This design comes from an exercise in tuning for small area and a short achievable clock period on the open sky130 flow, not from production work. Where RTL was checked, it was by simulation tests only, not by an equivalence proof against the original. Some runs may be left out. An edit can pass the tests and still lose a function that they never use. Only the layout flow was run in runs 2 to 6, 14, 16 and 17; the RTL was not checked for function there. Power figures rest on the tool's default switching activity, not on a simulated workload.

`design.v`:
```
`timescale 1ns/1ps
module mac (
    input clk,
    input rst,
    input [15:0] a,
    input [15:0] b,
    input [31:0] acc_in,
    output [31:0] acc_out
);
reg [15:0] ar;
reg [7:0] one_r, two_r, neg_r;
reg b15r;
reg [91:0] t0;
reg [31:0] pr;           
reg [2:0] v;             
reg [31:0] t4;           
reg [2:0] g4;            
reg [31:0] s5;           
wire one_d0 = b[0] ^ 1'b0;
wire two_d0 = (b[1] & ~b[0] & ~1'b0) | (~b[1] & b[0] & 1'b0);
wire neg_d0 = b[1];
wire one0 = one_r[0];
wire two0 = two_r[0];
wire neg0 = neg_r[0];
wire one_d1 = b[2] ^ b[1];
wire two_d1 = (b[3] & ~b[2] & ~b[1]) | (~b[3] & b[2] & b[1]);
wire neg_d1 = b[3];
wire one1 = one_r[1];
wire two1 = two_r[1];
wire neg1 = neg_r[1];
wire one_d2 = b[4] ^ b[3];
wire two_d2 = (b[5] & ~b[4] & ~b[3]) | (~b[5] & b[4] & b[3]);
wire neg_d2 = b[5];
wire one2 = one_r[2];
wire two2 = two_r[2];
wire neg2 = neg_r[2];
wire one_d3 = b[6] ^ b[5];
wire two_d3 = (b[7] & ~b[6] & ~b[5]) | (~b[7] & b[6] & b[5]);
wire neg_d3 = b[7];
wire one3 = one_r[3];
wire two3 = two_r[3];
wire neg3 = neg_r[3];
wire one_d4 = b[8] ^ b[7];
wire two_d4 = (b[9] & ~b[8] & ~b[7]) | (~b[9] & b[8] & b[7]);
wire neg_d4 = b[9];
wire one4 = one_r[4];
wire two4 = two_r[4];
wire neg4 = neg_r[4];
wire one_d5 = b[10] ^ b[9];
wire two_d5 = (b[11] & ~b[10] & ~b[9]) | (~b[11] & b[10] & b[9]);
wire neg_d5 = b[11];
wire one5 = one_r[5];
wire two5 = two_r[5];
wire neg5 = neg_r[5];
wire one_d6 = b[12] ^ b[11];
wire two_d6 = (b[13] & ~b[12] & ~b[11]) | (~b[13] & b[12] & b[11]);
wire neg_d6 = b[13];
wire one6 = one_r[6];
wire two6 = two_r[6];
wire neg6 = neg_r[6];
wire one_d7 = b[14] ^ b[13];
wire two_d7 = (b[15] & ~b[14] & ~b[13]) | (~b[15] & b[14] & b[13]);
wire neg_d7 = b[15];
wire one7 = one_r[7];
wire two7 = two_r[7];
wire neg7 = neg_r[7];
wire pp0_0 = (one0 & ar[0]) ^ neg0;
wire pp0_1 = ((one0 & ar[1]) | (two0 & ar[0])) ^ neg0;
wire pp0_2 = ((one0 & ar[2]) | (two0 & ar[1])) ^ neg0;
wire pp0_3 = ((one0 & ar[3]) | (two0 & ar[2])) ^ neg0;
wire pp0_4 = ((one0 & ar[4]) | (two0 & ar[3])) ^ neg0;
wire pp0_5 = ((one0 & ar[5]) | (two0 & ar[4])) ^ neg0;
wire pp0_6 = ((one0 & ar[6]) | (two0 & ar[5])) ^ neg0;
wire pp0_7 = ((one0 & ar[7]) | (two0 & ar[6])) ^ neg0;
wire pp0_8 = ((one0 & ar[8]) | (two0 & ar[7])) ^ neg0;
wire pp0_9 = ((one0 & ar[9]) | (two0 & ar[8])) ^ neg0;
wire pp0_10 = ((one0 & ar[10]) | (two0 & ar[9])) ^ neg0;
wire pp0_11 = ((one0 & ar[11]) | (two0 & ar[10])) ^ neg0;
wire pp0_12 = ((one0 & ar[12]) | (two0 & ar[11])) ^ neg0;
wire pp0_13 = ((one0 & ar[13]) | (two0 & ar[12])) ^ neg0;
wire pp0_14 = ((one0 & ar[14]) | (two0 & ar[13])) ^ neg0;
wire pp0_15 = ((one0 & ar[15]) | (two0 & ar[14])) ^ neg0;
wire pp0_16 = (two0 & ar[15]) ^ neg0;
wire nsg0 = ~neg0;
wire pp1_0 = (one1 & ar[0]) ^ neg1;
wire pp1_1 = ((one1 & ar[1]) | (two1 & ar[0])) ^ neg1;
wire pp1_2 = ((one1 & ar[2]) | (two1 & ar[1])) ^ neg1;
wire pp1_3 = ((one1 & ar[3]) | (two1 & ar[2])) ^ neg1;
wire pp1_4 = ((one1 & ar[4]) | (two1 & ar[3])) ^ neg1;
wire pp1_5 = ((one1 & ar[5]) | (two1 & ar[4])) ^ neg1;
wire pp1_6 = ((one1 & ar[6]) | (two1 & ar[5])) ^ neg1;
wire pp1_7 = ((one1 & ar[7]) | (two1 & ar[6])) ^ neg1;
wire pp1_8 = ((one1 & ar[8]) | (two1 & ar[7])) ^ neg1;
wire pp1_9 = ((one1 & ar[9]) | (two1 & ar[8])) ^ neg1;
wire pp1_10 = ((one1 & ar[10]) | (two1 & ar[9])) ^ neg1;
wire pp1_11 = ((one1 & ar[11]) | (two1 & ar[10])) ^ neg1;
wire pp1_12 = ((one1 & ar[12]) | (two1 & ar[11])) ^ neg1;
wire pp1_13 = ((one1 & ar[13]) | (two1 & ar[12])) ^ neg1;
wire pp1_14 = ((one1 & ar[14]) | (two1 & ar[13])) ^ neg1;
wire pp1_15 = ((one1 & ar[15]) | (two1 & ar[14])) ^ neg1;
wire pp1_16 = (two1 & ar[15]) ^ neg1;
wire nsg1 = ~neg1;
wire pp2_0 = (one2 & ar[0]) ^ neg2;
wire pp2_1 = ((one2 & ar[1]) | (two2 & ar[0])) ^ neg2;
wire pp2_2 = ((one2 & ar[2]) | (two2 & ar[1])) ^ neg2;
wire pp2_3 = ((one2 & ar[3]) | (two2 & ar[2])) ^ neg2;
wire pp2_4 = ((one2 & ar[4]) | (two2 & ar[3])) ^ neg2;
wire pp2_5 = ((one2 & ar[5]) | (two2 & ar[4])) ^ neg2;
wire pp2_6 = ((one2 & ar[6]) | (two2 & ar[5])) ^ neg2;
wire pp2_7 = ((one2 & ar[7]) | (two2 & ar[6])) ^ neg2;
wire pp2_8 = ((one2 & ar[8]) | (two2 & ar[7])) ^ neg2;
wire pp2_9 = ((one2 & ar[9]) | (two2 & ar[8])) ^ neg2;
wire pp2_10 = ((one2 & ar[10]) | (two2 & ar[9])) ^ neg2;
wire pp2_11 = ((one2 & ar[11]) | (two2 & ar[10])) ^ neg2;
wire pp2_12 = ((one2 & ar[12]) | (two2 & ar[11])) ^ neg2;
wire pp2_13 = ((one2 & ar[13]) | (two2 & ar[12])) ^ neg2;
wire pp2_14 = ((one2 & ar[14]) | (two2 & ar[13])) ^ neg2;
wire pp2_15 = ((one2 & ar[15]) | (two2 & ar[14])) ^ neg2;
wire pp2_16 = (two2 & ar[15]) ^ neg2;
wire nsg2 = ~neg2;
wire pp3_0 = (one3 & ar[0]) ^ neg3;
wire pp3_1 = ((one3 & ar[1]) | (two3 & ar[0])) ^ neg3;
wire pp3_2 = ((one3 & ar[2]) | (two3 & ar[1])) ^ neg3;
wire pp3_3 = ((one3 & ar[3]) | (two3 & ar[2])) ^ neg3;
wire pp3_4 = ((one3 & ar[4]) | (two3 & ar[3])) ^ neg3;
wire pp3_5 = ((one3 & ar[5]) | (two3 & ar[4])) ^ neg3;
wire pp3_6 = ((one3 & ar[6]) | (two3 & ar[5])) ^ neg3;
wire pp3_7 = ((one3 & ar[7]) | (two3 & ar[6])) ^ neg3;
wire pp3_8 = ((one3 & ar[8]) | (two3 & ar[7])) ^ neg3;
wire pp3_9 = ((one3 & ar[9]) | (two3 & ar[8])) ^ neg3;
wire pp3_10 = ((one3 & ar[10]) | (two3 & ar[9])) ^ neg3;
wire pp3_11 = ((one3 & ar[11]) | (two3 & ar[10])) ^ neg3;
wire pp3_12 = ((one3 & ar[12]) | (two3 & ar[11])) ^ neg3;
wire pp3_13 = ((one3 & ar[13]) | (two3 & ar[12])) ^ neg3;
wire pp3_14 = ((one3 & ar[14]) | (two3 & ar[13])) ^ neg3;
wire pp3_15 = ((one3 & ar[15]) | (two3 & ar[14])) ^ neg3;
wire pp3_16 = (two3 & ar[15]) ^ neg3;
wire nsg3 = ~neg3;
wire pp4_0 = (one4 & ar[0]) ^ neg4;
wire pp4_1 = ((one4 & ar[1]) | (two4 & ar[0])) ^ neg4;
wire pp4_2 = ((one4 & ar[2]) | (two4 & ar[1])) ^ neg4;
wire pp4_3 = ((one4 & ar[3]) | (two4 & ar[2])) ^ neg4;
wire pp4_4 = ((one4 & ar[4]) | (two4 & ar[3])) ^ neg4;
wire pp4_5 = ((one4 & ar[5]) | (two4 & ar[4])) ^ neg4;
wire pp4_6 = ((one4 & ar[6]) | (two4 & ar[5])) ^ neg4;
wire pp4_7 = ((one4 & ar[7]) | (two4 & ar[6])) ^ neg4;
wire pp4_8 = ((one4 & ar[8]) | (two4 & ar[7])) ^ neg4;
wire pp4_9 = ((one4 & ar[9]) | (two4 & ar[8])) ^ neg4;
wire pp4_10 = ((one4 & ar[10]) | (two4 & ar[9])) ^ neg4;
wire pp4_11 = ((one4 & ar[11]) | (two4 & ar[10])) ^ neg4;
wire pp4_12 = ((one4 & ar[12]) | (two4 & ar[11])) ^ neg4;
wire pp4_13 = ((one4 & ar[13]) | (two4 & ar[12])) ^ neg4;
wire pp4_14 = ((one4 & ar[14]) | (two4 & ar[13])) ^ neg4;
wire pp4_15 = ((one4 & ar[15]) | (two4 & ar[14])) ^ neg4;
wire pp4_16 = (two4 & ar[15]) ^ neg4;
wire nsg4 = ~neg4;
wire pp5_0 = (one5 & ar[0]) ^ neg5;
wire pp5_1 = ((one5 & ar[1]) | (two5 & ar[0])) ^ neg5;
wire pp5_2 = ((one5 & ar[2]) | (two5 & ar[1])) ^ neg5;
wire pp5_3 = ((one5 & ar[3]) | (two5 & ar[2])) ^ neg5;
wire pp5_4 = ((one5 & ar[4]) | (two5 & ar[3])) ^ neg5;
wire pp5_5 = ((one5 & ar[5]) | (two5 & ar[4])) ^ neg5;
wire pp5_6 = ((one5 & ar[6]) | (two5 & ar[5])) ^ neg5;
wire pp5_7 = ((one5 & ar[7]) | (two5 & ar[6])) ^ neg5;
wire pp5_8 = ((one5 & ar[8]) | (two5 & ar[7])) ^ neg5;
wire pp5_9 = ((one5 & ar[9]) | (two5 & ar[8])) ^ neg5;
wire pp5_10 = ((one5 & ar[10]) | (two5 & ar[9])) ^ neg5;
wire pp5_11 = ((one5 & ar[11]) | (two5 & ar[10])) ^ neg5;
wire pp5_12 = ((one5 & ar[12]) | (two5 & ar[11])) ^ neg5;
wire pp5_13 = ((one5 & ar[13]) | (two5 & ar[12])) ^ neg5;
wire pp5_14 = ((one5 & ar[14]) | (two5 & ar[13])) ^ neg5;
wire pp5_15 = ((one5 & ar[15]) | (two5 & ar[14])) ^ neg5;
wire pp5_16 = (two5 & ar[15]) ^ neg5;
wire nsg5 = ~neg5;
wire pp6_0 = (one6 & ar[0]) ^ neg6;
wire pp6_1 = ((one6 & ar[1]) | (two6 & ar[0])) ^ neg6;
wire pp6_2 = ((one6 & ar[2]) | (two6 & ar[1])) ^ neg6;
wire pp6_3 = ((one6 & ar[3]) | (two6 & ar[2])) ^ neg6;
wire pp6_4 = ((one6 & ar[4]) | (two6 & ar[3])) ^ neg6;
wire pp6_5 = ((one6 & ar[5]) | (two6 & ar[4])) ^ neg6;
wire pp6_6 = ((one6 & ar[6]) | (two6 & ar[5])) ^ neg6;
wire pp6_7 = ((one6 & ar[7]) | (two6 & ar[6])) ^ neg6;
wire pp6_8 = ((one6 & ar[8]) | (two6 & ar[7])) ^ neg6;
wire pp6_9 = ((one6 & ar[9]) | (two6 & ar[8])) ^ neg6;
wire pp6_10 = ((one6 & ar[10]) | (two6 & ar[9])) ^ neg6;
wire pp6_11 = ((one6 & ar[11]) | (two6 & ar[10])) ^ neg6;
wire pp6_12 = ((one6 & ar[12]) | (two6 & ar[11])) ^ neg6;
wire pp6_13 = ((one6 & ar[13]) | (two6 & ar[12])) ^ neg6;
wire pp6_14 = ((one6 & ar[14]) | (two6 & ar[13])) ^ neg6;
wire pp6_15 = ((one6 & ar[15]) | (two6 & ar[14])) ^ neg6;
wire pp6_16 = (two6 & ar[15]) ^ neg6;
wire nsg6 = ~neg6;
wire pp7_0 = (one7 & ar[0]) ^ neg7;
wire pp7_1 = ((one7 & ar[1]) | (two7 & ar[0])) ^ neg7;
wire pp7_2 = ((one7 & ar[2]) | (two7 & ar[1])) ^ neg7;
wire pp7_3 = ((one7 & ar[3]) | (two7 & ar[2])) ^ neg7;
wire pp7_4 = ((one7 & ar[4]) | (two7 & ar[3])) ^ neg7;
wire pp7_5 = ((one7 & ar[5]) | (two7 & ar[4])) ^ neg7;
wire pp7_6 = ((one7 & ar[6]) | (two7 & ar[5])) ^ neg7;
wire pp7_7 = ((one7 & ar[7]) | (two7 & ar[6])) ^ neg7;
wire pp7_8 = ((one7 & ar[8]) | (two7 & ar[7])) ^ neg7;
wire pp7_9 = ((one7 & ar[9]) | (two7 & ar[8])) ^ neg7;
wire pp7_10 = ((one7 & ar[10]) | (two7 & ar[9])) ^ neg7;
wire pp7_11 = ((one7 & ar[11]) | (two7 & ar[10])) ^ neg7;
wire pp7_12 = ((one7 & ar[12]) | (two7 & ar[11])) ^ neg7;
wire pp7_13 = ((one7 & ar[13]) | (two7 & ar[12])) ^ neg7;
wire pp7_14 = ((one7 & ar[14]) | (two7 & ar[13])) ^ neg7;
wire pp7_15 = ((one7 & ar[15]) | (two7 & ar[14])) ^ neg7;
wire pp7_16 = (two7 & ar[15]) ^ neg7;
wire nsg7 = ~neg7;
wire pp8_0 = ar[0] & b15r;
wire pp8_1 = ar[1] & b15r;
wire pp8_2 = ar[2] & b15r;
wire pp8_3 = ar[3] & b15r;
wire pp8_4 = ar[4] & b15r;
wire pp8_5 = ar[5] & b15r;
wire pp8_6 = ar[6] & b15r;
wire pp8_7 = ar[7] & b15r;
wire pp8_8 = ar[8] & b15r;
wire pp8_9 = ar[9] & b15r;
wire pp8_10 = ar[10] & b15r;
wire pp8_11 = ar[11] & b15r;
wire pp8_12 = ar[12] & b15r;
wire pp8_13 = ar[13] & b15r;
wire pp8_14 = ar[14] & b15r;
wire pp8_15 = ar[15] & b15r;
wire s_1 = neg5 ^ pp0_10;
wire c_2 = neg5 & pp0_10;
wire s_3 = pp0_11 ^ pp1_9;
wire c_4 = pp0_11 & pp1_9;
wire s_5 = neg6 ^ pp0_12 ^ pp1_10;
wire c_6 = (neg6 & pp0_12) | (neg6 & pp1_10) | (pp0_12 & pp1_10);
wire s_7 = pp2_8 ^ pp3_6;
wire c_8 = pp2_8 & pp3_6;
wire s_9 = pp0_13 ^ pp1_11 ^ pp2_9;
wire c_10 = (pp0_13 & pp1_11) | (pp0_13 & pp2_9) | (pp1_11 & pp2_9);
wire s_11 = pp3_7 ^ pp4_5;
wire c_12 = pp3_7 & pp4_5;
wire s_13 = neg7 ^ pp0_14 ^ pp1_12;
wire c_14 = (neg7 & pp0_14) | (neg7 & pp1_12) | (pp0_14 & pp1_12);
wire s_15 = pp2_10 ^ pp3_8 ^ pp4_6;
wire c_16 = (pp2_10 & pp3_8) | (pp2_10 & pp4_6) | (pp3_8 & pp4_6);
wire s_17 = pp5_4 ^ pp6_2;
wire c_18 = pp5_4 & pp6_2;
wire s_19 = pp0_15 ^ pp1_13 ^ pp2_11;
wire c_20 = (pp0_15 & pp1_13) | (pp0_15 & pp2_11) | (pp1_13 & pp2_11);
wire s_21 = pp3_9 ^ pp4_7 ^ pp5_5;
wire c_22 = (pp3_9 & pp4_7) | (pp3_9 & pp5_5) | (pp4_7 & pp5_5);
wire s_23 = pp6_3 ^ pp7_1;
wire c_24 = pp6_3 & pp7_1;
wire s_25 = pp8_0 ^ pp0_16 ^ pp1_14;
wire c_26 = (pp8_0 & pp0_16) | (pp8_0 & pp1_14) | (pp0_16 & pp1_14);
wire s_27 = pp2_12 ^ pp3_10 ^ pp4_8;
wire c_28 = (pp2_12 & pp3_10) | (pp2_12 & pp4_8) | (pp3_10 & pp4_8);
wire s_29 = pp5_6 ^ pp6_4 ^ pp7_2;
wire c_30 = (pp5_6 & pp6_4) | (pp5_6 & pp7_2) | (pp6_4 & pp7_2);
wire s_31 = neg0 ^ pp8_1 ^ pp1_15;
wire c_32 = (neg0 & pp8_1) | (neg0 & pp1_15) | (pp8_1 & pp1_15);
wire s_33 = pp2_13 ^ pp3_11 ^ pp4_9;
wire c_34 = (pp2_13 & pp3_11) | (pp2_13 & pp4_9) | (pp3_11 & pp4_9);
wire s_35 = pp5_7 ^ pp6_5 ^ pp7_3;
wire c_36 = (pp5_7 & pp6_5) | (pp5_7 & pp7_3) | (pp6_5 & pp7_3);
wire s_37 = neg0 ^ pp8_2 ^ pp1_16;
wire c_38 = (neg0 & pp8_2) | (neg0 & pp1_16) | (pp8_2 & pp1_16);
wire s_39 = pp2_14 ^ pp3_12 ^ pp4_10;
wire c_40 = (pp2_14 & pp3_12) | (pp2_14 & pp4_10) | (pp3_12 & pp4_10);
wire s_41 = pp5_8 ^ pp6_6 ^ pp7_4;
wire c_42 = (pp5_8 & pp6_6) | (pp5_8 & pp7_4) | (pp6_6 & pp7_4);
wire s_43 = nsg1 ^ nsg0 ^ pp8_3;
wire c_44 = (nsg1 & nsg0) | (nsg1 & pp8_3) | (nsg0 & pp8_3);
wire s_45 = pp2_15 ^ pp3_13 ^ pp4_11;
wire c_46 = (pp2_15 & pp3_13) | (pp2_15 & pp4_11) | (pp3_13 & pp4_11);
wire s_47 = pp5_9 ^ pp6_7 ^ pp7_5;
wire c_48 = (pp5_9 & pp6_7) | (pp5_9 & pp7_5) | (pp6_7 & pp7_5);
wire s_49 = ~(pp8_4 ^ pp2_16);
wire c_50 = pp8_4 | pp2_16;
wire s_51 = pp3_14 ^ pp4_12 ^ pp5_10;
wire c_52 = (pp3_14 & pp4_12) | (pp3_14 & pp5_10) | (pp4_12 & pp5_10);
wire s_53 = pp6_8 ^ pp7_6;
wire c_54 = pp6_8 & pp7_6;
wire s_55 = nsg2 ^ pp8_5 ^ pp3_15;
wire c_56 = (nsg2 & pp8_5) | (nsg2 & pp3_15) | (pp8_5 & pp3_15);
wire s_57 = pp4_13 ^ pp5_11 ^ pp6_9;
wire c_58 = (pp4_13 & pp5_11) | (pp4_13 & pp6_9) | (pp5_11 & pp6_9);
wire s_59 = ~(pp8_6 ^ pp3_16);
wire c_60 = pp8_6 | pp3_16;
wire s_61 = pp4_14 ^ pp5_12;
wire c_62 = pp4_14 & pp5_12;
wire s_63 = nsg3 ^ pp8_7 ^ pp4_15;
wire c_64 = (nsg3 & pp8_7) | (nsg3 & pp4_15) | (pp8_7 & pp4_15);
wire s_65 = ~pp8_8;
wire c_66 = pp8_8;
wire s_67 = neg3 ^ pp0_6;
wire c_68 = neg3 & pp0_6;
wire s_69 = pp0_7 ^ pp1_5;
wire c_70 = pp0_7 & pp1_5;
wire s_71 = neg4 ^ pp0_8 ^ pp1_6;
wire c_72 = (neg4 & pp0_8) | (neg4 & pp1_6) | (pp0_8 & pp1_6);
wire s_73 = pp2_4 ^ pp3_2;
wire c_74 = pp2_4 & pp3_2;
wire s_75 = pp0_9 ^ pp1_7 ^ pp2_5;
wire c_76 = (pp0_9 & pp1_7) | (pp0_9 & pp2_5) | (pp1_7 & pp2_5);
wire s_77 = pp3_3 ^ pp4_1;
wire c_78 = pp3_3 & pp4_1;
wire s_79 = pp1_8 ^ pp2_6 ^ pp3_4;
wire c_80 = (pp1_8 & pp2_6) | (pp1_8 & pp3_4) | (pp2_6 & pp3_4);
wire s_81 = pp4_2 ^ pp5_0 ^ s_1;
wire c_82 = (pp4_2 & pp5_0) | (pp4_2 & s_1) | (pp5_0 & s_1);
wire s_83 = pp2_7 ^ pp3_5 ^ pp4_3;
wire c_84 = (pp2_7 & pp3_5) | (pp2_7 & pp4_3) | (pp3_5 & pp4_3);
wire s_85 = pp5_1 ^ c_2 ^ s_3;
wire c_86 = (pp5_1 & c_2) | (pp5_1 & s_3) | (c_2 & s_3);
wire s_87 = pp4_4 ^ pp5_2 ^ pp6_0;
wire c_88 = (pp4_4 & pp5_2) | (pp4_4 & pp6_0) | (pp5_2 & pp6_0);
wire s_89 = c_4 ^ s_7 ^ s_5;
wire c_90 = (c_4 & s_7) | (c_4 & s_5) | (s_7 & s_5);
wire s_91 = pp5_3 ^ pp6_1 ^ c_8;
wire c_92 = (pp5_3 & pp6_1) | (pp5_3 & c_8) | (pp6_1 & c_8);
wire s_93 = s_11 ^ c_6 ^ s_9;
wire c_94 = (s_11 & c_6) | (s_11 & s_9) | (c_6 & s_9);
wire s_95 = pp7_0 ^ c_12 ^ s_17;
wire c_96 = (pp7_0 & c_12) | (pp7_0 & s_17) | (c_12 & s_17);
wire s_97 = c_10 ^ s_13 ^ s_15;
wire c_98 = (c_10 & s_13) | (c_10 & s_15) | (s_13 & s_15);
wire s_99 = c_18 ^ s_23 ^ c_14;
wire c_100 = (c_18 & s_23) | (c_18 & c_14) | (s_23 & c_14);
wire s_101 = c_16 ^ s_19 ^ s_21;
wire c_102 = (c_16 & s_19) | (c_16 & s_21) | (s_19 & s_21);
wire s_103 = c_24 ^ c_20 ^ c_22;
wire c_104 = (c_24 & c_20) | (c_24 & c_22) | (c_20 & c_22);
wire s_105 = s_25 ^ s_27 ^ s_29;
wire c_106 = (s_25 & s_27) | (s_25 & s_29) | (s_27 & s_29);
wire s_107 = c_26 ^ c_28 ^ c_30;
wire c_108 = (c_26 & c_28) | (c_26 & c_30) | (c_28 & c_30);
wire s_109 = s_31 ^ s_33 ^ s_35;
wire c_110 = (s_31 & s_33) | (s_31 & s_35) | (s_33 & s_35);
wire s_111 = c_32 ^ c_34 ^ c_36;
wire c_112 = (c_32 & c_34) | (c_32 & c_36) | (c_34 & c_36);
wire s_113 = s_37 ^ s_39 ^ s_41;
wire c_114 = (s_37 & s_39) | (s_37 & s_41) | (s_39 & s_41);
wire s_115 = s_43 ^ c_38 ^ c_40;
wire c_116 = (s_43 & c_38) | (s_43 & c_40) | (c_38 & c_40);
wire s_117 = c_42 ^ s_45 ^ s_47;
wire c_118 = (c_42 & s_45) | (c_42 & s_47) | (s_45 & s_47);
wire s_119 = c_44 ^ s_49 ^ s_53;
wire c_120 = (c_44 & s_49) | (c_44 & s_53) | (s_49 & s_53);
wire s_121 = c_46 ^ c_48 ^ s_51;
wire c_122 = (c_46 & c_48) | (c_46 & s_51) | (c_48 & s_51);
wire s_123 = pp7_7 ^ c_50 ^ c_54;
wire c_124 = (pp7_7 & c_50) | (pp7_7 & c_54) | (c_50 & c_54);
wire s_125 = c_52 ^ s_55 ^ s_57;
wire c_126 = (c_52 & s_55) | (c_52 & s_57) | (s_55 & s_57);
wire s_127 = pp6_10 ^ pp7_8 ^ s_59;
wire c_128 = (pp6_10 & pp7_8) | (pp6_10 & s_59) | (pp7_8 & s_59);
wire s_129 = s_61 ^ c_56 ^ c_58;
wire c_130 = (s_61 & c_56) | (s_61 & c_58) | (c_56 & c_58);
wire s_131 = pp5_13 ^ pp6_11 ^ pp7_9;
wire c_132 = (pp5_13 & pp6_11) | (pp5_13 & pp7_9) | (pp6_11 & pp7_9);
wire s_133 = c_60 ^ c_62 ^ s_63;
wire c_134 = (c_60 & c_62) | (c_60 & s_63) | (c_62 & s_63);
wire s_135 = s_65 ^ pp4_16 ^ pp5_14;
wire c_136 = (s_65 & pp4_16) | (s_65 & pp5_14) | (pp4_16 & pp5_14);
wire s_137 = pp6_12 ^ pp7_10 ^ c_64;
wire c_138 = (pp6_12 & pp7_10) | (pp6_12 & c_64) | (pp7_10 & c_64);
wire s_139 = nsg4 ^ c_66 ^ pp8_9;
wire c_140 = (nsg4 & c_66) | (nsg4 & pp8_9) | (c_66 & pp8_9);
wire s_141 = pp5_15 ^ pp6_13 ^ pp7_11;
wire c_142 = (pp5_15 & pp6_13) | (pp5_15 & pp7_11) | (pp6_13 & pp7_11);
wire s_143 = ~(pp8_10 ^ pp5_16);
wire c_144 = pp8_10 | pp5_16;
wire s_145 = pp6_14 ^ pp7_12;
wire c_146 = pp6_14 & pp7_12;
wire s_147 = nsg5 ^ pp8_11 ^ pp6_15;
wire c_148 = (nsg5 & pp8_11) | (nsg5 & pp6_15) | (pp8_11 & pp6_15);
wire s_149 = ~pp8_12;
wire c_150 = pp8_12;
wire s_151 = neg2 ^ pp0_4;
wire c_152 = neg2 & pp0_4;
wire s_153 = pp0_5 ^ pp1_3;
wire c_154 = pp0_5 & pp1_3;
wire s_155 = pp1_4 ^ pp2_2 ^ pp3_0;
wire c_156 = (pp1_4 & pp2_2) | (pp1_4 & pp3_0) | (pp2_2 & pp3_0);
wire s_157 = pp2_3 ^ pp3_1 ^ c_68;
wire c_158 = (pp2_3 & pp3_1) | (pp2_3 & c_68) | (pp3_1 & c_68);
wire s_159 = pp4_0 ^ c_70 ^ s_73;
wire c_160 = (pp4_0 & c_70) | (pp4_0 & s_73) | (c_70 & s_73);
wire s_161 = c_74 ^ s_77 ^ c_72;
wire c_162 = (c_74 & s_77) | (c_74 & c_72) | (s_77 & c_72);
wire s_163 = c_78 ^ c_76 ^ s_79;
wire c_164 = (c_78 & c_76) | (c_78 & s_79) | (c_76 & s_79);
wire s_165 = c_80 ^ s_83 ^ c_82;
wire c_166 = (c_80 & s_83) | (c_80 & c_82) | (s_83 & c_82);
wire s_167 = c_84 ^ s_87 ^ c_86;
wire c_168 = (c_84 & s_87) | (c_84 & c_86) | (s_87 & c_86);
wire s_169 = c_88 ^ s_91 ^ c_90;
wire c_170 = (c_88 & s_91) | (c_88 & c_90) | (s_91 & c_90);
wire s_171 = c_92 ^ s_95 ^ c_94;
wire c_172 = (c_92 & s_95) | (c_92 & c_94) | (s_95 & c_94);
wire s_173 = c_96 ^ c_98 ^ s_99;
wire c_174 = (c_96 & c_98) | (c_96 & s_99) | (c_98 & s_99);
wire s_175 = c_100 ^ c_102 ^ s_103;
wire c_176 = (c_100 & c_102) | (c_100 & s_103) | (c_102 & s_103);
wire s_177 = c_104 ^ c_106 ^ s_107;
wire c_178 = (c_104 & c_106) | (c_104 & s_107) | (c_106 & s_107);
wire s_179 = c_108 ^ c_110 ^ s_111;
wire c_180 = (c_108 & c_110) | (c_108 & s_111) | (c_110 & s_111);
wire s_181 = c_112 ^ c_114 ^ s_115;
wire c_182 = (c_112 & c_114) | (c_112 & s_115) | (c_114 & s_115);
wire s_183 = c_116 ^ s_119 ^ c_118;
wire c_184 = (c_116 & s_119) | (c_116 & c_118) | (s_119 & c_118);
wire s_185 = c_120 ^ s_123 ^ c_122;
wire c_186 = (c_120 & s_123) | (c_120 & c_122) | (s_123 & c_122);
wire s_187 = c_124 ^ s_127 ^ c_126;
wire c_188 = (c_124 & s_127) | (c_124 & c_126) | (s_127 & c_126);
wire s_189 = s_131 ^ c_128 ^ c_130;
wire c_190 = (s_131 & c_128) | (s_131 & c_130) | (c_128 & c_130);
wire s_191 = c_132 ^ s_135 ^ c_134;
wire c_192 = (c_132 & s_135) | (c_132 & c_134) | (s_135 & c_134);
wire s_193 = s_139 ^ c_136 ^ s_141;
wire c_194 = (s_139 & c_136) | (s_139 & s_141) | (c_136 & s_141);
wire s_195 = c_140 ^ s_143 ^ s_145;
wire c_196 = (c_140 & s_143) | (c_140 & s_145) | (s_143 & s_145);
wire s_197 = pp7_13 ^ c_144 ^ c_146;
wire c_198 = (pp7_13 & c_144) | (pp7_13 & c_146) | (c_144 & c_146);
wire s_199 = s_149 ^ pp6_16 ^ pp7_14;
wire c_200 = (s_149 & pp6_16) | (s_149 & pp7_14) | (pp6_16 & pp7_14);
wire s_201 = nsg6 ^ c_150 ^ pp8_13;
wire c_202 = (nsg6 & c_150) | (nsg6 & pp8_13) | (c_150 & pp8_13);
wire s_203 = ~pp8_14;
wire c_204 = pp8_14;
wire s_205 = t0[3] ^ t0[4];
wire c_206 = t0[3] & t0[4];
wire s_207 = t0[6] ^ t0[7];
wire c_208 = t0[6] & t0[7];
wire s_209 = t0[8] ^ t0[9] ^ t0[10];
wire c_210 = (t0[8] & t0[9]) | (t0[8] & t0[10]) | (t0[9] & t0[10]);
wire s_211 = t0[11] ^ t0[12] ^ t0[13];
wire c_212 = (t0[11] & t0[12]) | (t0[11] & t0[13]) | (t0[12] & t0[13]);
wire s_213 = t0[14] ^ t0[15] ^ t0[16];
wire c_214 = (t0[14] & t0[15]) | (t0[14] & t0[16]) | (t0[15] & t0[16]);
wire s_215 = t0[17] ^ t0[18] ^ t0[19];
wire c_216 = (t0[17] & t0[18]) | (t0[17] & t0[19]) | (t0[18] & t0[19]);
wire s_217 = t0[20] ^ t0[21] ^ t0[22];
wire c_218 = (t0[20] & t0[21]) | (t0[20] & t0[22]) | (t0[21] & t0[22]);
wire s_219 = t0[23] ^ t0[24] ^ t0[25];
wire c_220 = (t0[23] & t0[24]) | (t0[23] & t0[25]) | (t0[24] & t0[25]);
wire s_221 = t0[26] ^ t0[27] ^ t0[28];
wire c_222 = (t0[26] & t0[27]) | (t0[26] & t0[28]) | (t0[27] & t0[28]);
wire s_223 = t0[29] ^ t0[30] ^ t0[31];
wire c_224 = (t0[29] & t0[30]) | (t0[29] & t0[31]) | (t0[30] & t0[31]);
wire s_225 = t0[32] ^ t0[33] ^ t0[34];
wire c_226 = (t0[32] & t0[33]) | (t0[32] & t0[34]) | (t0[33] & t0[34]);
wire s_227 = t0[35] ^ t0[36] ^ t0[37];
wire c_228 = (t0[35] & t0[36]) | (t0[35] & t0[37]) | (t0[36] & t0[37]);
wire s_229 = t0[38] ^ t0[39] ^ t0[40];
wire c_230 = (t0[38] & t0[39]) | (t0[38] & t0[40]) | (t0[39] & t0[40]);
wire s_231 = t0[41] ^ t0[42] ^ t0[43];
wire c_232 = (t0[41] & t0[42]) | (t0[41] & t0[43]) | (t0[42] & t0[43]);
wire s_233 = t0[44] ^ t0[45] ^ t0[46];
wire c_234 = (t0[44] & t0[45]) | (t0[44] & t0[46]) | (t0[45] & t0[46]);
wire s_235 = t0[47] ^ t0[48] ^ t0[49];
wire c_236 = (t0[47] & t0[48]) | (t0[47] & t0[49]) | (t0[48] & t0[49]);
wire s_237 = t0[50] ^ t0[51] ^ t0[52];
wire c_238 = (t0[50] & t0[51]) | (t0[50] & t0[52]) | (t0[51] & t0[52]);
wire s_239 = t0[53] ^ t0[54] ^ t0[55];
wire c_240 = (t0[53] & t0[54]) | (t0[53] & t0[55]) | (t0[54] & t0[55]);
wire s_241 = t0[56] ^ t0[57] ^ t0[58];
wire c_242 = (t0[56] & t0[57]) | (t0[56] & t0[58]) | (t0[57] & t0[58]);
wire s_243 = t0[59] ^ t0[60] ^ t0[61];
wire c_244 = (t0[59] & t0[60]) | (t0[59] & t0[61]) | (t0[60] & t0[61]);
wire s_245 = t0[62] ^ t0[63] ^ t0[64];
wire c_246 = (t0[62] & t0[63]) | (t0[62] & t0[64]) | (t0[63] & t0[64]);
wire s_247 = t0[65] ^ t0[66] ^ t0[67];
wire c_248 = (t0[65] & t0[66]) | (t0[65] & t0[67]) | (t0[66] & t0[67]);
wire s_249 = t0[68] ^ t0[69] ^ t0[70];
wire c_250 = (t0[68] & t0[69]) | (t0[68] & t0[70]) | (t0[69] & t0[70]);
wire s_251 = t0[71] ^ t0[72] ^ t0[73];
wire c_252 = (t0[71] & t0[72]) | (t0[71] & t0[73]) | (t0[72] & t0[73]);
wire s_253 = t0[74] ^ t0[75] ^ t0[76];
wire c_254 = (t0[74] & t0[75]) | (t0[74] & t0[76]) | (t0[75] & t0[76]);
wire s_255 = t0[77] ^ t0[78] ^ t0[79];
wire c_256 = (t0[77] & t0[78]) | (t0[77] & t0[79]) | (t0[78] & t0[79]);
wire s_257 = t0[80] ^ t0[81] ^ t0[82];
wire c_258 = (t0[80] & t0[81]) | (t0[80] & t0[82]) | (t0[81] & t0[82]);
wire s_259 = t0[83] ^ t0[84] ^ t0[85];
wire c_260 = (t0[83] & t0[84]) | (t0[83] & t0[85]) | (t0[84] & t0[85]);
wire s_261 = t0[86] ^ t0[87] ^ t0[88];
wire c_262 = (t0[86] & t0[87]) | (t0[86] & t0[88]) | (t0[87] & t0[88]);
wire s_263 = t0[89] ^ t0[90] ^ t0[91];
wire c_264 = (t0[89] & t0[90]) | (t0[89] & t0[91]) | (t0[90] & t0[91]);
wire [31:0] row0 = {c_262, c_260, c_258, c_256, c_254, c_252, c_250, c_248, c_246, c_244, c_242, c_240, c_238, c_236, c_234, c_232, c_230, c_228, c_226, c_224, c_222, c_220, c_218, c_216, c_214, c_212, c_210, c_208, c_206, s_205, t0[2], t0[0]};
wire [31:0] row1 = {s_263, s_261, s_259, s_257, s_255, s_253, s_251, s_249, s_247, s_245, s_243, s_241, s_239, s_237, s_235, s_233, s_231, s_229, s_227, s_225, s_223, s_221, s_219, s_217, s_215, s_213, s_211, s_209, s_207, t0[5], 1'b0, t0[1]};
wire [31:0] prod = row0 + row1;
wire [31:0] pg = pr & {32{v[2]}};
wire [8:0] bs_0 = {1'b0, pg[7:0]} + {1'b0, acc_in[7:0]};
wire [8:0] bs_1 = {1'b0, pg[15:8]} + {1'b0, acc_in[15:8]};
wire [8:0] bs_2 = {1'b0, pg[23:16]} + {1'b0, acc_in[23:16]};
wire [8:0] bs_3 = {1'b0, pg[31:24]} + {1'b0, acc_in[31:24]};
wire rc_0 = 1'b0;
wire rc_1 = g4[0] | (rc_0 & (&t4[7:0]));
wire rc_2 = g4[1] | (rc_1 & (&t4[15:8]));
wire rc_3 = g4[2] | (rc_2 & (&t4[23:16]));
wire [31:0] sum = {(t4[31:24] + {7'd0, rc_3}), (t4[23:16] + {7'd0, rc_2}), (t4[15:8] + {7'd0, rc_1}), (t4[7:0] + {7'd0, rc_0})};
always @(posedge clk) begin
    ar <= a;
    one_r <= {one_d7, one_d6, one_d5, one_d4, one_d3, one_d2, one_d1, one_d0};
    two_r <= {two_d7, two_d6, two_d5, two_d4, two_d3, two_d2, two_d1, two_d0};
    neg_r <= {neg_d7, neg_d6, neg_d5, neg_d4, neg_d3, neg_d2, neg_d1, neg_d0};
    b15r <= b[15];
    t0 <= {pp8_15, nsg7, c_204, pp7_16, s_203, c_202, pp7_15, s_201, c_200, c_148, s_199, c_198, s_147, s_197, c_196, c_142, s_195, c_194, c_138, s_193, c_192, s_137, s_191, c_190, s_133, s_189, c_188, s_129, s_187, c_186, s_125, s_185, c_184, s_121, s_183, c_182, s_117, s_181, c_180, s_113, s_179, c_178, s_109, s_177, c_176, s_105, s_175, c_174, s_101, s_173, c_172, s_97, s_171, c_170, s_93, s_169, c_168, s_89, s_167, c_166, s_85, s_165, c_164, s_81, s_163, c_162, s_75, s_161, c_160, s_71, s_159, c_158, s_69, s_157, c_156, s_67, s_155, c_154, pp2_1, s_153, c_152, pp2_0, pp1_2, s_151, pp1_1, pp0_3, pp1_0, pp0_2, neg1, pp0_1, pp0_0, neg0};
    pr <= prod;
end
always @(posedge clk or posedge rst) begin
  if (rst) v <= 3'd0;
  else v <= {v[1:0], 1'b1};
end
always @(posedge clk or posedge rst) begin
  if (rst) begin
    t4 <= 32'd0; g4 <= 3'd0; s5 <= 32'd0;
  end else begin
    t4 <= {bs_3[7:0], bs_2[7:0], bs_1[7:0], bs_0[7:0]};
    g4 <= {bs_2[8], bs_1[8], bs_0[8]};
    s5 <= sum;
  end
end
assign acc_out = s5;
endmodule
```
`run.sh`:
```
#!/bin/bash
# synth_recipe.tcl (not shown) runs the flow's synth.tcl, then flattens the netlist and writes it again
# the make line also repeats each setting of config.mk as NAME=value (left out here)
make -C /OpenROAD-flow-scripts/flow DESIGN_CONFIG=/design/flow/config.mk WORK_HOME=/design/flow/orfs CLKGATE_MAP_FILE= SYNTH_SCRIPT=/design/flow/synth_recipe.tcl finish
```
`config.mk`:
```
export PLATFORM = sky130hd
export DESIGN_NAME = mac
export DESIGN_NICKNAME = mac
export VERILOG_FILES = /design/flow/design.v
export SDC_FILE = /design/flow/constraint.sdc
export NUM_CORES = 4
export LEC_CHECK = 0
export CAP_MARGIN = 20
export CORE_MARGIN = 2
export CORE_UTILIZATION = 40
export SETUP_SLACK_MARGIN = 4
export SLEW_MARGIN = 20
```
`constraint.sdc`:
```
create_clock -name core_clock -period 6.5 [get_ports {clk}]
set_input_delay 1.3000 -clock core_clock [delete_from_list [all_inputs] [get_ports {clk}]]
set_output_delay 1.3000 -clock core_clock [all_outputs]
set_load 0.01 [all_outputs]
```
Run 1, PDN straps and rails:
Drawn at 2 px/µm. Pins as bars on the die edge.
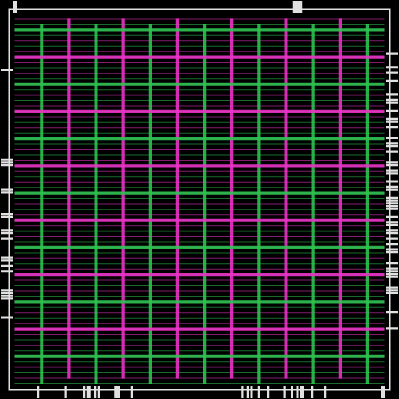
Key: magenta = VDD; green = VSS
13 straps on met4. 13 straps on met5. 68 met1 rails follow the rows.
Max rail drop VDD: 0.343 mV
chip height: 189 µm

Run 1, cell classes on the final placement:
Drawn at 3 px/µm.
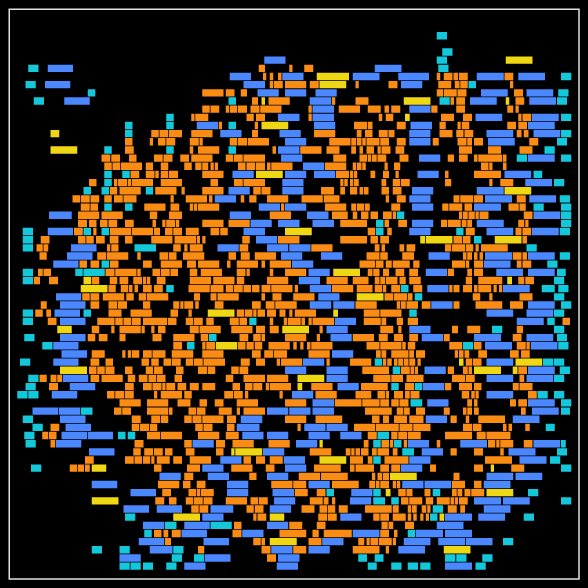
Key: cyan = remaining buffers and delay cells [cells 159, share of their area 9.0%]; orange = remaining logic cells [cells 965, share of their area 54%]; yellow = clock drivers and dummy loads [cells 48, share of their area 5.1%]; blue = sequential cells [cells 234, share of their area 31%]

Run 1, clock wires, drivers and flops:
Drawn at 2 px/µm.
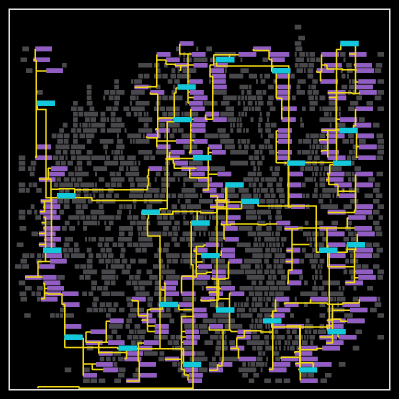
Key: purple = flip-flops [count 234]; cyan = clock-net drivers [count 27]; yellow = clock wires [length 2,980 µm]
There are 28 routed clock nets. Position of the flops: spread over the die.
Post-Route Skew: 15.5 ps
Clk. pwr: 1.43 mW
clock network fraction of design power: 0.149
Skew-Pair Late Insertion Delay: 560 ps

==> results.py, run 1 <==
metrics = {
    "run_status": {
        "outcome": "finished clean",
    },
    "clock_network": {
        "cts_made_buffers": 27,
        "clockBufferDepth": 3,
        "clock-sinks": 234,
        "cts_tree": "built",
    },
    "cells_and_area": {
        "signal_buffers": 159,
        "layout.nets": 1653,
        "multi_input_area_share": 0.504,
        "n_clock_buffer": 35,
        "layout.area.seq_mm2": 0.00517,
        "final_common_cell": "xnor2_1",
        "antennaDiodeCount": 0,
        "multi_input_area_mm2": 0.00858,
        "drive_gt1_frac": 0.171,
        "final_cell_mix": "xnor2_1, dfxtp_1, a22oi_1",
        "inverters": 96,
    },
    "floorplanning": {
        "die_w_um": 189,
        "dieArea_mm2": 0.0359,
    },
    "synth": {
        "postSynthAreaPerCell_um2": 10.7,
        "synthMuxAreaShare": 0,
        "synth_area_mm2": 0.0138,
        "synth_seq_cells": 234,
        "ys.flop_type": "dfxtp_1",
        "synthAdderAreaFrac": 0.243,
        "yosysMostFrequentCell": "xnor2_1",
        "yosys_warnings": 1,
        "synth-xor-area-share": 0.136,
        "yosysTopAreaCellShare": 0.239,
    },
    "global_route": {
        "grt_max_degree": 71,
    },
    "placement": {
        "hpwl_mm": 21.6,
        "globalplace.congestion": 0.857,
        "place_area_mm2": 0.0152,
    },
    "sta": {
        "fin_setup_tns_ps": 0,
        "hold_slack_ps": 343,
        "timing.final.crit_share": 0.414,
        "drv_slew": 0,
        "max_slew_margin": 0.439,
        "hold_viol": 0,
        "rsz0062_at_grt": "true",
    },
    "power": {
        "power_density_mw_per_mm2": 567,
    },
    "critical_path": {
        "startpoint": "t0[8]$_DFF_P_",
        "rr_startpoint": "t0[8]$_DFF_P_",
        "critPathKind": "reg -> reg",
        "crit_path_end_kind": "flip-flop",
        "crit_end": "pr[28]$_DFF_P_",
    },
    "detailed_routing": {
        "avgViaCountPerCell": 5.01,
        "drtIter0Drc": 694,
        "wl_per_cell_um": 16.9,
        "drt.antenna.violating_nets": 0,
    },
    "hold_path": {
        "hold-path-cell-count": 0,
        "hold_class": "reg -> reg",
        "hold_path.startpoint": "v[0]$_DFF_PP0_",
        "whs_endpoint": "v[1]$_DFF_PP0_",
    },
    "job": {
        "cap_violations": 0,
    },
}
## run 1: power breakdown
| part | internal (mW) | switching [mW] | total (mW) |
|---|---|---|---|
| Sequential | 2.05 | 0.311 | 2.36 |
| Combinational | 2.84 | 3.01 | 5.86 |
| Clock | 0.839 | 0.594 | 1.43 |
## run 1: flip-flops by register name, summed over array words and instances (netlist names)
register / cells
one_r: 8
s5: 32
v: 3
ar: 16
neg_r: 8
g4: 3
pr: 32
two_r: 8
t0: 92
t4: 32
## run 1: worst max-delay path, stage by stage (launching register included)
cell and delay [ps]:
dfxtp_2 320, fa_1 490, ha_1 310, o21a_1 120, a211o_1 310, buf_6 140
buf_6 110, a31oi_4 230, a211oi_4 110, o21bai_1 210, a21oi_2 90, xor2_1 150
## run 1: per-layer routing
| metal | track usage | routed length, µm |
|---|---|---|
| met4 | 0.0558 | 816 |
| met2 | 0.265 | 13900 |
| met3 | 0.0300 | 1880 |
| met5 | 0 | 0 |
| met1 | 0.247 | 14800 |
## run 1: timing repair
action	in CTS	in global routing
gates resized for setup	187	62
pin swaps	40	31
setup endpoints to repair	92	37
setup buffers	21	35
Run 1, metal layers overlaid:
Drawn at 2 px/µm.
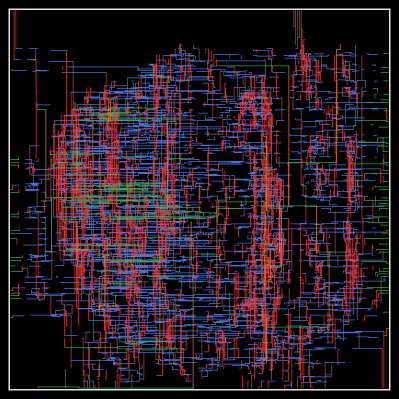

==> run 2, diff against run 1 <==
--- a/design.v
+++ b/design.v
@@ -11,10 +11,11 @@
 reg [7:0] one_r, two_r, neg_r;
 reg b15r;
 reg [91:0] t0;
-reg [31:0] pr;           
+reg [31:0] bs3;          
+reg [6:0] bc3;           
 reg [2:0] v;             
 reg [31:0] t4;           
-reg [2:0] g4;            
+reg [6:0] g4;            
 reg [31:0] s5;           
 wire one_d0 = b[0] ^ 1'b0;
 wire two_d0 = (b[1] & ~b[0] & ~1'b0) | (~b[1] & b[0] & 1'b0);
@@ -490,17 +491,28 @@
 wire c_264 = (t0[89] & t0[90]) | (t0[89] & t0[91]) | (t0[90] & t0[91]);
 wire [31:0] row0 = {c_262, c_260, c_258, c_256, c_254, c_252, c_250, c_248, c_246, c_244, c_242, c_240, c_238, c_236, c_234, c_232, c_230, c_228, c_226, c_224, c_222, c_220, c_218, c_216, c_214, c_212, c_210, c_208, c_206, s_205, t0[2], t0[0]};
 wire [31:0] row1 = {s_263, s_261, s_259, s_257, s_255, s_253, s_251, s_249, s_247, s_245, s_243, s_241, s_239, s_237, s_235, s_233, s_231, s_229, s_227, s_225, s_223, s_221, s_219, s_217, s_215, s_213, s_211, s_209, s_207, t0[5], 1'b0, t0[1]};
-wire [31:0] prod = row0 + row1;
-wire [31:0] pg = pr & {32{v[2]}};
-wire [8:0] bs_0 = {1'b0, pg[7:0]} + {1'b0, acc_in[7:0]};
-wire [8:0] bs_1 = {1'b0, pg[15:8]} + {1'b0, acc_in[15:8]};
-wire [8:0] bs_2 = {1'b0, pg[23:16]} + {1'b0, acc_in[23:16]};
-wire [8:0] bs_3 = {1'b0, pg[31:24]} + {1'b0, acc_in[31:24]};
-wire rc_0 = 1'b0;
-wire rc_1 = g4[0] | (rc_0 & (&t4[7:0]));
-wire rc_2 = g4[1] | (rc_1 & (&t4[15:8]));
-wire rc_3 = g4[2] | (rc_2 & (&t4[23:16]));
-wire [31:0] sum = {(t4[31:24] + {7'd0, rc_3}), (t4[23:16] + {7'd0, rc_2}), (t4[15:8] + {7'd0, rc_1}), (t4[7:0] + {7'd0, rc_0})};
+wire [4:0] cs_0 = {1'b0, row0[3:0]} + {1'b0, row1[3:0]};
+wire [4:0] cs_1 = {1'b0, row0[7:4]} + {1'b0, row1[7:4]};
+wire [4:0] cs_2 = {1'b0, row0[11:8]} + {1'b0, row1[11:8]};
+wire [4:0] cs_3 = {1'b0, row0[15:12]} + {1'b0, row1[15:12]};
+wire [4:0] cs_4 = {1'b0, row0[19:16]} + {1'b0, row1[19:16]};
+wire [4:0] cs_5 = {1'b0, row0[23:20]} + {1'b0, row1[23:20]};
+wire [4:0] cs_6 = {1'b0, row0[27:24]} + {1'b0, row1[27:24]};
+wire [4:0] cs_7 = {1'b0, row0[31:28]} + {1'b0, row1[31:28]};
+wire [31:0] bs_d = {cs_7[3:0], cs_6[3:0], cs_5[3:0], cs_4[3:0], cs_3[3:0], cs_2[3:0], cs_1[3:0], cs_0[3:0]};
+wire [6:0] bc_d = {cs_6[4], cs_5[4], cs_4[4], cs_3[4], cs_2[4], cs_1[4], cs_0[4]};
+wire [31:0] xg = bs3 & {32{v[2]}};
+wire [6:0] cg = bc3 & {7{v[2]}};
+wire [4:0] bs_0 = {1'b0, xg[3:0]} + {1'b0, acc_in[3:0]};
+wire [4:0] bs_1 = {1'b0, xg[7:4]} + {1'b0, acc_in[7:4]} + {4'd0, cg[0]};
+wire [4:0] bs_2 = {1'b0, xg[11:8]} + {1'b0, acc_in[11:8]} + {4'd0, cg[1]};
+wire [4:0] bs_3 = {1'b0, xg[15:12]} + {1'b0, acc_in[15:12]} + {4'd0, cg[2]};
+wire [4:0] bs_4 = {1'b0, xg[19:16]} + {1'b0, acc_in[19:16]} + {4'd0, cg[3]};
+wire [4:0] bs_5 = {1'b0, xg[23:20]} + {1'b0, acc_in[23:20]} + {4'd0, cg[4]};
+wire [4:0] bs_6 = {1'b0, xg[27:24]} + {1'b0, acc_in[27:24]} + {4'd0, cg[5]};
+wire [4:0] bs_7 = {1'b0, xg[31:28]} + {1'b0, acc_in[31:28]} + {4'd0, cg[6]};
+wire [31:0] gsp = {1'b0, 1'b0, 1'b0, g4[6], 1'b0, 1'b0, 1'b0, g4[5], 1'b0, 1'b0, 1'b0, g4[4], 1'b0, 1'b0, 1'b0, g4[3], 1'b0, 1'b0, 1'b0, g4[2], 1'b0, 1'b0, 1'b0, g4[1], 1'b0, 1'b0, 1'b0, g4[0], 1'b0, 1'b0, 1'b0, 1'b0};
+wire [31:0] sum = t4 + gsp;
 always @(posedge clk) begin
     ar <= a;
     one_r <= {one_d7, one_d6, one_d5, one_d4, one_d3, one_d2, one_d1, one_d0};
@@ -508,7 +520,8 @@
     neg_r <= {neg_d7, neg_d6, neg_d5, neg_d4, neg_d3, neg_d2, neg_d1, neg_d0};
     b15r <= b[15];
     t0 <= {pp8_15, nsg7, c_204, pp7_16, s_203, c_202, pp7_15, s_201, c_200, c_148, s_199, c_198, s_147, s_197, c_196, c_142, s_195, c_194, c_138, s_193, c_192, s_137, s_191, c_190, s_133, s_189, c_188, s_129, s_187, c_186, s_125, s_185, c_184, s_121, s_183, c_182, s_117, s_181, c_180, s_113, s_179, c_178, s_109, s_177, c_176, s_105, s_175, c_174, s_101, s_173, c_172, s_97, s_171, c_170, s_93, s_169, c_168, s_89, s_167, c_166, s_85, s_165, c_164, s_81, s_163, c_162, s_75, s_161, c_160, s_71, s_159, c_158, s_69, s_157, c_156, s_67, s_155, c_154, pp2_1, s_153, c_152, pp2_0, pp1_2, s_151, pp1_1, pp0_3, pp1_0, pp0_2, neg1, pp0_1, pp0_0, neg0};
-    pr <= prod;
+    bs3 <= bs_d;
+    bc3 <= bc_d;
 end
 always @(posedge clk or posedge rst) begin
   if (rst) v <= 3'd0;
@@ -516,10 +529,10 @@
 end
 always @(posedge clk or posedge rst) begin
   if (rst) begin
-    t4 <= 32'd0; g4 <= 3'd0; s5 <= 32'd0;
+    t4 <= 32'd0; g4 <= 7'd0; s5 <= 32'd0;
   end else begin
-    t4 <= {bs_3[7:0], bs_2[7:0], bs_1[7:0], bs_0[7:0]};
-    g4 <= {bs_2[8], bs_1[8], bs_0[8]};
+    t4 <= {bs_7[3:0], bs_6[3:0], bs_5[3:0], bs_4[3:0], bs_3[3:0], bs_2[3:0], bs_1[3:0], bs_0[3:0]};
+    g4 <= {bs_6[4], bs_5[4], bs_4[4], bs_3[4], bs_2[4], bs_1[4], bs_0[4]};
     s5 <= sum;
   end
 end
Run 2, metal layers overlaid:
Drawn at 2 px/µm.
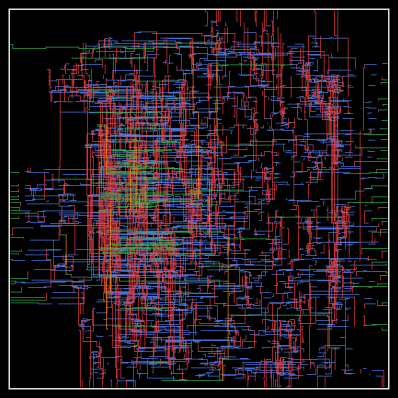
Key: blue = M1 [wire length 13,400 µm]; green = M3 [wire length 2,250 µm]; orange = M4 [wire length 525 µm]; red = M2 [wire length 12,600 µm]

Run 2, full-chip view from the flow's report step:
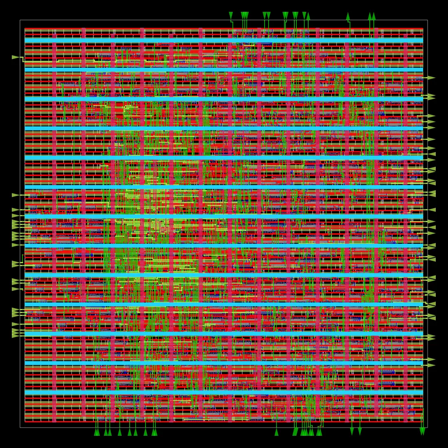
Die X: 189 µm
design area: 0.0162 mm²
io pins: 98
Total Wirelength: 28.8 mm

==> results.py, run 2 <==
metrics = {
    "run_status": {
        "outcome": "finished clean",
    },
    "cells_and_area": {
        "top_register": "t0",
        "layout.nets": 1560,
        "multi_input_area_share": 0.474,
        "layout.area.seq_mm2": 0.00540,
        "antennaDiodeCount": 0,
        "final_cell_mix": "xnor2_1, dfxtp_1, fa_1",
        "signal_buffers": 124,
        "inverters": 120,
        "drive_gt1_frac": 0.0971,
        "n_clock_buffer": 40,
        "multi_input_area_mm2": 0.00767,
    },
    "power": {
        "ir_drop_mv": 0.207,
        "power_density_mw_per_mm2": 421,
    },
    "placement": {
        "hpwl_mm": 20.4,
        "globalplace.congestion": 0.886,
    },
    "critical_path": {
        "slowest_stage": "fa_1",
        "crit_path_end_kind": "flip-flop",
        "path_buf_inv": 2,
        "critPathKind": "reg -> reg",
        "rr_startpoint": "ar[10]$_DFF_P_",
        "crit_end": "t0[42]$_DFF_P_",
        "cp_common_cell": "fa_1",
        "critical_path_depth": 7,
    },
    "detailed_routing": {
        "drt.antenna.violating_nets": 0,
        "wl_per_cell_um": 16.5,
        "drtIter0Drc": 581,
    },
    "global_route": {
        "busiest_layer": "met2",
        "grt_util_met1": 0.233,
        "grt_max_degree": 75,
        "grt_use_met2": 0.256,
    },
    "synth": {
        "synth_area_mm2": 0.0137,
        "ys.flop_type": "dfxtp_1",
        "synthAdderAreaFrac": 0.266,
        "synth-xor-area-share": 0.131,
        "synth_seq_cells": 245,
        "postSynthAreaPerCell_um2": 11.3,
        "synthMuxAreaShare": 0,
    },
    "sta": {
        "max_slew_margin": 0.403,
        "drv_slew": 0,
        "hold_viol": 0,
        "rsz0062_at_grt": "true",
        "fin_skew_ps": 13.4,
    },
    "clock_network": {
        "cts_tree": "built",
        "cts_made_buffers": 27,
        "insertion_delay_ps": 530,
        "clock-sinks": 245,
    },
    "job": {
        "cap_violations": 0,
    },
    "hold_path": {
        "whs_endpoint": "v[2]$_DFF_PP0_",
        "hold_path.startpoint": "v[1]$_DFF_PP0_",
        "hold-path-cell-count": 0,
    },
}
[run 2: what timing repair did]
| action | 4_1_cts | 5_1_grt |
|---|---|---|
| gates cloned | 0 | 0 |
| setup endpoints to repair | 65 | 32 |
| resized for setup | 95 | 40 |
| buffers inserted | 5 | 16 |
| endpoints found under the hold margin | 0 | 0 |
[run 2: routing by layer]
metal | up-vias | routed length [µm]
met5 | - | 0
met4 | 0 | 524
met3 | 54 | 2250
met2 | 331 | 12600
met1 | 4065 | 13400
li1 | 4070 | -
[run 2: power by group]
group / internal (mW) / switching, mW
clock network: 0.885 / 0.582
registers: 2.14 / 0.343
logic: 1.46 / 1.40
total: 4.48 / 2.33
[run 2: metrics by stage]
step | setup slack (ps) | std cells | instance area [µm²] | hold slack, ps
after floorplan | 4000 | 1211 | 13800 | 329
after global placement | 3480 | 1679 | 14900 | 333
after detailed placement | 3400 | 1679 | 14900 | 335
after CTS | 3990 | 1730 | 15900 | 348
after global routing | 3950 | 1746 | 16200 | 354
final | 4030 | 1746 | 16200 | 347
Run 2, cell classes on the final placement:
Drawn at 3 px/µm.
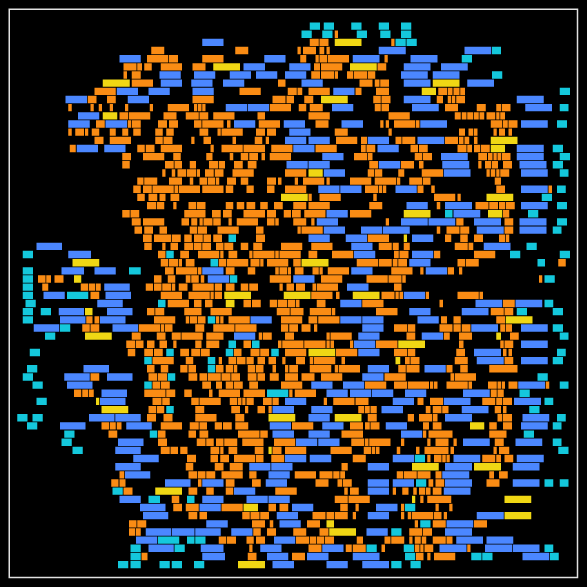

==> run 3, diff against run 2 <==
--- a/config.mk
+++ b/config.mk
@@ -8,5 +8,5 @@
 export CAP_MARGIN = 20
 export CORE_MARGIN = 2
 export CORE_UTILIZATION = 40
-export SETUP_SLACK_MARGIN = 4
+export SETUP_SLACK_MARGIN = 4.3
 export SLEW_MARGIN = 20
Run 3, cell classes on the final placement:
Drawn at 3 px/µm.
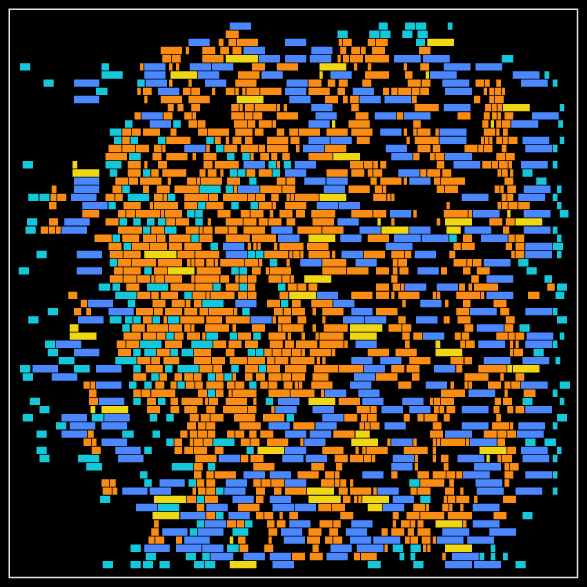
Core Rows: 67
fin util: 0.533
Seq/total area: 0.302
design area: 0.0179 mm²

Run 3, metal layers overlaid:
Drawn at 2 px/µm.
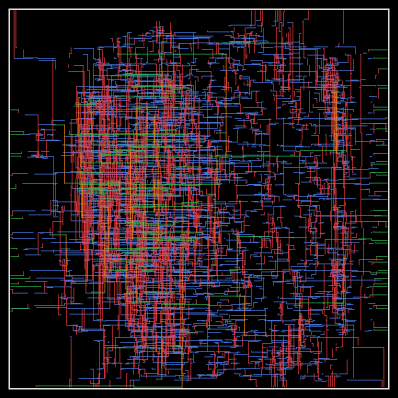
Key: orange = M4 [wire length 985 µm]; green = M3 [wire length 2,220 µm]; blue = M1 [wire length 14,100 µm]; red = M2 [wire length 14,400 µm]
Tot GR Track Use: 0.182
via count: 9,068
drt wl/cell: 17.1 µm

==> results.py, run 3 <==
metrics = {
    "placement": {
        "place_area_mm2": 0.0153,
        "port_buffers": 97,
        "placedCellCount": 1679,
        "hpwl_mm": 20.6,
        "place_ws_ps": 3440,
        "globalplace.congestion": 0.850,
    },
    "cells_and_area": {
        "n_fill_cell": 2871,
        "drive_gt1_frac": 0.315,
        "layout.nets": 1665,
        "final_cell_mix": "xnor2_1, dfxtp_1, buf_4",
        "top_register": "t0",
        "final_common_cell": "xnor2_1",
        "multi_input_area_mm2": 0.00835,
        "antennaDiodeCount": 0,
        "instances_no_fill": 1855,
        "layout.area.seq_mm2": 0.00541,
    },
    "global_route": {
        "grt_use_met2": 0.290,
        "grt_max_degree": 75,
        "use_met3": 0.0319,
        "grt_util_met1": 0.249,
        "busiest_layer": "met2",
    },
    "hold_path": {
        "hold_path.startpoint": "t4[1]$_DFF_PP0_",
        "whs_endpoint": "s5[1]$_DFF_PP0_",
        "hold-path-cell-count": 0,
    },
    "synth": {
        "synth_common_cells": "xnor2_1, dfxtp_1, fa_1",
        "synth_seq_cells": 245,
        "postSynthAreaPerCell_um2": 11.3,
        "synth_cells": 1211,
        "ys.flop_type": "dfxtp_1",
    },
    "detailed_routing": {
        "wl_met3_mm": 2.22,
        "drt.antenna.violating_nets": 0,
        "drt_wl_total_mm": 31.7,
        "top_layer": "met4",
        "drtIter0Drc": 585,
        "routedLengthMet1_mm": 14.1,
        "drt-pass1-iter-count": 5,
        "wl_met2_mm": 14.4,
    },
    "power": {
        "p_int_mw": 4.78,
        "seq_power_share": 0.339,
        "p_sw_frac": 0.338,
        "switchingPower_mw": 2.44,
        "comb_power_share": 0.429,
        "ir_drop_mv": 0.205,
        "clkPwrFrac": 0.232,
        "power_density_mw_per_mm2": 403,
    },
    "critical_path": {
        "critPathKind": "reg -> reg",
        "path_buf_inv": 1,
        "critical_path_depth": 6,
        "slowest_stage": "fa_2",
        "r2r-end": "t0[63]$_DFF_P_",
        "cp_common_cell": "fa_2",
        "rr_startpoint": "one_r[3]$_DFF_P_",
        "crit_path_end_kind": "flip-flop",
    },
    "clock_network": {
        "cts_tree": "built",
        "insertion_delay_ps": 540,
        "postCtsSetupBuffers": 110,
        "cts_resized": 277,
        "clock-sinks": 245,
        "cts_made_buffers": 28,
    },
    "sta": {
        "hold_slack_ps": 347,
        "rsz0062_at_grt": "true",
        "fin_skew_ps": 15.0,
        "drv_slew": 0,
        "max_slew_margin": 0.418,
        "setup_ws_ps": 4130,
        "hold_viol": 0,
    },
    "floorplanning": {
        "die_w_um": 189,
        "pin_count": 98,
    },
    "run_status": {
        "outcome": "finished clean",
    },
    "job": {
        "cap_violations": 0,
    },
}
## run 3: cell counts after synthesis
Identical to the previous run, type by type.
## run 3: power groups by stage
| stage | clock, mW | sequential [mW] | combinational, mW |
|---|---|---|---|
| floorplan | 0 | 2.43 | 2.24 |
| global placement | 0 | 2.52 | 2.92 |
| detailed placement | 0 | 2.53 | 3.00 |
| CTS | 1.72 | 2.45 | 3.08 |
| global route | 1.79 | 2.51 | 3.59 |
| finish | 1.68 | 2.45 | 3.10 |
## run 3: kinds of logic (layout without fill, tap and decap cells)
| logic type | Yosys count | after routing | synth area share |
|---|---|---|---|
| flops | 245 | 245 | 0.386 |
| xor+xnor | 204 | 204 | 0.131 |
| simple gates | 141 | 141 | 0.0546 |
| other cells | 1 | 1 | 0.000274 |
| buf+inv | 203 | 399 | 0.0561 |
| compound gates | 204 | 204 | 0.107 |
| fa+ha+maj | 213 | 213 | 0.266 |
## run 3: layout make-up
cell class / count / area share
Clock buffer: 41 / 0.0459
Clock inverter: 10 / 0.00999
Inverter: 120 / 0.0294
Multi-Input combinational cell: 763 / 0.466
Sequential cell: 245 / 0.302
Tap cell: 448 / 0.0313
Timing Repair Buffer: 228 / 0.115
Run 3, PDN straps and rails:
Drawn at 2 px/µm. Pins as bars on the die edge.
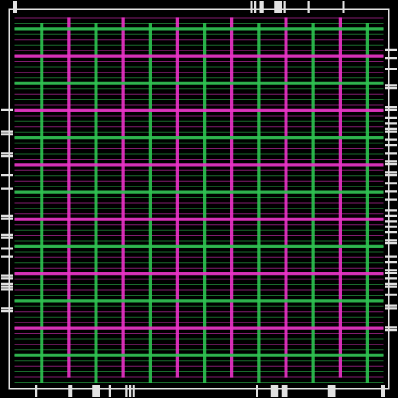

==> run 4, diff against run 3 <==
--- a/design.v
+++ b/design.v
@@ -10,7 +10,7 @@
 reg [15:0] ar;
 reg [7:0] one_r, two_r, neg_r;
 reg b15r;
-reg [91:0] t0;
+reg [114:0] t0;
 reg [31:0] bs3;          
 reg [6:0] bc3;           
 reg [2:0] v;             
@@ -375,120 +375,120 @@
 wire c_148 = (nsg5 & pp8_11) | (nsg5 & pp6_15) | (pp8_11 & pp6_15);
 wire s_149 = ~pp8_12;
 wire c_150 = pp8_12;
-wire s_151 = neg2 ^ pp0_4;
-wire c_152 = neg2 & pp0_4;
-wire s_153 = pp0_5 ^ pp1_3;
-wire c_154 = pp0_5 & pp1_3;
-wire s_155 = pp1_4 ^ pp2_2 ^ pp3_0;
-wire c_156 = (pp1_4 & pp2_2) | (pp1_4 & pp3_0) | (pp2_2 & pp3_0);
-wire s_157 = pp2_3 ^ pp3_1 ^ c_68;
-wire c_158 = (pp2_3 & pp3_1) | (pp2_3 & c_68) | (pp3_1 & c_68);
-wire s_159 = pp4_0 ^ c_70 ^ s_73;
-wire c_160 = (pp4_0 & c_70) | (pp4_0 & s_73) | (c_70 & s_73);
-wire s_161 = c_74 ^ s_77 ^ c_72;
-wire c_162 = (c_74 & s_77) | (c_74 & c_72) | (s_77 & c_72);
-wire s_163 = c_78 ^ c_76 ^ s_79;
-wire c_164 = (c_78 & c_76) | (c_78 & s_79) | (c_76 & s_79);
-wire s_165 = c_80 ^ s_83 ^ c_82;
-wire c_166 = (c_80 & s_83) | (c_80 & c_82) | (s_83 & c_82);
-wire s_167 = c_84 ^ s_87 ^ c_86;
-wire c_168 = (c_84 & s_87) | (c_84 & c_86) | (s_87 & c_86);
-wire s_169 = c_88 ^ s_91 ^ c_90;
-wire c_170 = (c_88 & s_91) | (c_88 & c_90) | (s_91 & c_90);
-wire s_171 = c_92 ^ s_95 ^ c_94;
-wire c_172 = (c_92 & s_95) | (c_92 & c_94) | (s_95 & c_94);
-wire s_173 = c_96 ^ c_98 ^ s_99;
-wire c_174 = (c_96 & c_98) | (c_96 & s_99) | (c_98 & s_99);
-wire s_175 = c_100 ^ c_102 ^ s_103;
-wire c_176 = (c_100 & c_102) | (c_100 & s_103) | (c_102 & s_103);
-wire s_177 = c_104 ^ c_106 ^ s_107;
-wire c_178 = (c_104 & c_106) | (c_104 & s_107) | (c_106 & s_107);
-wire s_179 = c_108 ^ c_110 ^ s_111;
-wire c_180 = (c_108 & c_110) | (c_108 & s_111) | (c_110 & s_111);
-wire s_181 = c_112 ^ c_114 ^ s_115;
-wire c_182 = (c_112 & c_114) | (c_112 & s_115) | (c_114 & s_115);
-wire s_183 = c_116 ^ s_119 ^ c_118;
-wire c_184 = (c_116 & s_119) | (c_116 & c_118) | (s_119 & c_118);
-wire s_185 = c_120 ^ s_123 ^ c_122;
-wire c_186 = (c_120 & s_123) | (c_120 & c_122) | (s_123 & c_122);
-wire s_187 = c_124 ^ s_127 ^ c_126;
-wire c_188 = (c_124 & s_127) | (c_124 & c_126) | (s_127 & c_126);
-wire s_189 = s_131 ^ c_128 ^ c_130;
-wire c_190 = (s_131 & c_128) | (s_131 & c_130) | (c_128 & c_130);
-wire s_191 = c_132 ^ s_135 ^ c_134;
-wire c_192 = (c_132 & s_135) | (c_132 & c_134) | (s_135 & c_134);
-wire s_193 = s_139 ^ c_136 ^ s_141;
-wire c_194 = (s_139 & c_136) | (s_139 & s_141) | (c_136 & s_141);
-wire s_195 = c_140 ^ s_143 ^ s_145;
-wire c_196 = (c_140 & s_143) | (c_140 & s_145) | (s_143 & s_145);
-wire s_197 = pp7_13 ^ c_144 ^ c_146;
-wire c_198 = (pp7_13 & c_144) | (pp7_13 & c_146) | (c_144 & c_146);
-wire s_199 = s_149 ^ pp6_16 ^ pp7_14;
-wire c_200 = (s_149 & pp6_16) | (s_149 & pp7_14) | (pp6_16 & pp7_14);
-wire s_201 = nsg6 ^ c_150 ^ pp8_13;
-wire c_202 = (nsg6 & c_150) | (nsg6 & pp8_13) | (c_150 & pp8_13);
-wire s_203 = ~pp8_14;
-wire c_204 = pp8_14;
+wire s_151 = t0[8] ^ t0[9];
+wire c_152 = t0[8] & t0[9];
+wire s_153 = t0[12] ^ t0[13];
+wire c_154 = t0[12] & t0[13];
+wire s_155 = t0[15] ^ t0[16] ^ t0[17];
+wire c_156 = (t0[15] & t0[16]) | (t0[15] & t0[17]) | (t0[16] & t0[17]);
+wire s_157 = t0[19] ^ t0[20] ^ t0[21];
+wire c_158 = (t0[19] & t0[20]) | (t0[19] & t0[21]) | (t0[20] & t0[21]);
+wire s_159 = t0[23] ^ t0[24] ^ t0[25];
+wire c_160 = (t0[23] & t0[24]) | (t0[23] & t0[25]) | (t0[24] & t0[25]);
+wire s_161 = t0[27] ^ t0[28] ^ t0[29];
+wire c_162 = (t0[27] & t0[28]) | (t0[27] & t0[29]) | (t0[28] & t0[29]);
+wire s_163 = t0[31] ^ t0[32] ^ t0[33];
+wire c_164 = (t0[31] & t0[32]) | (t0[31] & t0[33]) | (t0[32] & t0[33]);
+wire s_165 = t0[35] ^ t0[36] ^ t0[37];
+wire c_166 = (t0[35] & t0[36]) | (t0[35] & t0[37]) | (t0[36] & t0[37]);
+wire s_167 = t0[39] ^ t0[40] ^ t0[41];
+wire c_168 = (t0[39] & t0[40]) | (t0[39] & t0[41]) | (t0[40] & t0[41]);
+wire s_169 = t0[43] ^ t0[44] ^ t0[45];
+wire c_170 = (t0[43] & t0[44]) | (t0[43] & t0[45]) | (t0[44] & t0[45]);
+wire s_171 = t0[47] ^ t0[48] ^ t0[49];
+wire c_172 = (t0[47] & t0[48]) | (t0[47] & t0[49]) | (t0[48] & t0[49]);
+wire s_173 = t0[51] ^ t0[52] ^ t0[53];
+wire c_174 = (t0[51] & t0[52]) | (t0[51] & t0[53]) | (t0[52] & t0[53]);
+wire s_175 = t0[55] ^ t0[56] ^ t0[57];
+wire c_176 = (t0[55] & t0[56]) | (t0[55] & t0[57]) | (t0[56] & t0[57]);
+wire s_177 = t0[59] ^ t0[60] ^ t0[61];
+wire c_178 = (t0[59] & t0[60]) | (t0[59] & t0[61]) | (t0[60] & t0[61]);
+wire s_179 = t0[63] ^ t0[64] ^ t0[65];
+wire c_180 = (t0[63] & t0[64]) | (t0[63] & t0[65]) | (t0[64] & t0[65]);
+wire s_181 = t0[67] ^ t0[68] ^ t0[69];
+wire c_182 = (t0[67] & t0[68]) | (t0[67] & t0[69]) | (t0[68] & t0[69]);
+wire s_183 = t0[71] ^ t0[72] ^ t0[73];
+wire c_184 = (t0[71] & t0[72]) | (t0[71] & t0[73]) | (t0[72] & t0[73]);
+wire s_185 = t0[75] ^ t0[76] ^ t0[77];
+wire c_186 = (t0[75] & t0[76]) | (t0[75] & t0[77]) | (t0[76] & t0[77]);
+wire s_187 = t0[79] ^ t0[80] ^ t0[81];
+wire c_188 = (t0[79] & t0[80]) | (t0[79] & t0[81]) | (t0[80] & t0[81]);
+wire s_189 = t0[83] ^ t0[84] ^ t0[85];
+wire c_190 = (t0[83] & t0[84]) | (t0[83] & t0[85]) | (t0[84] & t0[85]);
+wire s_191 = t0[87] ^ t0[88] ^ t0[89];
+wire c_192 = (t0[87] & t0[88]) | (t0[87] & t0[89]) | (t0[88] & t0[89]);
+wire s_193 = t0[91] ^ t0[92] ^ t0[93];
+wire c_194 = (t0[91] & t0[92]) | (t0[91] & t0[93]) | (t0[92] & t0[93]);
+wire s_195 = t0[95] ^ t0[96] ^ t0[97];
+wire c_196 = (t0[95] & t0[96]) | (t0[95] & t0[97]) | (t0[96] & t0[97]);
+wire s_197 = t0[99] ^ t0[100] ^ t0[101];
+wire c_198 = (t0[99] & t0[100]) | (t0[99] & t0[101]) | (t0[100] & t0[101]);
+wire s_199 = t0[103] ^ t0[104] ^ t0[105];
+wire c_200 = (t0[103] & t0[104]) | (t0[103] & t0[105]) | (t0[104] & t0[105]);
+wire s_201 = t0[107] ^ t0[108] ^ t0[109];
+wire c_202 = (t0[107] & t0[108]) | (t0[107] & t0[109]) | (t0[108] & t0[109]);
+wire s_203 = ~t0[111];
+wire c_204 = t0[111];
 wire s_205 = t0[3] ^ t0[4];
 wire c_206 = t0[3] & t0[4];
 wire s_207 = t0[6] ^ t0[7];
 wire c_208 = t0[6] & t0[7];
-wire s_209 = t0[8] ^ t0[9] ^ t0[10];
-wire c_210 = (t0[8] & t0[9]) | (t0[8] & t0[10]) | (t0[9] & t0[10]);
-wire s_211 = t0[11] ^ t0[12] ^ t0[13];
-wire c_212 = (t0[11] & t0[12]) | (t0[11] & t0[13]) | (t0[12] & t0[13]);
-wire s_213 = t0[14] ^ t0[15] ^ t0[16];
-wire c_214 = (t0[14] & t0[15]) | (t0[14] & t0[16]) | (t0[15] & t0[16]);
-wire s_215 = t0[17] ^ t0[18] ^ t0[19];
-wire c_216 = (t0[17] & t0[18]) | (t0[17] & t0[19]) | (t0[18] & t0[19]);
-wire s_217 = t0[20] ^ t0[21] ^ t0[22];
-wire c_218 = (t0[20] & t0[21]) | (t0[20] & t0[22]) | (t0[21] & t0[22]);
-wire s_219 = t0[23] ^ t0[24] ^ t0[25];
-wire c_220 = (t0[23] & t0[24]) | (t0[23] & t0[25]) | (t0[24] & t0[25]);
-wire s_221 = t0[26] ^ t0[27] ^ t0[28];
-wire c_222 = (t0[26] & t0[27]) | (t0[26] & t0[28]) | (t0[27] & t0[28]);
-wire s_223 = t0[29] ^ t0[30] ^ t0[31];
-wire c_224 = (t0[29] & t0[30]) | (t0[29] & t0[31]) | (t0[30] & t0[31]);
-wire s_225 = t0[32] ^ t0[33] ^ t0[34];
-wire c_226 = (t0[32] & t0[33]) | (t0[32] & t0[34]) | (t0[33] & t0[34]);
-wire s_227 = t0[35] ^ t0[36] ^ t0[37];
-wire c_228 = (t0[35] & t0[36]) | (t0[35] & t0[37]) | (t0[36] & t0[37]);
-wire s_229 = t0[38] ^ t0[39] ^ t0[40];
-wire c_230 = (t0[38] & t0[39]) | (t0[38] & t0[40]) | (t0[39] & t0[40]);
-wire s_231 = t0[41] ^ t0[42] ^ t0[43];
-wire c_232 = (t0[41] & t0[42]) | (t0[41] & t0[43]) | (t0[42] & t0[43]);
-wire s_233 = t0[44] ^ t0[45] ^ t0[46];
-wire c_234 = (t0[44] & t0[45]) | (t0[44] & t0[46]) | (t0[45] & t0[46]);
-wire s_235 = t0[47] ^ t0[48] ^ t0[49];
-wire c_236 = (t0[47] & t0[48]) | (t0[47] & t0[49]) | (t0[48] & t0[49]);
-wire s_237 = t0[50] ^ t0[51] ^ t0[52];
-wire c_238 = (t0[50] & t0[51]) | (t0[50] & t0[52]) | (t0[51] & t0[52]);
-wire s_239 = t0[53] ^ t0[54] ^ t0[55];
-wire c_240 = (t0[53] & t0[54]) | (t0[53] & t0[55]) | (t0[54] & t0[55]);
-wire s_241 = t0[56] ^ t0[57] ^ t0[58];
-wire c_242 = (t0[56] & t0[57]) | (t0[56] & t0[58]) | (t0[57] & t0[58]);
-wire s_243 = t0[59] ^ t0[60] ^ t0[61];
-wire c_244 = (t0[59] & t0[60]) | (t0[59] & t0[61]) | (t0[60] & t0[61]);
-wire s_245 = t0[62] ^ t0[63] ^ t0[64];
-wire c_246 = (t0[62] & t0[63]) | (t0[62] & t0[64]) | (t0[63] & t0[64]);
-wire s_247 = t0[65] ^ t0[66] ^ t0[67];
-wire c_248 = (t0[65] & t0[66]) | (t0[65] & t0[67]) | (t0[66] & t0[67]);
-wire s_249 = t0[68] ^ t0[69] ^ t0[70];
-wire c_250 = (t0[68] & t0[69]) | (t0[68] & t0[70]) | (t0[69] & t0[70]);
-wire s_251 = t0[71] ^ t0[72] ^ t0[73];
-wire c_252 = (t0[71] & t0[72]) | (t0[71] & t0[73]) | (t0[72] & t0[73]);
-wire s_253 = t0[74] ^ t0[75] ^ t0[76];
-wire c_254 = (t0[74] & t0[75]) | (t0[74] & t0[76]) | (t0[75] & t0[76]);
-wire s_255 = t0[77] ^ t0[78] ^ t0[79];
-wire c_256 = (t0[77] & t0[78]) | (t0[77] & t0[79]) | (t0[78] & t0[79]);
-wire s_257 = t0[80] ^ t0[81] ^ t0[82];
-wire c_258 = (t0[80] & t0[81]) | (t0[80] & t0[82]) | (t0[81] & t0[82]);
-wire s_259 = t0[83] ^ t0[84] ^ t0[85];
-wire c_260 = (t0[83] & t0[84]) | (t0[83] & t0[85]) | (t0[84] & t0[85]);
-wire s_261 = t0[86] ^ t0[87] ^ t0[88];
-wire c_262 = (t0[86] & t0[87]) | (t0[86] & t0[88]) | (t0[87] & t0[88]);
-wire s_263 = t0[89] ^ t0[90] ^ t0[91];
-wire c_264 = (t0[89] & t0[90]) | (t0[89] & t0[91]) | (t0[90] & t0[91]);
+wire s_209 = t0[10] ^ t0[11] ^ s_151;
+wire c_210 = (t0[10] & t0[11]) | (t0[10] & s_151) | (t0[11] & s_151);
+wire s_211 = t0[14] ^ c_152 ^ s_153;
+wire c_212 = (t0[14] & c_152) | (t0[14] & s_153) | (c_152 & s_153);
+wire s_213 = t0[18] ^ c_154 ^ s_155;
+wire c_214 = (t0[18] & c_154) | (t0[18] & s_155) | (c_154 & s_155);
+wire s_215 = t0[22] ^ c_156 ^ s_157;
+wire c_216 = (t0[22] & c_156) | (t0[22] & s_157) | (c_156 & s_157);
+wire s_217 = t0[26] ^ c_158 ^ s_159;
+wire c_218 = (t0[26] & c_158) | (t0[26] & s_159) | (c_158 & s_159);
+wire s_219 = t0[30] ^ c_160 ^ s_161;
+wire c_220 = (t0[30] & c_160) | (t0[30] & s_161) | (c_160 & s_161);
+wire s_221 = t0[34] ^ c_162 ^ s_163;
+wire c_222 = (t0[34] & c_162) | (t0[34] & s_163) | (c_162 & s_163);
+wire s_223 = t0[38] ^ c_164 ^ s_165;
+wire c_224 = (t0[38] & c_164) | (t0[38] & s_165) | (c_164 & s_165);
+wire s_225 = t0[42] ^ c_166 ^ s_167;
+wire c_226 = (t0[42] & c_166) | (t0[42] & s_167) | (c_166 & s_167);
+wire s_227 = t0[46] ^ c_168 ^ s_169;
+wire c_228 = (t0[46] & c_168) | (t0[46] & s_169) | (c_168 & s_169);
+wire s_229 = t0[50] ^ c_170 ^ s_171;
+wire c_230 = (t0[50] & c_170) | (t0[50] & s_171) | (c_170 & s_171);
+wire s_231 = t0[54] ^ c_172 ^ s_173;
+wire c_232 = (t0[54] & c_172) | (t0[54] & s_173) | (c_172 & s_173);
+wire s_233 = t0[58] ^ c_174 ^ s_175;
+wire c_234 = (t0[58] & c_174) | (t0[58] & s_175) | (c_174 & s_175);
+wire s_235 = t0[62] ^ c_176 ^ s_177;
+wire c_236 = (t0[62] & c_176) | (t0[62] & s_177) | (c_176 & s_177);
+wire s_237 = t0[66] ^ c_178 ^ s_179;
+wire c_238 = (t0[66] & c_178) | (t0[66] & s_179) | (c_178 & s_179);
+wire s_239 = t0[70] ^ c_180 ^ s_181;
+wire c_240 = (t0[70] & c_180) | (t0[70] & s_181) | (c_180 & s_181);
+wire s_241 = t0[74] ^ c_182 ^ s_183;
+wire c_242 = (t0[74] & c_182) | (t0[74] & s_183) | (c_182 & s_183);
+wire s_243 = t0[78] ^ c_184 ^ s_185;
+wire c_244 = (t0[78] & c_184) | (t0[78] & s_185) | (c_184 & s_185);
+wire s_245 = t0[82] ^ c_186 ^ s_187;
+wire c_246 = (t0[82] & c_186) | (t0[82] & s_187) | (c_186 & s_187);
+wire s_247 = t0[86] ^ c_188 ^ s_189;
+wire c_248 = (t0[86] & c_188) | (t0[86] & s_189) | (c_188 & s_189);
+wire s_249 = t0[90] ^ c_190 ^ s_191;
+wire c_250 = (t0[90] & c_190) | (t0[90] & s_191) | (c_190 & s_191);
+wire s_251 = t0[94] ^ c_192 ^ s_193;
+wire c_252 = (t0[94] & c_192) | (t0[94] & s_193) | (c_192 & s_193);
+wire s_253 = t0[98] ^ c_194 ^ s_195;
+wire c_254 = (t0[98] & c_194) | (t0[98] & s_195) | (c_194 & s_195);
+wire s_255 = t0[102] ^ c_196 ^ s_197;
+wire c_256 = (t0[102] & c_196) | (t0[102] & s_197) | (c_196 & s_197);
+wire s_257 = t0[106] ^ c_198 ^ s_199;
+wire c_258 = (t0[106] & c_198) | (t0[106] & s_199) | (c_198 & s_199);
+wire s_259 = t0[110] ^ c_200 ^ s_201;
+wire c_260 = (t0[110] & c_200) | (t0[110] & s_201) | (c_200 & s_201);
+wire s_261 = t0[112] ^ s_203 ^ c_202;
+wire c_262 = (t0[112] & s_203) | (t0[112] & c_202) | (s_203 & c_202);
+wire s_263 = c_204 ^ t0[113] ^ t0[114];
+wire c_264 = (c_204 & t0[113]) | (c_204 & t0[114]) | (t0[113] & t0[114]);
 wire [31:0] row0 = {c_262, c_260, c_258, c_256, c_254, c_252, c_250, c_248, c_246, c_244, c_242, c_240, c_238, c_236, c_234, c_232, c_230, c_228, c_226, c_224, c_222, c_220, c_218, c_216, c_214, c_212, c_210, c_208, c_206, s_205, t0[2], t0[0]};
 wire [31:0] row1 = {s_263, s_261, s_259, s_257, s_255, s_253, s_251, s_249, s_247, s_245, s_243, s_241, s_239, s_237, s_235, s_233, s_231, s_229, s_227, s_225, s_223, s_221, s_219, s_217, s_215, s_213, s_211, s_209, s_207, t0[5], 1'b0, t0[1]};
 wire [4:0] cs_0 = {1'b0, row0[3:0]} + {1'b0, row1[3:0]};
@@ -519,7 +519,7 @@
     two_r <= {two_d7, two_d6, two_d5, two_d4, two_d3, two_d2, two_d1, two_d0};
     neg_r <= {neg_d7, neg_d6, neg_d5, neg_d4, neg_d3, neg_d2, neg_d1, neg_d0};
     b15r <= b[15];
-    t0 <= {pp8_15, nsg7, c_204, pp7_16, s_203, c_202, pp7_15, s_201, c_200, c_148, s_199, c_198, s_147, s_197, c_196, c_142, s_195, c_194, c_138, s_193, c_192, s_137, s_191, c_190, s_133, s_189, c_188, s_129, s_187, c_186, s_125, s_185, c_184, s_121, s_183, c_182, s_117, s_181, c_180, s_113, s_179, c_178, s_109, s_177, c_176, s_105, s_175, c_174, s_101, s_173, c_172, s_97, s_171, c_170, s_93, s_169, c_168, s_89, s_167, c_166, s_85, s_165, c_164, s_81, s_163, c_162, s_75, s_161, c_160, s_71, s_159, c_158, s_69, s_157, c_156, s_67, s_155, c_154, pp2_1, s_153, c_152, pp2_0, pp1_2, s_151, pp1_1, pp0_3, pp1_0, pp0_2, neg1, pp0_1, pp0_0, neg0};
+    t0 <= {pp8_15, nsg7, pp7_16, pp8_14, pp7_15, pp8_13, nsg6, c_150, pp7_14, pp6_16, s_149, c_148, pp7_13, s_147, c_146, c_144, s_145, s_143, c_142, c_140, s_141, s_139, c_138, c_136, s_137, s_135, c_134, c_132, s_133, s_131, c_130, c_128, s_129, s_127, c_126, c_124, s_125, s_123, c_122, c_120, s_121, s_119, c_118, c_116, s_117, s_115, c_114, c_112, s_113, s_111, c_110, c_108, s_109, s_107, c_106, c_104, s_105, s_103, c_102, c_100, s_101, s_99, c_98, c_96, s_97, s_95, c_94, c_92, s_93, s_91, c_90, c_88, s_89, s_87, c_86, c_84, s_85, s_83, c_82, c_80, s_81, s_79, c_78, c_76, s_77, s_75, c_74, c_72, pp4_0, s_73, s_71, c_70, pp3_1, pp2_3, s_69, c_68, pp3_0, pp2_2, pp1_4, s_67, pp2_1, pp1_3, pp0_5, pp2_0, pp1_2, pp0_4, neg2, pp1_1, pp0_3, pp1_0, pp0_2, neg1, pp0_1, pp0_0, neg0};
     bs3 <= bs_d;
     bc3 <= bc_d;
 end
--- a/config.mk
+++ b/config.mk
@@ -8,5 +8,5 @@
 export CAP_MARGIN = 20
 export CORE_MARGIN = 2
 export CORE_UTILIZATION = 40
-export SETUP_SLACK_MARGIN = 4.3
+export SETUP_SLACK_MARGIN = 4
 export SLEW_MARGIN = 20
Run 4, PDN straps and rails:
Drawn at 2 px/µm. Pins as bars on the die edge.
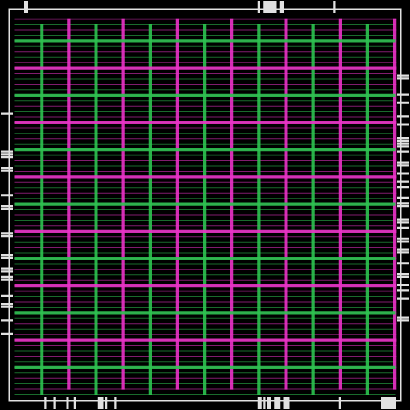
Key: magenta = VDD; green = VSS
13 straps on met5. 98 signal pins sit on the boundary. 70 met1 rails follow the rows. 14 straps on met4.

==> results.py, run 4 <==
metrics = {
    "run_status": {
        "outcome": "finished clean",
    },
    "synth": {
        "synth_seq_cells": 268,
        "synth_common_cells": "inv_1, dfxtp_1, xnor2_1",
        "ys.flop_type": "dfxtp_1",
        "synth_edf_count": 0,
        "yosys.area_share.simple": 0.0535,
        "synth-xor-area-share": 0.123,
        "postSynthAreaPerCell_um2": 10.8,
        "synth-compound-area-share": 0.101,
        "yosysTopAreaCell": "dfxtp_1",
        "synthAdderAreaFrac": 0.250,
        "synth_cells": 1348,
        "synth_top_family_by_area": "adder cells",
        "synthMuxAreaShare": 0,
    },
    "cells_and_area": {
        "seq_cells": 268,
        "clock_area_frac": 0.0572,
        "layout.nets": 1680,
        "sh_seq_area": 0.342,
        "multi_input_gates": 773,
        "inverters": 224,
        "final_area_mm2": 0.0169,
        "final_common_cell": "inv_1",
        "signal_buffers": 105,
        "layout.area.seq_mm2": 0.00577,
        "n_fill_cell": 3306,
        "multi_input_area_share": 0.457,
        "largest_cell_class": "multi-input gates",
        "utilization": 0.472,
        "antennaDiodeCount": 0,
        "top_register": "t0",
        "nonClkBufAreaFrac": 0.0594,
        "final_cell_mix": "inv_1, xnor2_1, dfxtp_1",
        "instances_no_fill": 1885,
        "n_clock_buffer": 38,
    },
    "clock_network": {
        "cts_resized": 72,
        "postCtsSetupBuffers": 0,
        "cts_tree": "built",
        "clock-sinks": 268,
        "clockBufferDepth": 3,
        "cts_made_buffers": 29,
        "insertion_delay_ps": 570,
        "htreeDepth": 1,
    },
    "detailed_routing": {
        "drtIter0Drc": 570,
        "drt-pass1-iter-count": 6,
        "drt.antenna.violating_nets": 0,
        "vias": 8967,
    },
    "sta": {
        "hold_viol": 0,
        "fin_skew_ps": 24.5,
        "max_slew_margin": 0.392,
        "rsz0062_at_grt": "false",
        "setup_ws_ps": 4060,
        "hold_slack_ps": 347,
        "period_needed_ps": 2440,
    },
    "power": {
        "power_density_mw_per_mm2": 460,
        "ir_drop_mv": 0.211,
        "p_leak_nw": 7.67,
    },
    "critical_path": {
        "crit_family": "flip-flops",
        "slowest_stage": "dfrtp_1",
        "crit_path_end_kind": "output pin",
        "critPathKind": "reg -> out",
    },
    "placement": {
        "place_area_mm2": 0.0159,
        "place_ws_ps": 3480,
        "globalplace.congestion": 0.911,
        "hpwl_mm": 21.4,
        "placedCellCount": 1831,
        "port_buffers": 97,
    },
    "floorplanning": {
        "taps": 461,
        "pin_count": 98,
        "rows": 69,
        "die_w_um": 195,
    },
    "global_route": {
        "grt_max_degree": 75,
    },
    "job": {
        "cap_violations": 0,
    },
}
Run 4, metal layers overlaid:
Drawn at 2 px/µm.
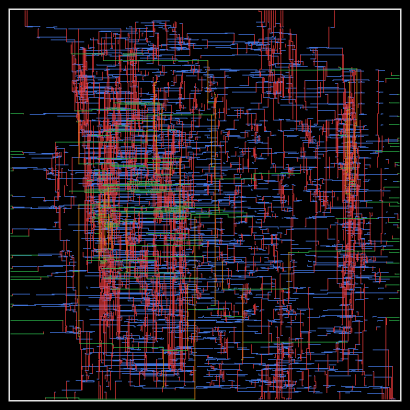
Total Wirelength: 29.9 mm
drt wl/cell: 15.9 µm
Tot GR Track Use: 0.163

-- run 4: power breakdown --
part           switching, mW  internal (mW)
clock network          0.674          0.971
registers              0.311           2.29
logic                   1.79           1.73
total                   2.77           4.99
-- run 4: per-layer routing --
metal,up-vias,GRT usage,part of all wire
li1,4349,-,-
met1,4268,0.224,0.47
met2,281,0.254,0.43
met3,69,0.0312,0.068
met4,0,0.0622,0.031
met5,-,0,0
-- run 4: final timing paths --
check                                  from         endpoint  slack, ps  depth (start not counted)
max reg2reg                two_r[1]$_DFF_P_   t0[54]$_DFF_P_       4080                          5
min reg2reg                 t4[1]$_DFF_PP0_  s5[1]$_DFF_PP0_        350                          0
max in group asynchronous               rst  g4[6]$_DFF_PP0_       4500                          3
min                         t4[1]$_DFF_PP0_  s5[1]$_DFF_PP0_        350                          0
min in group asynchronous               rst  t4[2]$_DFF_PP0_       1390                          3
max                         s5[2]$_DFF_PP0_       acc_out[2]       4060                          1
-- run 4: logic make-up after synthesis --
kind of cell,Yosys count
and+or+nand+nor,149
DFF,268
buffers and inverters,307
adders and majority gates,213
AOI/OAI and AO/OA,205
xor gates and xnor gates,205
other,1
Run 4, clock wires, drivers and flops:
Drawn at 2 px/µm.
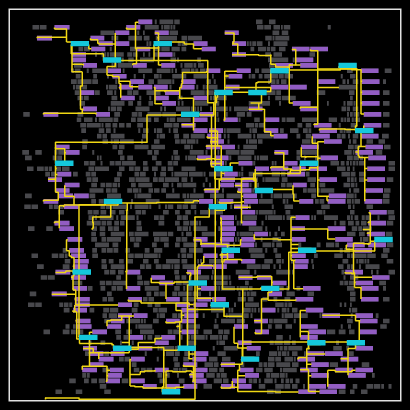

--- run 5 (changed files replaced; the others as in run 4) ---
removed: run.sh
==> design.v <==
`timescale 1ns/1ps
module mac (
    input clk,
    input rst,
    input [15:0] a,
    input [15:0] b,
    input [31:0] acc_in,
    output [31:0] acc_out
);
reg [15:0] ar;
reg [7:0] one_r, two_r, neg_r;
reg b15r;
reg [114:0] t0;
reg [31:0] bs3;          
reg [6:0] bc3;           
reg [2:0] v;             
reg [31:0] t4;           
reg [6:0] g4;            
reg [31:0] s5;           
wire one_d0 = b[0] ^ 1'b0;
wire two_d0 = (b[1] & ~b[0] & ~1'b0) | (~b[1] & b[0] & 1'b0);
wire neg_d0 = b[1];
wire one0 = one_r[0];
wire two0 = two_r[0];
wire neg0 = neg_r[0];
wire one_d1 = b[2] ^ b[1];
wire two_d1 = (b[3] & ~b[2] & ~b[1]) | (~b[3] & b[2] & b[1]);
wire neg_d1 = b[3];
wire one1 = one_r[1];
wire two1 = two_r[1];
wire neg1 = neg_r[1];
wire one_d2 = b[4] ^ b[3];
wire two_d2 = (b[5] & ~b[4] & ~b[3]) | (~b[5] & b[4] & b[3]);
wire neg_d2 = b[5];
wire one2 = one_r[2];
wire two2 = two_r[2];
wire neg2 = neg_r[2];
wire one_d3 = b[6] ^ b[5];
wire two_d3 = (b[7] & ~b[6] & ~b[5]) | (~b[7] & b[6] & b[5]);
wire neg_d3 = b[7];
wire one3 = one_r[3];
wire two3 = two_r[3];
wire neg3 = neg_r[3];
wire one_d4 = b[8] ^ b[7];
wire two_d4 = (b[9] & ~b[8] & ~b[7]) | (~b[9] & b[8] & b[7]);
wire neg_d4 = b[9];
wire one4 = one_r[4];
wire two4 = two_r[4];
wire neg4 = neg_r[4];
wire one_d5 = b[10] ^ b[9];
wire two_d5 = (b[11] & ~b[10] & ~b[9]) | (~b[11] & b[10] & b[9]);
wire neg_d5 = b[11];
wire one5 = one_r[5];
wire two5 = two_r[5];
wire neg5 = neg_r[5];
wire one_d6 = b[12] ^ b[11];
wire two_d6 = (b[13] & ~b[12] & ~b[11]) | (~b[13] & b[12] & b[11]);
wire neg_d6 = b[13];
wire one6 = one_r[6];
wire two6 = two_r[6];
wire neg6 = neg_r[6];
wire one_d7 = b[14] ^ b[13];
wire two_d7 = (b[15] & ~b[14] & ~b[13]) | (~b[15] & b[14] & b[13]);
wire neg_d7 = b[15];
wire one7 = one_r[7];
wire two7 = two_r[7];
wire neg7 = neg_r[7];
wire pp0_0 = (one0 & ar[0]) ^ neg0;
wire pp0_1 = ((one0 & ar[1]) | (two0 & ar[0])) ^ neg0;
wire pp0_2 = ((one0 & ar[2]) | (two0 & ar[1])) ^ neg0;
wire pp0_3 = ((one0 & ar[3]) | (two0 & ar[2])) ^ neg0;
wire pp0_4 = ((one0 & ar[4]) | (two0 & ar[3])) ^ neg0;
wire pp0_5 = ((one0 & ar[5]) | (two0 & ar[4])) ^ neg0;
wire pp0_6 = ((one0 & ar[6]) | (two0 & ar[5])) ^ neg0;
wire pp0_7 = ((one0 & ar[7]) | (two0 & ar[6])) ^ neg0;
wire pp0_8 = ((one0 & ar[8]) | (two0 & ar[7])) ^ neg0;
wire pp0_9 = ((one0 & ar[9]) | (two0 & ar[8])) ^ neg0;
wire pp0_10 = ((one0 & ar[10]) | (two0 & ar[9])) ^ neg0;
wire pp0_11 = ((one0 & ar[11]) | (two0 & ar[10])) ^ neg0;
wire pp0_12 = ((one0 & ar[12]) | (two0 & ar[11])) ^ neg0;
wire pp0_13 = ((one0 & ar[13]) | (two0 & ar[12])) ^ neg0;
wire pp0_14 = ((one0 & ar[14]) | (two0 & ar[13])) ^ neg0;
wire pp0_15 = ((one0 & ar[15]) | (two0 & ar[14])) ^ neg0;
wire pp0_16 = (two0 & ar[15]) ^ neg0;
wire nsg0 = ~neg0;
wire pp1_0 = (one1 & ar[0]) ^ neg1;
wire pp1_1 = ((one1 & ar[1]) | (two1 & ar[0])) ^ neg1;
wire pp1_2 = ((one1 & ar[2]) | (two1 & ar[1])) ^ neg1;
wire pp1_3 = ((one1 & ar[3]) | (two1 & ar[2])) ^ neg1;
wire pp1_4 = ((one1 & ar[4]) | (two1 & ar[3])) ^ neg1;
wire pp1_5 = ((one1 & ar[5]) | (two1 & ar[4])) ^ neg1;
wire pp1_6 = ((one1 & ar[6]) | (two1 & ar[5])) ^ neg1;
wire pp1_7 = ((one1 & ar[7]) | (two1 & ar[6])) ^ neg1;
wire pp1_8 = ((one1 & ar[8]) | (two1 & ar[7])) ^ neg1;
wire pp1_9 = ((one1 & ar[9]) | (two1 & ar[8])) ^ neg1;
wire pp1_10 = ((one1 & ar[10]) | (two1 & ar[9])) ^ neg1;
wire pp1_11 = ((one1 & ar[11]) | (two1 & ar[10])) ^ neg1;
wire pp1_12 = ((one1 & ar[12]) | (two1 & ar[11])) ^ neg1;
wire pp1_13 = ((one1 & ar[13]) | (two1 & ar[12])) ^ neg1;
wire pp1_14 = ((one1 & ar[14]) | (two1 & ar[13])) ^ neg1;
wire pp1_15 = ((one1 & ar[15]) | (two1 & ar[14])) ^ neg1;
wire pp1_16 = (two1 & ar[15]) ^ neg1;
wire nsg1 = ~neg1;
wire pp2_0 = (one2 & ar[0]) ^ neg2;
wire pp2_1 = ((one2 & ar[1]) | (two2 & ar[0])) ^ neg2;
wire pp2_2 = ((one2 & ar[2]) | (two2 & ar[1])) ^ neg2;
wire pp2_3 = ((one2 & ar[3]) | (two2 & ar[2])) ^ neg2;
wire pp2_4 = ((one2 & ar[4]) | (two2 & ar[3])) ^ neg2;
wire pp2_5 = ((one2 & ar[5]) | (two2 & ar[4])) ^ neg2;
wire pp2_6 = ((one2 & ar[6]) | (two2 & ar[5])) ^ neg2;
wire pp2_7 = ((one2 & ar[7]) | (two2 & ar[6])) ^ neg2;
wire pp2_8 = ((one2 & ar[8]) | (two2 & ar[7])) ^ neg2;
wire pp2_9 = ((one2 & ar[9]) | (two2 & ar[8])) ^ neg2;
wire pp2_10 = ((one2 & ar[10]) | (two2 & ar[9])) ^ neg2;
wire pp2_11 = ((one2 & ar[11]) | (two2 & ar[10])) ^ neg2;
wire pp2_12 = ((one2 & ar[12]) | (two2 & ar[11])) ^ neg2;
wire pp2_13 = ((one2 & ar[13]) | (two2 & ar[12])) ^ neg2;
wire pp2_14 = ((one2 & ar[14]) | (two2 & ar[13])) ^ neg2;
wire pp2_15 = ((one2 & ar[15]) | (two2 & ar[14])) ^ neg2;
wire pp2_16 = (two2 & ar[15]) ^ neg2;
wire nsg2 = ~neg2;
wire pp3_0 = (one3 & ar[0]) ^ neg3;
wire pp3_1 = ((one3 & ar[1]) | (two3 & ar[0])) ^ neg3;
wire pp3_2 = ((one3 & ar[2]) | (two3 & ar[1])) ^ neg3;
wire pp3_3 = ((one3 & ar[3]) | (two3 & ar[2])) ^ neg3;
wire pp3_4 = ((one3 & ar[4]) | (two3 & ar[3])) ^ neg3;
wire pp3_5 = ((one3 & ar[5]) | (two3 & ar[4])) ^ neg3;
wire pp3_6 = ((one3 & ar[6]) | (two3 & ar[5])) ^ neg3;
wire pp3_7 = ((one3 & ar[7]) | (two3 & ar[6])) ^ neg3;
wire pp3_8 = ((one3 & ar[8]) | (two3 & ar[7])) ^ neg3;
wire pp3_9 = ((one3 & ar[9]) | (two3 & ar[8])) ^ neg3;
wire pp3_10 = ((one3 & ar[10]) | (two3 & ar[9])) ^ neg3;
wire pp3_11 = ((one3 & ar[11]) | (two3 & ar[10])) ^ neg3;
wire pp3_12 = ((one3 & ar[12]) | (two3 & ar[11])) ^ neg3;
wire pp3_13 = ((one3 & ar[13]) | (two3 & ar[12])) ^ neg3;
wire pp3_14 = ((one3 & ar[14]) | (two3 & ar[13])) ^ neg3;
wire pp3_15 = ((one3 & ar[15]) | (two3 & ar[14])) ^ neg3;
wire pp3_16 = (two3 & ar[15]) ^ neg3;
wire nsg3 = ~neg3;
wire pp4_0 = (one4 & ar[0]) ^ neg4;
wire pp4_1 = ((one4 & ar[1]) | (two4 & ar[0])) ^ neg4;
wire pp4_2 = ((one4 & ar[2]) | (two4 & ar[1])) ^ neg4;
wire pp4_3 = ((one4 & ar[3]) | (two4 & ar[2])) ^ neg4;
wire pp4_4 = ((one4 & ar[4]) | (two4 & ar[3])) ^ neg4;
wire pp4_5 = ((one4 & ar[5]) | (two4 & ar[4])) ^ neg4;
wire pp4_6 = ((one4 & ar[6]) | (two4 & ar[5])) ^ neg4;
wire pp4_7 = ((one4 & ar[7]) | (two4 & ar[6])) ^ neg4;
wire pp4_8 = ((one4 & ar[8]) | (two4 & ar[7])) ^ neg4;
wire pp4_9 = ((one4 & ar[9]) | (two4 & ar[8])) ^ neg4;
wire pp4_10 = ((one4 & ar[10]) | (two4 & ar[9])) ^ neg4;
wire pp4_11 = ((one4 & ar[11]) | (two4 & ar[10])) ^ neg4;
wire pp4_12 = ((one4 & ar[12]) | (two4 & ar[11])) ^ neg4;
wire pp4_13 = ((one4 & ar[13]) | (two4 & ar[12])) ^ neg4;
wire pp4_14 = ((one4 & ar[14]) | (two4 & ar[13])) ^ neg4;
wire pp4_15 = ((one4 & ar[15]) | (two4 & ar[14])) ^ neg4;
wire pp4_16 = (two4 & ar[15]) ^ neg4;
wire nsg4 = ~neg4;
wire pp5_0 = (one5 & ar[0]) ^ neg5;
wire pp5_1 = ((one5 & ar[1]) | (two5 & ar[0])) ^ neg5;
wire pp5_2 = ((one5 & ar[2]) | (two5 & ar[1])) ^ neg5;
wire pp5_3 = ((one5 & ar[3]) | (two5 & ar[2])) ^ neg5;
wire pp5_4 = ((one5 & ar[4]) | (two5 & ar[3])) ^ neg5;
wire pp5_5 = ((one5 & ar[5]) | (two5 & ar[4])) ^ neg5;
wire pp5_6 = ((one5 & ar[6]) | (two5 & ar[5])) ^ neg5;
wire pp5_7 = ((one5 & ar[7]) | (two5 & ar[6])) ^ neg5;
wire pp5_8 = ((one5 & ar[8]) | (two5 & ar[7])) ^ neg5;
wire pp5_9 = ((one5 & ar[9]) | (two5 & ar[8])) ^ neg5;
wire pp5_10 = ((one5 & ar[10]) | (two5 & ar[9])) ^ neg5;
wire pp5_11 = ((one5 & ar[11]) | (two5 & ar[10])) ^ neg5;
wire pp5_12 = ((one5 & ar[12]) | (two5 & ar[11])) ^ neg5;
wire pp5_13 = ((one5 & ar[13]) | (two5 & ar[12])) ^ neg5;
wire pp5_14 = ((one5 & ar[14]) | (two5 & ar[13])) ^ neg5;
wire pp5_15 = ((one5 & ar[15]) | (two5 & ar[14])) ^ neg5;
wire pp5_16 = (two5 & ar[15]) ^ neg5;
wire nsg5 = ~neg5;
wire pp6_0 = (one6 & ar[0]) ^ neg6;
wire pp6_1 = ((one6 & ar[1]) | (two6 & ar[0])) ^ neg6;
wire pp6_2 = ((one6 & ar[2]) | (two6 & ar[1])) ^ neg6;
wire pp6_3 = ((one6 & ar[3]) | (two6 & ar[2])) ^ neg6;
wire pp6_4 = ((one6 & ar[4]) | (two6 & ar[3])) ^ neg6;
wire pp6_5 = ((one6 & ar[5]) | (two6 & ar[4])) ^ neg6;
wire pp6_6 = ((one6 & ar[6]) | (two6 & ar[5])) ^ neg6;
wire pp6_7 = ((one6 & ar[7]) | (two6 & ar[6])) ^ neg6;
wire pp6_8 = ((one6 & ar[8]) | (two6 & ar[7])) ^ neg6;
wire pp6_9 = ((one6 & ar[9]) | (two6 & ar[8])) ^ neg6;
wire pp6_10 = ((one6 & ar[10]) | (two6 & ar[9])) ^ neg6;
wire pp6_11 = ((one6 & ar[11]) | (two6 & ar[10])) ^ neg6;
wire pp6_12 = ((one6 & ar[12]) | (two6 & ar[11])) ^ neg6;
wire pp6_13 = ((one6 & ar[13]) | (two6 & ar[12])) ^ neg6;
wire pp6_14 = ((one6 & ar[14]) | (two6 & ar[13])) ^ neg6;
wire pp6_15 = ((one6 & ar[15]) | (two6 & ar[14])) ^ neg6;
wire pp6_16 = (two6 & ar[15]) ^ neg6;
wire nsg6 = ~neg6;
wire pp7_0 = (one7 & ar[0]) ^ neg7;
wire pp7_1 = ((one7 & ar[1]) | (two7 & ar[0])) ^ neg7;
wire pp7_2 = ((one7 & ar[2]) | (two7 & ar[1])) ^ neg7;
wire pp7_3 = ((one7 & ar[3]) | (two7 & ar[2])) ^ neg7;
wire pp7_4 = ((one7 & ar[4]) | (two7 & ar[3])) ^ neg7;
wire pp7_5 = ((one7 & ar[5]) | (two7 & ar[4])) ^ neg7;
wire pp7_6 = ((one7 & ar[6]) | (two7 & ar[5])) ^ neg7;
wire pp7_7 = ((one7 & ar[7]) | (two7 & ar[6])) ^ neg7;
wire pp7_8 = ((one7 & ar[8]) | (two7 & ar[7])) ^ neg7;
wire pp7_9 = ((one7 & ar[9]) | (two7 & ar[8])) ^ neg7;
wire pp7_10 = ((one7 & ar[10]) | (two7 & ar[9])) ^ neg7;
wire pp7_11 = ((one7 & ar[11]) | (two7 & ar[10])) ^ neg7;
wire pp7_12 = ((one7 & ar[12]) | (two7 & ar[11])) ^ neg7;
wire pp7_13 = ((one7 & ar[13]) | (two7 & ar[12])) ^ neg7;
wire pp7_14 = ((one7 & ar[14]) | (two7 & ar[13])) ^ neg7;
wire pp7_15 = ((one7 & ar[15]) | (two7 & ar[14])) ^ neg7;
wire pp7_16 = (two7 & ar[15]) ^ neg7;
wire nsg7 = ~neg7;
wire pp8_0 = ar[0] & b15r;
wire pp8_1 = ar[1] & b15r;
wire pp8_2 = ar[2] & b15r;
wire pp8_3 = ar[3] & b15r;
wire pp8_4 = ar[4] & b15r;
wire pp8_5 = ar[5] & b15r;
wire pp8_6 = ar[6] & b15r;
wire pp8_7 = ar[7] & b15r;
wire pp8_8 = ar[8] & b15r;
wire pp8_9 = ar[9] & b15r;
wire pp8_10 = ar[10] & b15r;
wire pp8_11 = ar[11] & b15r;
wire pp8_12 = ar[12] & b15r;
wire pp8_13 = ar[13] & b15r;
wire pp8_14 = ar[14] & b15r;
wire pp8_15 = ar[15] & b15r;
wire s_1, c_2;
ha us_1 (.a(neg5), .b(pp0_10), .s(s_1), .co(c_2));
wire s_3, c_4;
ha us_3 (.a(pp0_11), .b(pp1_9), .s(s_3), .co(c_4));
wire s_5, c_6;
fa us_5 (.a(neg6), .b(pp0_12), .c(pp1_10), .s(s_5), .co(c_6));
wire s_7, c_8;
ha us_7 (.a(pp2_8), .b(pp3_6), .s(s_7), .co(c_8));
wire s_9, c_10;
fa us_9 (.a(pp0_13), .b(pp1_11), .c(pp2_9), .s(s_9), .co(c_10));
wire s_11, c_12;
ha us_11 (.a(pp3_7), .b(pp4_5), .s(s_11), .co(c_12));
wire s_13, c_14;
fa us_13 (.a(neg7), .b(pp0_14), .c(pp1_12), .s(s_13), .co(c_14));
wire s_15, c_16;
fa us_15 (.a(pp2_10), .b(pp3_8), .c(pp4_6), .s(s_15), .co(c_16));
wire s_17, c_18;
ha us_17 (.a(pp5_4), .b(pp6_2), .s(s_17), .co(c_18));
wire s_19, c_20;
fa us_19 (.a(pp0_15), .b(pp1_13), .c(pp2_11), .s(s_19), .co(c_20));
wire s_21, c_22;
fa us_21 (.a(pp3_9), .b(pp4_7), .c(pp5_5), .s(s_21), .co(c_22));
wire s_23, c_24;
ha us_23 (.a(pp6_3), .b(pp7_1), .s(s_23), .co(c_24));
wire s_25, c_26;
fa us_25 (.a(pp8_0), .b(pp0_16), .c(pp1_14), .s(s_25), .co(c_26));
wire s_27, c_28;
fa us_27 (.a(pp2_12), .b(pp3_10), .c(pp4_8), .s(s_27), .co(c_28));
wire s_29, c_30;
fa us_29 (.a(pp5_6), .b(pp6_4), .c(pp7_2), .s(s_29), .co(c_30));
wire s_31, c_32;
fa us_31 (.a(neg0), .b(pp8_1), .c(pp1_15), .s(s_31), .co(c_32));
wire s_33, c_34;
fa us_33 (.a(pp2_13), .b(pp3_11), .c(pp4_9), .s(s_33), .co(c_34));
wire s_35, c_36;
fa us_35 (.a(pp5_7), .b(pp6_5), .c(pp7_3), .s(s_35), .co(c_36));
wire s_37, c_38;
fa us_37 (.a(neg0), .b(pp8_2), .c(pp1_16), .s(s_37), .co(c_38));
wire s_39, c_40;
fa us_39 (.a(pp2_14), .b(pp3_12), .c(pp4_10), .s(s_39), .co(c_40));
wire s_41, c_42;
fa us_41 (.a(pp5_8), .b(pp6_6), .c(pp7_4), .s(s_41), .co(c_42));
wire s_43, c_44;
fa us_43 (.a(nsg1), .b(nsg0), .c(pp8_3), .s(s_43), .co(c_44));
wire s_45, c_46;
fa us_45 (.a(pp2_15), .b(pp3_13), .c(pp4_11), .s(s_45), .co(c_46));
wire s_47, c_48;
fa us_47 (.a(pp5_9), .b(pp6_7), .c(pp7_5), .s(s_47), .co(c_48));
wire s_49 = ~(pp8_4 ^ pp2_16);
wire c_50 = pp8_4 | pp2_16;
wire s_51, c_52;
fa us_51 (.a(pp3_14), .b(pp4_12), .c(pp5_10), .s(s_51), .co(c_52));
wire s_53, c_54;
ha us_53 (.a(pp6_8), .b(pp7_6), .s(s_53), .co(c_54));
wire s_55, c_56;
fa us_55 (.a(nsg2), .b(pp8_5), .c(pp3_15), .s(s_55), .co(c_56));
wire s_57, c_58;
fa us_57 (.a(pp4_13), .b(pp5_11), .c(pp6_9), .s(s_57), .co(c_58));
wire s_59 = ~(pp8_6 ^ pp3_16);
wire c_60 = pp8_6 | pp3_16;
wire s_61, c_62;
ha us_61 (.a(pp4_14), .b(pp5_12), .s(s_61), .co(c_62));
wire s_63, c_64;
fa us_63 (.a(nsg3), .b(pp8_7), .c(pp4_15), .s(s_63), .co(c_64));
wire s_65 = ~pp8_8;
wire c_66 = pp8_8;
wire s_67, c_68;
ha us_67 (.a(neg3), .b(pp0_6), .s(s_67), .co(c_68));
wire s_69, c_70;
ha us_69 (.a(pp0_7), .b(pp1_5), .s(s_69), .co(c_70));
wire s_71, c_72;
fa us_71 (.a(neg4), .b(pp0_8), .c(pp1_6), .s(s_71), .co(c_72));
wire s_73, c_74;
ha us_73 (.a(pp2_4), .b(pp3_2), .s(s_73), .co(c_74));
wire s_75, c_76;
fa us_75 (.a(pp0_9), .b(pp1_7), .c(pp2_5), .s(s_75), .co(c_76));
wire s_77, c_78;
ha us_77 (.a(pp3_3), .b(pp4_1), .s(s_77), .co(c_78));
wire s_79, c_80;
fa us_79 (.a(pp1_8), .b(pp2_6), .c(pp3_4), .s(s_79), .co(c_80));
wire s_81, c_82;
fa us_81 (.a(pp4_2), .b(pp5_0), .c(s_1), .s(s_81), .co(c_82));
wire s_83, c_84;
fa us_83 (.a(pp2_7), .b(pp3_5), .c(pp4_3), .s(s_83), .co(c_84));
wire s_85, c_86;
fa us_85 (.a(pp5_1), .b(c_2), .c(s_3), .s(s_85), .co(c_86));
wire s_87, c_88;
fa us_87 (.a(pp4_4), .b(pp5_2), .c(pp6_0), .s(s_87), .co(c_88));
wire s_89, c_90;
fa us_89 (.a(c_4), .b(s_7), .c(s_5), .s(s_89), .co(c_90));
wire s_91, c_92;
fa us_91 (.a(pp5_3), .b(pp6_1), .c(c_8), .s(s_91), .co(c_92));
wire s_93, c_94;
fa us_93 (.a(s_11), .b(c_6), .c(s_9), .s(s_93), .co(c_94));
wire s_95, c_96;
fa us_95 (.a(pp7_0), .b(c_12), .c(s_17), .s(s_95), .co(c_96));
wire s_97, c_98;
fa us_97 (.a(c_10), .b(s_13), .c(s_15), .s(s_97), .co(c_98));
wire s_99, c_100;
fa us_99 (.a(c_18), .b(s_23), .c(c_14), .s(s_99), .co(c_100));
wire s_101, c_102;
fa us_101 (.a(c_16), .b(s_19), .c(s_21), .s(s_101), .co(c_102));
wire s_103, c_104;
fa us_103 (.a(c_24), .b(c_20), .c(c_22), .s(s_103), .co(c_104));
wire s_105, c_106;
fa us_105 (.a(s_25), .b(s_27), .c(s_29), .s(s_105), .co(c_106));
wire s_107, c_108;
fa us_107 (.a(c_26), .b(c_28), .c(c_30), .s(s_107), .co(c_108));
wire s_109, c_110;
fa us_109 (.a(s_31), .b(s_33), .c(s_35), .s(s_109), .co(c_110));
wire s_111, c_112;
fa us_111 (.a(c_32), .b(c_34), .c(c_36), .s(s_111), .co(c_112));
wire s_113, c_114;
fa us_113 (.a(s_37), .b(s_39), .c(s_41), .s(s_113), .co(c_114));
wire s_115, c_116;
fa us_115 (.a(s_43), .b(c_38), .c(c_40), .s(s_115), .co(c_116));
wire s_117, c_118;
fa us_117 (.a(c_42), .b(s_45), .c(s_47), .s(s_117), .co(c_118));
wire s_119, c_120;
fa us_119 (.a(c_44), .b(s_49), .c(s_53), .s(s_119), .co(c_120));
wire s_121, c_122;
fa us_121 (.a(c_46), .b(c_48), .c(s_51), .s(s_121), .co(c_122));
wire s_123, c_124;
fa us_123 (.a(pp7_7), .b(c_50), .c(c_54), .s(s_123), .co(c_124));
wire s_125, c_126;
fa us_125 (.a(c_52), .b(s_55), .c(s_57), .s(s_125), .co(c_126));
wire s_127, c_128;
fa us_127 (.a(pp6_10), .b(pp7_8), .c(s_59), .s(s_127), .co(c_128));
wire s_129, c_130;
fa us_129 (.a(s_61), .b(c_56), .c(c_58), .s(s_129), .co(c_130));
wire s_131, c_132;
fa us_131 (.a(pp5_13), .b(pp6_11), .c(pp7_9), .s(s_131), .co(c_132));
wire s_133, c_134;
fa us_133 (.a(c_60), .b(c_62), .c(s_63), .s(s_133), .co(c_134));
wire s_135, c_136;
fa us_135 (.a(s_65), .b(pp4_16), .c(pp5_14), .s(s_135), .co(c_136));
wire s_137, c_138;
fa us_137 (.a(pp6_12), .b(pp7_10), .c(c_64), .s(s_137), .co(c_138));
wire s_139, c_140;
fa us_139 (.a(nsg4), .b(c_66), .c(pp8_9), .s(s_139), .co(c_140));
wire s_141, c_142;
fa us_141 (.a(pp5_15), .b(pp6_13), .c(pp7_11), .s(s_141), .co(c_142));
wire s_143 = ~(pp8_10 ^ pp5_16);
wire c_144 = pp8_10 | pp5_16;
wire s_145, c_146;
ha us_145 (.a(pp6_14), .b(pp7_12), .s(s_145), .co(c_146));
wire s_147, c_148;
fa us_147 (.a(nsg5), .b(pp8_11), .c(pp6_15), .s(s_147), .co(c_148));
wire s_149 = ~pp8_12;
wire c_150 = pp8_12;
wire s_151, c_152;
ha us_151 (.a(t0[8]), .b(t0[9]), .s(s_151), .co(c_152));
wire s_153, c_154;
ha us_153 (.a(t0[12]), .b(t0[13]), .s(s_153), .co(c_154));
wire s_155, c_156;
fa us_155 (.a(t0[15]), .b(t0[16]), .c(t0[17]), .s(s_155), .co(c_156));
wire s_157, c_158;
fa us_157 (.a(t0[19]), .b(t0[20]), .c(t0[21]), .s(s_157), .co(c_158));
wire s_159, c_160;
fa us_159 (.a(t0[23]), .b(t0[24]), .c(t0[25]), .s(s_159), .co(c_160));
wire s_161, c_162;
fa us_161 (.a(t0[27]), .b(t0[28]), .c(t0[29]), .s(s_161), .co(c_162));
wire s_163, c_164;
fa us_163 (.a(t0[31]), .b(t0[32]), .c(t0[33]), .s(s_163), .co(c_164));
wire s_165, c_166;
fa us_165 (.a(t0[35]), .b(t0[36]), .c(t0[37]), .s(s_165), .co(c_166));
wire s_167, c_168;
fa us_167 (.a(t0[39]), .b(t0[40]), .c(t0[41]), .s(s_167), .co(c_168));
wire s_169, c_170;
fa us_169 (.a(t0[43]), .b(t0[44]), .c(t0[45]), .s(s_169), .co(c_170));
wire s_171, c_172;
fa us_171 (.a(t0[47]), .b(t0[48]), .c(t0[49]), .s(s_171), .co(c_172));
wire s_173, c_174;
fa us_173 (.a(t0[51]), .b(t0[52]), .c(t0[53]), .s(s_173), .co(c_174));
wire s_175, c_176;
fa us_175 (.a(t0[55]), .b(t0[56]), .c(t0[57]), .s(s_175), .co(c_176));
wire s_177, c_178;
fa us_177 (.a(t0[59]), .b(t0[60]), .c(t0[61]), .s(s_177), .co(c_178));
wire s_179, c_180;
fa us_179 (.a(t0[63]), .b(t0[64]), .c(t0[65]), .s(s_179), .co(c_180));
wire s_181, c_182;
fa us_181 (.a(t0[67]), .b(t0[68]), .c(t0[69]), .s(s_181), .co(c_182));
wire s_183, c_184;
fa us_183 (.a(t0[71]), .b(t0[72]), .c(t0[73]), .s(s_183), .co(c_184));
wire s_185, c_186;
fa us_185 (.a(t0[75]), .b(t0[76]), .c(t0[77]), .s(s_185), .co(c_186));
wire s_187, c_188;
fa us_187 (.a(t0[79]), .b(t0[80]), .c(t0[81]), .s(s_187), .co(c_188));
wire s_189, c_190;
fa us_189 (.a(t0[83]), .b(t0[84]), .c(t0[85]), .s(s_189), .co(c_190));
wire s_191, c_192;
fa us_191 (.a(t0[87]), .b(t0[88]), .c(t0[89]), .s(s_191), .co(c_192));
wire s_193, c_194;
fa us_193 (.a(t0[91]), .b(t0[92]), .c(t0[93]), .s(s_193), .co(c_194));
wire s_195, c_196;
fa us_195 (.a(t0[95]), .b(t0[96]), .c(t0[97]), .s(s_195), .co(c_196));
wire s_197, c_198;
fa us_197 (.a(t0[99]), .b(t0[100]), .c(t0[101]), .s(s_197), .co(c_198));
wire s_199, c_200;
fa us_199 (.a(t0[103]), .b(t0[104]), .c(t0[105]), .s(s_199), .co(c_200));
wire s_201, c_202;
fa us_201 (.a(t0[107]), .b(t0[108]), .c(t0[109]), .s(s_201), .co(c_202));
wire s_203 = ~t0[111];
wire c_204 = t0[111];
wire s_205, c_206;
ha us_205 (.a(t0[3]), .b(t0[4]), .s(s_205), .co(c_206));
wire s_207, c_208;
ha us_207 (.a(t0[6]), .b(t0[7]), .s(s_207), .co(c_208));
wire s_209, c_210;
fa us_209 (.a(t0[10]), .b(t0[11]), .c(s_151), .s(s_209), .co(c_210));
wire s_211, c_212;
fa us_211 (.a(t0[14]), .b(c_152), .c(s_153), .s(s_211), .co(c_212));
wire s_213, c_214;
fa us_213 (.a(t0[18]), .b(c_154), .c(s_155), .s(s_213), .co(c_214));
wire s_215, c_216;
fa us_215 (.a(t0[22]), .b(c_156), .c(s_157), .s(s_215), .co(c_216));
wire s_217, c_218;
fa us_217 (.a(t0[26]), .b(c_158), .c(s_159), .s(s_217), .co(c_218));
wire s_219, c_220;
fa us_219 (.a(t0[30]), .b(c_160), .c(s_161), .s(s_219), .co(c_220));
wire s_221, c_222;
fa us_221 (.a(t0[34]), .b(c_162), .c(s_163), .s(s_221), .co(c_222));
wire s_223, c_224;
fa us_223 (.a(t0[38]), .b(c_164), .c(s_165), .s(s_223), .co(c_224));
wire s_225, c_226;
fa us_225 (.a(t0[42]), .b(c_166), .c(s_167), .s(s_225), .co(c_226));
wire s_227, c_228;
fa us_227 (.a(t0[46]), .b(c_168), .c(s_169), .s(s_227), .co(c_228));
wire s_229, c_230;
fa us_229 (.a(t0[50]), .b(c_170), .c(s_171), .s(s_229), .co(c_230));
wire s_231, c_232;
fa us_231 (.a(t0[54]), .b(c_172), .c(s_173), .s(s_231), .co(c_232));
wire s_233, c_234;
fa us_233 (.a(t0[58]), .b(c_174), .c(s_175), .s(s_233), .co(c_234));
wire s_235, c_236;
fa us_235 (.a(t0[62]), .b(c_176), .c(s_177), .s(s_235), .co(c_236));
wire s_237, c_238;
fa us_237 (.a(t0[66]), .b(c_178), .c(s_179), .s(s_237), .co(c_238));
wire s_239, c_240;
fa us_239 (.a(t0[70]), .b(c_180), .c(s_181), .s(s_239), .co(c_240));
wire s_241, c_242;
fa us_241 (.a(t0[74]), .b(c_182), .c(s_183), .s(s_241), .co(c_242));
wire s_243, c_244;
fa us_243 (.a(t0[78]), .b(c_184), .c(s_185), .s(s_243), .co(c_244));
wire s_245, c_246;
fa us_245 (.a(t0[82]), .b(c_186), .c(s_187), .s(s_245), .co(c_246));
wire s_247, c_248;
fa us_247 (.a(t0[86]), .b(c_188), .c(s_189), .s(s_247), .co(c_248));
wire s_249, c_250;
fa us_249 (.a(t0[90]), .b(c_190), .c(s_191), .s(s_249), .co(c_250));
wire s_251, c_252;
fa us_251 (.a(t0[94]), .b(c_192), .c(s_193), .s(s_251), .co(c_252));
wire s_253, c_254;
fa us_253 (.a(t0[98]), .b(c_194), .c(s_195), .s(s_253), .co(c_254));
wire s_255, c_256;
fa us_255 (.a(t0[102]), .b(c_196), .c(s_197), .s(s_255), .co(c_256));
wire s_257, c_258;
fa us_257 (.a(t0[106]), .b(c_198), .c(s_199), .s(s_257), .co(c_258));
wire s_259, c_260;
fa us_259 (.a(t0[110]), .b(c_200), .c(s_201), .s(s_259), .co(c_260));
wire s_261, c_262;
fa us_261 (.a(t0[112]), .b(s_203), .c(c_202), .s(s_261), .co(c_262));
wire s_263, c_264;
fa us_263 (.a(c_204), .b(t0[113]), .c(t0[114]), .s(s_263), .co(c_264));
wire [31:0] row0 = {c_262, c_260, c_258, c_256, c_254, c_252, c_250, c_248, c_246, c_244, c_242, c_240, c_238, c_236, c_234, c_232, c_230, c_228, c_226, c_224, c_222, c_220, c_218, c_216, c_214, c_212, c_210, c_208, c_206, s_205, t0[2], t0[0]};
wire [31:0] row1 = {s_263, s_261, s_259, s_257, s_255, s_253, s_251, s_249, s_247, s_245, s_243, s_241, s_239, s_237, s_235, s_233, s_231, s_229, s_227, s_225, s_223, s_221, s_219, s_217, s_215, s_213, s_211, s_209, s_207, t0[5], 1'b0, t0[1]};
wire [4:0] cs_0 = {1'b0, row0[3:0]} + {1'b0, row1[3:0]};
wire [4:0] cs_1 = {1'b0, row0[7:4]} + {1'b0, row1[7:4]};
wire [4:0] cs_2 = {1'b0, row0[11:8]} + {1'b0, row1[11:8]};
wire [4:0] cs_3 = {1'b0, row0[15:12]} + {1'b0, row1[15:12]};
wire [4:0] cs_4 = {1'b0, row0[19:16]} + {1'b0, row1[19:16]};
wire [4:0] cs_5 = {1'b0, row0[23:20]} + {1'b0, row1[23:20]};
wire [4:0] cs_6 = {1'b0, row0[27:24]} + {1'b0, row1[27:24]};
wire [4:0] cs_7 = {1'b0, row0[31:28]} + {1'b0, row1[31:28]};
wire [31:0] bs_d = {cs_7[3:0], cs_6[3:0], cs_5[3:0], cs_4[3:0], cs_3[3:0], cs_2[3:0], cs_1[3:0], cs_0[3:0]};
wire [6:0] bc_d = {cs_6[4], cs_5[4], cs_4[4], cs_3[4], cs_2[4], cs_1[4], cs_0[4]};
wire [31:0] xg = bs3 & {32{v[2]}};
wire [6:0] cg = bc3 & {7{v[2]}};
wire [4:0] bs_0 = {1'b0, xg[3:0]} + {1'b0, acc_in[3:0]};
wire [4:0] bs_1 = {1'b0, xg[7:4]} + {1'b0, acc_in[7:4]} + {4'd0, cg[0]};
wire [4:0] bs_2 = {1'b0, xg[11:8]} + {1'b0, acc_in[11:8]} + {4'd0, cg[1]};
wire [4:0] bs_3 = {1'b0, xg[15:12]} + {1'b0, acc_in[15:12]} + {4'd0, cg[2]};
wire [4:0] bs_4 = {1'b0, xg[19:16]} + {1'b0, acc_in[19:16]} + {4'd0, cg[3]};
wire [4:0] bs_5 = {1'b0, xg[23:20]} + {1'b0, acc_in[23:20]} + {4'd0, cg[4]};
wire [4:0] bs_6 = {1'b0, xg[27:24]} + {1'b0, acc_in[27:24]} + {4'd0, cg[5]};
wire [4:0] bs_7 = {1'b0, xg[31:28]} + {1'b0, acc_in[31:28]} + {4'd0, cg[6]};
wire [31:0] gsp = {1'b0, 1'b0, 1'b0, g4[6], 1'b0, 1'b0, 1'b0, g4[5], 1'b0, 1'b0, 1'b0, g4[4], 1'b0, 1'b0, 1'b0, g4[3], 1'b0, 1'b0, 1'b0, g4[2], 1'b0, 1'b0, 1'b0, g4[1], 1'b0, 1'b0, 1'b0, g4[0], 1'b0, 1'b0, 1'b0, 1'b0};
wire [31:0] sum = t4 + gsp;
always @(posedge clk) begin
    ar <= a;
    one_r <= {one_d7, one_d6, one_d5, one_d4, one_d3, one_d2, one_d1, one_d0};
    two_r <= {two_d7, two_d6, two_d5, two_d4, two_d3, two_d2, two_d1, two_d0};
    neg_r <= {neg_d7, neg_d6, neg_d5, neg_d4, neg_d3, neg_d2, neg_d1, neg_d0};
    b15r <= b[15];
    t0 <= {pp8_15, nsg7, pp7_16, pp8_14, pp7_15, pp8_13, nsg6, c_150, pp7_14, pp6_16, s_149, c_148, pp7_13, s_147, c_146, c_144, s_145, s_143, c_142, c_140, s_141, s_139, c_138, c_136, s_137, s_135, c_134, c_132, s_133, s_131, c_130, c_128, s_129, s_127, c_126, c_124, s_125, s_123, c_122, c_120, s_121, s_119, c_118, c_116, s_117, s_115, c_114, c_112, s_113, s_111, c_110, c_108, s_109, s_107, c_106, c_104, s_105, s_103, c_102, c_100, s_101, s_99, c_98, c_96, s_97, s_95, c_94, c_92, s_93, s_91, c_90, c_88, s_89, s_87, c_86, c_84, s_85, s_83, c_82, c_80, s_81, s_79, c_78, c_76, s_77, s_75, c_74, c_72, pp4_0, s_73, s_71, c_70, pp3_1, pp2_3, s_69, c_68, pp3_0, pp2_2, pp1_4, s_67, pp2_1, pp1_3, pp0_5, pp2_0, pp1_2, pp0_4, neg2, pp1_1, pp0_3, pp1_0, pp0_2, neg1, pp0_1, pp0_0, neg0};
    bs3 <= bs_d;
    bc3 <= bc_d;
end
always @(posedge clk or posedge rst) begin
  if (rst) v <= 3'd0;
  else v <= {v[1:0], 1'b1};
end
always @(posedge clk or posedge rst) begin
  if (rst) begin
    t4 <= 32'd0; g4 <= 7'd0; s5 <= 32'd0;
  end else begin
    t4 <= {bs_7[3:0], bs_6[3:0], bs_5[3:0], bs_4[3:0], bs_3[3:0], bs_2[3:0], bs_1[3:0], bs_0[3:0]};
    g4 <= {bs_6[4], bs_5[4], bs_4[4], bs_3[4], bs_2[4], bs_1[4], bs_0[4]};
    s5 <= sum;
  end
end
assign acc_out = s5;
endmodule
module fa (input a, input b, input c, output s, output co);
  assign s = a ^ b ^ c;
  assign co = (a & b) | (a & c) | (b & c);
endmodule
module ha (input a, input b, output s, output co);
  assign s = a ^ b;
  assign co = a & b;
endmodule
==> flow/run.sh <==
#!/bin/bash
# Layout flow: the standard layout (standard.sh), with buf_2 cells as the
# port buffers instead of the default choice. Everything else is unchanged.
set -eo pipefail
export BUFFER_PORTS_ARGS="-buffer_cell sky130_fd_sc_hd__buf_2"
bash standard.sh > standard.log 2>&1
==> standard.sh <==
#!/bin/bash
# synth_recipe.tcl (not shown) runs the flow's synth.tcl, then flattens the netlist and writes it again
# the make line also repeats each setting of config.mk as NAME=value (left out here)
make -C /OpenROAD-flow-scripts/flow DESIGN_CONFIG=/design/flow/config.mk WORK_HOME=/design/flow/orfs CLKGATE_MAP_FILE= SYNTH_SCRIPT=/design/flow/synth_recipe.tcl "${@:-finish}"
==> config.mk <==
export PLATFORM = sky130hd
export DESIGN_NAME = mac
export DESIGN_NICKNAME = mac
export VERILOG_FILES = /design/flow/design.v
export SDC_FILE = /design/flow/constraint.sdc
export NUM_CORES = 4
export LEC_CHECK = 0
export CAP_MARGIN = 20
export CORE_MARGIN = 2
export CORE_UTILIZATION = 40
export CTS_CLUSTER_DIAMETER = 80
export CTS_CLUSTER_SIZE = 30
export SETUP_SLACK_MARGIN = 4
export SLEW_MARGIN = 20
export SYNTH_HIERARCHICAL = 1
Run 5, clock wires, drivers and flops:
Drawn at 2 px/µm.
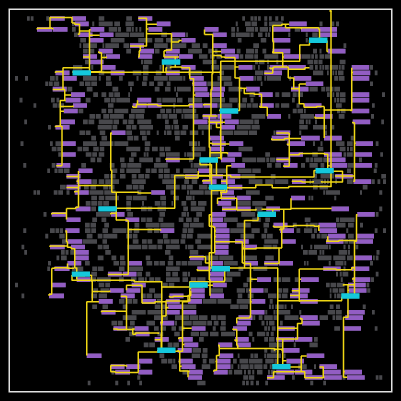
Post-Route Skew: 25.5 ps
Skew-Pair Late Insertion Delay: 510 ps
Clk. pwr: 1.05 mW
clock network fraction of design power: 0.154

==> results.py, run 5 <==
metrics = {
    "run_status": {
        "outcome": "finished clean",
    },
    "placement": {
        "hpwl_mm": 19.9,
        "globalplace.congestion": 0.841,
        "place_area_mm2": 0.0147,
        "place_ws_ps": 3840,
        "placedCellCount": 1649,
        "port_buffers": 97,
    },
    "clock_network": {
        "clock-sinks": 268,
        "cts_made_buffers": 15,
        "clockBufferDepth": 3,
        "clockRootBuffer": "clkbuf_16",
        "cts_tree": "built",
        "htreeDepth": 1,
    },
    "cells_and_area": {
        "largest_reg_flops": 115,
        "utilization": 0.442,
        "final_common_cell": "dfxtp_1",
        "instances_no_fill": 1674,
        "final_cell_mix": "dfxtp_1, xnor2_1, fa_1",
        "layout.area.seq_mm2": 0.00575,
        "layout.nets": 1491,
        "top_register": "t0",
        "antennaDiodeCount": 0,
        "n_fill_cell": 3205,
        "drive_gt1_frac": 0.122,
        "final_area_mm2": 0.0152,
    },
    "global_route": {
        "use_met3": 0.0261,
        "grt_max_degree": 75,
        "grt_util_met1": 0.231,
        "grt_antenna_before_repair": 0,
        "busiest_layer": "met2",
        "grt_use_met2": 0.241,
    },
    "detailed_routing": {
        "drc": 0,
        "top_layer": "met4",
        "wl_met2_mm": 11.9,
        "vias": 8115,
        "drtIter0Drc": 577,
        "drt-pass1-iter-count": 5,
        "avgViaCountPerCell": 4.85,
        "routedLengthMet1_mm": 13.8,
        "drt.antenna.violating_nets": 0,
        "wl_met3_mm": 1.62,
    },
    "sta": {
        "max_slew_margin": 0.406,
        "hold_viol": 0,
        "rsz0062_at_grt": "false",
        "setup_viol": 0,
        "period_needed_ps": 2430,
        "setup_ws_ps": 4070,
        "hold_slack_ps": 354,
    },
    "power": {
        "p_sw_frac": 0.361,
        "seq-power_mw": 2.65,
        "p_int_mw": 4.37,
        "seq_power_share": 0.388,
        "p_leak_nw": 6.60,
        "comb_power_share": 0.458,
        "powerComb_mw": 3.13,
        "power_leader": "combinational logic",
        "ir_drop_mv": 0.223,
        "switchingPower_mw": 2.46,
        "power_density_mw_per_mm2": 449,
    },
    "hold_path": {
        "whs_endpoint": "v[2]$_DFF_PP0_",
        "hold-path-cell-count": 0,
        "hold_path.startpoint": "v[1]$_DFF_PP0_",
    },
    "floorplanning": {
        "core_mm2": 0.0344,
        "die_w_um": 191,
        "pin_count": 98,
        "rows": 68,
    },
    "critical_path": {
        "cp_common_cell": "fa_1",
        "rr_startpoint": "ar[7]$_DFF_P_",
        "r2r-end": "t0[66]$_DFF_P_",
        "critical_path_depth": 4,
        "crit_family": "adder cells",
        "crit_path_end_kind": "flip-flop",
        "r2r_setup_slack_ps": 4070,
        "critPathKind": "reg -> reg",
        "worstRegToRegCells": 4,
        "slowest_stage": "dfxtp_1",
        "startpoint": "ar[7]$_DFF_P_",
        "crit_end": "t0[66]$_DFF_P_",
    },
    "job": {
        "cap_violations": 0,
    },
    "synth": {
        "synth_edf_count": 0,
        "synth_area_mm2": 0.0139,
        "synth_seq_cells": 268,
        "postSynthAreaPerCell_um2": 11.8,
        "synth_cells": 1178,
        "synth_common_cells": "dfxtp_1, xnor2_1, fa_1",
        "yosysTopAreaCell": "dfxtp_1",
        "ys.flop_type": "dfxtp_1",
    },
}
Run 5, metal layers overlaid:
Drawn at 2 px/µm.
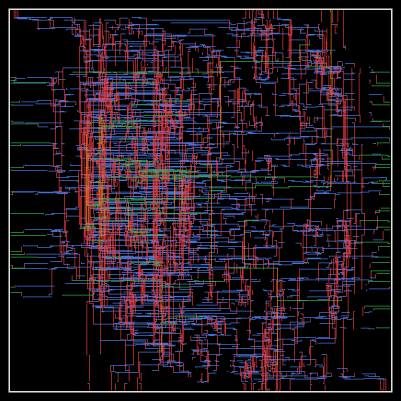
Tot GR Track Use: 0.159
drt wl/cell: 16.6 µm
Total Wirelength: 27.8 mm

==> run 5: cell type report <==
class,instances,area share
repair buffers,102,0.0344
clock buffers,16,0.0256
well taps,455,0.0375
flip-flops and latches,268,0.379
clock inverters,9,0.00683
multi-input cells,758,0.500
inverters,66,0.0165
==> run 5: worst reg2reg max path, cell delays in order, from the launching register on <==
cell	delay [ps]
dfxtp_1	850
a22oi_1	230
xnor2_1	200
fa_1	620
fa_1	430
==> run 5: kinds of logic (layout without fill, tap and decap cells) <==
group | Yosys count | count (layout) | share of synthesized area
xor gates and xnor gates | 202 | 202 | 0.127
and+or+nand+nor | 145 | 145 | 0.0540
DFF | 268 | 268 | 0.412
adders and majority gates | 214 | 214 | 0.263
other | 1 | 1 | 0.000269
AOI/OAI and AO/OA | 196 | 196 | 0.102
buffers and inverters | 152 | 193 | 0.0416
==> run 5: timing repair <==
| action | CTS | global route |
|---|---|---|
| setup buffers | 0 | 0 |
| setup endpoints to repair | 5 | 26 |
| hold buffers | 0 | 0 |
| gates resized for setup | 2 | 12 |
==> run 5: Yosys stat by module (local to each module, per instance) <==
module	flip-flops and latches	copies in the design
ha	0	17
fa	0	109
mac	268	1
Run 5, cell classes on the final placement:
Drawn at 3 px/µm.
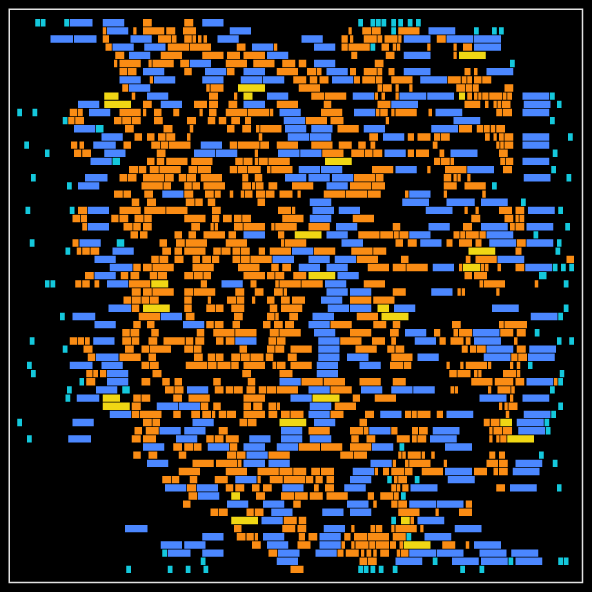

==> run 6, diff against run 5 <==
--- a/config.mk
+++ b/config.mk
@@ -10,6 +10,6 @@
 export CORE_UTILIZATION = 40
 export CTS_CLUSTER_DIAMETER = 80
 export CTS_CLUSTER_SIZE = 30
-export SETUP_SLACK_MARGIN = 4
+export SETUP_SLACK_MARGIN = 4.2
 export SLEW_MARGIN = 20
 export SYNTH_HIERARCHICAL = 1
Run 6, cell classes on the final placement:
Drawn at 3 px/µm.
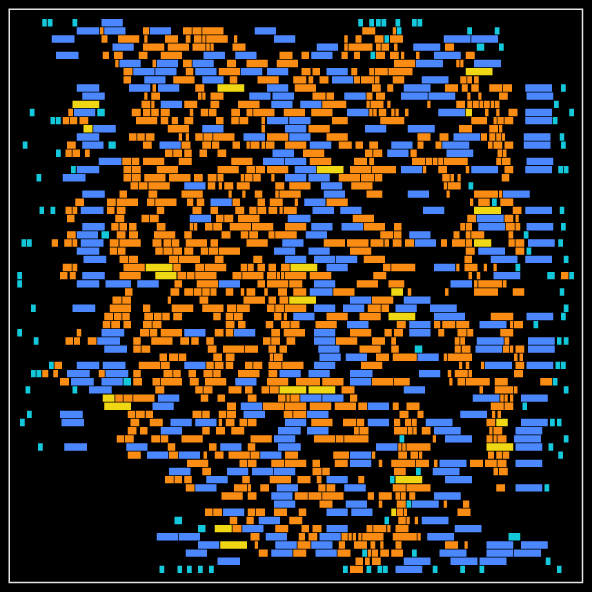
Key: cyan = remaining buffers and delay cells [cells 106, share of their area 3.8%]; orange = remaining logic cells [cells 824, share of their area 54%]; yellow = clock drivers and dummy loads [cells 24, share of their area 3.3%]; blue = sequential cells [cells 268, share of their area 39%]

Run 6, PDN straps and rails:
Drawn at 2 px/µm. Pins as bars on the die edge.
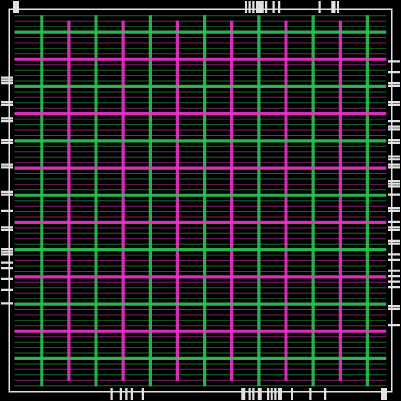
Key: green = VSS; magenta = VDD
13 straps on met4. 98 signal pins sit on the boundary. 69 met1 rails follow the rows.

==> results.py, run 6 <==
metrics = {
    "clock_network": {
        "cts_tree": "built",
        "clockBufferDepth": 3,
        "clock-sinks": 268,
        "hold_buffers": 0,
        "clockRootBuffer": "clkbuf_16",
        "htreeDepth": 1,
        "cts_made_buffers": 15,
        "insertion_delay_ps": 500,
    },
    "cells_and_area": {
        "largest_reg_flops": 115,
        "sh_seq_area": 0.377,
        "signal_buffers": 106,
        "seq_cells": 268,
        "clock_area_frac": 0.0314,
        "multi_input_gates": 758,
        "largest_cell_class": "multi-input gates",
        "n_fill_cell": 3208,
        "nonClkBufAreaFrac": 0.0364,
        "top_register": "t0",
        "multi_input_area_share": 0.499,
        "antennaDiodeCount": 0,
        "drive_gt1_frac": 0.169,
        "n_clock_buffer": 15,
        "layout.area.seq_mm2": 0.00579,
    },
    "floorplanning": {
        "taps": 455,
        "die_w_um": 191,
        "core_mm2": 0.0344,
        "rows": 68,
        "pin_count": 98,
    },
    "global_route": {
        "grt_antenna_before_repair": 0,
        "grt_overflow_total": 0,
        "track_usage": 0.161,
    },
    "detailed_routing": {
        "drt_wl_total_mm": 28.4,
        "drt-pass1-iter-count": 8,
        "drtIter0Drc": 514,
        "wl_per_cell_um": 17.0,
        "drt.antenna.violating_nets": 0,
        "vias": 8194,
        "avgViaCountPerCell": 4.89,
    },
    "sta": {
        "hold_viol": 0,
        "fin_skew_ps": 22.0,
        "timing.final.crit_share": 0.355,
        "hold_slack_ps": 358,
        "max_slew_margin": 0.407,
        "rsz0062_at_grt": "true",
        "setup_viol": 0,
    },
    "synth": {
        "synth-compound-area-share": 0.102,
        "yosys.area_share.simple": 0.0540,
        "yosysTopAreaCell": "dfxtp_1",
        "ys.flop_type": "dfxtp_1",
        "synth_edf_count": 0,
        "synth_seq_cells": 268,
        "synth_top_family_by_area": "adder cells",
        "postSynthAreaPerCell_um2": 11.8,
        "synth-xor-area-share": 0.127,
        "synthMuxAreaShare": 0,
        "synthAdderAreaFrac": 0.263,
        "synth_area_mm2": 0.0139,
        "synth_cells": 1178,
    },
    "power": {
        "powerComb_mw": 3.23,
        "power_density_mw_per_mm2": 451,
        "p_sw_frac": 0.362,
        "p_int_mw": 4.42,
        "seq_power_share": 0.383,
        "ir_drop_mv": 0.246,
        "power_leader": "combinational logic",
        "p_leak_nw": 6.61,
        "comb_power_share": 0.465,
        "clkPwrFrac": 0.151,
        "switchingPower_mw": 2.51,
    },
    "critical_path": {
        "startpoint": "t0[24]$_DFF_P_",
        "worstRegToRegCells": 6,
        "critPathKind": "reg -> reg",
        "crit_family": "adder cells",
        "crit_end": "bc3[2]$_DFF_P_",
        "crit_path_end_kind": "flip-flop",
        "rr_startpoint": "t0[24]$_DFF_P_",
        "r2r_setup_slack_ps": 4190,
        "slowest_stage": "fa_1",
        "r2r-end": "bc3[2]$_DFF_P_",
        "critical_path_depth": 6,
    },
    "placement": {
        "hpwl_mm": 20.1,
        "port_buffers": 97,
    },
    "hold_path": {
        "whs_endpoint": "s5[0]$_DFF_PP0_",
        "hold_path.startpoint": "t4[0]$_DFF_PP0_",
        "hold-path-cell-count": 0,
    },
    "job": {
        "cap_violations": 0,
    },
    "run_status": {
        "outcome": "finished clean",
    },
}
run 6: timing repair:
item,4_1_cts,5_1_grt
gates resized for setup,43,11
pin swaps,1,2
buffers inserted,0,2
endpoints found under the setup margin,99,66
cloned,0,0
run 6: layer usage:
| layer | share of wire | up-vias | track usage | wire length (µm) |
|---|---|---|---|---|
| li1 | - | 3922 | - | - |
| met1 | 0.47 | 3998 | 0.225 | 13400 |
| met2 | 0.44 | 236 | 0.259 | 12600 |
| met3 | 0.067 | 38 | 0.0269 | 1920 |
| met4 | 0.018 | 0 | 0.0435 | 525 |
| met5 | 0 | - | 0 | 0 |
run 6: per-stage QoR:
stage	area, µm²	power (mW)	setup slack, ps	utilization	instances
global route	15400	7.63	4110	0.447	1677
detailed placement	14800	5.90	3900	0.430	1651
finish	15400	6.93	4190	0.447	1677
floorplan	14000	5.06	4140	-	1178
CTS	15300	7.04	4170	0.446	1675
global placement	14800	5.81	3960	0.430	1651
run 6: per-module statistics from Yosys, one instance, submodules excluded:
module | cells inside | flip-flops and latches | area, µm²
fa | 1 | 0 | 20.0
mac | 1052 | 268 | 11500
ha | 1 | 0 | 12.5
Run 6, full-chip view from the flow's report step:
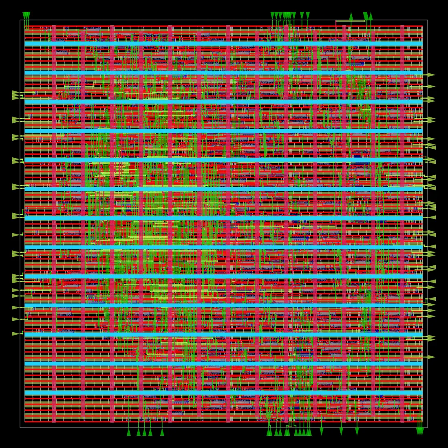

==> run 7, diff against run 6 <==
--- a/design.v
+++ b/design.v
@@ -10,7 +10,7 @@
 reg [15:0] ar;
 reg [7:0] one_r, two_r, neg_r;
 reg b15r;
-reg [114:0] t0;
+reg [91:0] t0;
 reg [31:0] bs3;          
 reg [6:0] bc3;           
 reg [2:0] v;             
@@ -376,119 +376,119 @@
 wire s_149 = ~pp8_12;
 wire c_150 = pp8_12;
 wire s_151, c_152;
-ha us_151 (.a(t0[8]), .b(t0[9]), .s(s_151), .co(c_152));
+ha us_151 (.a(neg2), .b(pp0_4), .s(s_151), .co(c_152));
 wire s_153, c_154;
-ha us_153 (.a(t0[12]), .b(t0[13]), .s(s_153), .co(c_154));
+ha us_153 (.a(pp0_5), .b(pp1_3), .s(s_153), .co(c_154));
 wire s_155, c_156;
-fa us_155 (.a(t0[15]), .b(t0[16]), .c(t0[17]), .s(s_155), .co(c_156));
+fa us_155 (.a(pp1_4), .b(pp2_2), .c(pp3_0), .s(s_155), .co(c_156));
 wire s_157, c_158;
-fa us_157 (.a(t0[19]), .b(t0[20]), .c(t0[21]), .s(s_157), .co(c_158));
+fa us_157 (.a(pp2_3), .b(pp3_1), .c(c_68), .s(s_157), .co(c_158));
 wire s_159, c_160;
-fa us_159 (.a(t0[23]), .b(t0[24]), .c(t0[25]), .s(s_159), .co(c_160));
+fa us_159 (.a(pp4_0), .b(c_70), .c(s_73), .s(s_159), .co(c_160));
 wire s_161, c_162;
-fa us_161 (.a(t0[27]), .b(t0[28]), .c(t0[29]), .s(s_161), .co(c_162));
+fa us_161 (.a(c_74), .b(s_77), .c(c_72), .s(s_161), .co(c_162));
 wire s_163, c_164;
-fa us_163 (.a(t0[31]), .b(t0[32]), .c(t0[33]), .s(s_163), .co(c_164));
+fa us_163 (.a(c_78), .b(c_76), .c(s_79), .s(s_163), .co(c_164));
 wire s_165, c_166;
-fa us_165 (.a(t0[35]), .b(t0[36]), .c(t0[37]), .s(s_165), .co(c_166));
+fa us_165 (.a(c_80), .b(s_83), .c(c_82), .s(s_165), .co(c_166));
 wire s_167, c_168;
-fa us_167 (.a(t0[39]), .b(t0[40]), .c(t0[41]), .s(s_167), .co(c_168));
+fa us_167 (.a(c_84), .b(s_87), .c(c_86), .s(s_167), .co(c_168));
 wire s_169, c_170;
-fa us_169 (.a(t0[43]), .b(t0[44]), .c(t0[45]), .s(s_169), .co(c_170));
+fa us_169 (.a(c_88), .b(s_91), .c(c_90), .s(s_169), .co(c_170));
 wire s_171, c_172;
-fa us_171 (.a(t0[47]), .b(t0[48]), .c(t0[49]), .s(s_171), .co(c_172));
+fa us_171 (.a(c_92), .b(s_95), .c(c_94), .s(s_171), .co(c_172));
 wire s_173, c_174;
-fa us_173 (.a(t0[51]), .b(t0[52]), .c(t0[53]), .s(s_173), .co(c_174));
+fa us_173 (.a(c_96), .b(c_98), .c(s_99), .s(s_173), .co(c_174));
 wire s_175, c_176;
-fa us_175 (.a(t0[55]), .b(t0[56]), .c(t0[57]), .s(s_175), .co(c_176));
+fa us_175 (.a(c_100), .b(c_102), .c(s_103), .s(s_175), .co(c_176));
 wire s_177, c_178;
-fa us_177 (.a(t0[59]), .b(t0[60]), .c(t0[61]), .s(s_177), .co(c_178));
+fa us_177 (.a(c_104), .b(c_106), .c(s_107), .s(s_177), .co(c_178));
 wire s_179, c_180;
-fa us_179 (.a(t0[63]), .b(t0[64]), .c(t0[65]), .s(s_179), .co(c_180));
+fa us_179 (.a(c_108), .b(c_110), .c(s_111), .s(s_179), .co(c_180));
 wire s_181, c_182;
-fa us_181 (.a(t0[67]), .b(t0[68]), .c(t0[69]), .s(s_181), .co(c_182));
+fa us_181 (.a(c_112), .b(c_114), .c(s_115), .s(s_181), .co(c_182));
 wire s_183, c_184;
-fa us_183 (.a(t0[71]), .b(t0[72]), .c(t0[73]), .s(s_183), .co(c_184));
+fa us_183 (.a(c_116), .b(s_119), .c(c_118), .s(s_183), .co(c_184));
 wire s_185, c_186;
-fa us_185 (.a(t0[75]), .b(t0[76]), .c(t0[77]), .s(s_185), .co(c_186));
+fa us_185 (.a(c_120), .b(s_123), .c(c_122), .s(s_185), .co(c_186));
 wire s_187, c_188;
-fa us_187 (.a(t0[79]), .b(t0[80]), .c(t0[81]), .s(s_187), .co(c_188));
+fa us_187 (.a(c_124), .b(s_127), .c(c_126), .s(s_187), .co(c_188));
 wire s_189, c_190;
-fa us_189 (.a(t0[83]), .b(t0[84]), .c(t0[85]), .s(s_189), .co(c_190));
+fa us_189 (.a(s_131), .b(c_128), .c(c_130), .s(s_189), .co(c_190));
 wire s_191, c_192;
-fa us_191 (.a(t0[87]), .b(t0[88]), .c(t0[89]), .s(s_191), .co(c_192));
+fa us_191 (.a(c_132), .b(s_135), .c(c_134), .s(s_191), .co(c_192));
 wire s_193, c_194;
-fa us_193 (.a(t0[91]), .b(t0[92]), .c(t0[93]), .s(s_193), .co(c_194));
+fa us_193 (.a(s_139), .b(c_136), .c(s_141), .s(s_193), .co(c_194));
 wire s_195, c_196;
-fa us_195 (.a(t0[95]), .b(t0[96]), .c(t0[97]), .s(s_195), .co(c_196));
+fa us_195 (.a(c_140), .b(s_143), .c(s_145), .s(s_195), .co(c_196));
 wire s_197, c_198;
-fa us_197 (.a(t0[99]), .b(t0[100]), .c(t0[101]), .s(s_197), .co(c_198));
+fa us_197 (.a(pp7_13), .b(c_144), .c(c_146), .s(s_197), .co(c_198));
 wire s_199, c_200;
-fa us_199 (.a(t0[103]), .b(t0[104]), .c(t0[105]), .s(s_199), .co(c_200));
+fa us_199 (.a(s_149), .b(pp6_16), .c(pp7_14), .s(s_199), .co(c_200));
 wire s_201, c_202;
-fa us_201 (.a(t0[107]), .b(t0[108]), .c(t0[109]), .s(s_201), .co(c_202));
-wire s_203 = ~t0[111];
-wire c_204 = t0[111];
+fa us_201 (.a(nsg6), .b(c_150), .c(pp8_13), .s(s_201), .co(c_202));
+wire s_203 = ~pp8_14;
+wire c_204 = pp8_14;
 wire s_205, c_206;
 ha us_205 (.a(t0[3]), .b(t0[4]), .s(s_205), .co(c_206));
 wire s_207, c_208;
 ha us_207 (.a(t0[6]), .b(t0[7]), .s(s_207), .co(c_208));
 wire s_209, c_210;
-fa us_209 (.a(t0[10]), .b(t0[11]), .c(s_151), .s(s_209), .co(c_210));
+fa us_209 (.a(t0[8]), .b(t0[9]), .c(t0[10]), .s(s_209), .co(c_210));
 wire s_211, c_212;
-fa us_211 (.a(t0[14]), .b(c_152), .c(s_153), .s(s_211), .co(c_212));
+fa us_211 (.a(t0[11]), .b(t0[12]), .c(t0[13]), .s(s_211), .co(c_212));
 wire s_213, c_214;
-fa us_213 (.a(t0[18]), .b(c_154), .c(s_155), .s(s_213), .co(c_214));
+fa us_213 (.a(t0[14]), .b(t0[15]), .c(t0[16]), .s(s_213), .co(c_214));
 wire s_215, c_216;
-fa us_215 (.a(t0[22]), .b(c_156), .c(s_157), .s(s_215), .co(c_216));
+fa us_215 (.a(t0[17]), .b(t0[18]), .c(t0[19]), .s(s_215), .co(c_216));
 wire s_217, c_218;
-fa us_217 (.a(t0[26]), .b(c_158), .c(s_159), .s(s_217), .co(c_218));
+fa us_217 (.a(t0[20]), .b(t0[21]), .c(t0[22]), .s(s_217), .co(c_218));
 wire s_219, c_220;
-fa us_219 (.a(t0[30]), .b(c_160), .c(s_161), .s(s_219), .co(c_220));
+fa us_219 (.a(t0[23]), .b(t0[24]), .c(t0[25]), .s(s_219), .co(c_220));
 wire s_221, c_222;
-fa us_221 (.a(t0[34]), .b(c_162), .c(s_163), .s(s_221), .co(c_222));
+fa us_221 (.a(t0[26]), .b(t0[27]), .c(t0[28]), .s(s_221), .co(c_222));
 wire s_223, c_224;
-fa us_223 (.a(t0[38]), .b(c_164), .c(s_165), .s(s_223), .co(c_224));
+fa us_223 (.a(t0[29]), .b(t0[30]), .c(t0[31]), .s(s_223), .co(c_224));
 wire s_225, c_226;
-fa us_225 (.a(t0[42]), .b(c_166), .c(s_167), .s(s_225), .co(c_226));
+fa us_225 (.a(t0[32]), .b(t0[33]), .c(t0[34]), .s(s_225), .co(c_226));
 wire s_227, c_228;
-fa us_227 (.a(t0[46]), .b(c_168), .c(s_169), .s(s_227), .co(c_228));
+fa us_227 (.a(t0[35]), .b(t0[36]), .c(t0[37]), .s(s_227), .co(c_228));
 wire s_229, c_230;
-fa us_229 (.a(t0[50]), .b(c_170), .c(s_171), .s(s_229), .co(c_230));
+fa us_229 (.a(t0[38]), .b(t0[39]), .c(t0[40]), .s(s_229), .co(c_230));
 wire s_231, c_232;
-fa us_231 (.a(t0[54]), .b(c_172), .c(s_173), .s(s_231), .co(c_232));
+fa us_231 (.a(t0[41]), .b(t0[42]), .c(t0[43]), .s(s_231), .co(c_232));
 wire s_233, c_234;
-fa us_233 (.a(t0[58]), .b(c_174), .c(s_175), .s(s_233), .co(c_234));
+fa us_233 (.a(t0[44]), .b(t0[45]), .c(t0[46]), .s(s_233), .co(c_234));
 wire s_235, c_236;
-fa us_235 (.a(t0[62]), .b(c_176), .c(s_177), .s(s_235), .co(c_236));
+fa us_235 (.a(t0[47]), .b(t0[48]), .c(t0[49]), .s(s_235), .co(c_236));
 wire s_237, c_238;
-fa us_237 (.a(t0[66]), .b(c_178), .c(s_179), .s(s_237), .co(c_238));
+fa us_237 (.a(t0[50]), .b(t0[51]), .c(t0[52]), .s(s_237), .co(c_238));
 wire s_239, c_240;
-fa us_239 (.a(t0[70]), .b(c_180), .c(s_181), .s(s_239), .co(c_240));
+fa us_239 (.a(t0[53]), .b(t0[54]), .c(t0[55]), .s(s_239), .co(c_240));
 wire s_241, c_242;
-fa us_241 (.a(t0[74]), .b(c_182), .c(s_183), .s(s_241), .co(c_242));
+fa us_241 (.a(t0[56]), .b(t0[57]), .c(t0[58]), .s(s_241), .co(c_242));
 wire s_243, c_244;
-fa us_243 (.a(t0[78]), .b(c_184), .c(s_185), .s(s_243), .co(c_244));
+fa us_243 (.a(t0[59]), .b(t0[60]), .c(t0[61]), .s(s_243), .co(c_244));
 wire s_245, c_246;
-fa us_245 (.a(t0[82]), .b(c_186), .c(s_187), .s(s_245), .co(c_246));
+fa us_245 (.a(t0[62]), .b(t0[63]), .c(t0[64]), .s(s_245), .co(c_246));
 wire s_247, c_248;
-fa us_247 (.a(t0[86]), .b(c_188), .c(s_189), .s(s_247), .co(c_248));
+fa us_247 (.a(t0[65]), .b(t0[66]), .c(t0[67]), .s(s_247), .co(c_248));
 wire s_249, c_250;
-fa us_249 (.a(t0[90]), .b(c_190), .c(s_191), .s(s_249), .co(c_250));
+fa us_249 (.a(t0[68]), .b(t0[69]), .c(t0[70]), .s(s_249), .co(c_250));
 wire s_251, c_252;
-fa us_251 (.a(t0[94]), .b(c_192), .c(s_193), .s(s_251), .co(c_252));
+fa us_251 (.a(t0[71]), .b(t0[72]), .c(t0[73]), .s(s_251), .co(c_252));
 wire s_253, c_254;
-fa us_253 (.a(t0[98]), .b(c_194), .c(s_195), .s(s_253), .co(c_254));
+fa us_253 (.a(t0[74]), .b(t0[75]), .c(t0[76]), .s(s_253), .co(c_254));
 wire s_255, c_256;
-fa us_255 (.a(t0[102]), .b(c_196), .c(s_197), .s(s_255), .co(c_256));
+fa us_255 (.a(t0[77]), .b(t0[78]), .c(t0[79]), .s(s_255), .co(c_256));
 wire s_257, c_258;
-fa us_257 (.a(t0[106]), .b(c_198), .c(s_199), .s(s_257), .co(c_258));
+fa us_257 (.a(t0[80]), .b(t0[81]), .c(t0[82]), .s(s_257), .co(c_258));
 wire s_259, c_260;
-fa us_259 (.a(t0[110]), .b(c_200), .c(s_201), .s(s_259), .co(c_260));
+fa us_259 (.a(t0[83]), .b(t0[84]), .c(t0[85]), .s(s_259), .co(c_260));
 wire s_261, c_262;
-fa us_261 (.a(t0[112]), .b(s_203), .c(c_202), .s(s_261), .co(c_262));
+fa us_261 (.a(t0[86]), .b(t0[87]), .c(t0[88]), .s(s_261), .co(c_262));
 wire s_263, c_264;
-fa us_263 (.a(c_204), .b(t0[113]), .c(t0[114]), .s(s_263), .co(c_264));
+fa us_263 (.a(t0[89]), .b(t0[90]), .c(t0[91]), .s(s_263), .co(c_264));
 wire [31:0] row0 = {c_262, c_260, c_258, c_256, c_254, c_252, c_250, c_248, c_246, c_244, c_242, c_240, c_238, c_236, c_234, c_232, c_230, c_228, c_226, c_224, c_222, c_220, c_218, c_216, c_214, c_212, c_210, c_208, c_206, s_205, t0[2], t0[0]};
 wire [31:0] row1 = {s_263, s_261, s_259, s_257, s_255, s_253, s_251, s_249, s_247, s_245, s_243, s_241, s_239, s_237, s_235, s_233, s_231, s_229, s_227, s_225, s_223, s_221, s_219, s_217, s_215, s_213, s_211, s_209, s_207, t0[5], 1'b0, t0[1]};
 wire [4:0] cs_0 = {1'b0, row0[3:0]} + {1'b0, row1[3:0]};
@@ -519,7 +519,7 @@
     two_r <= {two_d7, two_d6, two_d5, two_d4, two_d3, two_d2, two_d1, two_d0};
     neg_r <= {neg_d7, neg_d6, neg_d5, neg_d4, neg_d3, neg_d2, neg_d1, neg_d0};
     b15r <= b[15];
-    t0 <= {pp8_15, nsg7, pp7_16, pp8_14, pp7_15, pp8_13, nsg6, c_150, pp7_14, pp6_16, s_149, c_148, pp7_13, s_147, c_146, c_144, s_145, s_143, c_142, c_140, s_141, s_139, c_138, c_136, s_137, s_135, c_134, c_132, s_133, s_131, c_130, c_128, s_129, s_127, c_126, c_124, s_125, s_123, c_122, c_120, s_121, s_119, c_118, c_116, s_117, s_115, c_114, c_112, s_113, s_111, c_110, c_108, s_109, s_107, c_106, c_104, s_105, s_103, c_102, c_100, s_101, s_99, c_98, c_96, s_97, s_95, c_94, c_92, s_93, s_91, c_90, c_88, s_89, s_87, c_86, c_84, s_85, s_83, c_82, c_80, s_81, s_79, c_78, c_76, s_77, s_75, c_74, c_72, pp4_0, s_73, s_71, c_70, pp3_1, pp2_3, s_69, c_68, pp3_0, pp2_2, pp1_4, s_67, pp2_1, pp1_3, pp0_5, pp2_0, pp1_2, pp0_4, neg2, pp1_1, pp0_3, pp1_0, pp0_2, neg1, pp0_1, pp0_0, neg0};
+    t0 <= {pp8_15, nsg7, c_204, pp7_16, s_203, c_202, pp7_15, s_201, c_200, c_148, s_199, c_198, s_147, s_197, c_196, c_142, s_195, c_194, c_138, s_193, c_192, s_137, s_191, c_190, s_133, s_189, c_188, s_129, s_187, c_186, s_125, s_185, c_184, s_121, s_183, c_182, s_117, s_181, c_180, s_113, s_179, c_178, s_109, s_177, c_176, s_105, s_175, c_174, s_101, s_173, c_172, s_97, s_171, c_170, s_93, s_169, c_168, s_89, s_167, c_166, s_85, s_165, c_164, s_81, s_163, c_162, s_75, s_161, c_160, s_71, s_159, c_158, s_69, s_157, c_156, s_67, s_155, c_154, pp2_1, s_153, c_152, pp2_0, pp1_2, s_151, pp1_1, pp0_3, pp1_0, pp0_2, neg1, pp0_1, pp0_0, neg0};
     bs3 <= bs_d;
     bc3 <= bc_d;
 end
Run 7, full-chip view from the flow's report step:
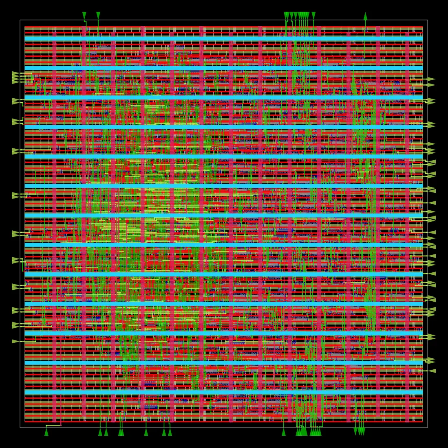
Die X: 188 µm
chip height: 188 µm

Run 7, clock wires, drivers and flops:
Drawn at 2 px/µm.
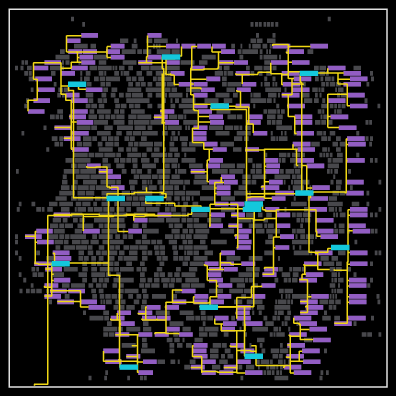
Post-Route Skew: 14.3 ps
Clk. pwr: 1.01 mW
clock network fraction of design power: 0.157

==> results.py, run 7 <==
metrics = {
    "critical_path": {
        "r2r_setup_slack_ps": 4140,
        "path_buf_inv": 1,
        "crit_path_end_kind": "flip-flop",
        "startpoint": "ar[13]$_DFF_P_",
        "critPathKind": "reg -> reg",
        "slowest_stage": "fa_2",
        "cp-start-kind": "flip-flop",
        "critPathMaxStageDelay_ps": 520,
        "crit_family": "adder cells",
        "crit_chain": "buf_4 -> a22oi_2 -> xnor2_2 -> fa_2 -> fa_2 -> fa_1",
        "rr_startpoint": "ar[13]$_DFF_P_",
        "critical_path_depth": 6,
        "r2r-end": "t0[39]$_DFF_P_",
        "crit_end": "t0[39]$_DFF_P_",
        "worstRegToRegCells": 6,
    },
    "synth": {
        "ys.flop_type": "dfxtp_1",
        "synth_edf_count": 0,
        "synth-compound-area-share": 0.109,
        "synthMuxAreaShare": 0,
        "yosysMostFrequentCell": "xnor2_1",
        "synthAdderAreaFrac": 0.270,
        "yosys_warnings": 7,
        "synth_cells": 1168,
        "synth_top_family_by_area": "adder cells",
        "synth_common_cells": "xnor2_1, dfxtp_1, fa_1",
        "synth-xor-area-share": 0.130,
        "synth_seq_cells": 245,
        "yosys.area_share.simple": 0.0586,
        "synthDistinctLibCells": 46,
        "yosysSeqAreaShare": 0.389,
        "synth_area_mm2": 0.0136,
        "postSynthAreaPerCell_um2": 11.6,
        "yosysTopAreaCell": "dfxtp_1",
    },
    "clock_network": {
        "cts_tree": "built",
        "clockBufferDepth": 3,
        "clockRootBuffer": "clkbuf_16",
        "clock-sinks": 245,
        "path_clk_slew_ps": 100,
        "insertion_delay_ps": 510,
        "htreeDepth": 1,
        "cts_made_buffers": 15,
        "hold_buffers": 0,
    },
    "placement": {
        "place_ws_ps": 3520,
        "placedCellCount": 1633,
        "hpwl_mm": 20.1,
        "port_buffers": 97,
    },
    "detailed_routing": {
        "wl_met2_mm": 13.9,
        "top_layer": "met4",
        "routedLengthMet1_mm": 13.6,
        "drt-pass1-iter-count": 5,
        "wl_met3_mm": 2.10,
        "drt.antenna.violating_nets": 0,
        "drc": 0,
        "wl_per_cell_um": 17.2,
        "avgViaCountPerCell": 4.93,
        "drtIter0Drc": 625,
        "vias": 8737,
        "drt_wl_total_mm": 30.4,
    },
    "power": {
        "comb_power_share": 0.459,
        "p_sw_frac": 0.365,
        "ir_drop_mv": 0.228,
        "power_density_mw_per_mm2": 390,
        "powerComb_mw": 2.96,
        "seq_power_share": 0.384,
        "seq-power_mw": 2.48,
        "power_mw": 6.46,
        "p_leak_nw": 7.21,
        "switchingPower_mw": 2.35,
        "power_leader": "combinational logic",
        "p_int_mw": 4.10,
    },
    "floorplanning": {
        "core_mm2": 0.0334,
        "rows": 67,
        "pin_count": 98,
        "dieArea_mm2": 0.0354,
        "initial_utilization": 0.405,
    },
    "sta": {
        "period_needed_ps": 2360,
        "setup_ws_ps": 4140,
        "max_freq_mhz": 424,
        "drv_slew": 0,
        "timing.final.crit_share": 0.363,
        "rsz0062_at_grt": "true",
        "max_slew_margin": 0.398,
        "hold_viol": 0,
        "fin_setup_tns_ps": 0,
        "max_slew.worst_pin.slew_ps": 904,
        "setup_viol": 0,
    },
    "cells_and_area": {
        "final_cell_mix": "xnor2_1, dfxtp_1, buf_2",
        "syn_to_final_growth_pct": 22.2,
        "final_common_cell": "xnor2_1",
        "top_register": "t0",
        "drive_gt1_frac": 0.297,
        "layout.nets": 1598,
        "antennaDiodeCount": 0,
        "n_fill_cell": 2977,
        "largest_reg_flops": 92,
        "instances_no_fill": 1774,
    },
    "hold_path": {
        "whs_endpoint": "v[2]$_DFF_PP0_",
        "hold-path-cell-count": 0,
        "hold_path.startpoint": "v[1]$_DFF_PP0_",
    },
    "global_route": {
        "grt_overflow_total": 0,
        "grt_antenna_before_repair": 0,
        "grt_max_degree": 75,
        "grt_pass1_vias": 8903,
        "track_usage": 0.170,
    },
    "run_status": {
        "outcome": "finished clean",
    },
    "job": {
        "cap_violations": 0,
    },
}
run 7: changes by cell type after synthesis, sizes merged, moves of 3 or more:
| cell | change |
|---|---|
| a31oi | -3 |
| nand4 | +4 |
| nand3 | +4 |
| dfxtp | -23 |
| o21ai | +4 |
| and3 | -3 |
| a21oi | +3 |
run 7: through the flow:
stage           util  cell area, µm²  hold slack, ps
2_1_floorplan      -           14300             329
3_3_place_gp   0.437           14600             332
3_5_place_dp   0.437           14600             336
4_1_cts        0.479           16000             358
5_1_grt        0.495           16600             369
6_report       0.495           16600             354
run 7: layout make-up:
class                      count  area, µm²  area share
multi-input combinational    769       8140       0.491
clock inverter                 9        109     0.00657
timing repair buffer         219       1670       0.101
tap                          448        561      0.0338
inverter                      68        304      0.0184
sequential                   245       5410       0.326
clock buffer                  16        379      0.0229
run 7: per-layer routing:
metal,GRT usage,vias to the layer above
met5,0,-
met4,0.0475,0
met3,0.0326,50
met2,0.273,302
met1,0.234,4239
li1,-,4146
run 7: what timing repair did:
action,4_1_cts,5_1_grt
setup endpoints to repair,102,55
resized for setup,98,25
gates cloned,1,0
setup buffers,69,46
pin swaps,31,34
Run 7, metal layers overlaid:
Drawn at 2 px/µm.
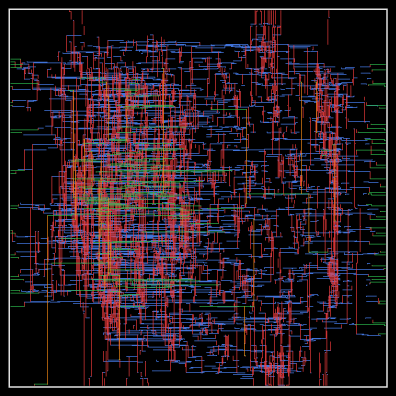

==> run 8, diff against run 7 <==
--- a/config.mk
+++ b/config.mk
@@ -10,6 +10,6 @@
 export CORE_UTILIZATION = 40
 export CTS_CLUSTER_DIAMETER = 80
 export CTS_CLUSTER_SIZE = 30
-export SETUP_SLACK_MARGIN = 4.2
+export SETUP_SLACK_MARGIN = 4
 export SLEW_MARGIN = 20
 export SYNTH_HIERARCHICAL = 1
Run 8, metal layers overlaid:
Drawn at 2 px/µm.
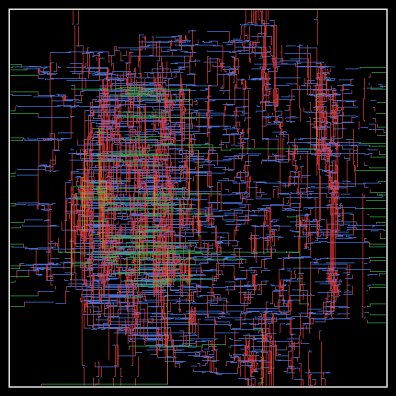
drt wl/cell: 16.9 µm
via count: 8,207

==> results.py, run 8 <==
metrics = {
    "sta": {
        "max_freq_mhz": 416,
        "period_needed_ps": 2400,
        "fin_skew_ps": 16.9,
        "hold_viol": 0,
        "setup_viol": 0,
        "rsz0062_at_grt": "false",
        "max_slew_margin": 0.402,
        "setup_ws_ps": 4100,
        "drv_slew": 0,
    },
    "cells_and_area": {
        "multi_input_area_share": 0.514,
        "clock_area_frac": 0.0333,
        "nonClkBufAreaFrac": 0.0360,
        "layout.area.seq_mm2": 0.00541,
        "final_common_cell": "xnor2_1",
        "multi_input_gates": 769,
        "final_cell_mix": "xnor2_1, dfxtp_1, fa_1",
        "layout.nets": 1482,
        "largest_reg_flops": 92,
        "signal_buffers": 103,
        "syn_to_final_growth_pct": 10.3,
        "drive_gt1_frac": 0.143,
    },
    "synth": {
        "synthDistinctLibCells": 46,
        "synth_seq_cells": 245,
        "postSynthAreaPerCell_um2": 11.6,
        "synth_cells": 1168,
        "yosysTopAreaCell": "dfxtp_1",
        "synth_edf_count": 0,
        "ys.flop_type": "dfxtp_1",
        "yosysMostFrequentCell": "xnor2_1",
        "yosys_warnings": 7,
        "yosysSeqAreaShare": 0.389,
        "synth_common_cells": "xnor2_1, dfxtp_1, fa_1",
    },
    "floorplanning": {
        "die_y_um": 188,
        "dieArea_mm2": 0.0354,
        "rows": 67,
        "initial_utilization": 0.405,
        "taps": 448,
        "die_w_um": 188,
    },
    "clock_network": {
        "hold_buffers": 0,
        "clockRootBuffer": "clkbuf_16",
        "path_clk_slew_ps": 90,
        "cts_tree": "built",
        "clock-sinks": 245,
        "cts_resized": 43,
    },
    "critical_path": {
        "crit_chain": "buf_4 -> inv_1 -> fa_1 -> fa_1 -> fa_1",
        "crit_path_end_kind": "flip-flop",
        "r2r-end": "t0[54]$_DFF_P_",
        "rr_startpoint": "neg_r[1]$_DFF_P_",
        "worstRegToRegCells": 5,
    },
    "placement": {
        "placedCellCount": 1633,
        "place_area_mm2": 0.0143,
        "port_buffers": 97,
    },
    "run_status": {
        "outcome": "finished clean",
    },
    "power": {
        "p_sw_frac": 0.362,
        "power_leader": "combinational logic",
        "powerComb_mw": 2.74,
        "seq_power_share": 0.400,
        "ir_drop_mv": 0.172,
        "power_density_mw_per_mm2": 419,
        "p_leak_nw": 6.47,
        "switchingPower_mw": 2.26,
        "power_mw": 6.26,
        "clkPwrFrac": 0.163,
    },
    "hold_path": {
        "whs_endpoint": "v[2]$_DFF_PP0_",
        "hold_path.startpoint": "v[1]$_DFF_PP0_",
        "hold-path-cell-count": 0,
    },
    "detailed_routing": {
        "drt-pass1-iter-count": 6,
        "drt.antenna.violating_nets": 0,
        "drt_wl_total_mm": 28.1,
        "drtIter0Drc": 721,
    },
    "job": {
        "cap_violations": 0,
    },
    "global_route": {
        "grt_pass1_vias": 8687,
        "grt_overflow_total": 0,
    },
}
Run 8, cell classes on the final placement:
Drawn at 3 px/µm.
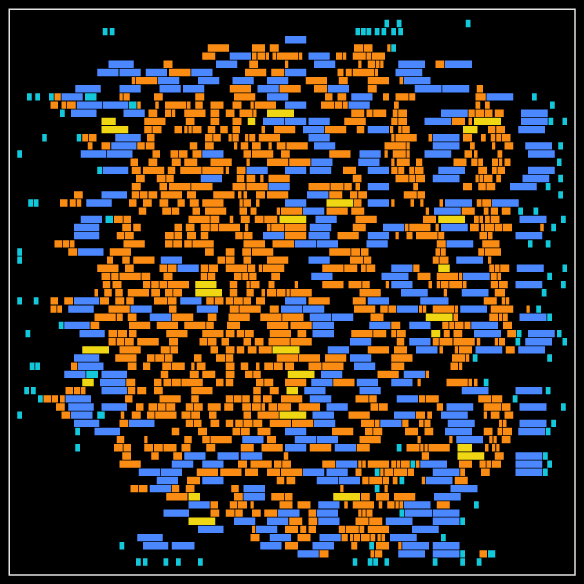
Key: cyan = remaining buffers and delay cells [cells 103, share of their area 3.7%]; orange = remaining logic cells [cells 837, share of their area 55%]; blue = sequential cells [cells 245, share of their area 38%]; yellow = clock drivers and dummy loads [cells 25, share of their area 3.5%]
Seq/total area: 0.361
design area: 0.0150 mm²
Core ar.: 0.0334 mm²
fin util: 0.447

## run 8: cell types whose count changed in the layout (fill, tap and decap cells not counted), sizes merged
| cell | change |
|---|---|
| clkinvlp | +1 |
| diode | +1 |
| clkbuf | +1 |
| bufbuf | -1 |
| clkinv | -3 |
| buf | -114 |
## run 8: modules after synthesis, one instance, submodules excluded
module | cells inside | times used | flops+latches | area [µm²]
ha | 1 | 17 | 0 | 12.5
fa | 1 | 109 | 0 | 20.0
mac | 1042 | 1 | 245 | 11200
## run 8: logic make-up after synthesis
logic type               share of synthesized area
adder cells (fa/ha/maj)                      0.270
XOR/XNOR                                     0.130
buffers and inverters                       0.0433
AND/OR/NAND/NOR                             0.0586
AO/OA/AOI/OAI                                0.109
flip-flops                                   0.389
other                                     0.000277
## run 8: layer usage
| layer | GRT usage | wire length, µm | vias up |
|---|---|---|---|
| li1 | - | - | 3904 |
| met1 | 0.231 | 12800 | 3960 |
| met2 | 0.256 | 12400 | 301 |
| met3 | 0.0322 | 2250 | 42 |
| met4 | 0.0457 | 578 | 0 |
| met5 | 0 | 0 | - |
## run 8: critical path: cells and delay by family (launching register included)
family	cells	cell delay, ps
adders and majority gates	3	1510
DFF	1	310
buffers and inverters	2	460
Run 8, PDN straps and rails:
Drawn at 2 px/µm. Pins as bars on the die edge.
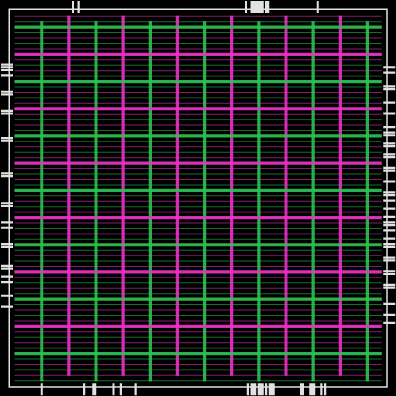

==> run 9, diff against run 8 <==
--- a/design.v
+++ b/design.v
@@ -10,7 +10,7 @@
 reg [15:0] ar;
 reg [7:0] one_r, two_r, neg_r;
 reg b15r;
-reg [91:0] t0;
+reg [103:0] t0;
 reg [31:0] bs3;          
 reg [6:0] bc3;           
 reg [2:0] v;             
@@ -376,121 +376,121 @@
 wire s_149 = ~pp8_12;
 wire c_150 = pp8_12;
 wire s_151, c_152;
-ha us_151 (.a(neg2), .b(pp0_4), .s(s_151), .co(c_152));
+fa us_151 (.a(neg1), .b(pp0_2), .c(pp1_0), .s(s_151), .co(c_152));
 wire s_153, c_154;
-ha us_153 (.a(pp0_5), .b(pp1_3), .s(s_153), .co(c_154));
+fa us_153 (.a(neg2), .b(pp0_4), .c(pp1_2), .s(s_153), .co(c_154));
 wire s_155, c_156;
-fa us_155 (.a(pp1_4), .b(pp2_2), .c(pp3_0), .s(s_155), .co(c_156));
-wire s_157, c_158;
-fa us_157 (.a(pp2_3), .b(pp3_1), .c(c_68), .s(s_157), .co(c_158));
+fa us_155 (.a(nsg6), .b(c_150), .c(pp8_13), .s(s_155), .co(c_156));
+wire s_157 = ~(pp8_14 ^ pp7_16);
+wire c_158 = pp8_14 | pp7_16;
 wire s_159, c_160;
-fa us_159 (.a(pp4_0), .b(c_70), .c(s_73), .s(s_159), .co(c_160));
+fa us_159 (.a(nsg7), .b(pp8_15), .c(c_158), .s(s_159), .co(c_160));
 wire s_161, c_162;
-fa us_161 (.a(c_74), .b(s_77), .c(c_72), .s(s_161), .co(c_162));
+fa us_161 (.a(pp0_3), .b(pp1_1), .c(c_152), .s(s_161), .co(c_162));
 wire s_163, c_164;
-fa us_163 (.a(c_78), .b(c_76), .c(s_79), .s(s_163), .co(c_164));
+fa us_163 (.a(s_149), .b(pp6_16), .c(pp7_14), .s(s_163), .co(c_164));
 wire s_165, c_166;
-fa us_165 (.a(c_80), .b(s_83), .c(c_82), .s(s_165), .co(c_166));
+fa us_165 (.a(pp7_15), .b(s_155), .c(c_164), .s(s_165), .co(c_166));
 wire s_167, c_168;
-fa us_167 (.a(c_84), .b(s_87), .c(c_86), .s(s_167), .co(c_168));
+fa us_167 (.a(pp7_13), .b(c_144), .c(c_146), .s(s_167), .co(c_168));
 wire s_169, c_170;
-fa us_169 (.a(c_88), .b(s_91), .c(c_90), .s(s_169), .co(c_170));
+fa us_169 (.a(c_140), .b(s_143), .c(s_145), .s(s_169), .co(c_170));
 wire s_171, c_172;
-fa us_171 (.a(c_92), .b(s_95), .c(c_94), .s(s_171), .co(c_172));
+fa us_171 (.a(s_139), .b(c_136), .c(s_141), .s(s_171), .co(c_172));
 wire s_173, c_174;
-fa us_173 (.a(c_96), .b(c_98), .c(s_99), .s(s_173), .co(c_174));
+ha us_173 (.a(t0[8]), .b(t0[9]), .s(s_173), .co(c_174));
 wire s_175, c_176;
-fa us_175 (.a(c_100), .b(c_102), .c(s_103), .s(s_175), .co(c_176));
+fa us_175 (.a(t0[12]), .b(t0[13]), .c(t0[14]), .s(s_175), .co(c_176));
 wire s_177, c_178;
-fa us_177 (.a(c_104), .b(c_106), .c(s_107), .s(s_177), .co(c_178));
+fa us_177 (.a(t0[16]), .b(t0[17]), .c(t0[18]), .s(s_177), .co(c_178));
 wire s_179, c_180;
-fa us_179 (.a(c_108), .b(c_110), .c(s_111), .s(s_179), .co(c_180));
+fa us_179 (.a(t0[20]), .b(t0[21]), .c(t0[22]), .s(s_179), .co(c_180));
 wire s_181, c_182;
-fa us_181 (.a(c_112), .b(c_114), .c(s_115), .s(s_181), .co(c_182));
+fa us_181 (.a(t0[24]), .b(t0[25]), .c(t0[26]), .s(s_181), .co(c_182));
 wire s_183, c_184;
-fa us_183 (.a(c_116), .b(s_119), .c(c_118), .s(s_183), .co(c_184));
+fa us_183 (.a(t0[28]), .b(t0[29]), .c(t0[30]), .s(s_183), .co(c_184));
 wire s_185, c_186;
-fa us_185 (.a(c_120), .b(s_123), .c(c_122), .s(s_185), .co(c_186));
+fa us_185 (.a(t0[32]), .b(t0[33]), .c(t0[34]), .s(s_185), .co(c_186));
 wire s_187, c_188;
-fa us_187 (.a(c_124), .b(s_127), .c(c_126), .s(s_187), .co(c_188));
+fa us_187 (.a(t0[36]), .b(t0[37]), .c(t0[38]), .s(s_187), .co(c_188));
 wire s_189, c_190;
-fa us_189 (.a(s_131), .b(c_128), .c(c_130), .s(s_189), .co(c_190));
+fa us_189 (.a(t0[40]), .b(t0[41]), .c(t0[42]), .s(s_189), .co(c_190));
 wire s_191, c_192;
-fa us_191 (.a(c_132), .b(s_135), .c(c_134), .s(s_191), .co(c_192));
+fa us_191 (.a(t0[44]), .b(t0[45]), .c(t0[46]), .s(s_191), .co(c_192));
 wire s_193, c_194;
-fa us_193 (.a(s_139), .b(c_136), .c(s_141), .s(s_193), .co(c_194));
+fa us_193 (.a(t0[48]), .b(t0[49]), .c(t0[50]), .s(s_193), .co(c_194));
 wire s_195, c_196;
-fa us_195 (.a(c_140), .b(s_143), .c(s_145), .s(s_195), .co(c_196));
+fa us_195 (.a(t0[52]), .b(t0[53]), .c(t0[54]), .s(s_195), .co(c_196));
 wire s_197, c_198;
-fa us_197 (.a(pp7_13), .b(c_144), .c(c_146), .s(s_197), .co(c_198));
+fa us_197 (.a(t0[56]), .b(t0[57]), .c(t0[58]), .s(s_197), .co(c_198));
 wire s_199, c_200;
-fa us_199 (.a(s_149), .b(pp6_16), .c(pp7_14), .s(s_199), .co(c_200));
+fa us_199 (.a(t0[60]), .b(t0[61]), .c(t0[62]), .s(s_199), .co(c_200));
 wire s_201, c_202;
-fa us_201 (.a(nsg6), .b(c_150), .c(pp8_13), .s(s_201), .co(c_202));
-wire s_203 = ~pp8_14;
-wire c_204 = pp8_14;
+fa us_201 (.a(t0[64]), .b(t0[65]), .c(t0[66]), .s(s_201), .co(c_202));
+wire s_203, c_204;
+fa us_203 (.a(t0[68]), .b(t0[69]), .c(t0[70]), .s(s_203), .co(c_204));
 wire s_205, c_206;
-ha us_205 (.a(t0[3]), .b(t0[4]), .s(s_205), .co(c_206));
+fa us_205 (.a(t0[72]), .b(t0[73]), .c(t0[74]), .s(s_205), .co(c_206));
 wire s_207, c_208;
-ha us_207 (.a(t0[6]), .b(t0[7]), .s(s_207), .co(c_208));
+fa us_207 (.a(t0[76]), .b(t0[77]), .c(t0[78]), .s(s_207), .co(c_208));
 wire s_209, c_210;
-fa us_209 (.a(t0[8]), .b(t0[9]), .c(t0[10]), .s(s_209), .co(c_210));
+fa us_209 (.a(t0[80]), .b(t0[81]), .c(t0[82]), .s(s_209), .co(c_210));
 wire s_211, c_212;
-fa us_211 (.a(t0[11]), .b(t0[12]), .c(t0[13]), .s(s_211), .co(c_212));
+fa us_211 (.a(t0[84]), .b(t0[85]), .c(t0[86]), .s(s_211), .co(c_212));
 wire s_213, c_214;
-fa us_213 (.a(t0[14]), .b(t0[15]), .c(t0[16]), .s(s_213), .co(c_214));
+ha us_213 (.a(t0[5]), .b(t0[6]), .s(s_213), .co(c_214));
 wire s_215, c_216;
-fa us_215 (.a(t0[17]), .b(t0[18]), .c(t0[19]), .s(s_215), .co(c_216));
+fa us_215 (.a(t0[10]), .b(t0[11]), .c(s_173), .s(s_215), .co(c_216));
 wire s_217, c_218;
-fa us_217 (.a(t0[20]), .b(t0[21]), .c(t0[22]), .s(s_217), .co(c_218));
+fa us_217 (.a(t0[15]), .b(c_174), .c(s_175), .s(s_217), .co(c_218));
 wire s_219, c_220;
-fa us_219 (.a(t0[23]), .b(t0[24]), .c(t0[25]), .s(s_219), .co(c_220));
+fa us_219 (.a(t0[19]), .b(c_176), .c(s_177), .s(s_219), .co(c_220));
 wire s_221, c_222;
-fa us_221 (.a(t0[26]), .b(t0[27]), .c(t0[28]), .s(s_221), .co(c_222));
+fa us_221 (.a(t0[23]), .b(c_178), .c(s_179), .s(s_221), .co(c_222));
 wire s_223, c_224;
-fa us_223 (.a(t0[29]), .b(t0[30]), .c(t0[31]), .s(s_223), .co(c_224));
+fa us_223 (.a(t0[27]), .b(c_180), .c(s_181), .s(s_223), .co(c_224));
 wire s_225, c_226;
-fa us_225 (.a(t0[32]), .b(t0[33]), .c(t0[34]), .s(s_225), .co(c_226));
+fa us_225 (.a(t0[31]), .b(c_182), .c(s_183), .s(s_225), .co(c_226));
 wire s_227, c_228;
-fa us_227 (.a(t0[35]), .b(t0[36]), .c(t0[37]), .s(s_227), .co(c_228));
+fa us_227 (.a(t0[35]), .b(c_184), .c(s_185), .s(s_227), .co(c_228));
 wire s_229, c_230;
-fa us_229 (.a(t0[38]), .b(t0[39]), .c(t0[40]), .s(s_229), .co(c_230));
+fa us_229 (.a(t0[39]), .b(c_186), .c(s_187), .s(s_229), .co(c_230));
 wire s_231, c_232;
-fa us_231 (.a(t0[41]), .b(t0[42]), .c(t0[43]), .s(s_231), .co(c_232));
+fa us_231 (.a(t0[43]), .b(c_188), .c(s_189), .s(s_231), .co(c_232));
 wire s_233, c_234;
-fa us_233 (.a(t0[44]), .b(t0[45]), .c(t0[46]), .s(s_233), .co(c_234));
+fa us_233 (.a(t0[47]), .b(c_190), .c(s_191), .s(s_233), .co(c_234));
 wire s_235, c_236;
-fa us_235 (.a(t0[47]), .b(t0[48]), .c(t0[49]), .s(s_235), .co(c_236));
+fa us_235 (.a(t0[51]), .b(c_192), .c(s_193), .s(s_235), .co(c_236));
 wire s_237, c_238;
-fa us_237 (.a(t0[50]), .b(t0[51]), .c(t0[52]), .s(s_237), .co(c_238));
+fa us_237 (.a(t0[55]), .b(c_194), .c(s_195), .s(s_237), .co(c_238));
 wire s_239, c_240;
-fa us_239 (.a(t0[53]), .b(t0[54]), .c(t0[55]), .s(s_239), .co(c_240));
+fa us_239 (.a(t0[59]), .b(c_196), .c(s_197), .s(s_239), .co(c_240));
 wire s_241, c_242;
-fa us_241 (.a(t0[56]), .b(t0[57]), .c(t0[58]), .s(s_241), .co(c_242));
+fa us_241 (.a(t0[63]), .b(c_198), .c(s_199), .s(s_241), .co(c_242));
 wire s_243, c_244;
-fa us_243 (.a(t0[59]), .b(t0[60]), .c(t0[61]), .s(s_243), .co(c_244));
+fa us_243 (.a(t0[67]), .b(c_200), .c(s_201), .s(s_243), .co(c_244));
 wire s_245, c_246;
-fa us_245 (.a(t0[62]), .b(t0[63]), .c(t0[64]), .s(s_245), .co(c_246));
+fa us_245 (.a(t0[71]), .b(c_202), .c(s_203), .s(s_245), .co(c_246));
 wire s_247, c_248;
-fa us_247 (.a(t0[65]), .b(t0[66]), .c(t0[67]), .s(s_247), .co(c_248));
+fa us_247 (.a(t0[75]), .b(c_204), .c(s_205), .s(s_247), .co(c_248));
 wire s_249, c_250;
-fa us_249 (.a(t0[68]), .b(t0[69]), .c(t0[70]), .s(s_249), .co(c_250));
+fa us_249 (.a(t0[79]), .b(c_206), .c(s_207), .s(s_249), .co(c_250));
 wire s_251, c_252;
-fa us_251 (.a(t0[71]), .b(t0[72]), .c(t0[73]), .s(s_251), .co(c_252));
+fa us_251 (.a(t0[83]), .b(c_208), .c(s_209), .s(s_251), .co(c_252));
 wire s_253, c_254;
-fa us_253 (.a(t0[74]), .b(t0[75]), .c(t0[76]), .s(s_253), .co(c_254));
+fa us_253 (.a(t0[87]), .b(c_210), .c(s_211), .s(s_253), .co(c_254));
 wire s_255, c_256;
-fa us_255 (.a(t0[77]), .b(t0[78]), .c(t0[79]), .s(s_255), .co(c_256));
+fa us_255 (.a(t0[88]), .b(t0[89]), .c(c_212), .s(s_255), .co(c_256));
 wire s_257, c_258;
-fa us_257 (.a(t0[80]), .b(t0[81]), .c(t0[82]), .s(s_257), .co(c_258));
+fa us_257 (.a(t0[90]), .b(t0[91]), .c(t0[92]), .s(s_257), .co(c_258));
 wire s_259, c_260;
-fa us_259 (.a(t0[83]), .b(t0[84]), .c(t0[85]), .s(s_259), .co(c_260));
+fa us_259 (.a(t0[93]), .b(t0[94]), .c(t0[95]), .s(s_259), .co(c_260));
 wire s_261, c_262;
-fa us_261 (.a(t0[86]), .b(t0[87]), .c(t0[88]), .s(s_261), .co(c_262));
+fa us_261 (.a(t0[96]), .b(t0[97]), .c(t0[98]), .s(s_261), .co(c_262));
 wire s_263, c_264;
-fa us_263 (.a(t0[89]), .b(t0[90]), .c(t0[91]), .s(s_263), .co(c_264));
-wire [31:0] row0 = {c_262, c_260, c_258, c_256, c_254, c_252, c_250, c_248, c_246, c_244, c_242, c_240, c_238, c_236, c_234, c_232, c_230, c_228, c_226, c_224, c_222, c_220, c_218, c_216, c_214, c_212, c_210, c_208, c_206, s_205, t0[2], t0[0]};
-wire [31:0] row1 = {s_263, s_261, s_259, s_257, s_255, s_253, s_251, s_249, s_247, s_245, s_243, s_241, s_239, s_237, s_235, s_233, s_231, s_229, s_227, s_225, s_223, s_221, s_219, s_217, s_215, s_213, s_211, s_209, s_207, t0[5], 1'b0, t0[1]};
+ha us_263 (.a(t0[100]), .b(t0[101]), .s(s_263), .co(c_264));
+wire [31:0] row0 = {c_264, s_263, c_262, c_260, c_258, c_256, c_254, c_252, c_250, c_248, c_246, c_244, c_242, c_240, c_238, c_236, c_234, c_232, c_230, c_228, c_226, c_224, c_222, c_220, c_218, c_216, c_214, s_213, t0[4], t0[3], t0[2], t0[0]};
+wire [31:0] row1 = {t0[103], t0[102], t0[99], s_261, s_259, s_257, s_255, s_253, s_251, s_249, s_247, s_245, s_243, s_241, s_239, s_237, s_235, s_233, s_231, s_229, s_227, s_225, s_223, s_221, s_219, s_217, s_215, t0[7], 1'b0, 1'b0, 1'b0, t0[1]};
 wire [4:0] cs_0 = {1'b0, row0[3:0]} + {1'b0, row1[3:0]};
 wire [4:0] cs_1 = {1'b0, row0[7:4]} + {1'b0, row1[7:4]};
 wire [4:0] cs_2 = {1'b0, row0[11:8]} + {1'b0, row1[11:8]};
@@ -519,7 +519,7 @@
     two_r <= {two_d7, two_d6, two_d5, two_d4, two_d3, two_d2, two_d1, two_d0};
     neg_r <= {neg_d7, neg_d6, neg_d5, neg_d4, neg_d3, neg_d2, neg_d1, neg_d0};
     b15r <= b[15];
-    t0 <= {pp8_15, nsg7, c_204, pp7_16, s_203, c_202, pp7_15, s_201, c_200, c_148, s_199, c_198, s_147, s_197, c_196, c_142, s_195, c_194, c_138, s_193, c_192, s_137, s_191, c_190, s_133, s_189, c_188, s_129, s_187, c_186, s_125, s_185, c_184, s_121, s_183, c_182, s_117, s_181, c_180, s_113, s_179, c_178, s_109, s_177, c_176, s_105, s_175, c_174, s_101, s_173, c_172, s_97, s_171, c_170, s_93, s_169, c_168, s_89, s_167, c_166, s_85, s_165, c_164, s_81, s_163, c_162, s_75, s_161, c_160, s_71, s_159, c_158, s_69, s_157, c_156, s_67, s_155, c_154, pp2_1, s_153, c_152, pp2_0, pp1_2, s_151, pp1_1, pp0_3, pp1_0, pp0_2, neg1, pp0_1, pp0_0, neg0};
+    t0 <= {s_159, c_166, s_157, c_156, s_165, c_168, s_163, c_148, c_170, s_167, s_147, c_172, s_169, c_142, s_171, c_138, s_137, s_135, c_134, c_132, s_133, s_131, c_130, c_128, s_129, s_127, c_126, c_124, s_125, s_123, c_122, c_120, s_121, s_119, c_118, c_116, s_117, s_115, c_114, c_112, s_113, s_111, c_110, c_108, s_109, s_107, c_106, c_104, s_105, s_103, c_102, c_100, s_101, s_99, c_98, c_96, s_97, s_95, c_94, c_92, s_93, s_91, c_90, c_88, s_89, s_87, c_86, c_84, s_85, s_83, c_82, c_80, s_81, s_79, c_78, c_76, s_77, s_75, c_74, c_72, pp4_0, s_73, s_71, c_70, pp3_1, pp2_3, s_69, c_68, pp3_0, pp2_2, pp1_4, s_67, c_154, pp2_1, pp1_3, pp0_5, c_162, s_153, pp2_0, s_161, s_151, pp0_1, pp0_0, neg0};
     bs3 <= bs_d;
     bc3 <= bc_d;
 end
--- a/config.mk
+++ b/config.mk
@@ -7,9 +7,9 @@
 export LEC_CHECK = 0
 export CAP_MARGIN = 20
 export CORE_MARGIN = 2
-export CORE_UTILIZATION = 40
+export CORE_UTILIZATION = 60
 export CTS_CLUSTER_DIAMETER = 80
 export CTS_CLUSTER_SIZE = 30
-export SETUP_SLACK_MARGIN = 4
+export SETUP_SLACK_MARGIN = 4.2
 export SLEW_MARGIN = 20
 export SYNTH_HIERARCHICAL = 1
Run 9, PDN straps and rails:
Drawn at 3 px/µm. Pins as bars on the die edge.
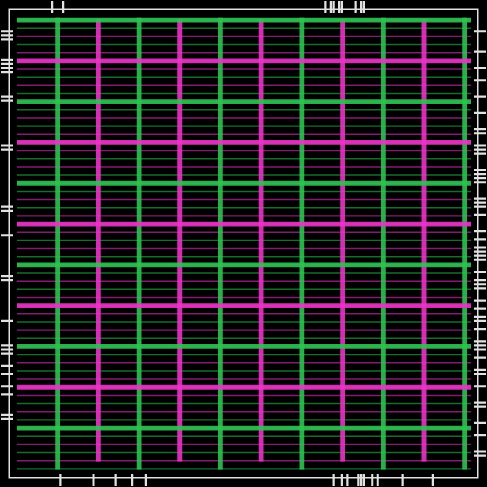
Key: magenta = VDD; green = VSS
The core has 55 rows. 56 met1 rails follow the rows. 11 straps on met4.
chip height: 156 µm
Core ar.: 0.0226 mm²
Max rail drop VDD: 0.337 mV

Run 9, cell classes on the final placement:
Drawn at 4 px/µm.
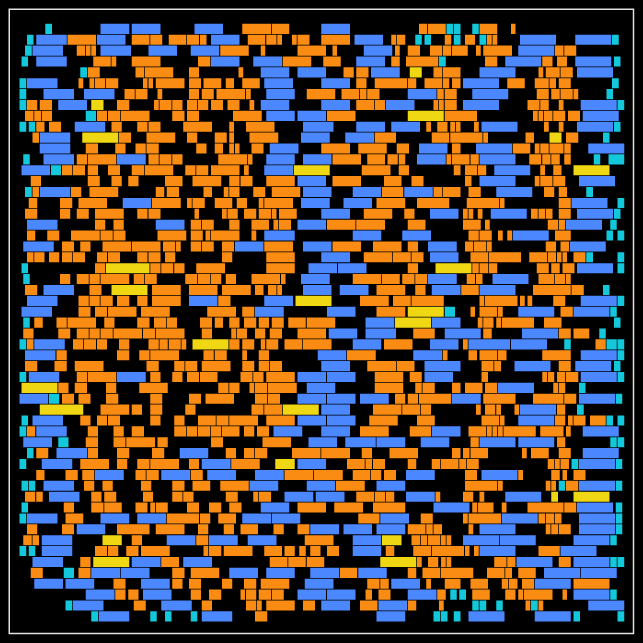
Seq/total area: 0.369
Core Rows: 55
design area: 0.0151 mm²
fin util: 0.666

==> results.py, run 9 <==
metrics = {
    "hold_path": {
        "hold_path.startpoint": "t4[3]$_DFF_PP0_",
        "hold_class": "reg -> reg",
        "whs_endpoint": "s5[3]$_DFF_PP0_",
        "hold-path-cell-count": 0,
    },
    "sta": {
        "setup_viol": 0,
        "max_slew_margin": 0.427,
        "setup_ws_ps": 4200,
        "drv_slew": 0,
        "period_needed_ps": 2300,
        "fin_setup_tns_ps": 0,
        "hold_viol": 0,
        "timing.final.crit_share": 0.354,
        "fin_skew_ps": 24.4,
        "rsz0062_at_grt": "true",
        "max_freq_mhz": 435,
        "max_slew.worst_pin.slew_ps": 860,
    },
    "synth": {
        "synth_seq_cells": 257,
        "synth-compound-area-share": 0.106,
        "synthDistinctLibCells": 48,
        "ys.flop_type": "dfxtp_1",
        "yosysMostFrequentCell": "dfxtp_1",
        "yosysTopAreaCell": "dfxtp_1",
        "async_reset_ff_frac": 0.288,
        "synth-xor-area-share": 0.127,
        "yosys.area_share.simple": 0.0586,
        "postSynthAreaPerCell_um2": 11.7,
        "synth_area_leaders": "dfxtp_1, fa_1, dfrtp_1",
        "synth_cells": 1180,
        "yosysSeqAreaShare": 0.400,
        "synthMuxAreaShare": 0.000725,
        "synthAdderAreaFrac": 0.265,
        "synth_common_cells": "dfxtp_1, xnor2_1, fa_1",
        "yosysTopAreaCellShare": 0.265,
        "yosys_warnings": 7,
        "synth_top_family_by_area": "adder cells",
        "synth_edf_count": 0,
    },
    "placement": {
        "port_buffers": 97,
        "place_area_mm2": 0.0144,
        "placedCellCount": 1481,
        "place_ws_ps": 3920,
        "hpwl_mm": 18.6,
    },
    "run_status": {
        "outcome": "finished clean",
    },
    "global_route": {
        "grt_antenna_before_repair": 0,
        "grt_use_met2": 0.353,
        "grt_pass1_vias": 8507,
        "grt_util_met1": 0.341,
        "use_met3": 0.0369,
        "grt_max_degree": 75,
        "grt_overflow_total": 0,
        "busiest_layer": "met2",
        "grt_pass1_wl_mm": 44.4,
    },
    "critical_path": {
        "crit_end": "bc3[5]$_DFF_P_",
        "r2r_setup_slack_ps": 4200,
        "r2r-end": "bc3[5]$_DFF_P_",
        "rr_startpoint": "t0[68]$_DFF_P_",
        "crit_path_end_kind": "flip-flop",
        "required_ps": 6880,
        "critPathArrivalTime_ps": 2680,
        "worstRegToRegCells": 6,
        "cp-start-kind": "flip-flop",
        "crit_chain": "fa_1 -> fa_1 -> ha_2 -> fa_2 -> a21o_1 -> a21o_1",
        "critPathMaxStageDelay_ps": 540,
    },
    "power": {
        "p_leak_nw": 6.51,
        "switchingPower_mw": 2.51,
        "p_int_mw": 4.40,
        "power_leader": "combinational logic",
        "clkPwrFrac": 0.148,
        "p_sw_frac": 0.363,
        "pg_clk_mw": 1.02,
        "power_mw": 6.92,
        "powerComb_mw": 3.28,
        "power_density_mw_per_mm2": 459,
        "seq_power_share": 0.378,
    },
    "detailed_routing": {
        "drt-pass1-iter-count": 5,
        "drt_wl_total_mm": 26.4,
        "drtIter0Drc": 498,
        "drt.antenna.violating_nets": 0,
        "vias": 8256,
        "drc": 0,
        "avgViaCountPerCell": 5.48,
        "wl_per_cell_um": 17.5,
    },
    "job": {
        "cap_violations": 0,
    },
    "cells_and_area": {
        "syn_to_final_growth_pct": 9.27,
        "final_common_cell": "xnor2_1",
        "top_register": "t0",
        "final_cell_mix": "xnor2_1, dfxtp_1, a22oi_1",
        "largest_reg_flops": 104,
        "layout.nets": 1492,
        "drive_gt1_frac": 0.172,
    },
    "clock_network": {
        "path_clk_slew_ps": 100,
        "hold_buffers": 0,
        "insertion_delay_ps": 500,
        "cts_tree": "built",
        "cts_made_buffers": 14,
        "clockRootBuffer": "clkbuf_16",
        "clock-sinks": 257,
    },
    "floorplanning": {
        "pin_count": 98,
        "die_w_um": 156,
        "dieArea_mm2": 0.0242,
        "initial_utilization": 0.610,
    },
}
-- run 9: cell types whose count changed in the layout (fill, tap and decap cells not counted), sizes merged, moves of 3 or more --
cell,delta
a21o,-3
nand2b,+3
a21oi,-6
clkinv,+4
nand3,-3
a31oi,+3
dfxtp,+12
xnor2,-3
inv,-3
-- run 9: layout make-up --
cell class | count | area, µm² | area share
multi-input cells | 767 | 7800 | 0.517
flip-flops and latches | 257 | 5570 | 0.369
repair buffers | 104 | 544 | 0.0361
clock buffers | 18 | 417 | 0.0276
well taps | 285 | 357 | 0.0236
inverters | 69 | 308 | 0.0204
clock inverters | 6 | 91.3 | 0.00606
-- run 9: critical path: cells and delay by family (launching register included) --
kind,cells,cell delay (ps)
adders and majority gates,4,1510
DFF,1,340
AOI/OAI and AO/OA,2,340
-- run 9: layer usage --
| layer | vias to the layer above | share of wire |
|---|---|---|
| li1 | 3947 | - |
| met1 | 3992 | 0.48 |
| met2 | 277 | 0.43 |
| met3 | 40 | 0.064 |
| met4 | 0 | 0.021 |
| met5 | - | 0 |
-- run 9: what timing repair did --
action	4_1_cts	5_1_grt
buffers inserted	0	1
endpoints found under the hold margin	0	0
pin swaps	0	5
resized for setup	35	25
setup endpoints to repair	94	73
Run 9, clock wires, drivers and flops:
Drawn at 3 px/µm.
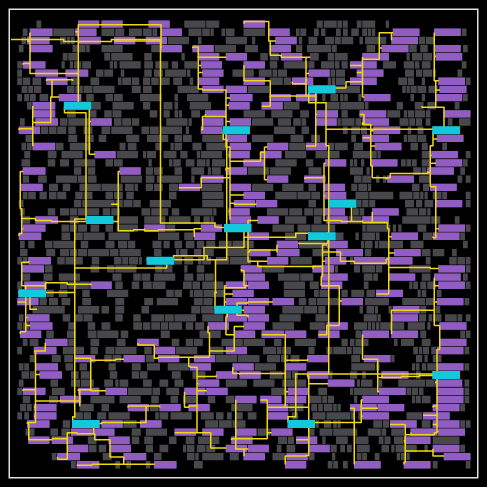

==> run 10, diff against run 9 <==
--- a/config.mk
+++ b/config.mk
@@ -7,7 +7,7 @@
 export LEC_CHECK = 0
 export CAP_MARGIN = 20
 export CORE_MARGIN = 2
-export CORE_UTILIZATION = 60
+export CORE_UTILIZATION = 40
 export CTS_CLUSTER_DIAMETER = 80
 export CTS_CLUSTER_SIZE = 30
 export SETUP_SLACK_MARGIN = 4.2
Run 10, clock wires, drivers and flops:
Drawn at 2 px/µm.
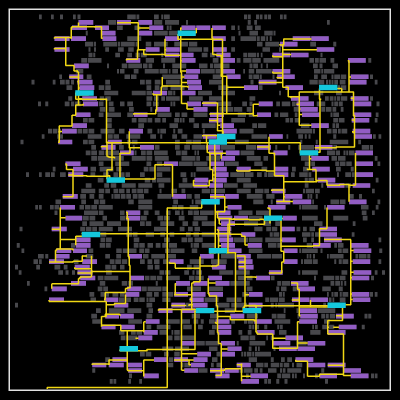
Key: purple = flip-flops [count 257]; yellow = clock wires [length 3,020 µm]; cyan = clock-net drivers [count 15]
Position of the flops: spread over the die. There are 16 routed clock nets.

==> results.py, run 10 <==
metrics = {
    "run_status": {
        "outcome": "finished clean",
    },
    "critical_path": {
        "cp-start-kind": "flip-flop",
        "startpoint": "t0[53]$_DFF_P_",
        "critical_path_depth": 6,
        "crit_chain": "fa_1 -> fa_1 -> ha_2 -> fa_2 -> a21o_1 -> a21o_1",
        "critPathMaxStageDelay_ps": 520,
        "crit_path_end_kind": "flip-flop",
        "rr_startpoint": "t0[53]$_DFF_P_",
        "crit_family": "adder cells",
        "path_buf_inv": 0,
        "r2r-end": "bc3[4]$_DFF_P_",
        "worstRegToRegCells": 6,
        "slowest_stage": "fa_1",
        "crit_end": "bc3[4]$_DFF_P_",
        "required_ps": 6890,
    },
    "synth": {
        "ys.flop_type": "dfxtp_1",
        "yosys_warnings": 7,
        "synth_top_family_by_area": "adder cells",
        "yosysTopAreaCellShare": 0.265,
        "postSynthAreaPerCell_um2": 11.7,
        "synth_edf_count": 0,
        "async_reset_ff_frac": 0.288,
        "yosysTopAreaCell": "dfxtp_1",
        "synth_cells": 1180,
        "synth_common_cells": "dfxtp_1, xnor2_1, fa_1",
        "yosysSeqAreaShare": 0.400,
        "yosysMostFrequentCell": "dfxtp_1",
        "synth_area_leaders": "dfxtp_1, fa_1, dfrtp_1",
        "synthAdderAreaFrac": 0.265,
        "synth-compound-area-share": 0.106,
        "synth-xor-area-share": 0.127,
        "synthDistinctLibCells": 48,
        "synthMuxAreaShare": 0.000725,
        "synth_seq_cells": 257,
        "yosys.area_share.simple": 0.0586,
    },
    "power": {
        "pg_clk_mw": 1.08,
        "powerComb_mw": 3.22,
        "ir_drop_mv": 0.226,
        "p_leak_nw": 6.51,
        "p_int_mw": 4.39,
        "power_mw": 6.93,
        "power_density_mw_per_mm2": 453,
        "power_leader": "combinational logic",
        "clkPwrFrac": 0.156,
        "p_sw_frac": 0.366,
        "switchingPower_mw": 2.54,
    },
    "floorplanning": {
        "dieArea_mm2": 0.0360,
        "pin_count": 98,
        "initial_utilization": 0.403,
        "core_mm2": 0.0343,
        "die_w_um": 190,
        "die_y_um": 190,
        "rows": 68,
    },
    "cells_and_area": {
        "largest_reg_flops": 104,
        "top_register": "t0",
        "final_area_mm2": 0.0153,
        "drive_gt1_frac": 0.173,
        "final_cell_mix": "xnor2_1, dfxtp_1, a22oi_1",
        "utilization": 0.446,
        "final_common_cell": "xnor2_1",
        "layout.nets": 1493,
        "syn_to_final_growth_pct": 10.8,
    },
    "sta": {
        "timing.final.crit_share": 0.357,
        "drv_slew": 0,
        "setup_ws_ps": 4180,
        "fin_skew_ps": 18.5,
        "max_slew_margin": 0.400,
        "max_slew.worst_pin.slew_ps": 899,
        "rsz0062_at_grt": "true",
        "max_freq_mhz": 432,
        "hold_viol": 0,
        "period_needed_ps": 2320,
    },
    "placement": {
        "place_ws_ps": 3920,
        "place_area_mm2": 0.0146,
        "hpwl_mm": 20.0,
        "placedCellCount": 1651,
        "port_buffers": 97,
        "globalplace.congestion": 0.866,
    },
    "job": {
        "cap_violations": 0,
    },
    "global_route": {
        "grt_antenna_before_repair": 0,
        "grt_pass1_vias": 8721,
        "grt_overflow_total": 0,
    },
    "clock_network": {
        "insertion_delay_ps": 500,
        "clockRootBuffer": "clkbuf_16",
        "clock-sinks": 257,
        "cts_made_buffers": 15,
        "path_clk_slew_ps": 110,
        "cts_tree": "built",
    },
    "detailed_routing": {
        "vias": 8204,
        "drc": 0,
        "drt-pass1-iter-count": 6,
        "drt_wl_total_mm": 28.2,
        "avgViaCountPerCell": 4.89,
        "drtIter0Drc": 476,
        "drt.antenna.violating_nets": 0,
    },
    "hold_path": {
        "hold_class": "reg -> reg",
        "hold_path.startpoint": "t4[2]$_DFF_PP0_",
        "hold-path-cell-count": 0,
        "whs_endpoint": "s5[2]$_DFF_PP0_",
    },
}
Run 10, cell classes on the final placement:
Drawn at 3 px/µm.
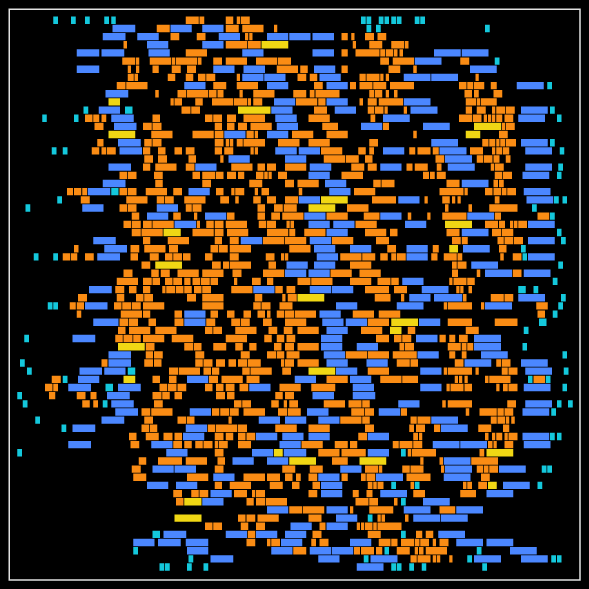
Key: yellow = clock drivers and dummy loads [cells 25, share of their area 3.5%]; cyan = remaining buffers and delay cells [cells 104, share of their area 3.7%]; blue = sequential cells [cells 257, share of their area 38%]; orange = remaining logic cells [cells 836, share of their area 55%]

-- run 10: cell counts after synthesis --
No cell type changed its count.
-- run 10: per-module statistics from Yosys (local to each module, per instance) --
module,area (µm²),cells inside,times used
mac,11400,1054,1
ha,12.5,1,16
fa,20.0,1,110
-- run 10: area by class of cell --
| cell class | count | area, µm² | share of cell area |
|---|---|---|---|
| Sequential cell | 257 | 5570 | 0.364 |
| Multi-Input combinational cell | 767 | 7790 | 0.510 |
| Clock buffer | 16 | 389 | 0.0255 |
| Clock inverter | 9 | 123 | 0.00802 |
| Timing Repair Buffer | 104 | 538 | 0.0352 |
| Tap cell | 455 | 569 | 0.0372 |
| Inverter | 69 | 308 | 0.0201 |
-- run 10: layer usage --
layer,vias to the layer above,global-route usage,share of wire
li1,3947,-,-
met1,4002,0.230,0.47
met2,222,0.255,0.45
met3,33,0.0325,0.069
met4,0,0.0447,0.015
met5,-,0,0
-- run 10: timing repair --
item	4_1_cts	5_1_grt
buffers inserted	0	1
pin swaps	0	4
hold buffers	0	0
gates resized for setup	41	17
setup endpoints to repair	103	63
Run 10, metal layers overlaid:
Drawn at 2 px/µm.
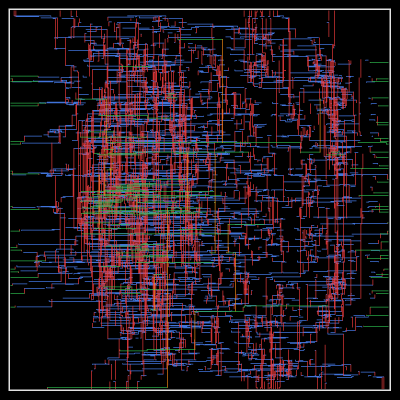

--- run 11: outline of the changes from run 10 ---
design.v: 548 -> 555 lines; modules unchanged: 2
  mac: edited, 539 -> 539 lines
  x2: new, 3 lines
  han: new, 4 lines
==> module x2 as of run 11 <==
module x2 (input a, input b, output y);
  assign y = a ^ b;
endmodule
==> module han as of run 11 <==
module han (input an, input bn, output sn, output con);
  assign sn = ~(an ^ bn);
  assign con = an | bn;
endmodule
--- a/config.mk
+++ b/config.mk
@@ -8,5 +8,6 @@
 export CAP_MARGIN = 20
 export CORE_MARGIN = 2
-export CORE_UTILIZATION = 40
+export CORE_UTILIZATION = 60
+export CTS_BUF_LIST = sky130_fd_sc_hd__clkbuf_8 sky130_fd_sc_hd__clkbuf_16
 export CTS_CLUSTER_DIAMETER = 80
 export CTS_CLUSTER_SIZE = 30
Run 11, metal layers overlaid:
Drawn at 2 px/µm.
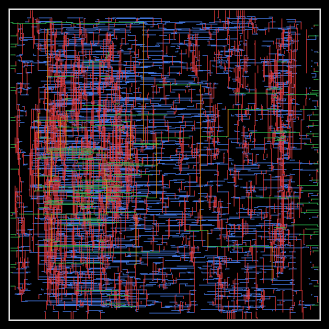
Key: green = M3 [wire length 1,570 µm]; blue = M1 [wire length 12,600 µm]; orange = M4 [wire length 439 µm]; red = M2 [wire length 11,300 µm]

Run 11, clock wires, drivers and flops:
Drawn at 3 px/µm.
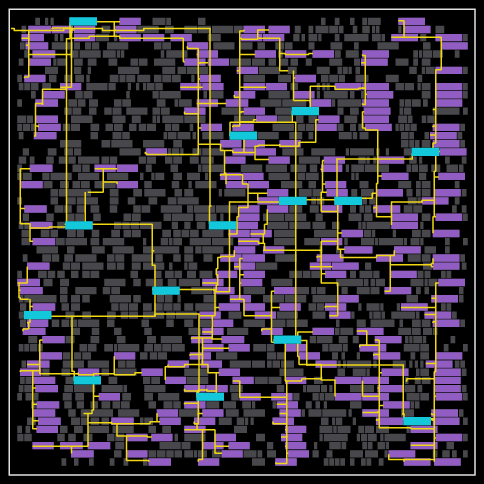
Key: cyan = clock-net drivers [count 14]; purple = flip-flops [count 252]; yellow = clock wires [length 2,530 µm]
There are 15 routed clock nets.
clock network fraction of design power: 0.155
Post-Route Skew: 20.4 ps
Skew-Pair Late Insertion Delay: 500 ps
Clk. pwr: 1.08 mW

==> results.py, run 11 <==
metrics = {
    "power": {
        "p_sw_frac": 0.358,
        "power_leader": "combinational logic",
        "p_leak_nw": 6.48,
        "switchingPower_mw": 2.48,
        "power_density_mw_per_mm2": 465,
        "p_int_mw": 4.46,
        "power_mw": 6.94,
    },
    "critical_path": {
        "startpoint": "t0[30]$_DFF_P_",
        "cp-start-kind": "flip-flop",
        "crit_chain": "fa_1 -> fa_1 -> ha_2 -> fa_2 -> a21o_1 -> a21o_1",
        "crit_path_end_kind": "flip-flop",
        "critical_path_depth": 6,
        "slowest_stage": "fa_1",
        "crit_end": "bc3[3]$_DFF_P_",
        "critPathMaxStageDelay_ps": 540,
        "path_buf_inv": 0,
        "crit_family": "adder cells",
        "r2r-end": "bc3[3]$_DFF_P_",
        "rr_startpoint": "t0[30]$_DFF_P_",
    },
    "global_route": {
        "grt_antenna_before_repair": 0,
        "grt_util_met1": 0.340,
        "grt_pass1_vias": 8235,
        "grt_use_met2": 0.345,
        "grt_overflow_total": 0,
    },
    "sta": {
        "hold_viol": 0,
        "timing.final.crit_share": 0.354,
        "max_slew_margin": 0.421,
        "max_slew.worst_pin.slew_ps": 869,
        "setup_ws_ps": 4200,
        "max_freq_mhz": 435,
        "rsz0062_at_grt": "true",
    },
    "placement": {
        "globalplace.congestion": 0.869,
        "placedCellCount": 1471,
        "place_ws_ps": 3910,
    },
    "synth": {
        "ys.flop_type": "dfxtp_1",
        "yosysMostFrequentCell": "dfxtp_1",
        "postSynthAreaPerCell_um2": 11.7,
        "synth_seq_cells": 252,
        "synth_edf_count": 0,
        "synth_area_leaders": "dfxtp_1, fa_1, dfrtp_1",
        "synthDistinctLibCells": 46,
        "synth_common_cells": "dfxtp_1, xnor2_1, fa_1",
        "yosysSeqAreaShare": 0.397,
        "synth_cells": 1170,
        "yosys_warnings": 7,
        "yosysTopAreaCell": "dfxtp_1",
    },
    "clock_network": {
        "cts_made_buffers": 14,
        "hold_buffers": 0,
        "clockRootBuffer": "clkbuf_16",
        "cts_tree": "built",
    },
    "cells_and_area": {
        "largest_cell_class": "multi-input gates",
        "clock_area_frac": 0.0369,
        "multi_input_gates": 758,
        "layout.area.seq_mm2": 0.00546,
        "seq_cells": 252,
        "signal_buffers": 107,
        "n_clock_buffer": 18,
        "layout.nets": 1486,
        "drive_gt1_frac": 0.166,
        "sh_seq_area": 0.366,
        "largest_reg_flops": 99,
        "final_common_cell": "xnor2_1",
        "final_cell_mix": "xnor2_1, dfxtp_1, a22oi_1",
        "syn_to_final_growth_pct": 9.42,
        "utilization": 0.663,
        "multi_input_area_mm2": 0.00767,
        "final_area_mm2": 0.0149,
    },
    "floorplanning": {
        "dieArea_mm2": 0.0239,
        "pin_count": 98,
        "initial_utilization": 0.606,
        "rows": 55,
        "die_w_um": 155,
    },
    "hold_path": {
        "hold_class": "reg -> reg",
        "hold_path.startpoint": "t4[0]$_DFF_PP0_",
    },
    "run_status": {
        "outcome": "finished clean",
    },
    "detailed_routing": {
        "vias": 8190,
        "drtIter0Drc": 527,
        "drt-pass1-iter-count": 7,
        "drc": 0,
        "routedLengthMet1_mm": 12.6,
        "top_layer": "met4",
        "drt.antenna.violating_nets": 0,
        "wl_met3_mm": 1.57,
    },
    "job": {
        "cap_violations": 0,
    },
}
[run 11: cell count changes after synthesis, moves of 4 or more]
cell | previous run | this run
nand4_1 | 8 | 4
xnor2_1 | 173 | 177
xor2_1 | 27 | 23
inv_1 | 69 | 73
clkbuf_1 | 73 | 77
nand2_1 | 55 | 51
dfxtp_1 | 183 | 178
[run 11: how the worst min path moves through the flow]
stage	endpoint	slack [ps]	cells after the start
6_report	s5[0]$_DFF_PP0_	360	0
3_3_place_gp	s5[0]$_DFF_PP0_	330	0
3_5_place_dp	s5[0]$_DFF_PP0_	340	0
4_1_cts	s5[0]$_DFF_PP0_	360	0
2_1_floorplan	s5[0]$_DFF_PP0_	330	0
5_1_grt	s5[2]$_DFF_PP0_	360	0
[run 11: logic make-up (layout without fill, tap and decap cells)]
family          count (synthesis)  count (layout)  share of synthesized area
other cells                     1               1                   0.000275
buf+inv                       160             204                     0.0447
mux                             1               1                   0.000734
compound gates                200             200                      0.105
simple gates                  142             142                     0.0555
flops                         252             252                      0.397
xor+xnor                      200             200                      0.128
fa+ha+maj                     214             214                      0.269
[run 11: Yosys stat by module (local to each module, per instance)]
module  cells inside  flops+latches
fa                 1              0
ha                 1              0
mac             1044            252
Run 11, full-chip view from the flow's report step:
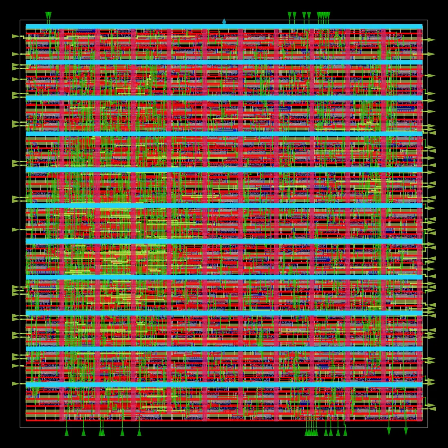

==> run 12, diff against run 11 <==
--- a/config.mk
+++ b/config.mk
@@ -8,7 +8,6 @@
 export CAP_MARGIN = 20
 export CORE_MARGIN = 2
 export CORE_UTILIZATION = 60
-export CTS_BUF_LIST = sky130_fd_sc_hd__clkbuf_8 sky130_fd_sc_hd__clkbuf_16
 export CTS_CLUSTER_DIAMETER = 80
 export CTS_CLUSTER_SIZE = 30
 export SETUP_SLACK_MARGIN = 4.2
Run 12, full-chip view from the flow's report step:
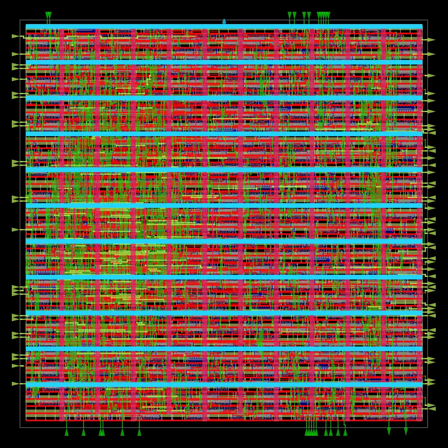
final std cells w/o fill: 1,499
Die X: 155 µm
die area: 0.0239 mm²
design area: 0.0149 mm²

==> results.py, run 12 <==
metrics = {
    "run_status": {
        "outcome": "finished clean",
    },
    "synth": {
        "synth_edf_count": 0,
        "postSynthAreaPerCell_um2": 11.7,
        "synth_cells": 1170,
        "ys.flop_type": "dfxtp_1",
        "synth_common_cells": "dfxtp_1, xnor2_1, fa_1",
        "yosysTopAreaCell": "dfxtp_1",
        "synth_area_leaders": "dfxtp_1, fa_1, dfrtp_1",
        "synth_seq_cells": 252,
        "yosysMostFrequentCell": "dfxtp_1",
        "yosys_warnings": 7,
        "yosysSeqAreaShare": 0.397,
        "synthDistinctLibCells": 46,
    },
    "power": {
        "power_leader": "combinational logic",
        "powerComb_mw": 3.30,
        "p_leak_nw": 6.48,
        "power_mw": 6.95,
        "clkPwrFrac": 0.155,
        "p_sw_frac": 0.358,
        "pg_clk_mw": 1.08,
        "seq-power_mw": 2.57,
        "switchingPower_mw": 2.48,
        "power_density_mw_per_mm2": 466,
        "p_int_mw": 4.46,
    },
    "detailed_routing": {
        "vias": 8177,
        "routedLengthMet1_mm": 12.7,
        "drt.antenna.violating_nets": 0,
        "drt-pass1-iter-count": 7,
        "drc": 0,
        "drtIter0Drc": 527,
        "wl_met3_mm": 1.53,
        "top_layer": "met4",
    },
    "cells_and_area": {
        "antennaDiodeCount": 0,
        "layout.nets": 1486,
        "largest_reg_flops": 99,
        "drive_gt1_frac": 0.166,
        "final_cell_mix": "xnor2_1, dfxtp_1, a22oi_1",
        "final_common_cell": "xnor2_1",
        "syn_to_final_growth_pct": 9.42,
    },
    "clock_network": {
        "cts_tree": "built",
        "hold_buffers": 0,
        "insertion_delay_ps": 500,
        "cts_made_buffers": 14,
        "clockRootBuffer": "clkbuf_16",
    },
    "global_route": {
        "grt_util_met1": 0.340,
        "grt_pass1_vias": 8235,
        "grt_use_met2": 0.345,
        "use_met3": 0.0258,
        "grt_overflow_total": 0,
        "grt_antenna_before_repair": 0,
    },
    "critical_path": {
        "crit_fanout": 2,
        "rr_startpoint": "t0[30]$_DFF_P_",
        "startpoint": "t0[30]$_DFF_P_",
        "cp-start-kind": "flip-flop",
        "crit_path_end_kind": "flip-flop",
        "r2r_setup_slack_ps": 4200,
        "r2r-end": "bc3[3]$_DFF_P_",
        "crit_end": "bc3[3]$_DFF_P_",
    },
    "sta": {
        "setup_ws_ps": 4200,
        "hold_viol": 0,
        "max_slew_margin": 0.420,
        "max_freq_mhz": 435,
        "timing.final.crit_share": 0.354,
        "max_slew.worst_pin.slew_ps": 869,
        "fin_skew_ps": 20.4,
        "rsz0062_at_grt": "true",
    },
    "placement": {
        "place_ws_ps": 3910,
        "placedCellCount": 1471,
        "globalplace.congestion": 0.869,
        "place_area_mm2": 0.0143,
        "port_buffers": 97,
    },
    "hold_path": {
        "hold-path-cell-count": 0,
        "hold_class": "reg -> reg",
        "whs_endpoint": "s5[0]$_DFF_PP0_",
        "hold_path.startpoint": "t4[0]$_DFF_PP0_",
    },
    "floorplanning": {
        "rows": 55,
        "initial_utilization": 0.606,
        "pin_count": 98,
    },
    "job": {
        "cap_violations": 0,
    },
}
Run 12, cell classes on the final placement:
Drawn at 4 px/µm.
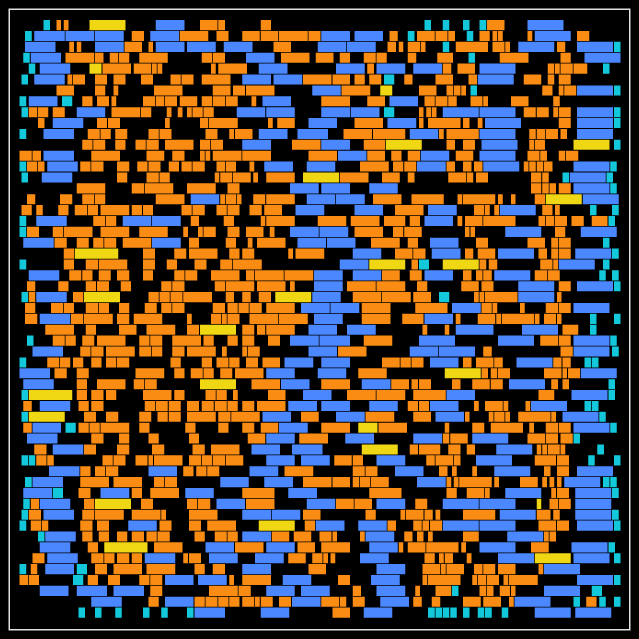
Key: cyan = remaining buffers and delay cells [cells 107, share of their area 3.8%]; orange = remaining logic cells [cells 831, share of their area 55%]; yellow = clock drivers and dummy loads [cells 24, share of their area 3.8%]; blue = sequential cells [cells 252, share of their area 38%]
Seq/total area: 0.366
Core ar.: 0.0225 mm²
fin util: 0.663

## run 12: cell count changes in the layout (fill, tap and decap cells not counted), sizes merged
cell and delta:
clkbuf +1, inv -1
## run 12: logic make-up after synthesis
| family | Yosys count | synth area share |
|---|---|---|
| other | 1 | 0.000275 |
| muxes | 1 | 0.000734 |
| DFF | 252 | 0.397 |
| and+or+nand+nor | 142 | 0.0555 |
| AOI/OAI and AO/OA | 200 | 0.105 |
| buffers and inverters | 160 | 0.0447 |
| xor gates and xnor gates | 200 | 0.128 |
| adders and majority gates | 214 | 0.269 |
## run 12: timing repair
action	CTS	global route
gates resized for setup	32	15
endpoints found under the setup margin	89	66
pin swaps	0	1
setup buffers	0	4
## run 12: final cells by class
cell class	instances	area, µm²
Clock buffer	19	443
Fill cell	1801	7580
Sequential cell	252	5460
Multi-Input combinational cell	758	7670
Clock inverter	5	108
Timing Repair Buffer	107	561
Inverter	73	323
Tap cell	285	357
## run 12: worst max-delay path, cell delays in order, from the launching register on
cell and delay, ps:
dfxtp_2 340, fa_1 540, fa_1 420, ha_2 200, fa_2 350, a21o_1 170
a21o_1 170
Run 12, PDN straps and rails:
Drawn at 3 px/µm. Pins as bars on the die edge.
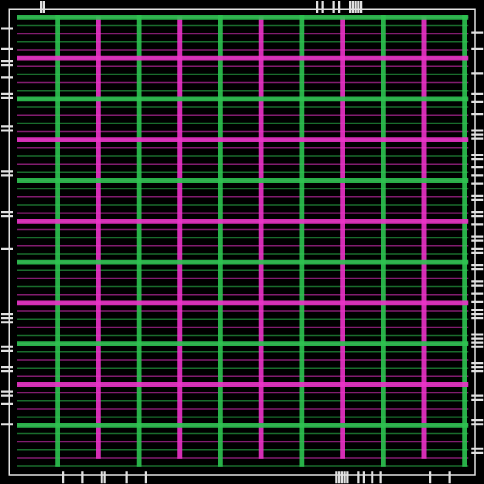

==> run 13, diff against run 12 <==
--- a/config.mk
+++ b/config.mk
@@ -7,7 +7,7 @@
 export LEC_CHECK = 0
 export CAP_MARGIN = 20
 export CORE_MARGIN = 2
-export CORE_UTILIZATION = 60
+export CORE_UTILIZATION = 70
 export CTS_CLUSTER_DIAMETER = 80
 export CTS_CLUSTER_SIZE = 30
 export SETUP_SLACK_MARGIN = 4.2
Run 13, PDN straps and rails:
Drawn at 3 px/µm. Pins as bars on the die edge.
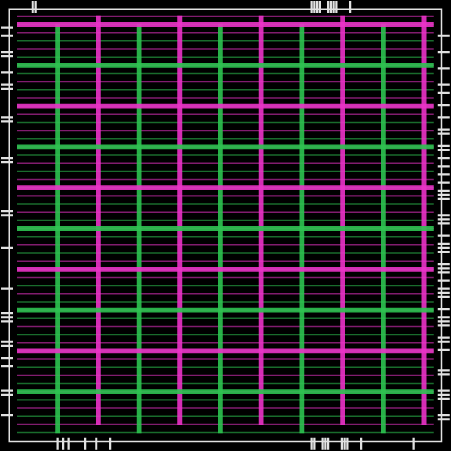
Key: green = VSS; magenta = VDD
10 straps on met5. The core has 51 rows. 98 signal pins sit on the boundary.

==> results.py, run 13 <==
metrics = {
    "cells_and_area": {
        "nonClkBufAreaFrac": 0.0400,
        "instances_no_fill": 1477,
        "final_area_mm2": 0.0149,
        "layout.nets": 1484,
        "drive_gt1_frac": 0.170,
        "utilization": 0.772,
        "multi_input_area_share": 0.516,
        "final_cell_mix": "xnor2_1, dfxtp_1, a22oi_1",
        "layout.area.seq_mm2": 0.00547,
        "multi_input_area_mm2": 0.00768,
        "n_clock_buffer": 17,
    },
    "hold_path": {
        "whs_endpoint": "s5[2]$_DFF_PP0_",
        "hold-path-cell-count": 0,
    },
    "power": {
        "p_int_mw": 4.43,
        "switchingPower_mw": 2.54,
        "power_density_mw_per_mm2": 469,
        "p_sw_frac": 0.364,
    },
    "synth": {
        "ys.flop_type": "dfxtp_1",
        "yosysTopAreaCell": "dfxtp_1",
        "synth_edf_count": 0,
        "synth_common_cells": "dfxtp_1, xnor2_1, fa_1",
        "synth-xor-area-share": 0.128,
        "synth_area_leaders": "dfxtp_1, fa_1, dfrtp_1",
        "synthAdderAreaFrac": 0.269,
        "synth_cells": 1170,
    },
    "clock_network": {
        "cts_resized": 34,
        "cts_tree": "built",
        "postCtsSetupBuffers": 0,
        "cts_made_buffers": 14,
    },
    "placement": {
        "placedCellCount": 1450,
        "globalplace.congestion": 0.911,
        "place_area_mm2": 0.0142,
    },
    "critical_path": {
        "r2r-end": "bc3[4]$_DFF_P_",
        "r2r_setup_slack_ps": 4190,
        "crit_fanout": 2,
        "crit_chain": "fa_1 -> fa_1 -> ha_2 -> fa_2 -> a21o_1 -> a21o_1",
        "crit_path_end_kind": "flip-flop",
    },
    "floorplanning": {
        "core_mm2": 0.0193,
        "initial_utilization": 0.708,
        "rows": 51,
    },
    "sta": {
        "rsz0062_at_grt": "true",
        "max_freq_mhz": 433,
        "timing.final.crit_share": 0.355,
        "setup_ws_ps": 4190,
    },
    "detailed_routing": {
        "drt.antenna.violating_nets": 0,
        "drc": 0,
    },
    "run_status": {
        "outcome": "finished clean",
    },
}
Run 13, clock wires, drivers and flops:
Drawn at 3 px/µm.
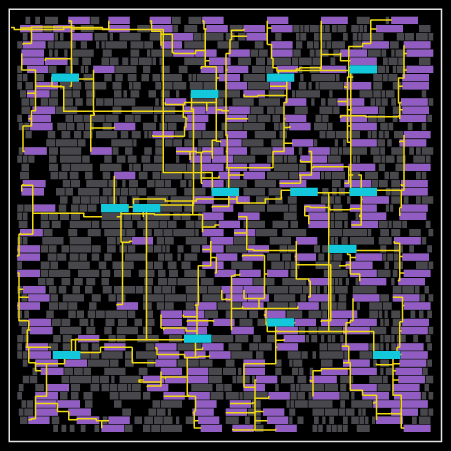
Key: purple = flip-flops [count 252]; cyan = clock-net drivers [count 14]; yellow = clock wires [length 2,440 µm]
Position of the flops: spread over the die.
clock network fraction of design power: 0.145
Clk. pwr: 1.01 mW
Post-Route Skew: 29.4 ps

-- run 13: routing by layer --
layer,GRT usage,share of wire,up-vias
li1,-,-,3907
met1,0.371,0.43,4198
met2,0.431,0.46,389
met3,0.0523,0.086,60
met4,0.0578,0.021,0
met5,0,0,-
-- run 13: power groups by stage --
stage	Combinational (mW)	Clock (mW)	Sequential (mW)
after floorplan	2.46	0	2.51
after global placement	3.05	0	2.59
after detailed placement	3.23	0	2.61
after CTS	3.29	1.03	2.57
after global routing	3.92	1.09	2.65
final	3.38	1.01	2.59
-- run 13: logic make-up (layout without fill, tap and decap cells) --
| group | count (synthesis) | count (layout) |
|---|---|---|
| buffers and inverters | 160 | 202 |
| adders and majority gates | 214 | 214 |
| other | 1 | 1 |
| DFF | 252 | 252 |
| muxes | 1 | 1 |
| and+or+nand+nor | 142 | 142 |
| AOI/OAI and AO/OA | 200 | 200 |
| xor gates and xnor gates | 200 | 200 |
-- run 13: worst reg2reg max path: stages (launching register included) --
cell and delay (ps):
dfxtp_2 340, fa_1 540, fa_1 420, ha_2 200, fa_2 350, a21o_1 180, a21o_1 170
Run 13, cell classes on the final placement:
Drawn at 4 px/µm.
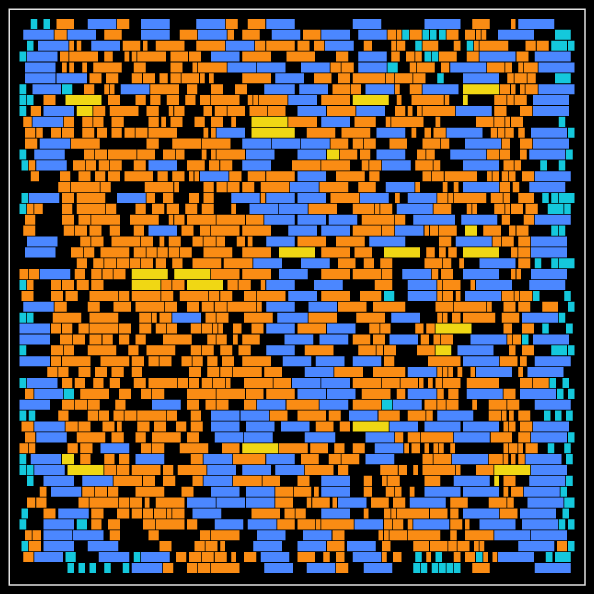

==> run 14: too many edits to list; what changed since run 13 <==
design.v: 555 -> 540 lines; modules unchanged: 3
  mac: edited, 539 -> 527 lines
  removed: x2
--- a/config.mk
+++ b/config.mk
@@ -8,5 +8,5 @@
 export CAP_MARGIN = 20
 export CORE_MARGIN = 2
-export CORE_UTILIZATION = 70
+export CORE_UTILIZATION = 50
 export CTS_CLUSTER_DIAMETER = 80
 export CTS_CLUSTER_SIZE = 30
Run 14, cell classes on the final placement:
Drawn at 3 px/µm.
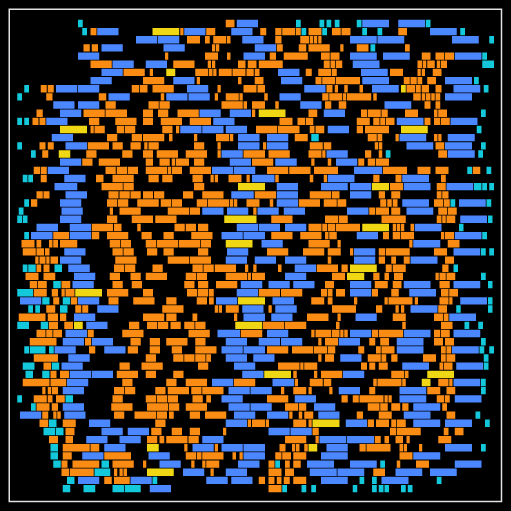
Seq/total area: 0.387
Core ar.: 0.0251 mm²
Core Rows: 58

==> results.py, run 14 <==
metrics = {
    "cells_and_area": {
        "layout.area.seq_mm2": 0.00554,
        "multi_input_gates": 621,
        "layout.nets": 1399,
        "drive_gt1_frac": 0.173,
        "multi_input_area_share": 0.464,
        "multi_input_area_mm2": 0.00664,
        "utilization": 0.571,
        "seq_cells": 258,
        "instances_no_fill": 1477,
        "top_register": "t0",
        "nonClkBufAreaFrac": 0.0503,
        "n_clock_buffer": 15,
        "final_cell_mix": "dfxtp_1, a222oi_1, inv_1",
    },
    "power": {
        "comb_power_share": 0.400,
        "clkPwrFrac": 0.176,
        "pg_clk_mw": 1.02,
        "seq-power_mw": 2.47,
        "powerComb_mw": 2.32,
        "p_sw_frac": 0.349,
        "p_int_mw": 3.78,
        "power_leader": "sequential cells",
        "power_density_mw_per_mm2": 406,
        "switchingPower_mw": 2.03,
    },
    "clock_network": {
        "cts_made_buffers": 15,
        "cts_tree": "built",
        "clockBufferDepth": 3,
        "cts_resized": 30,
        "insertion_delay_ps": 490,
        "htreeDepth": 1,
        "postCtsSetupBuffers": 14,
        "clock-sinks": 258,
    },
    "sta": {
        "max_freq_mhz": 387,
        "timing.final.crit_share": 0.397,
        "max_slew.worst_pin.slew_ps": 881,
        "fin_skew_ps": 27.8,
        "rsz0062_at_grt": "true",
        "setup_viol": 0,
        "max_slew_margin": 0.413,
    },
    "critical_path": {
        "slowest_stage": "or4_1",
        "crit_fanout": 3,
        "required_ps": 6940,
        "crit_path_end_kind": "flip-flop",
        "crit_chain": "buf_8 -> ha_4 -> a21o_1 -> a21oi_2 -> buf_4 -> a21oi_2 -> o2111a_1 -> or4_1 -> nand3_1",
        "critPathArrivalTime_ps": 3020,
    },
    "synth": {
        "synth_cells": 1073,
        "postSynthAreaPerCell_um2": 11.9,
        "synth_seq_cells": 258,
        "synth_edf_count": 0,
        "yosysSeqAreaShare": 0.435,
        "synth_common_cells": "dfxtp_1, inv_1, a222oi_1",
        "yosysTopAreaCell": "dfxtp_1",
        "synth_area_leaders": "dfxtp_1, fa_1, dfrtp_1",
        "ys.flop_type": "dfxtp_1",
        "synth_area_mm2": 0.0127,
    },
    "detailed_routing": {
        "drtIter0Drc": 1500,
        "drt.antenna.violating_nets": 0,
        "drc": 0,
    },
    "placement": {
        "placedCellCount": 1432,
        "hpwl_mm": 18.5,
        "globalplace.congestion": 0.901,
    },
    "floorplanning": {
        "die_w_um": 164,
        "pin_count": 98,
        "initial_utilization": 0.507,
    },
    "hold_path": {
        "hold_class": "reg -> reg",
    },
    "run_status": {
        "outcome": "finished clean",
    },
}
Run 14, metal layers overlaid:
Drawn at 2 px/µm.
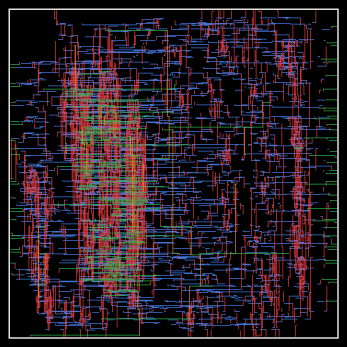
Key: blue = M1 [wire length 11,400 µm]; orange = M4 [wire length 600 µm]; green = M3 [wire length 2,470 µm]; red = M2 [wire length 11,300 µm]
Total Wirelength: 25.8 mm
via count: 8,219
Tot GR Track Use: 0.198
drt wl/cell: 17.5 µm

## run 14: worst paths after layout
kind	from	to	slack, ps	depth (start not counted)
worst min register to register	t0[0]$_DFF_P_	bs3[0]$_DFF_P_	340	0
worst max register to register	t0[59]$_DFF_P_	bc3[5]$_DFF_P_	4190	8
worst min-delay path	t0[0]$_DFF_P_	bs3[0]$_DFF_P_	340	0
min in group asynchronous	rst	s5[21]$_DFF_PP0_	1090	3
worst max-delay path	a[4]	a3r[15]$_DFF_P_	3920	9
max in group asynchronous	rst	v[2]$_DFF_PP0_	4800	3
## run 14: layer usage
layer	track usage	share of wire	vias to the layer above
met5	0	0	-
met4	0.0650	0.023	0
met3	0.0416	0.096	64
met2	0.307	0.44	431
met1	0.278	0.44	3827
li1	-	-	3897
## run 14: cells by family after synthesis
| kind of cell | synth area share |
|---|---|
| compound gates | 0.143 |
| fa+ha+maj | 0.256 |
| simple gates | 0.0658 |
| xor+xnor | 0.0433 |
| flops | 0.435 |
| other cells | 0.000294 |
| buf+inv | 0.0572 |
## run 14: stage by stage
stage	worst slack [ps]	instance area [µm²]
after detailed placement	3340	13500
after global routing	3880	14300
after floorplan	3610	12900
after global placement	3370	13500
final	3920	14300
after CTS	3980	14200
Run 14, clock wires, drivers and flops:
Drawn at 3 px/µm.
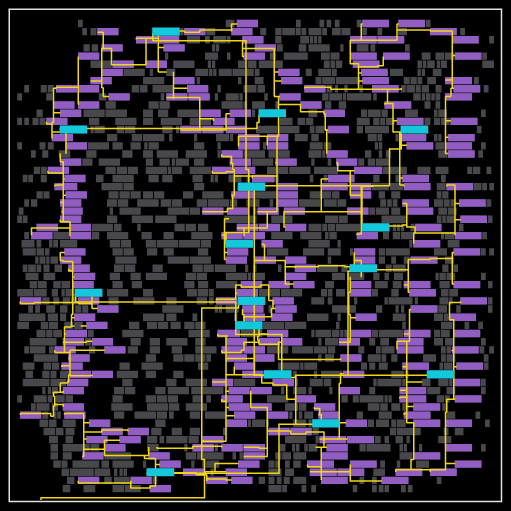

==> run 15, diff against run 14 <==
--- a/design.v
+++ b/design.v
@@ -17,82 +17,7 @@
 reg [31:0] t4;           
 reg [6:0] g4;            
 reg [31:0] s5;           
-wire [17:0] a3x = {2'b00, a};
-wire [17:0] a3y = {1'b0, a, 1'b0};
-wire [17:0] a3p = a3x ^ a3y;
-wire [17:0] a3g = a3x & a3y;
-wire a3G1_1 = a3g[1] | (a3p[1] & a3g[0]);
-wire a3P1_1 = a3p[1] & a3p[0];
-wire a3G1_3 = a3g[3] | (a3p[3] & a3g[2]);
-wire a3P1_3 = a3p[3] & a3p[2];
-wire a3G1_5 = a3g[5] | (a3p[5] & a3g[4]);
-wire a3P1_5 = a3p[5] & a3p[4];
-wire a3G1_7 = a3g[7] | (a3p[7] & a3g[6]);
-wire a3P1_7 = a3p[7] & a3p[6];
-wire a3G1_9 = a3g[9] | (a3p[9] & a3g[8]);
-wire a3P1_9 = a3p[9] & a3p[8];
-wire a3G1_11 = a3g[11] | (a3p[11] & a3g[10]);
-wire a3P1_11 = a3p[11] & a3p[10];
-wire a3G1_13 = a3g[13] | (a3p[13] & a3g[12]);
-wire a3P1_13 = a3p[13] & a3p[12];
-wire a3G1_15 = a3g[15] | (a3p[15] & a3g[14]);
-wire a3P1_15 = a3p[15] & a3p[14];
-wire a3G1_17 = a3g[17] | (a3p[17] & a3g[16]);
-wire a3P1_17 = a3p[17] & a3p[16];
-wire a3G2_2 = a3g[2] | (a3p[2] & a3G1_1);
-wire a3P2_2 = a3p[2] & a3P1_1;
-wire a3G2_3 = a3G1_3 | (a3P1_3 & a3G1_1);
-wire a3P2_3 = a3P1_3 & a3P1_1;
-wire a3G2_6 = a3g[6] | (a3p[6] & a3G1_5);
-wire a3P2_6 = a3p[6] & a3P1_5;
-wire a3G2_7 = a3G1_7 | (a3P1_7 & a3G1_5);
-wire a3P2_7 = a3P1_7 & a3P1_5;
-wire a3G2_10 = a3g[10] | (a3p[10] & a3G1_9);
-wire a3P2_10 = a3p[10] & a3P1_9;
-wire a3G2_11 = a3G1_11 | (a3P1_11 & a3G1_9);
-wire a3P2_11 = a3P1_11 & a3P1_9;
-wire a3G2_14 = a3g[14] | (a3p[14] & a3G1_13);
-wire a3P2_14 = a3p[14] & a3P1_13;
-wire a3G2_15 = a3G1_15 | (a3P1_15 & a3G1_13);
-wire a3P2_15 = a3P1_15 & a3P1_13;
-wire a3G3_4 = a3g[4] | (a3p[4] & a3G2_3);
-wire a3P3_4 = a3p[4] & a3P2_3;
-wire a3G3_5 = a3G1_5 | (a3P1_5 & a3G2_3);
-wire a3P3_5 = a3P1_5 & a3P2_3;
-wire a3G3_6 = a3G2_6 | (a3P2_6 & a3G2_3);
-wire a3P3_6 = a3P2_6 & a3P2_3;
-wire a3G3_7 = a3G2_7 | (a3P2_7 & a3G2_3);
-wire a3P3_7 = a3P2_7 & a3P2_3;
-wire a3G3_12 = a3g[12] | (a3p[12] & a3G2_11);
-wire a3P3_12 = a3p[12] & a3P2_11;
-wire a3G3_13 = a3G1_13 | (a3P1_13 & a3G2_11);
-wire a3P3_13 = a3P1_13 & a3P2_11;
-wire a3G3_14 = a3G2_14 | (a3P2_14 & a3G2_11);
-wire a3P3_14 = a3P2_14 & a3P2_11;
-wire a3G3_15 = a3G2_15 | (a3P2_15 & a3G2_11);
-wire a3P3_15 = a3P2_15 & a3P2_11;
-wire a3G4_8 = a3g[8] | (a3p[8] & a3G3_7);
-wire a3P4_8 = a3p[8] & a3P3_7;
-wire a3G4_9 = a3G1_9 | (a3P1_9 & a3G3_7);
-wire a3P4_9 = a3P1_9 & a3P3_7;
-wire a3G4_10 = a3G2_10 | (a3P2_10 & a3G3_7);
-wire a3P4_10 = a3P2_10 & a3P3_7;
-wire a3G4_11 = a3G2_11 | (a3P2_11 & a3G3_7);
-wire a3P4_11 = a3P2_11 & a3P3_7;
-wire a3G4_12 = a3G3_12 | (a3P3_12 & a3G3_7);
-wire a3P4_12 = a3P3_12 & a3P3_7;
-wire a3G4_13 = a3G3_13 | (a3P3_13 & a3G3_7);
-wire a3P4_13 = a3P3_13 & a3P3_7;
-wire a3G4_14 = a3G3_14 | (a3P3_14 & a3G3_7);
-wire a3P4_14 = a3P3_14 & a3P3_7;
-wire a3G4_15 = a3G3_15 | (a3P3_15 & a3G3_7);
-wire a3P4_15 = a3P3_15 & a3P3_7;
-wire a3G5_16 = a3g[16] | (a3p[16] & a3G4_15);
-wire a3P5_16 = a3p[16] & a3P4_15;
-wire a3G5_17 = a3G1_17 | (a3P1_17 & a3G4_15);
-wire a3P5_17 = a3P1_17 & a3P4_15;
-wire [17:0] a3c = {a3G5_16, a3G4_15, a3G4_14, a3G4_13, a3G4_12, a3G4_11, a3G4_10, a3G4_9, a3G4_8, a3G3_7, a3G3_6, a3G3_5, a3G3_4, a3G2_3, a3G2_2, a3G1_1, a3g[0], 1'b0};
-wire [17:0] a3_d = a3p ^ a3c;
+wire [17:0] a3_d = {2'b00, a} + {1'b0, a, 1'b0};
 wire s1_d0 = b[0] & ~b[1];
 wire s2_d0 = ~b[0] & b[1];
 wire s3_d0 = b[0] & b[1];
--- a/config.mk
+++ b/config.mk
@@ -7,7 +7,7 @@
 export LEC_CHECK = 0
 export CAP_MARGIN = 20
 export CORE_MARGIN = 2
-export CORE_UTILIZATION = 50
+export CORE_UTILIZATION = 60
 export CTS_CLUSTER_DIAMETER = 80
 export CTS_CLUSTER_SIZE = 30
 export SETUP_SLACK_MARGIN = 4.2
Run 15, clock wires, drivers and flops:
Drawn at 3 px/µm.
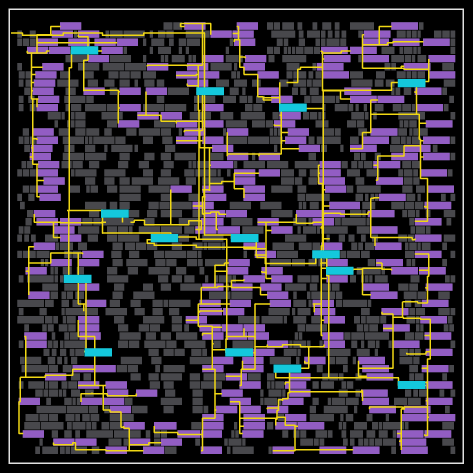
Key: purple = flip-flops [count 258]; cyan = clock-net drivers [count 14]; yellow = clock wires [length 2,600 µm]
There are 15 routed clock nets. Position of the flops: spread over the die.
Skew-Pair Late Insertion Delay: 510 ps
Post-Route Skew: 28.6 ps
clock network fraction of design power: 0.171
Clk. pwr: 1.02 mW

==> results.py, run 15 <==
metrics = {
    "run_status": {
        "outcome": "finished clean",
    },
    "cells_and_area": {
        "n_fill_cell": 1592,
        "utilization": 0.683,
        "top_register": "t0",
        "final_cell_mix": "dfxtp_1, a222oi_1, inv_1",
        "drive_gt1_frac": 0.171,
        "instances_no_fill": 1434,
        "layout.nets": 1411,
        "final_common_cell": "dfxtp_1",
        "multi_input_area_mm2": 0.00690,
        "layout.area.seq_mm2": 0.00555,
        "final_area_mm2": 0.0144,
    },
    "sta": {
        "period_needed_ps": 2380,
        "rsz0062_at_grt": "true",
        "setup_viol": 0,
        "drv_slew": 0,
        "hold_slack_ps": 337,
        "setup_ws_ps": 4120,
        "max_freq_mhz": 420,
        "timing.final.crit_share": 0.366,
        "max_slew_margin": 0.408,
        "max_slew.worst_pin.slew_ps": 888,
        "hold_viol": 0,
    },
    "floorplanning": {
        "die_w_um": 151,
        "dieArea_mm2": 0.0228,
        "initial_utilization": 0.614,
        "rows": 53,
        "die_y_um": 151,
        "pin_count": 98,
    },
    "critical_path": {
        "crit_fanout": 4,
        "critPathArrivalTime_ps": 2780,
        "critPathKind": "in -> reg",
        "critPathMaxStageDelay_ps": 370,
        "crit_end": "a3r[17]$_DFF_P_",
        "critical_path_depth": 8,
        "required_ps": 6900,
        "rr_startpoint": "t0[44]$_DFF_P_",
        "crit_family": "compound AO/OA/AOI/OAI gates",
        "r2r-end": "bc3[4]$_DFF_P_",
        "r2r_setup_slack_ps": 4150,
        "startpoint": "a[1]",
        "crit_chain": "buf_8 -> ha_4 -> fa_2 -> a211oi_4 -> o21ai_2 -> a31oi_4 -> a21oi_2 -> a21o_1",
        "crit_path_end_kind": "flip-flop",
        "worstRegToRegCells": 8,
        "path_buf_inv": 1,
        "slowest_stage": "fa_2",
    },
    "hold_path": {
        "hold-path-cell-count": 0,
        "hold_path.startpoint": "t0[6]$_DFF_P_",
        "hold_class": "reg -> reg",
        "whs_endpoint": "bs3[4]$_DFF_P_",
    },
    "global_route": {
        "grt_pass1_vias": 8661,
        "grt_antenna_before_repair": 0,
        "track_usage": 0.236,
    },
    "synth": {
        "synth_top_family_by_area": "adder cells",
        "postSynthAreaPerCell_um2": 11.8,
        "synth_seq_cells": 258,
        "yosysSeqAreaShare": 0.428,
        "yosys_warnings": 7,
        "synth_cells": 1100,
        "yosysTopAreaCell": "dfxtp_1",
        "yosys.area_share.simple": 0.0633,
        "ys.flop_type": "dfxtp_1",
        "synthMuxAreaShare": 0,
        "synth_edf_count": 0,
        "synth_area_mm2": 0.0129,
        "synthAdderAreaFrac": 0.250,
        "synth_area_leaders": "dfxtp_1, fa_1, dfrtp_1",
        "synth-compound-area-share": 0.158,
        "synth_common_cells": "dfxtp_1, inv_1, a222oi_1",
        "synth-xor-area-share": 0.0454,
        "yosysMostFrequentCell": "dfxtp_1",
    },
    "clock_network": {
        "htreeDepth": 1,
        "clock-sinks": 258,
        "cts_tree": "built",
        "cts_resized": 13,
        "postCtsSetupBuffers": 4,
        "clockBufferDepth": 3,
        "cts_made_buffers": 14,
    },
    "detailed_routing": {
        "drc": 0,
        "drt.antenna.violating_nets": 0,
        "drtIter0Drc": 1557,
        "drt-pass1-iter-count": 14,
        "vias": 8645,
        "drt_wl_total_mm": 26.3,
        "wl_per_cell_um": 18.3,
    },
    "placement": {
        "hpwl_mm": 19.0,
        "placedCellCount": 1404,
        "place_area_mm2": 0.0137,
        "globalplace.congestion": 0.917,
        "place_ws_ps": 3500,
    },
    "power": {
        "power_mw": 5.95,
        "ir_drop_mv": 0.216,
        "power_density_mw_per_mm2": 413,
    },
}
Run 15, cell classes on the final placement:
Drawn at 4 px/µm.
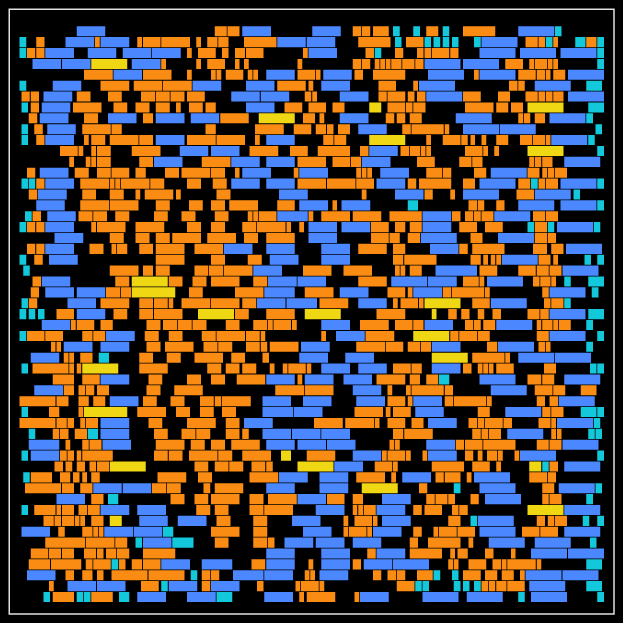
Core ar.: 0.0211 mm²
Seq/total area: 0.385

[run 15: cell types whose count changed after synthesis, moves of 3 or more]
cell / before / now
nor2b_1: 49 / 41
a211oi_1: 0 / 4
inv_1: 125 / 122
nand2_1: 22 / 28
o21ai_2: 0 / 3
xor2_1: 15 / 18
a21oi_2: 0 / 4
nor2_1: 12 / 15
o21bai_1: 1 / 5
and4_1: 2 / 5
[run 15: power breakdown]
group / internal, mW / switching [mW]
registers: 2.13 / 0.365
logic: 1.24 / 1.19
clock network: 0.472 / 0.543
total: 3.85 / 2.10
[run 15: layout make-up]
class,instances,share of cell area
clock buffer,17,0.0281
clock inverter,6,0.00652
inverter,122,0.0352
multi-input combinational,651,0.479
sequential,258,0.385
tap,275,0.0239
timing repair buffer,105,0.0421
[run 15: per-layer routing]
layer / track usage / wire length (µm) / up-vias
met5: 0 / 0 / -
met4: 0.0855 / 898 / 0
met3: 0.0482 / 2780 / 88
met2: 0.375 / 11800 / 570
met1: 0.323 / 10800 / 3991
li1: - / - / 3996
[run 15: modules after synthesis, one instance, submodules excluded]
module / flops+latches / copies in the design / cell area, µm²
fa: 0 / 87 / 20.0
mac: 258 / 1 / 10900
han: 0 / 9 / 27.5
Run 15, metal layers overlaid:
Drawn at 2 px/µm.
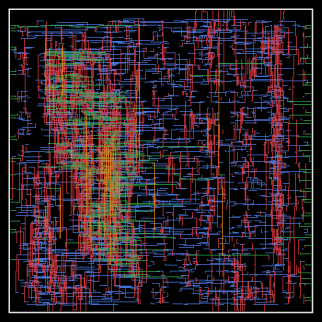

==> run 16, diff against run 15 <==
--- a/design.v
+++ b/design.v
@@ -17,7 +17,119 @@
 reg [31:0] t4;           
 reg [6:0] g4;            
 reg [31:0] s5;           
-wire [17:0] a3_d = {2'b00, a} + {1'b0, a, 1'b0};
+wire [17:0] a3x = {2'b00, a};
+wire [17:0] a3y = {1'b0, a, 1'b0};
+wire [17:0] a3g = a3x & a3y;
+wire [17:0] a3t = a3x | a3y;
+wire [17:0] a3p;
+x2 ua3p0 (.a(a3x[0]), .b(a3y[0]), .y(a3p[0]));
+x2 ua3p1 (.a(a3x[1]), .b(a3y[1]), .y(a3p[1]));
+x2 ua3p2 (.a(a3x[2]), .b(a3y[2]), .y(a3p[2]));
+x2 ua3p3 (.a(a3x[3]), .b(a3y[3]), .y(a3p[3]));
+x2 ua3p4 (.a(a3x[4]), .b(a3y[4]), .y(a3p[4]));
+x2 ua3p5 (.a(a3x[5]), .b(a3y[5]), .y(a3p[5]));
+x2 ua3p6 (.a(a3x[6]), .b(a3y[6]), .y(a3p[6]));
+x2 ua3p7 (.a(a3x[7]), .b(a3y[7]), .y(a3p[7]));
+x2 ua3p8 (.a(a3x[8]), .b(a3y[8]), .y(a3p[8]));
+x2 ua3p9 (.a(a3x[9]), .b(a3y[9]), .y(a3p[9]));
+x2 ua3p10 (.a(a3x[10]), .b(a3y[10]), .y(a3p[10]));
+x2 ua3p11 (.a(a3x[11]), .b(a3y[11]), .y(a3p[11]));
+x2 ua3p12 (.a(a3x[12]), .b(a3y[12]), .y(a3p[12]));
+x2 ua3p13 (.a(a3x[13]), .b(a3y[13]), .y(a3p[13]));
+x2 ua3p14 (.a(a3x[14]), .b(a3y[14]), .y(a3p[14]));
+x2 ua3p15 (.a(a3x[15]), .b(a3y[15]), .y(a3p[15]));
+x2 ua3p16 (.a(a3x[16]), .b(a3y[16]), .y(a3p[16]));
+x2 ua3p17 (.a(a3x[17]), .b(a3y[17]), .y(a3p[17]));
+wire a3G1_1 = a3g[1] | (a3t[1] & a3g[0]);
+wire a3P1_1 = a3t[1] & a3t[0];
+wire a3G1_3 = a3g[3] | (a3t[3] & a3g[2]);
+wire a3P1_3 = a3t[3] & a3t[2];
+wire a3G1_5 = a3g[5] | (a3t[5] & a3g[4]);
+wire a3P1_5 = a3t[5] & a3t[4];
+wire a3G1_7 = a3g[7] | (a3t[7] & a3g[6]);
+wire a3P1_7 = a3t[7] & a3t[6];
+wire a3G1_9 = a3g[9] | (a3t[9] & a3g[8]);
+wire a3P1_9 = a3t[9] & a3t[8];
+wire a3G1_11 = a3g[11] | (a3t[11] & a3g[10]);
+wire a3P1_11 = a3t[11] & a3t[10];
+wire a3G1_13 = a3g[13] | (a3t[13] & a3g[12]);
+wire a3P1_13 = a3t[13] & a3t[12];
+wire a3G1_15 = a3g[15] | (a3t[15] & a3g[14]);
+wire a3P1_15 = a3t[15] & a3t[14];
+wire a3G1_17 = a3g[17] | (a3t[17] & a3g[16]);
+wire a3P1_17 = a3t[17] & a3t[16];
+wire a3G2_2 = a3g[2] | (a3t[2] & a3G1_1);
+wire a3P2_2 = a3t[2] & a3P1_1;
+wire a3G2_3 = a3G1_3 | (a3P1_3 & a3G1_1);
+wire a3P2_3 = a3P1_3 & a3P1_1;
+wire a3G2_6 = a3g[6] | (a3t[6] & a3G1_5);
+wire a3P2_6 = a3t[6] & a3P1_5;
+wire a3G2_7 = a3G1_7 | (a3P1_7 & a3G1_5);
+wire a3P2_7 = a3P1_7 & a3P1_5;
+wire a3G2_10 = a3g[10] | (a3t[10] & a3G1_9);
+wire a3P2_10 = a3t[10] & a3P1_9;
+wire a3G2_11 = a3G1_11 | (a3P1_11 & a3G1_9);
+wire a3P2_11 = a3P1_11 & a3P1_9;
+wire a3G2_14 = a3g[14] | (a3t[14] & a3G1_13);
+wire a3P2_14 = a3t[14] & a3P1_13;
+wire a3G2_15 = a3G1_15 | (a3P1_15 & a3G1_13);
+wire a3P2_15 = a3P1_15 & a3P1_13;
+wire a3G3_4 = a3g[4] | (a3t[4] & a3G2_3);
+wire a3P3_4 = a3t[4] & a3P2_3;
+wire a3G3_5 = a3G1_5 | (a3P1_5 & a3G2_3);
+wire a3P3_5 = a3P1_5 & a3P2_3;
+wire a3G3_6 = a3G2_6 | (a3P2_6 & a3G2_3);
+wire a3P3_6 = a3P2_6 & a3P2_3;
+wire a3G3_7 = a3G2_7 | (a3P2_7 & a3G2_3);
+wire a3P3_7 = a3P2_7 & a3P2_3;
+wire a3G3_12 = a3g[12] | (a3t[12] & a3G2_11);
+wire a3P3_12 = a3t[12] & a3P2_11;
+wire a3G3_13 = a3G1_13 | (a3P1_13 & a3G2_11);
+wire a3P3_13 = a3P1_13 & a3P2_11;
+wire a3G3_14 = a3G2_14 | (a3P2_14 & a3G2_11);
+wire a3P3_14 = a3P2_14 & a3P2_11;
+wire a3G3_15 = a3G2_15 | (a3P2_15 & a3G2_11);
+wire a3P3_15 = a3P2_15 & a3P2_11;
+wire a3G4_8 = a3g[8] | (a3t[8] & a3G3_7);
+wire a3P4_8 = a3t[8] & a3P3_7;
+wire a3G4_9 = a3G1_9 | (a3P1_9 & a3G3_7);
+wire a3P4_9 = a3P1_9 & a3P3_7;
+wire a3G4_10 = a3G2_10 | (a3P2_10 & a3G3_7);
+wire a3P4_10 = a3P2_10 & a3P3_7;
+wire a3G4_11 = a3G2_11 | (a3P2_11 & a3G3_7);
+wire a3P4_11 = a3P2_11 & a3P3_7;
+wire a3G4_12 = a3G3_12 | (a3P3_12 & a3G3_7);
+wire a3P4_12 = a3P3_12 & a3P3_7;
+wire a3G4_13 = a3G3_13 | (a3P3_13 & a3G3_7);
+wire a3P4_13 = a3P3_13 & a3P3_7;
+wire a3G4_14 = a3G3_14 | (a3P3_14 & a3G3_7);
+wire a3P4_14 = a3P3_14 & a3P3_7;
+wire a3G4_15 = a3G3_15 | (a3P3_15 & a3G3_7);
+wire a3P4_15 = a3P3_15 & a3P3_7;
+wire a3G5_16 = a3g[16] | (a3t[16] & a3G4_15);
+wire a3P5_16 = a3t[16] & a3P4_15;
+wire a3G5_17 = a3G1_17 | (a3P1_17 & a3G4_15);
+wire a3P5_17 = a3P1_17 & a3P4_15;
+wire [17:0] a3c = {a3G5_16, a3G4_15, a3G4_14, a3G4_13, a3G4_12, a3G4_11, a3G4_10, a3G4_9, a3G4_8, a3G3_7, a3G3_6, a3G3_5, a3G3_4, a3G2_3, a3G2_2, a3G1_1, a3g[0], 1'b0};
+wire [17:0] a3_d;
+x2 ua3s0 (.a(a3p[0]), .b(a3c[0]), .y(a3_d[0]));
+x2 ua3s1 (.a(a3p[1]), .b(a3c[1]), .y(a3_d[1]));
+x2 ua3s2 (.a(a3p[2]), .b(a3c[2]), .y(a3_d[2]));
+x2 ua3s3 (.a(a3p[3]), .b(a3c[3]), .y(a3_d[3]));
+x2 ua3s4 (.a(a3p[4]), .b(a3c[4]), .y(a3_d[4]));
+x2 ua3s5 (.a(a3p[5]), .b(a3c[5]), .y(a3_d[5]));
+x2 ua3s6 (.a(a3p[6]), .b(a3c[6]), .y(a3_d[6]));
+x2 ua3s7 (.a(a3p[7]), .b(a3c[7]), .y(a3_d[7]));
+x2 ua3s8 (.a(a3p[8]), .b(a3c[8]), .y(a3_d[8]));
+x2 ua3s9 (.a(a3p[9]), .b(a3c[9]), .y(a3_d[9]));
+x2 ua3s10 (.a(a3p[10]), .b(a3c[10]), .y(a3_d[10]));
+x2 ua3s11 (.a(a3p[11]), .b(a3c[11]), .y(a3_d[11]));
+x2 ua3s12 (.a(a3p[12]), .b(a3c[12]), .y(a3_d[12]));
+x2 ua3s13 (.a(a3p[13]), .b(a3c[13]), .y(a3_d[13]));
+x2 ua3s14 (.a(a3p[14]), .b(a3c[14]), .y(a3_d[14]));
+x2 ua3s15 (.a(a3p[15]), .b(a3c[15]), .y(a3_d[15]));
+x2 ua3s16 (.a(a3p[16]), .b(a3c[16]), .y(a3_d[16]));
+x2 ua3s17 (.a(a3p[17]), .b(a3c[17]), .y(a3_d[17]));
 wire s1_d0 = b[0] & ~b[1];
 wire s2_d0 = ~b[0] & b[1];
 wire s3_d0 = b[0] & b[1];
@@ -459,6 +571,9 @@
   assign s = a ^ b;
   assign co = a & b;
 endmodule
+module x2 (input a, input b, output y);
+  assign y = a ^ b;
+endmodule
 module han (input an, input bn, output sn, output con);
   assign sn = ~(an ^ bn);
   assign con = an | bn;
Run 16, metal layers overlaid:
Drawn at 2 px/µm.
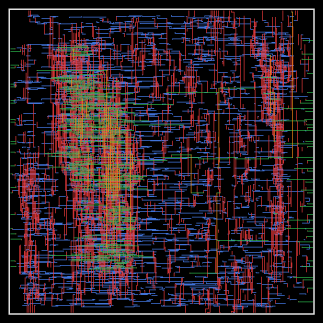
Key: blue = M1 [wire length 11,300 µm]; orange = M4 [wire length 769 µm]; red = M2 [wire length 11,900 µm]; green = M3 [wire length 2,620 µm]
via count: 8,857
Tot GR Track Use: 0.231
drt wl/cell: 18.1 µm
Total Wirelength: 26.6 mm

==> results.py, run 16 <==
metrics = {
    "synth": {
        "yosys.area_share.simple": 0.0745,
        "synth_edf_count": 0,
        "yosys_warnings": 7,
        "yosysMostFrequentCell": "dfxtp_1",
        "synth-compound-area-share": 0.155,
        "synthMuxAreaShare": 0,
        "synth_area_mm2": 0.0131,
        "postSynthAreaPerCell_um2": 11.5,
        "synth_seq_cells": 259,
        "synth_cells": 1137,
        "synth_top_family_by_area": "adder cells",
        "synth_common_cells": "dfxtp_1, inv_1, a222oi_1",
        "ys.flop_type": "dfxtp_1",
        "yosysSeqAreaShare": 0.425,
    },
    "floorplanning": {
        "pin_count": 98,
        "initial_utilization": 0.605,
        "taps": 280,
        "die_y_um": 152,
        "core_mm2": 0.0216,
    },
    "placement": {
        "placedCellCount": 1448,
        "place_area_mm2": 0.0138,
        "globalplace.congestion": 0.873,
        "hpwl_mm": 18.8,
    },
    "power": {
        "power_leader": "sequential cells",
        "seq-power_mw": 2.52,
        "pg_clk_mw": 1.04,
        "switchingPower_mw": 2.10,
        "power_mw": 6.04,
        "power_density_mw_per_mm2": 418,
        "p_sw_frac": 0.348,
        "comb_power_share": 0.410,
        "powerComb_mw": 2.48,
    },
    "sta": {
        "setup_ws_ps": 4140,
        "max_slew.worst_pin.slew_ps": 877,
        "max_freq_mhz": 423,
        "max_slew_margin": 0.415,
        "drv_slew": 0,
        "setup_viol": 0,
    },
    "hold_path": {
        "hold_class": "reg -> reg",
    },
    "cells_and_area": {
        "inverters": 124,
        "multi_input_gates": 687,
        "n_fill_cell": 1706,
        "final_cell_mix": "dfxtp_1, a222oi_1, inv_1",
        "layout.nets": 1427,
        "final_area_mm2": 0.0145,
        "seq_cells": 259,
        "clock_area_frac": 0.0340,
        "largest_cell_class": "multi-input gates",
    },
    "global_route": {
        "busiest_layer": "met2",
        "grt_antenna_before_repair": 0,
        "grt_util_met1": 0.307,
    },
    "clock_network": {
        "htreeDepth": 1,
        "clock-sinks": 259,
        "cts_made_buffers": 13,
        "cts_resized": 4,
    },
    "critical_path": {
        "r2r_setup_slack_ps": 4140,
        "rr_startpoint": "t0[58]$_DFF_P_",
        "required_ps": 6880,
        "crit_end": "bc3[5]$_DFF_P_",
    },
    "run_status": {
        "outcome": "finished clean",
    },
    "detailed_routing": {
        "wl_met3_mm": 2.62,
        "wl_met2_mm": 11.9,
        "drt.antenna.violating_nets": 0,
        "drtIter0Drc": 1723,
        "drc": 0,
    },
}
Run 16, PDN straps and rails:
Drawn at 3 px/µm. Pins as bars on the die edge.
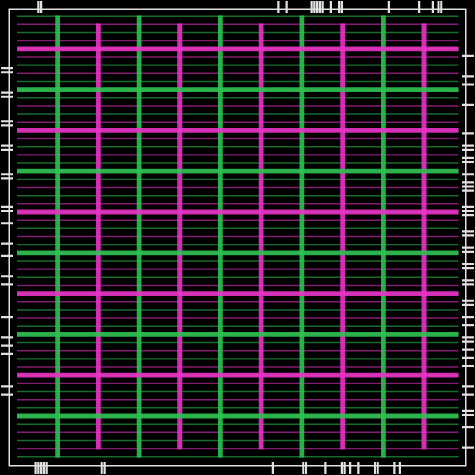
Key: magenta = VDD; green = VSS
55 met1 rails follow the rows. 10 straps on met4. 10 straps on met5. The core has 54 rows.

==> run 16: changes by cell type after synthesis, sizes merged, moves of 4 or more <==
cell | previous run | this run
xnor2 | 49 | 36
o21ai | 27 | 23
a22oi | 8 | 18
nand3 | 7 | 13
nand2 | 28 | 32
o21bai | 5 | 0
a211oi | 4 | 0
nor2b | 41 | 46
xor2 | 18 | 51
ha | 84 | 67
a21o | 27 | 23
==> run 16: worst max-delay path: stages, from the launching register on <==
cell,delay [ps]
dfxtp_1,330
fa_1,570
fa_1,440
inv_1,70
ha_1,130
inv_1,60
fa_2,350
a21o_1,160
a21o_1,160
==> run 16: worst min-delay path by stage <==
stage,depth (start not counted),start,end
after floorplan,0,t0[0]$_DFF_P_,bs3[0]$_DFF_P_
after global placement,0,t0[6]$_DFF_P_,bs3[4]$_DFF_P_
after detailed placement,0,t0[0]$_DFF_P_,bs3[0]$_DFF_P_
after CTS,0,t0[0]$_DFF_P_,bs3[0]$_DFF_P_
after global routing,0,t0[6]$_DFF_P_,bs3[4]$_DFF_P_
final,0,t0[0]$_DFF_P_,bs3[0]$_DFF_P_
Run 16, full-chip view from the flow's report step:
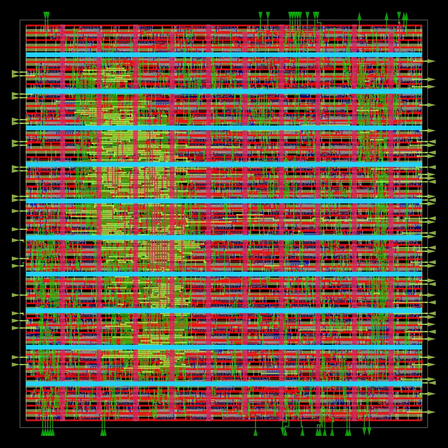

==> run 17, diff against run 16 <==
--- a/config.mk
+++ b/config.mk
@@ -6,8 +6,10 @@
 export NUM_CORES = 4
 export LEC_CHECK = 0
 export CAP_MARGIN = 20
+export CELL_PAD_IN_SITES_DETAIL_PLACEMENT = 1
+export CELL_PAD_IN_SITES_GLOBAL_PLACEMENT = 1
 export CORE_MARGIN = 2
-export CORE_UTILIZATION = 60
+export CORE_UTILIZATION = 50
 export CTS_CLUSTER_DIAMETER = 80
 export CTS_CLUSTER_SIZE = 30
 export SETUP_SLACK_MARGIN = 4.2
Run 17, full-chip view from the flow's report step:
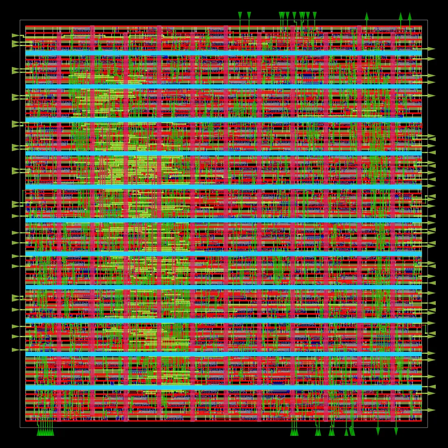
Die X: 166 µm
die area: 0.0275 mm²
Core Rows: 59
final std cells w/o fill: 1,532

==> results.py, run 17 <==
metrics = {
    "run_status": {
        "outcome": "finished clean",
    },
    "critical_path": {
        "r2r_setup_slack_ps": 4150,
        "crit_family": "adder cells",
        "rr_startpoint": "t0[58]$_DFF_P_",
        "critical_path_depth": 8,
        "crit_end": "bc3[5]$_DFF_P_",
        "path_buf_inv": 2,
        "critPathMaxStageDelay_ps": 560,
        "required_ps": 6890,
    },
    "hold_path": {
        "hold-path-cell-count": 0,
        "hold_class": "reg -> reg",
        "hold_path.startpoint": "t0[6]$_DFF_P_",
        "whs_endpoint": "bs3[4]$_DFF_P_",
    },
    "global_route": {
        "use_met3": 0.0434,
        "grt_overflow_total": 0,
        "busiest_layer": "met2",
        "grt_antenna_before_repair": 0,
        "grt_util_met1": 0.291,
        "track_usage": 0.222,
    },
    "floorplanning": {
        "pin_count": 98,
        "initial_utilization": 0.506,
    },
    "synth": {
        "yosysMostFrequentCell": "dfxtp_1",
        "synth-compound-area-share": 0.155,
        "synthDistinctLibCells": 52,
        "synthMuxAreaShare": 0,
        "synth_edf_count": 0,
        "yosys_warnings": 7,
        "synth_cells": 1137,
        "yosysSeqAreaShare": 0.425,
        "synth_top_family_by_area": "adder cells",
        "postSynthAreaPerCell_um2": 11.5,
        "ys.flop_type": "dfxtp_1",
        "synth_common_cells": "dfxtp_1, inv_1, a222oi_1",
        "yosysTopAreaCell": "dfxtp_1",
        "yosys.area_share.simple": 0.0745,
        "synth_area_mm2": 0.0131,
    },
    "detailed_routing": {
        "drtIter0Drc": 1252,
        "drc": 0,
        "drt.antenna.violating_nets": 0,
        "vias": 9071,
        "drt_wl_total_mm": 30.7,
        "wl_per_cell_um": 20.0,
    },
    "clock_network": {
        "cts_made_buffers": 15,
        "clock-sinks": 259,
        "clockRootBuffer": "clkbuf_16",
        "htreeDepth": 1,
        "insertion_delay_ps": 510,
    },
    "sta": {
        "drv_slew": 0,
        "max_freq_mhz": 425,
        "setup_viol": 0,
        "max_slew.worst_pin.slew_ps": 897,
        "max_slew_margin": 0.402,
    },
    "power": {
        "switchingPower_mw": 2.27,
        "comb_power_share": 0.415,
        "p_sw_frac": 0.367,
        "pg_clk_mw": 1.07,
        "power_leader": "combinational logic",
        "powerComb_mw": 2.56,
        "seq_power_share": 0.411,
        "power_density_mw_per_mm2": 424,
    },
    "cells_and_area": {
        "layout.nets": 1430,
        "n_fill_cell": 2710,
        "layout.area.seq_mm2": 0.00557,
        "top_register": "t0",
        "final_cell_mix": "dfxtp_1, a222oi_1, inv_1",
    },
    "placement": {
        "globalplace.congestion": 0.895,
        "hpwl_mm": 22.5,
    },
}
Run 17, cell classes on the final placement:
Drawn at 3 px/µm.
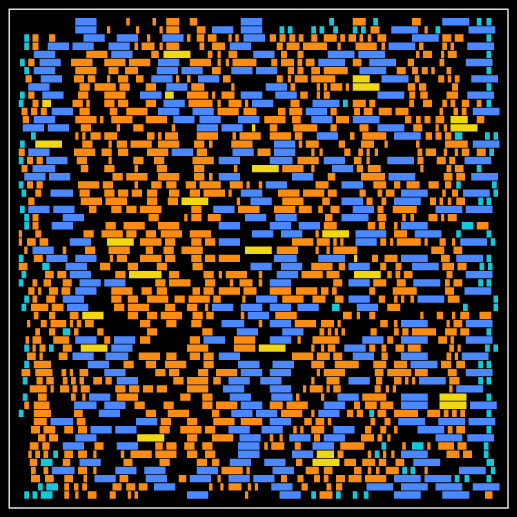
Core ar.: 0.0258 mm²
Seq/total area: 0.383
fin util: 0.563
design area: 0.0145 mm²

==> run 17: cell counts after synthesis <==
No cell type changed its count.
==> run 17: layout make-up <==
class / count / area share
multi-input combinational: 687 / 0.479
sequential: 259 / 0.383
timing repair buffer: 102 / 0.0381
inverter: 124 / 0.0348
tap: 335 / 0.0288
clock buffer: 18 / 0.0280
clock inverter: 7 / 0.00800
==> run 17: per-stage QoR <==
stage                     area, µm²  power [mW]  hold slack (ps)  worst slack [ps]  instances
after floorplan               13300        4.30              310              4020       1142
after global placement        13900        4.92              313              3700       1503
after detailed placement      13900        5.10              313              3650       1503
after CTS                     14400        6.21              338              4140       1529
after global routing          14500        6.73              344              4070       1532
final                         14500        6.17              337              4150       1532
==> run 17: timing repair <==
item,4_1_cts,5_1_grt
gates resized for setup,7,31
setup buffers,1,3
setup endpoints to repair,58,57
pin swaps,1,8
hold buffers,0,0
hold endpoints to repair,0,0
==> run 17: per-layer routing <==
layer | share of wire | wire, µm | up-vias
li1 | - | - | 4120
met1 | 0.42 | 12900 | 4416
met2 | 0.47 | 14300 | 455
met4 | 0.027 | 830 | 0
met5 | 0 | 0 | -
met3 | 0.085 | 2600 | 80

-- afterwards: timing with drivers on the ports --
Ports are ideal in the flow. The routed layouts listed here were re-timed in OpenROAD. Step 1 sets driving cells, clkbuf_16 on the clock port and buf_2 on the other inputs (assumed; they add their load-dependent delay and slew). Step 2 adds t to the input delays and takes it off the output delays; t is the mean of the earliest and latest rising clock arrival at the registers after step 1. Input paths then give back, and output paths get back, about the clock's delay inside the block. a / b / c = no drivers / after step 1 / after step 2; a / b = the first two.
| run | t, ns | setup slack, ns | worst setup path at the end | worst slew at a driven data input, ns | pins driven straight from the clock port |
|---|---|---|---|---|---|
| run 1 | 0.591 | 3.809 / 3.809 / 3.496 | input to register | 0.06 | 1 |
| run 2 | 0.569 | 4.027 / 4.001 / 3.508 | input to register | 0.05 | 1 |
| run 3 | 0.585 | 4.127 / 4.116 / 3.789 | input to register | 0.04 | 1 |
| run 4 | 0.601 | 4.056 / 4.010 / 3.477 | input to register | 0.05 | 1 |
| run 5 | 0.541 | 4.069 / 4.069 / 3.820 | input to register | 0.05 | 1 |
| run 6 | 0.540 | 4.194 / 4.147 / 3.911 | input to register | 0.05 | 1 |
| run 7 | 0.551 | 4.140 / 4.124 / 3.894 | input to register | 0.05 | 1 |
| run 8 | 0.531 | 4.098 / 4.098 / 3.816 | input to register | 0.05 | 1 |
| run 9 | 0.536 | 4.200 / 4.171 / 3.916 | input to register | 0.03 | 1 |
| run 10 | 0.542 | 4.183 / 4.137 / 3.922 | input to register | 0.05 | 1 |
| run 11 | 0.532 | 4.201 / 4.166 / 3.913 | input to register | 0.04 | 1 |
| run 12 | 0.532 | 4.201 / 4.167 / 3.913 | input to register | 0.04 | 1 |
| run 13 | 0.526 | 4.192 / 4.164 / 3.893 | input to register | 0.03 | 1 |
| run 14 | 0.524 | 3.919 / 3.922 / 3.398 | input to register | 0.05 | 1 |
| run 15 | 0.538 | 4.120 / 4.122 / 3.584 | input to register | 0.06 | 1 |
| run 16 | 0.526 | 4.136 / 4.136 / 3.695 | input to register | 0.04 | 1 |
| run 17 | 0.542 | 4.146 / 4.143 / 3.707 | input to register | 0.04 | 1 |
After both steps every run listed still meets setup and hold. For run 4, which loses most, drivers alone change the setup slack by -0.046 ns; drivers and shift together by -0.579 ns.
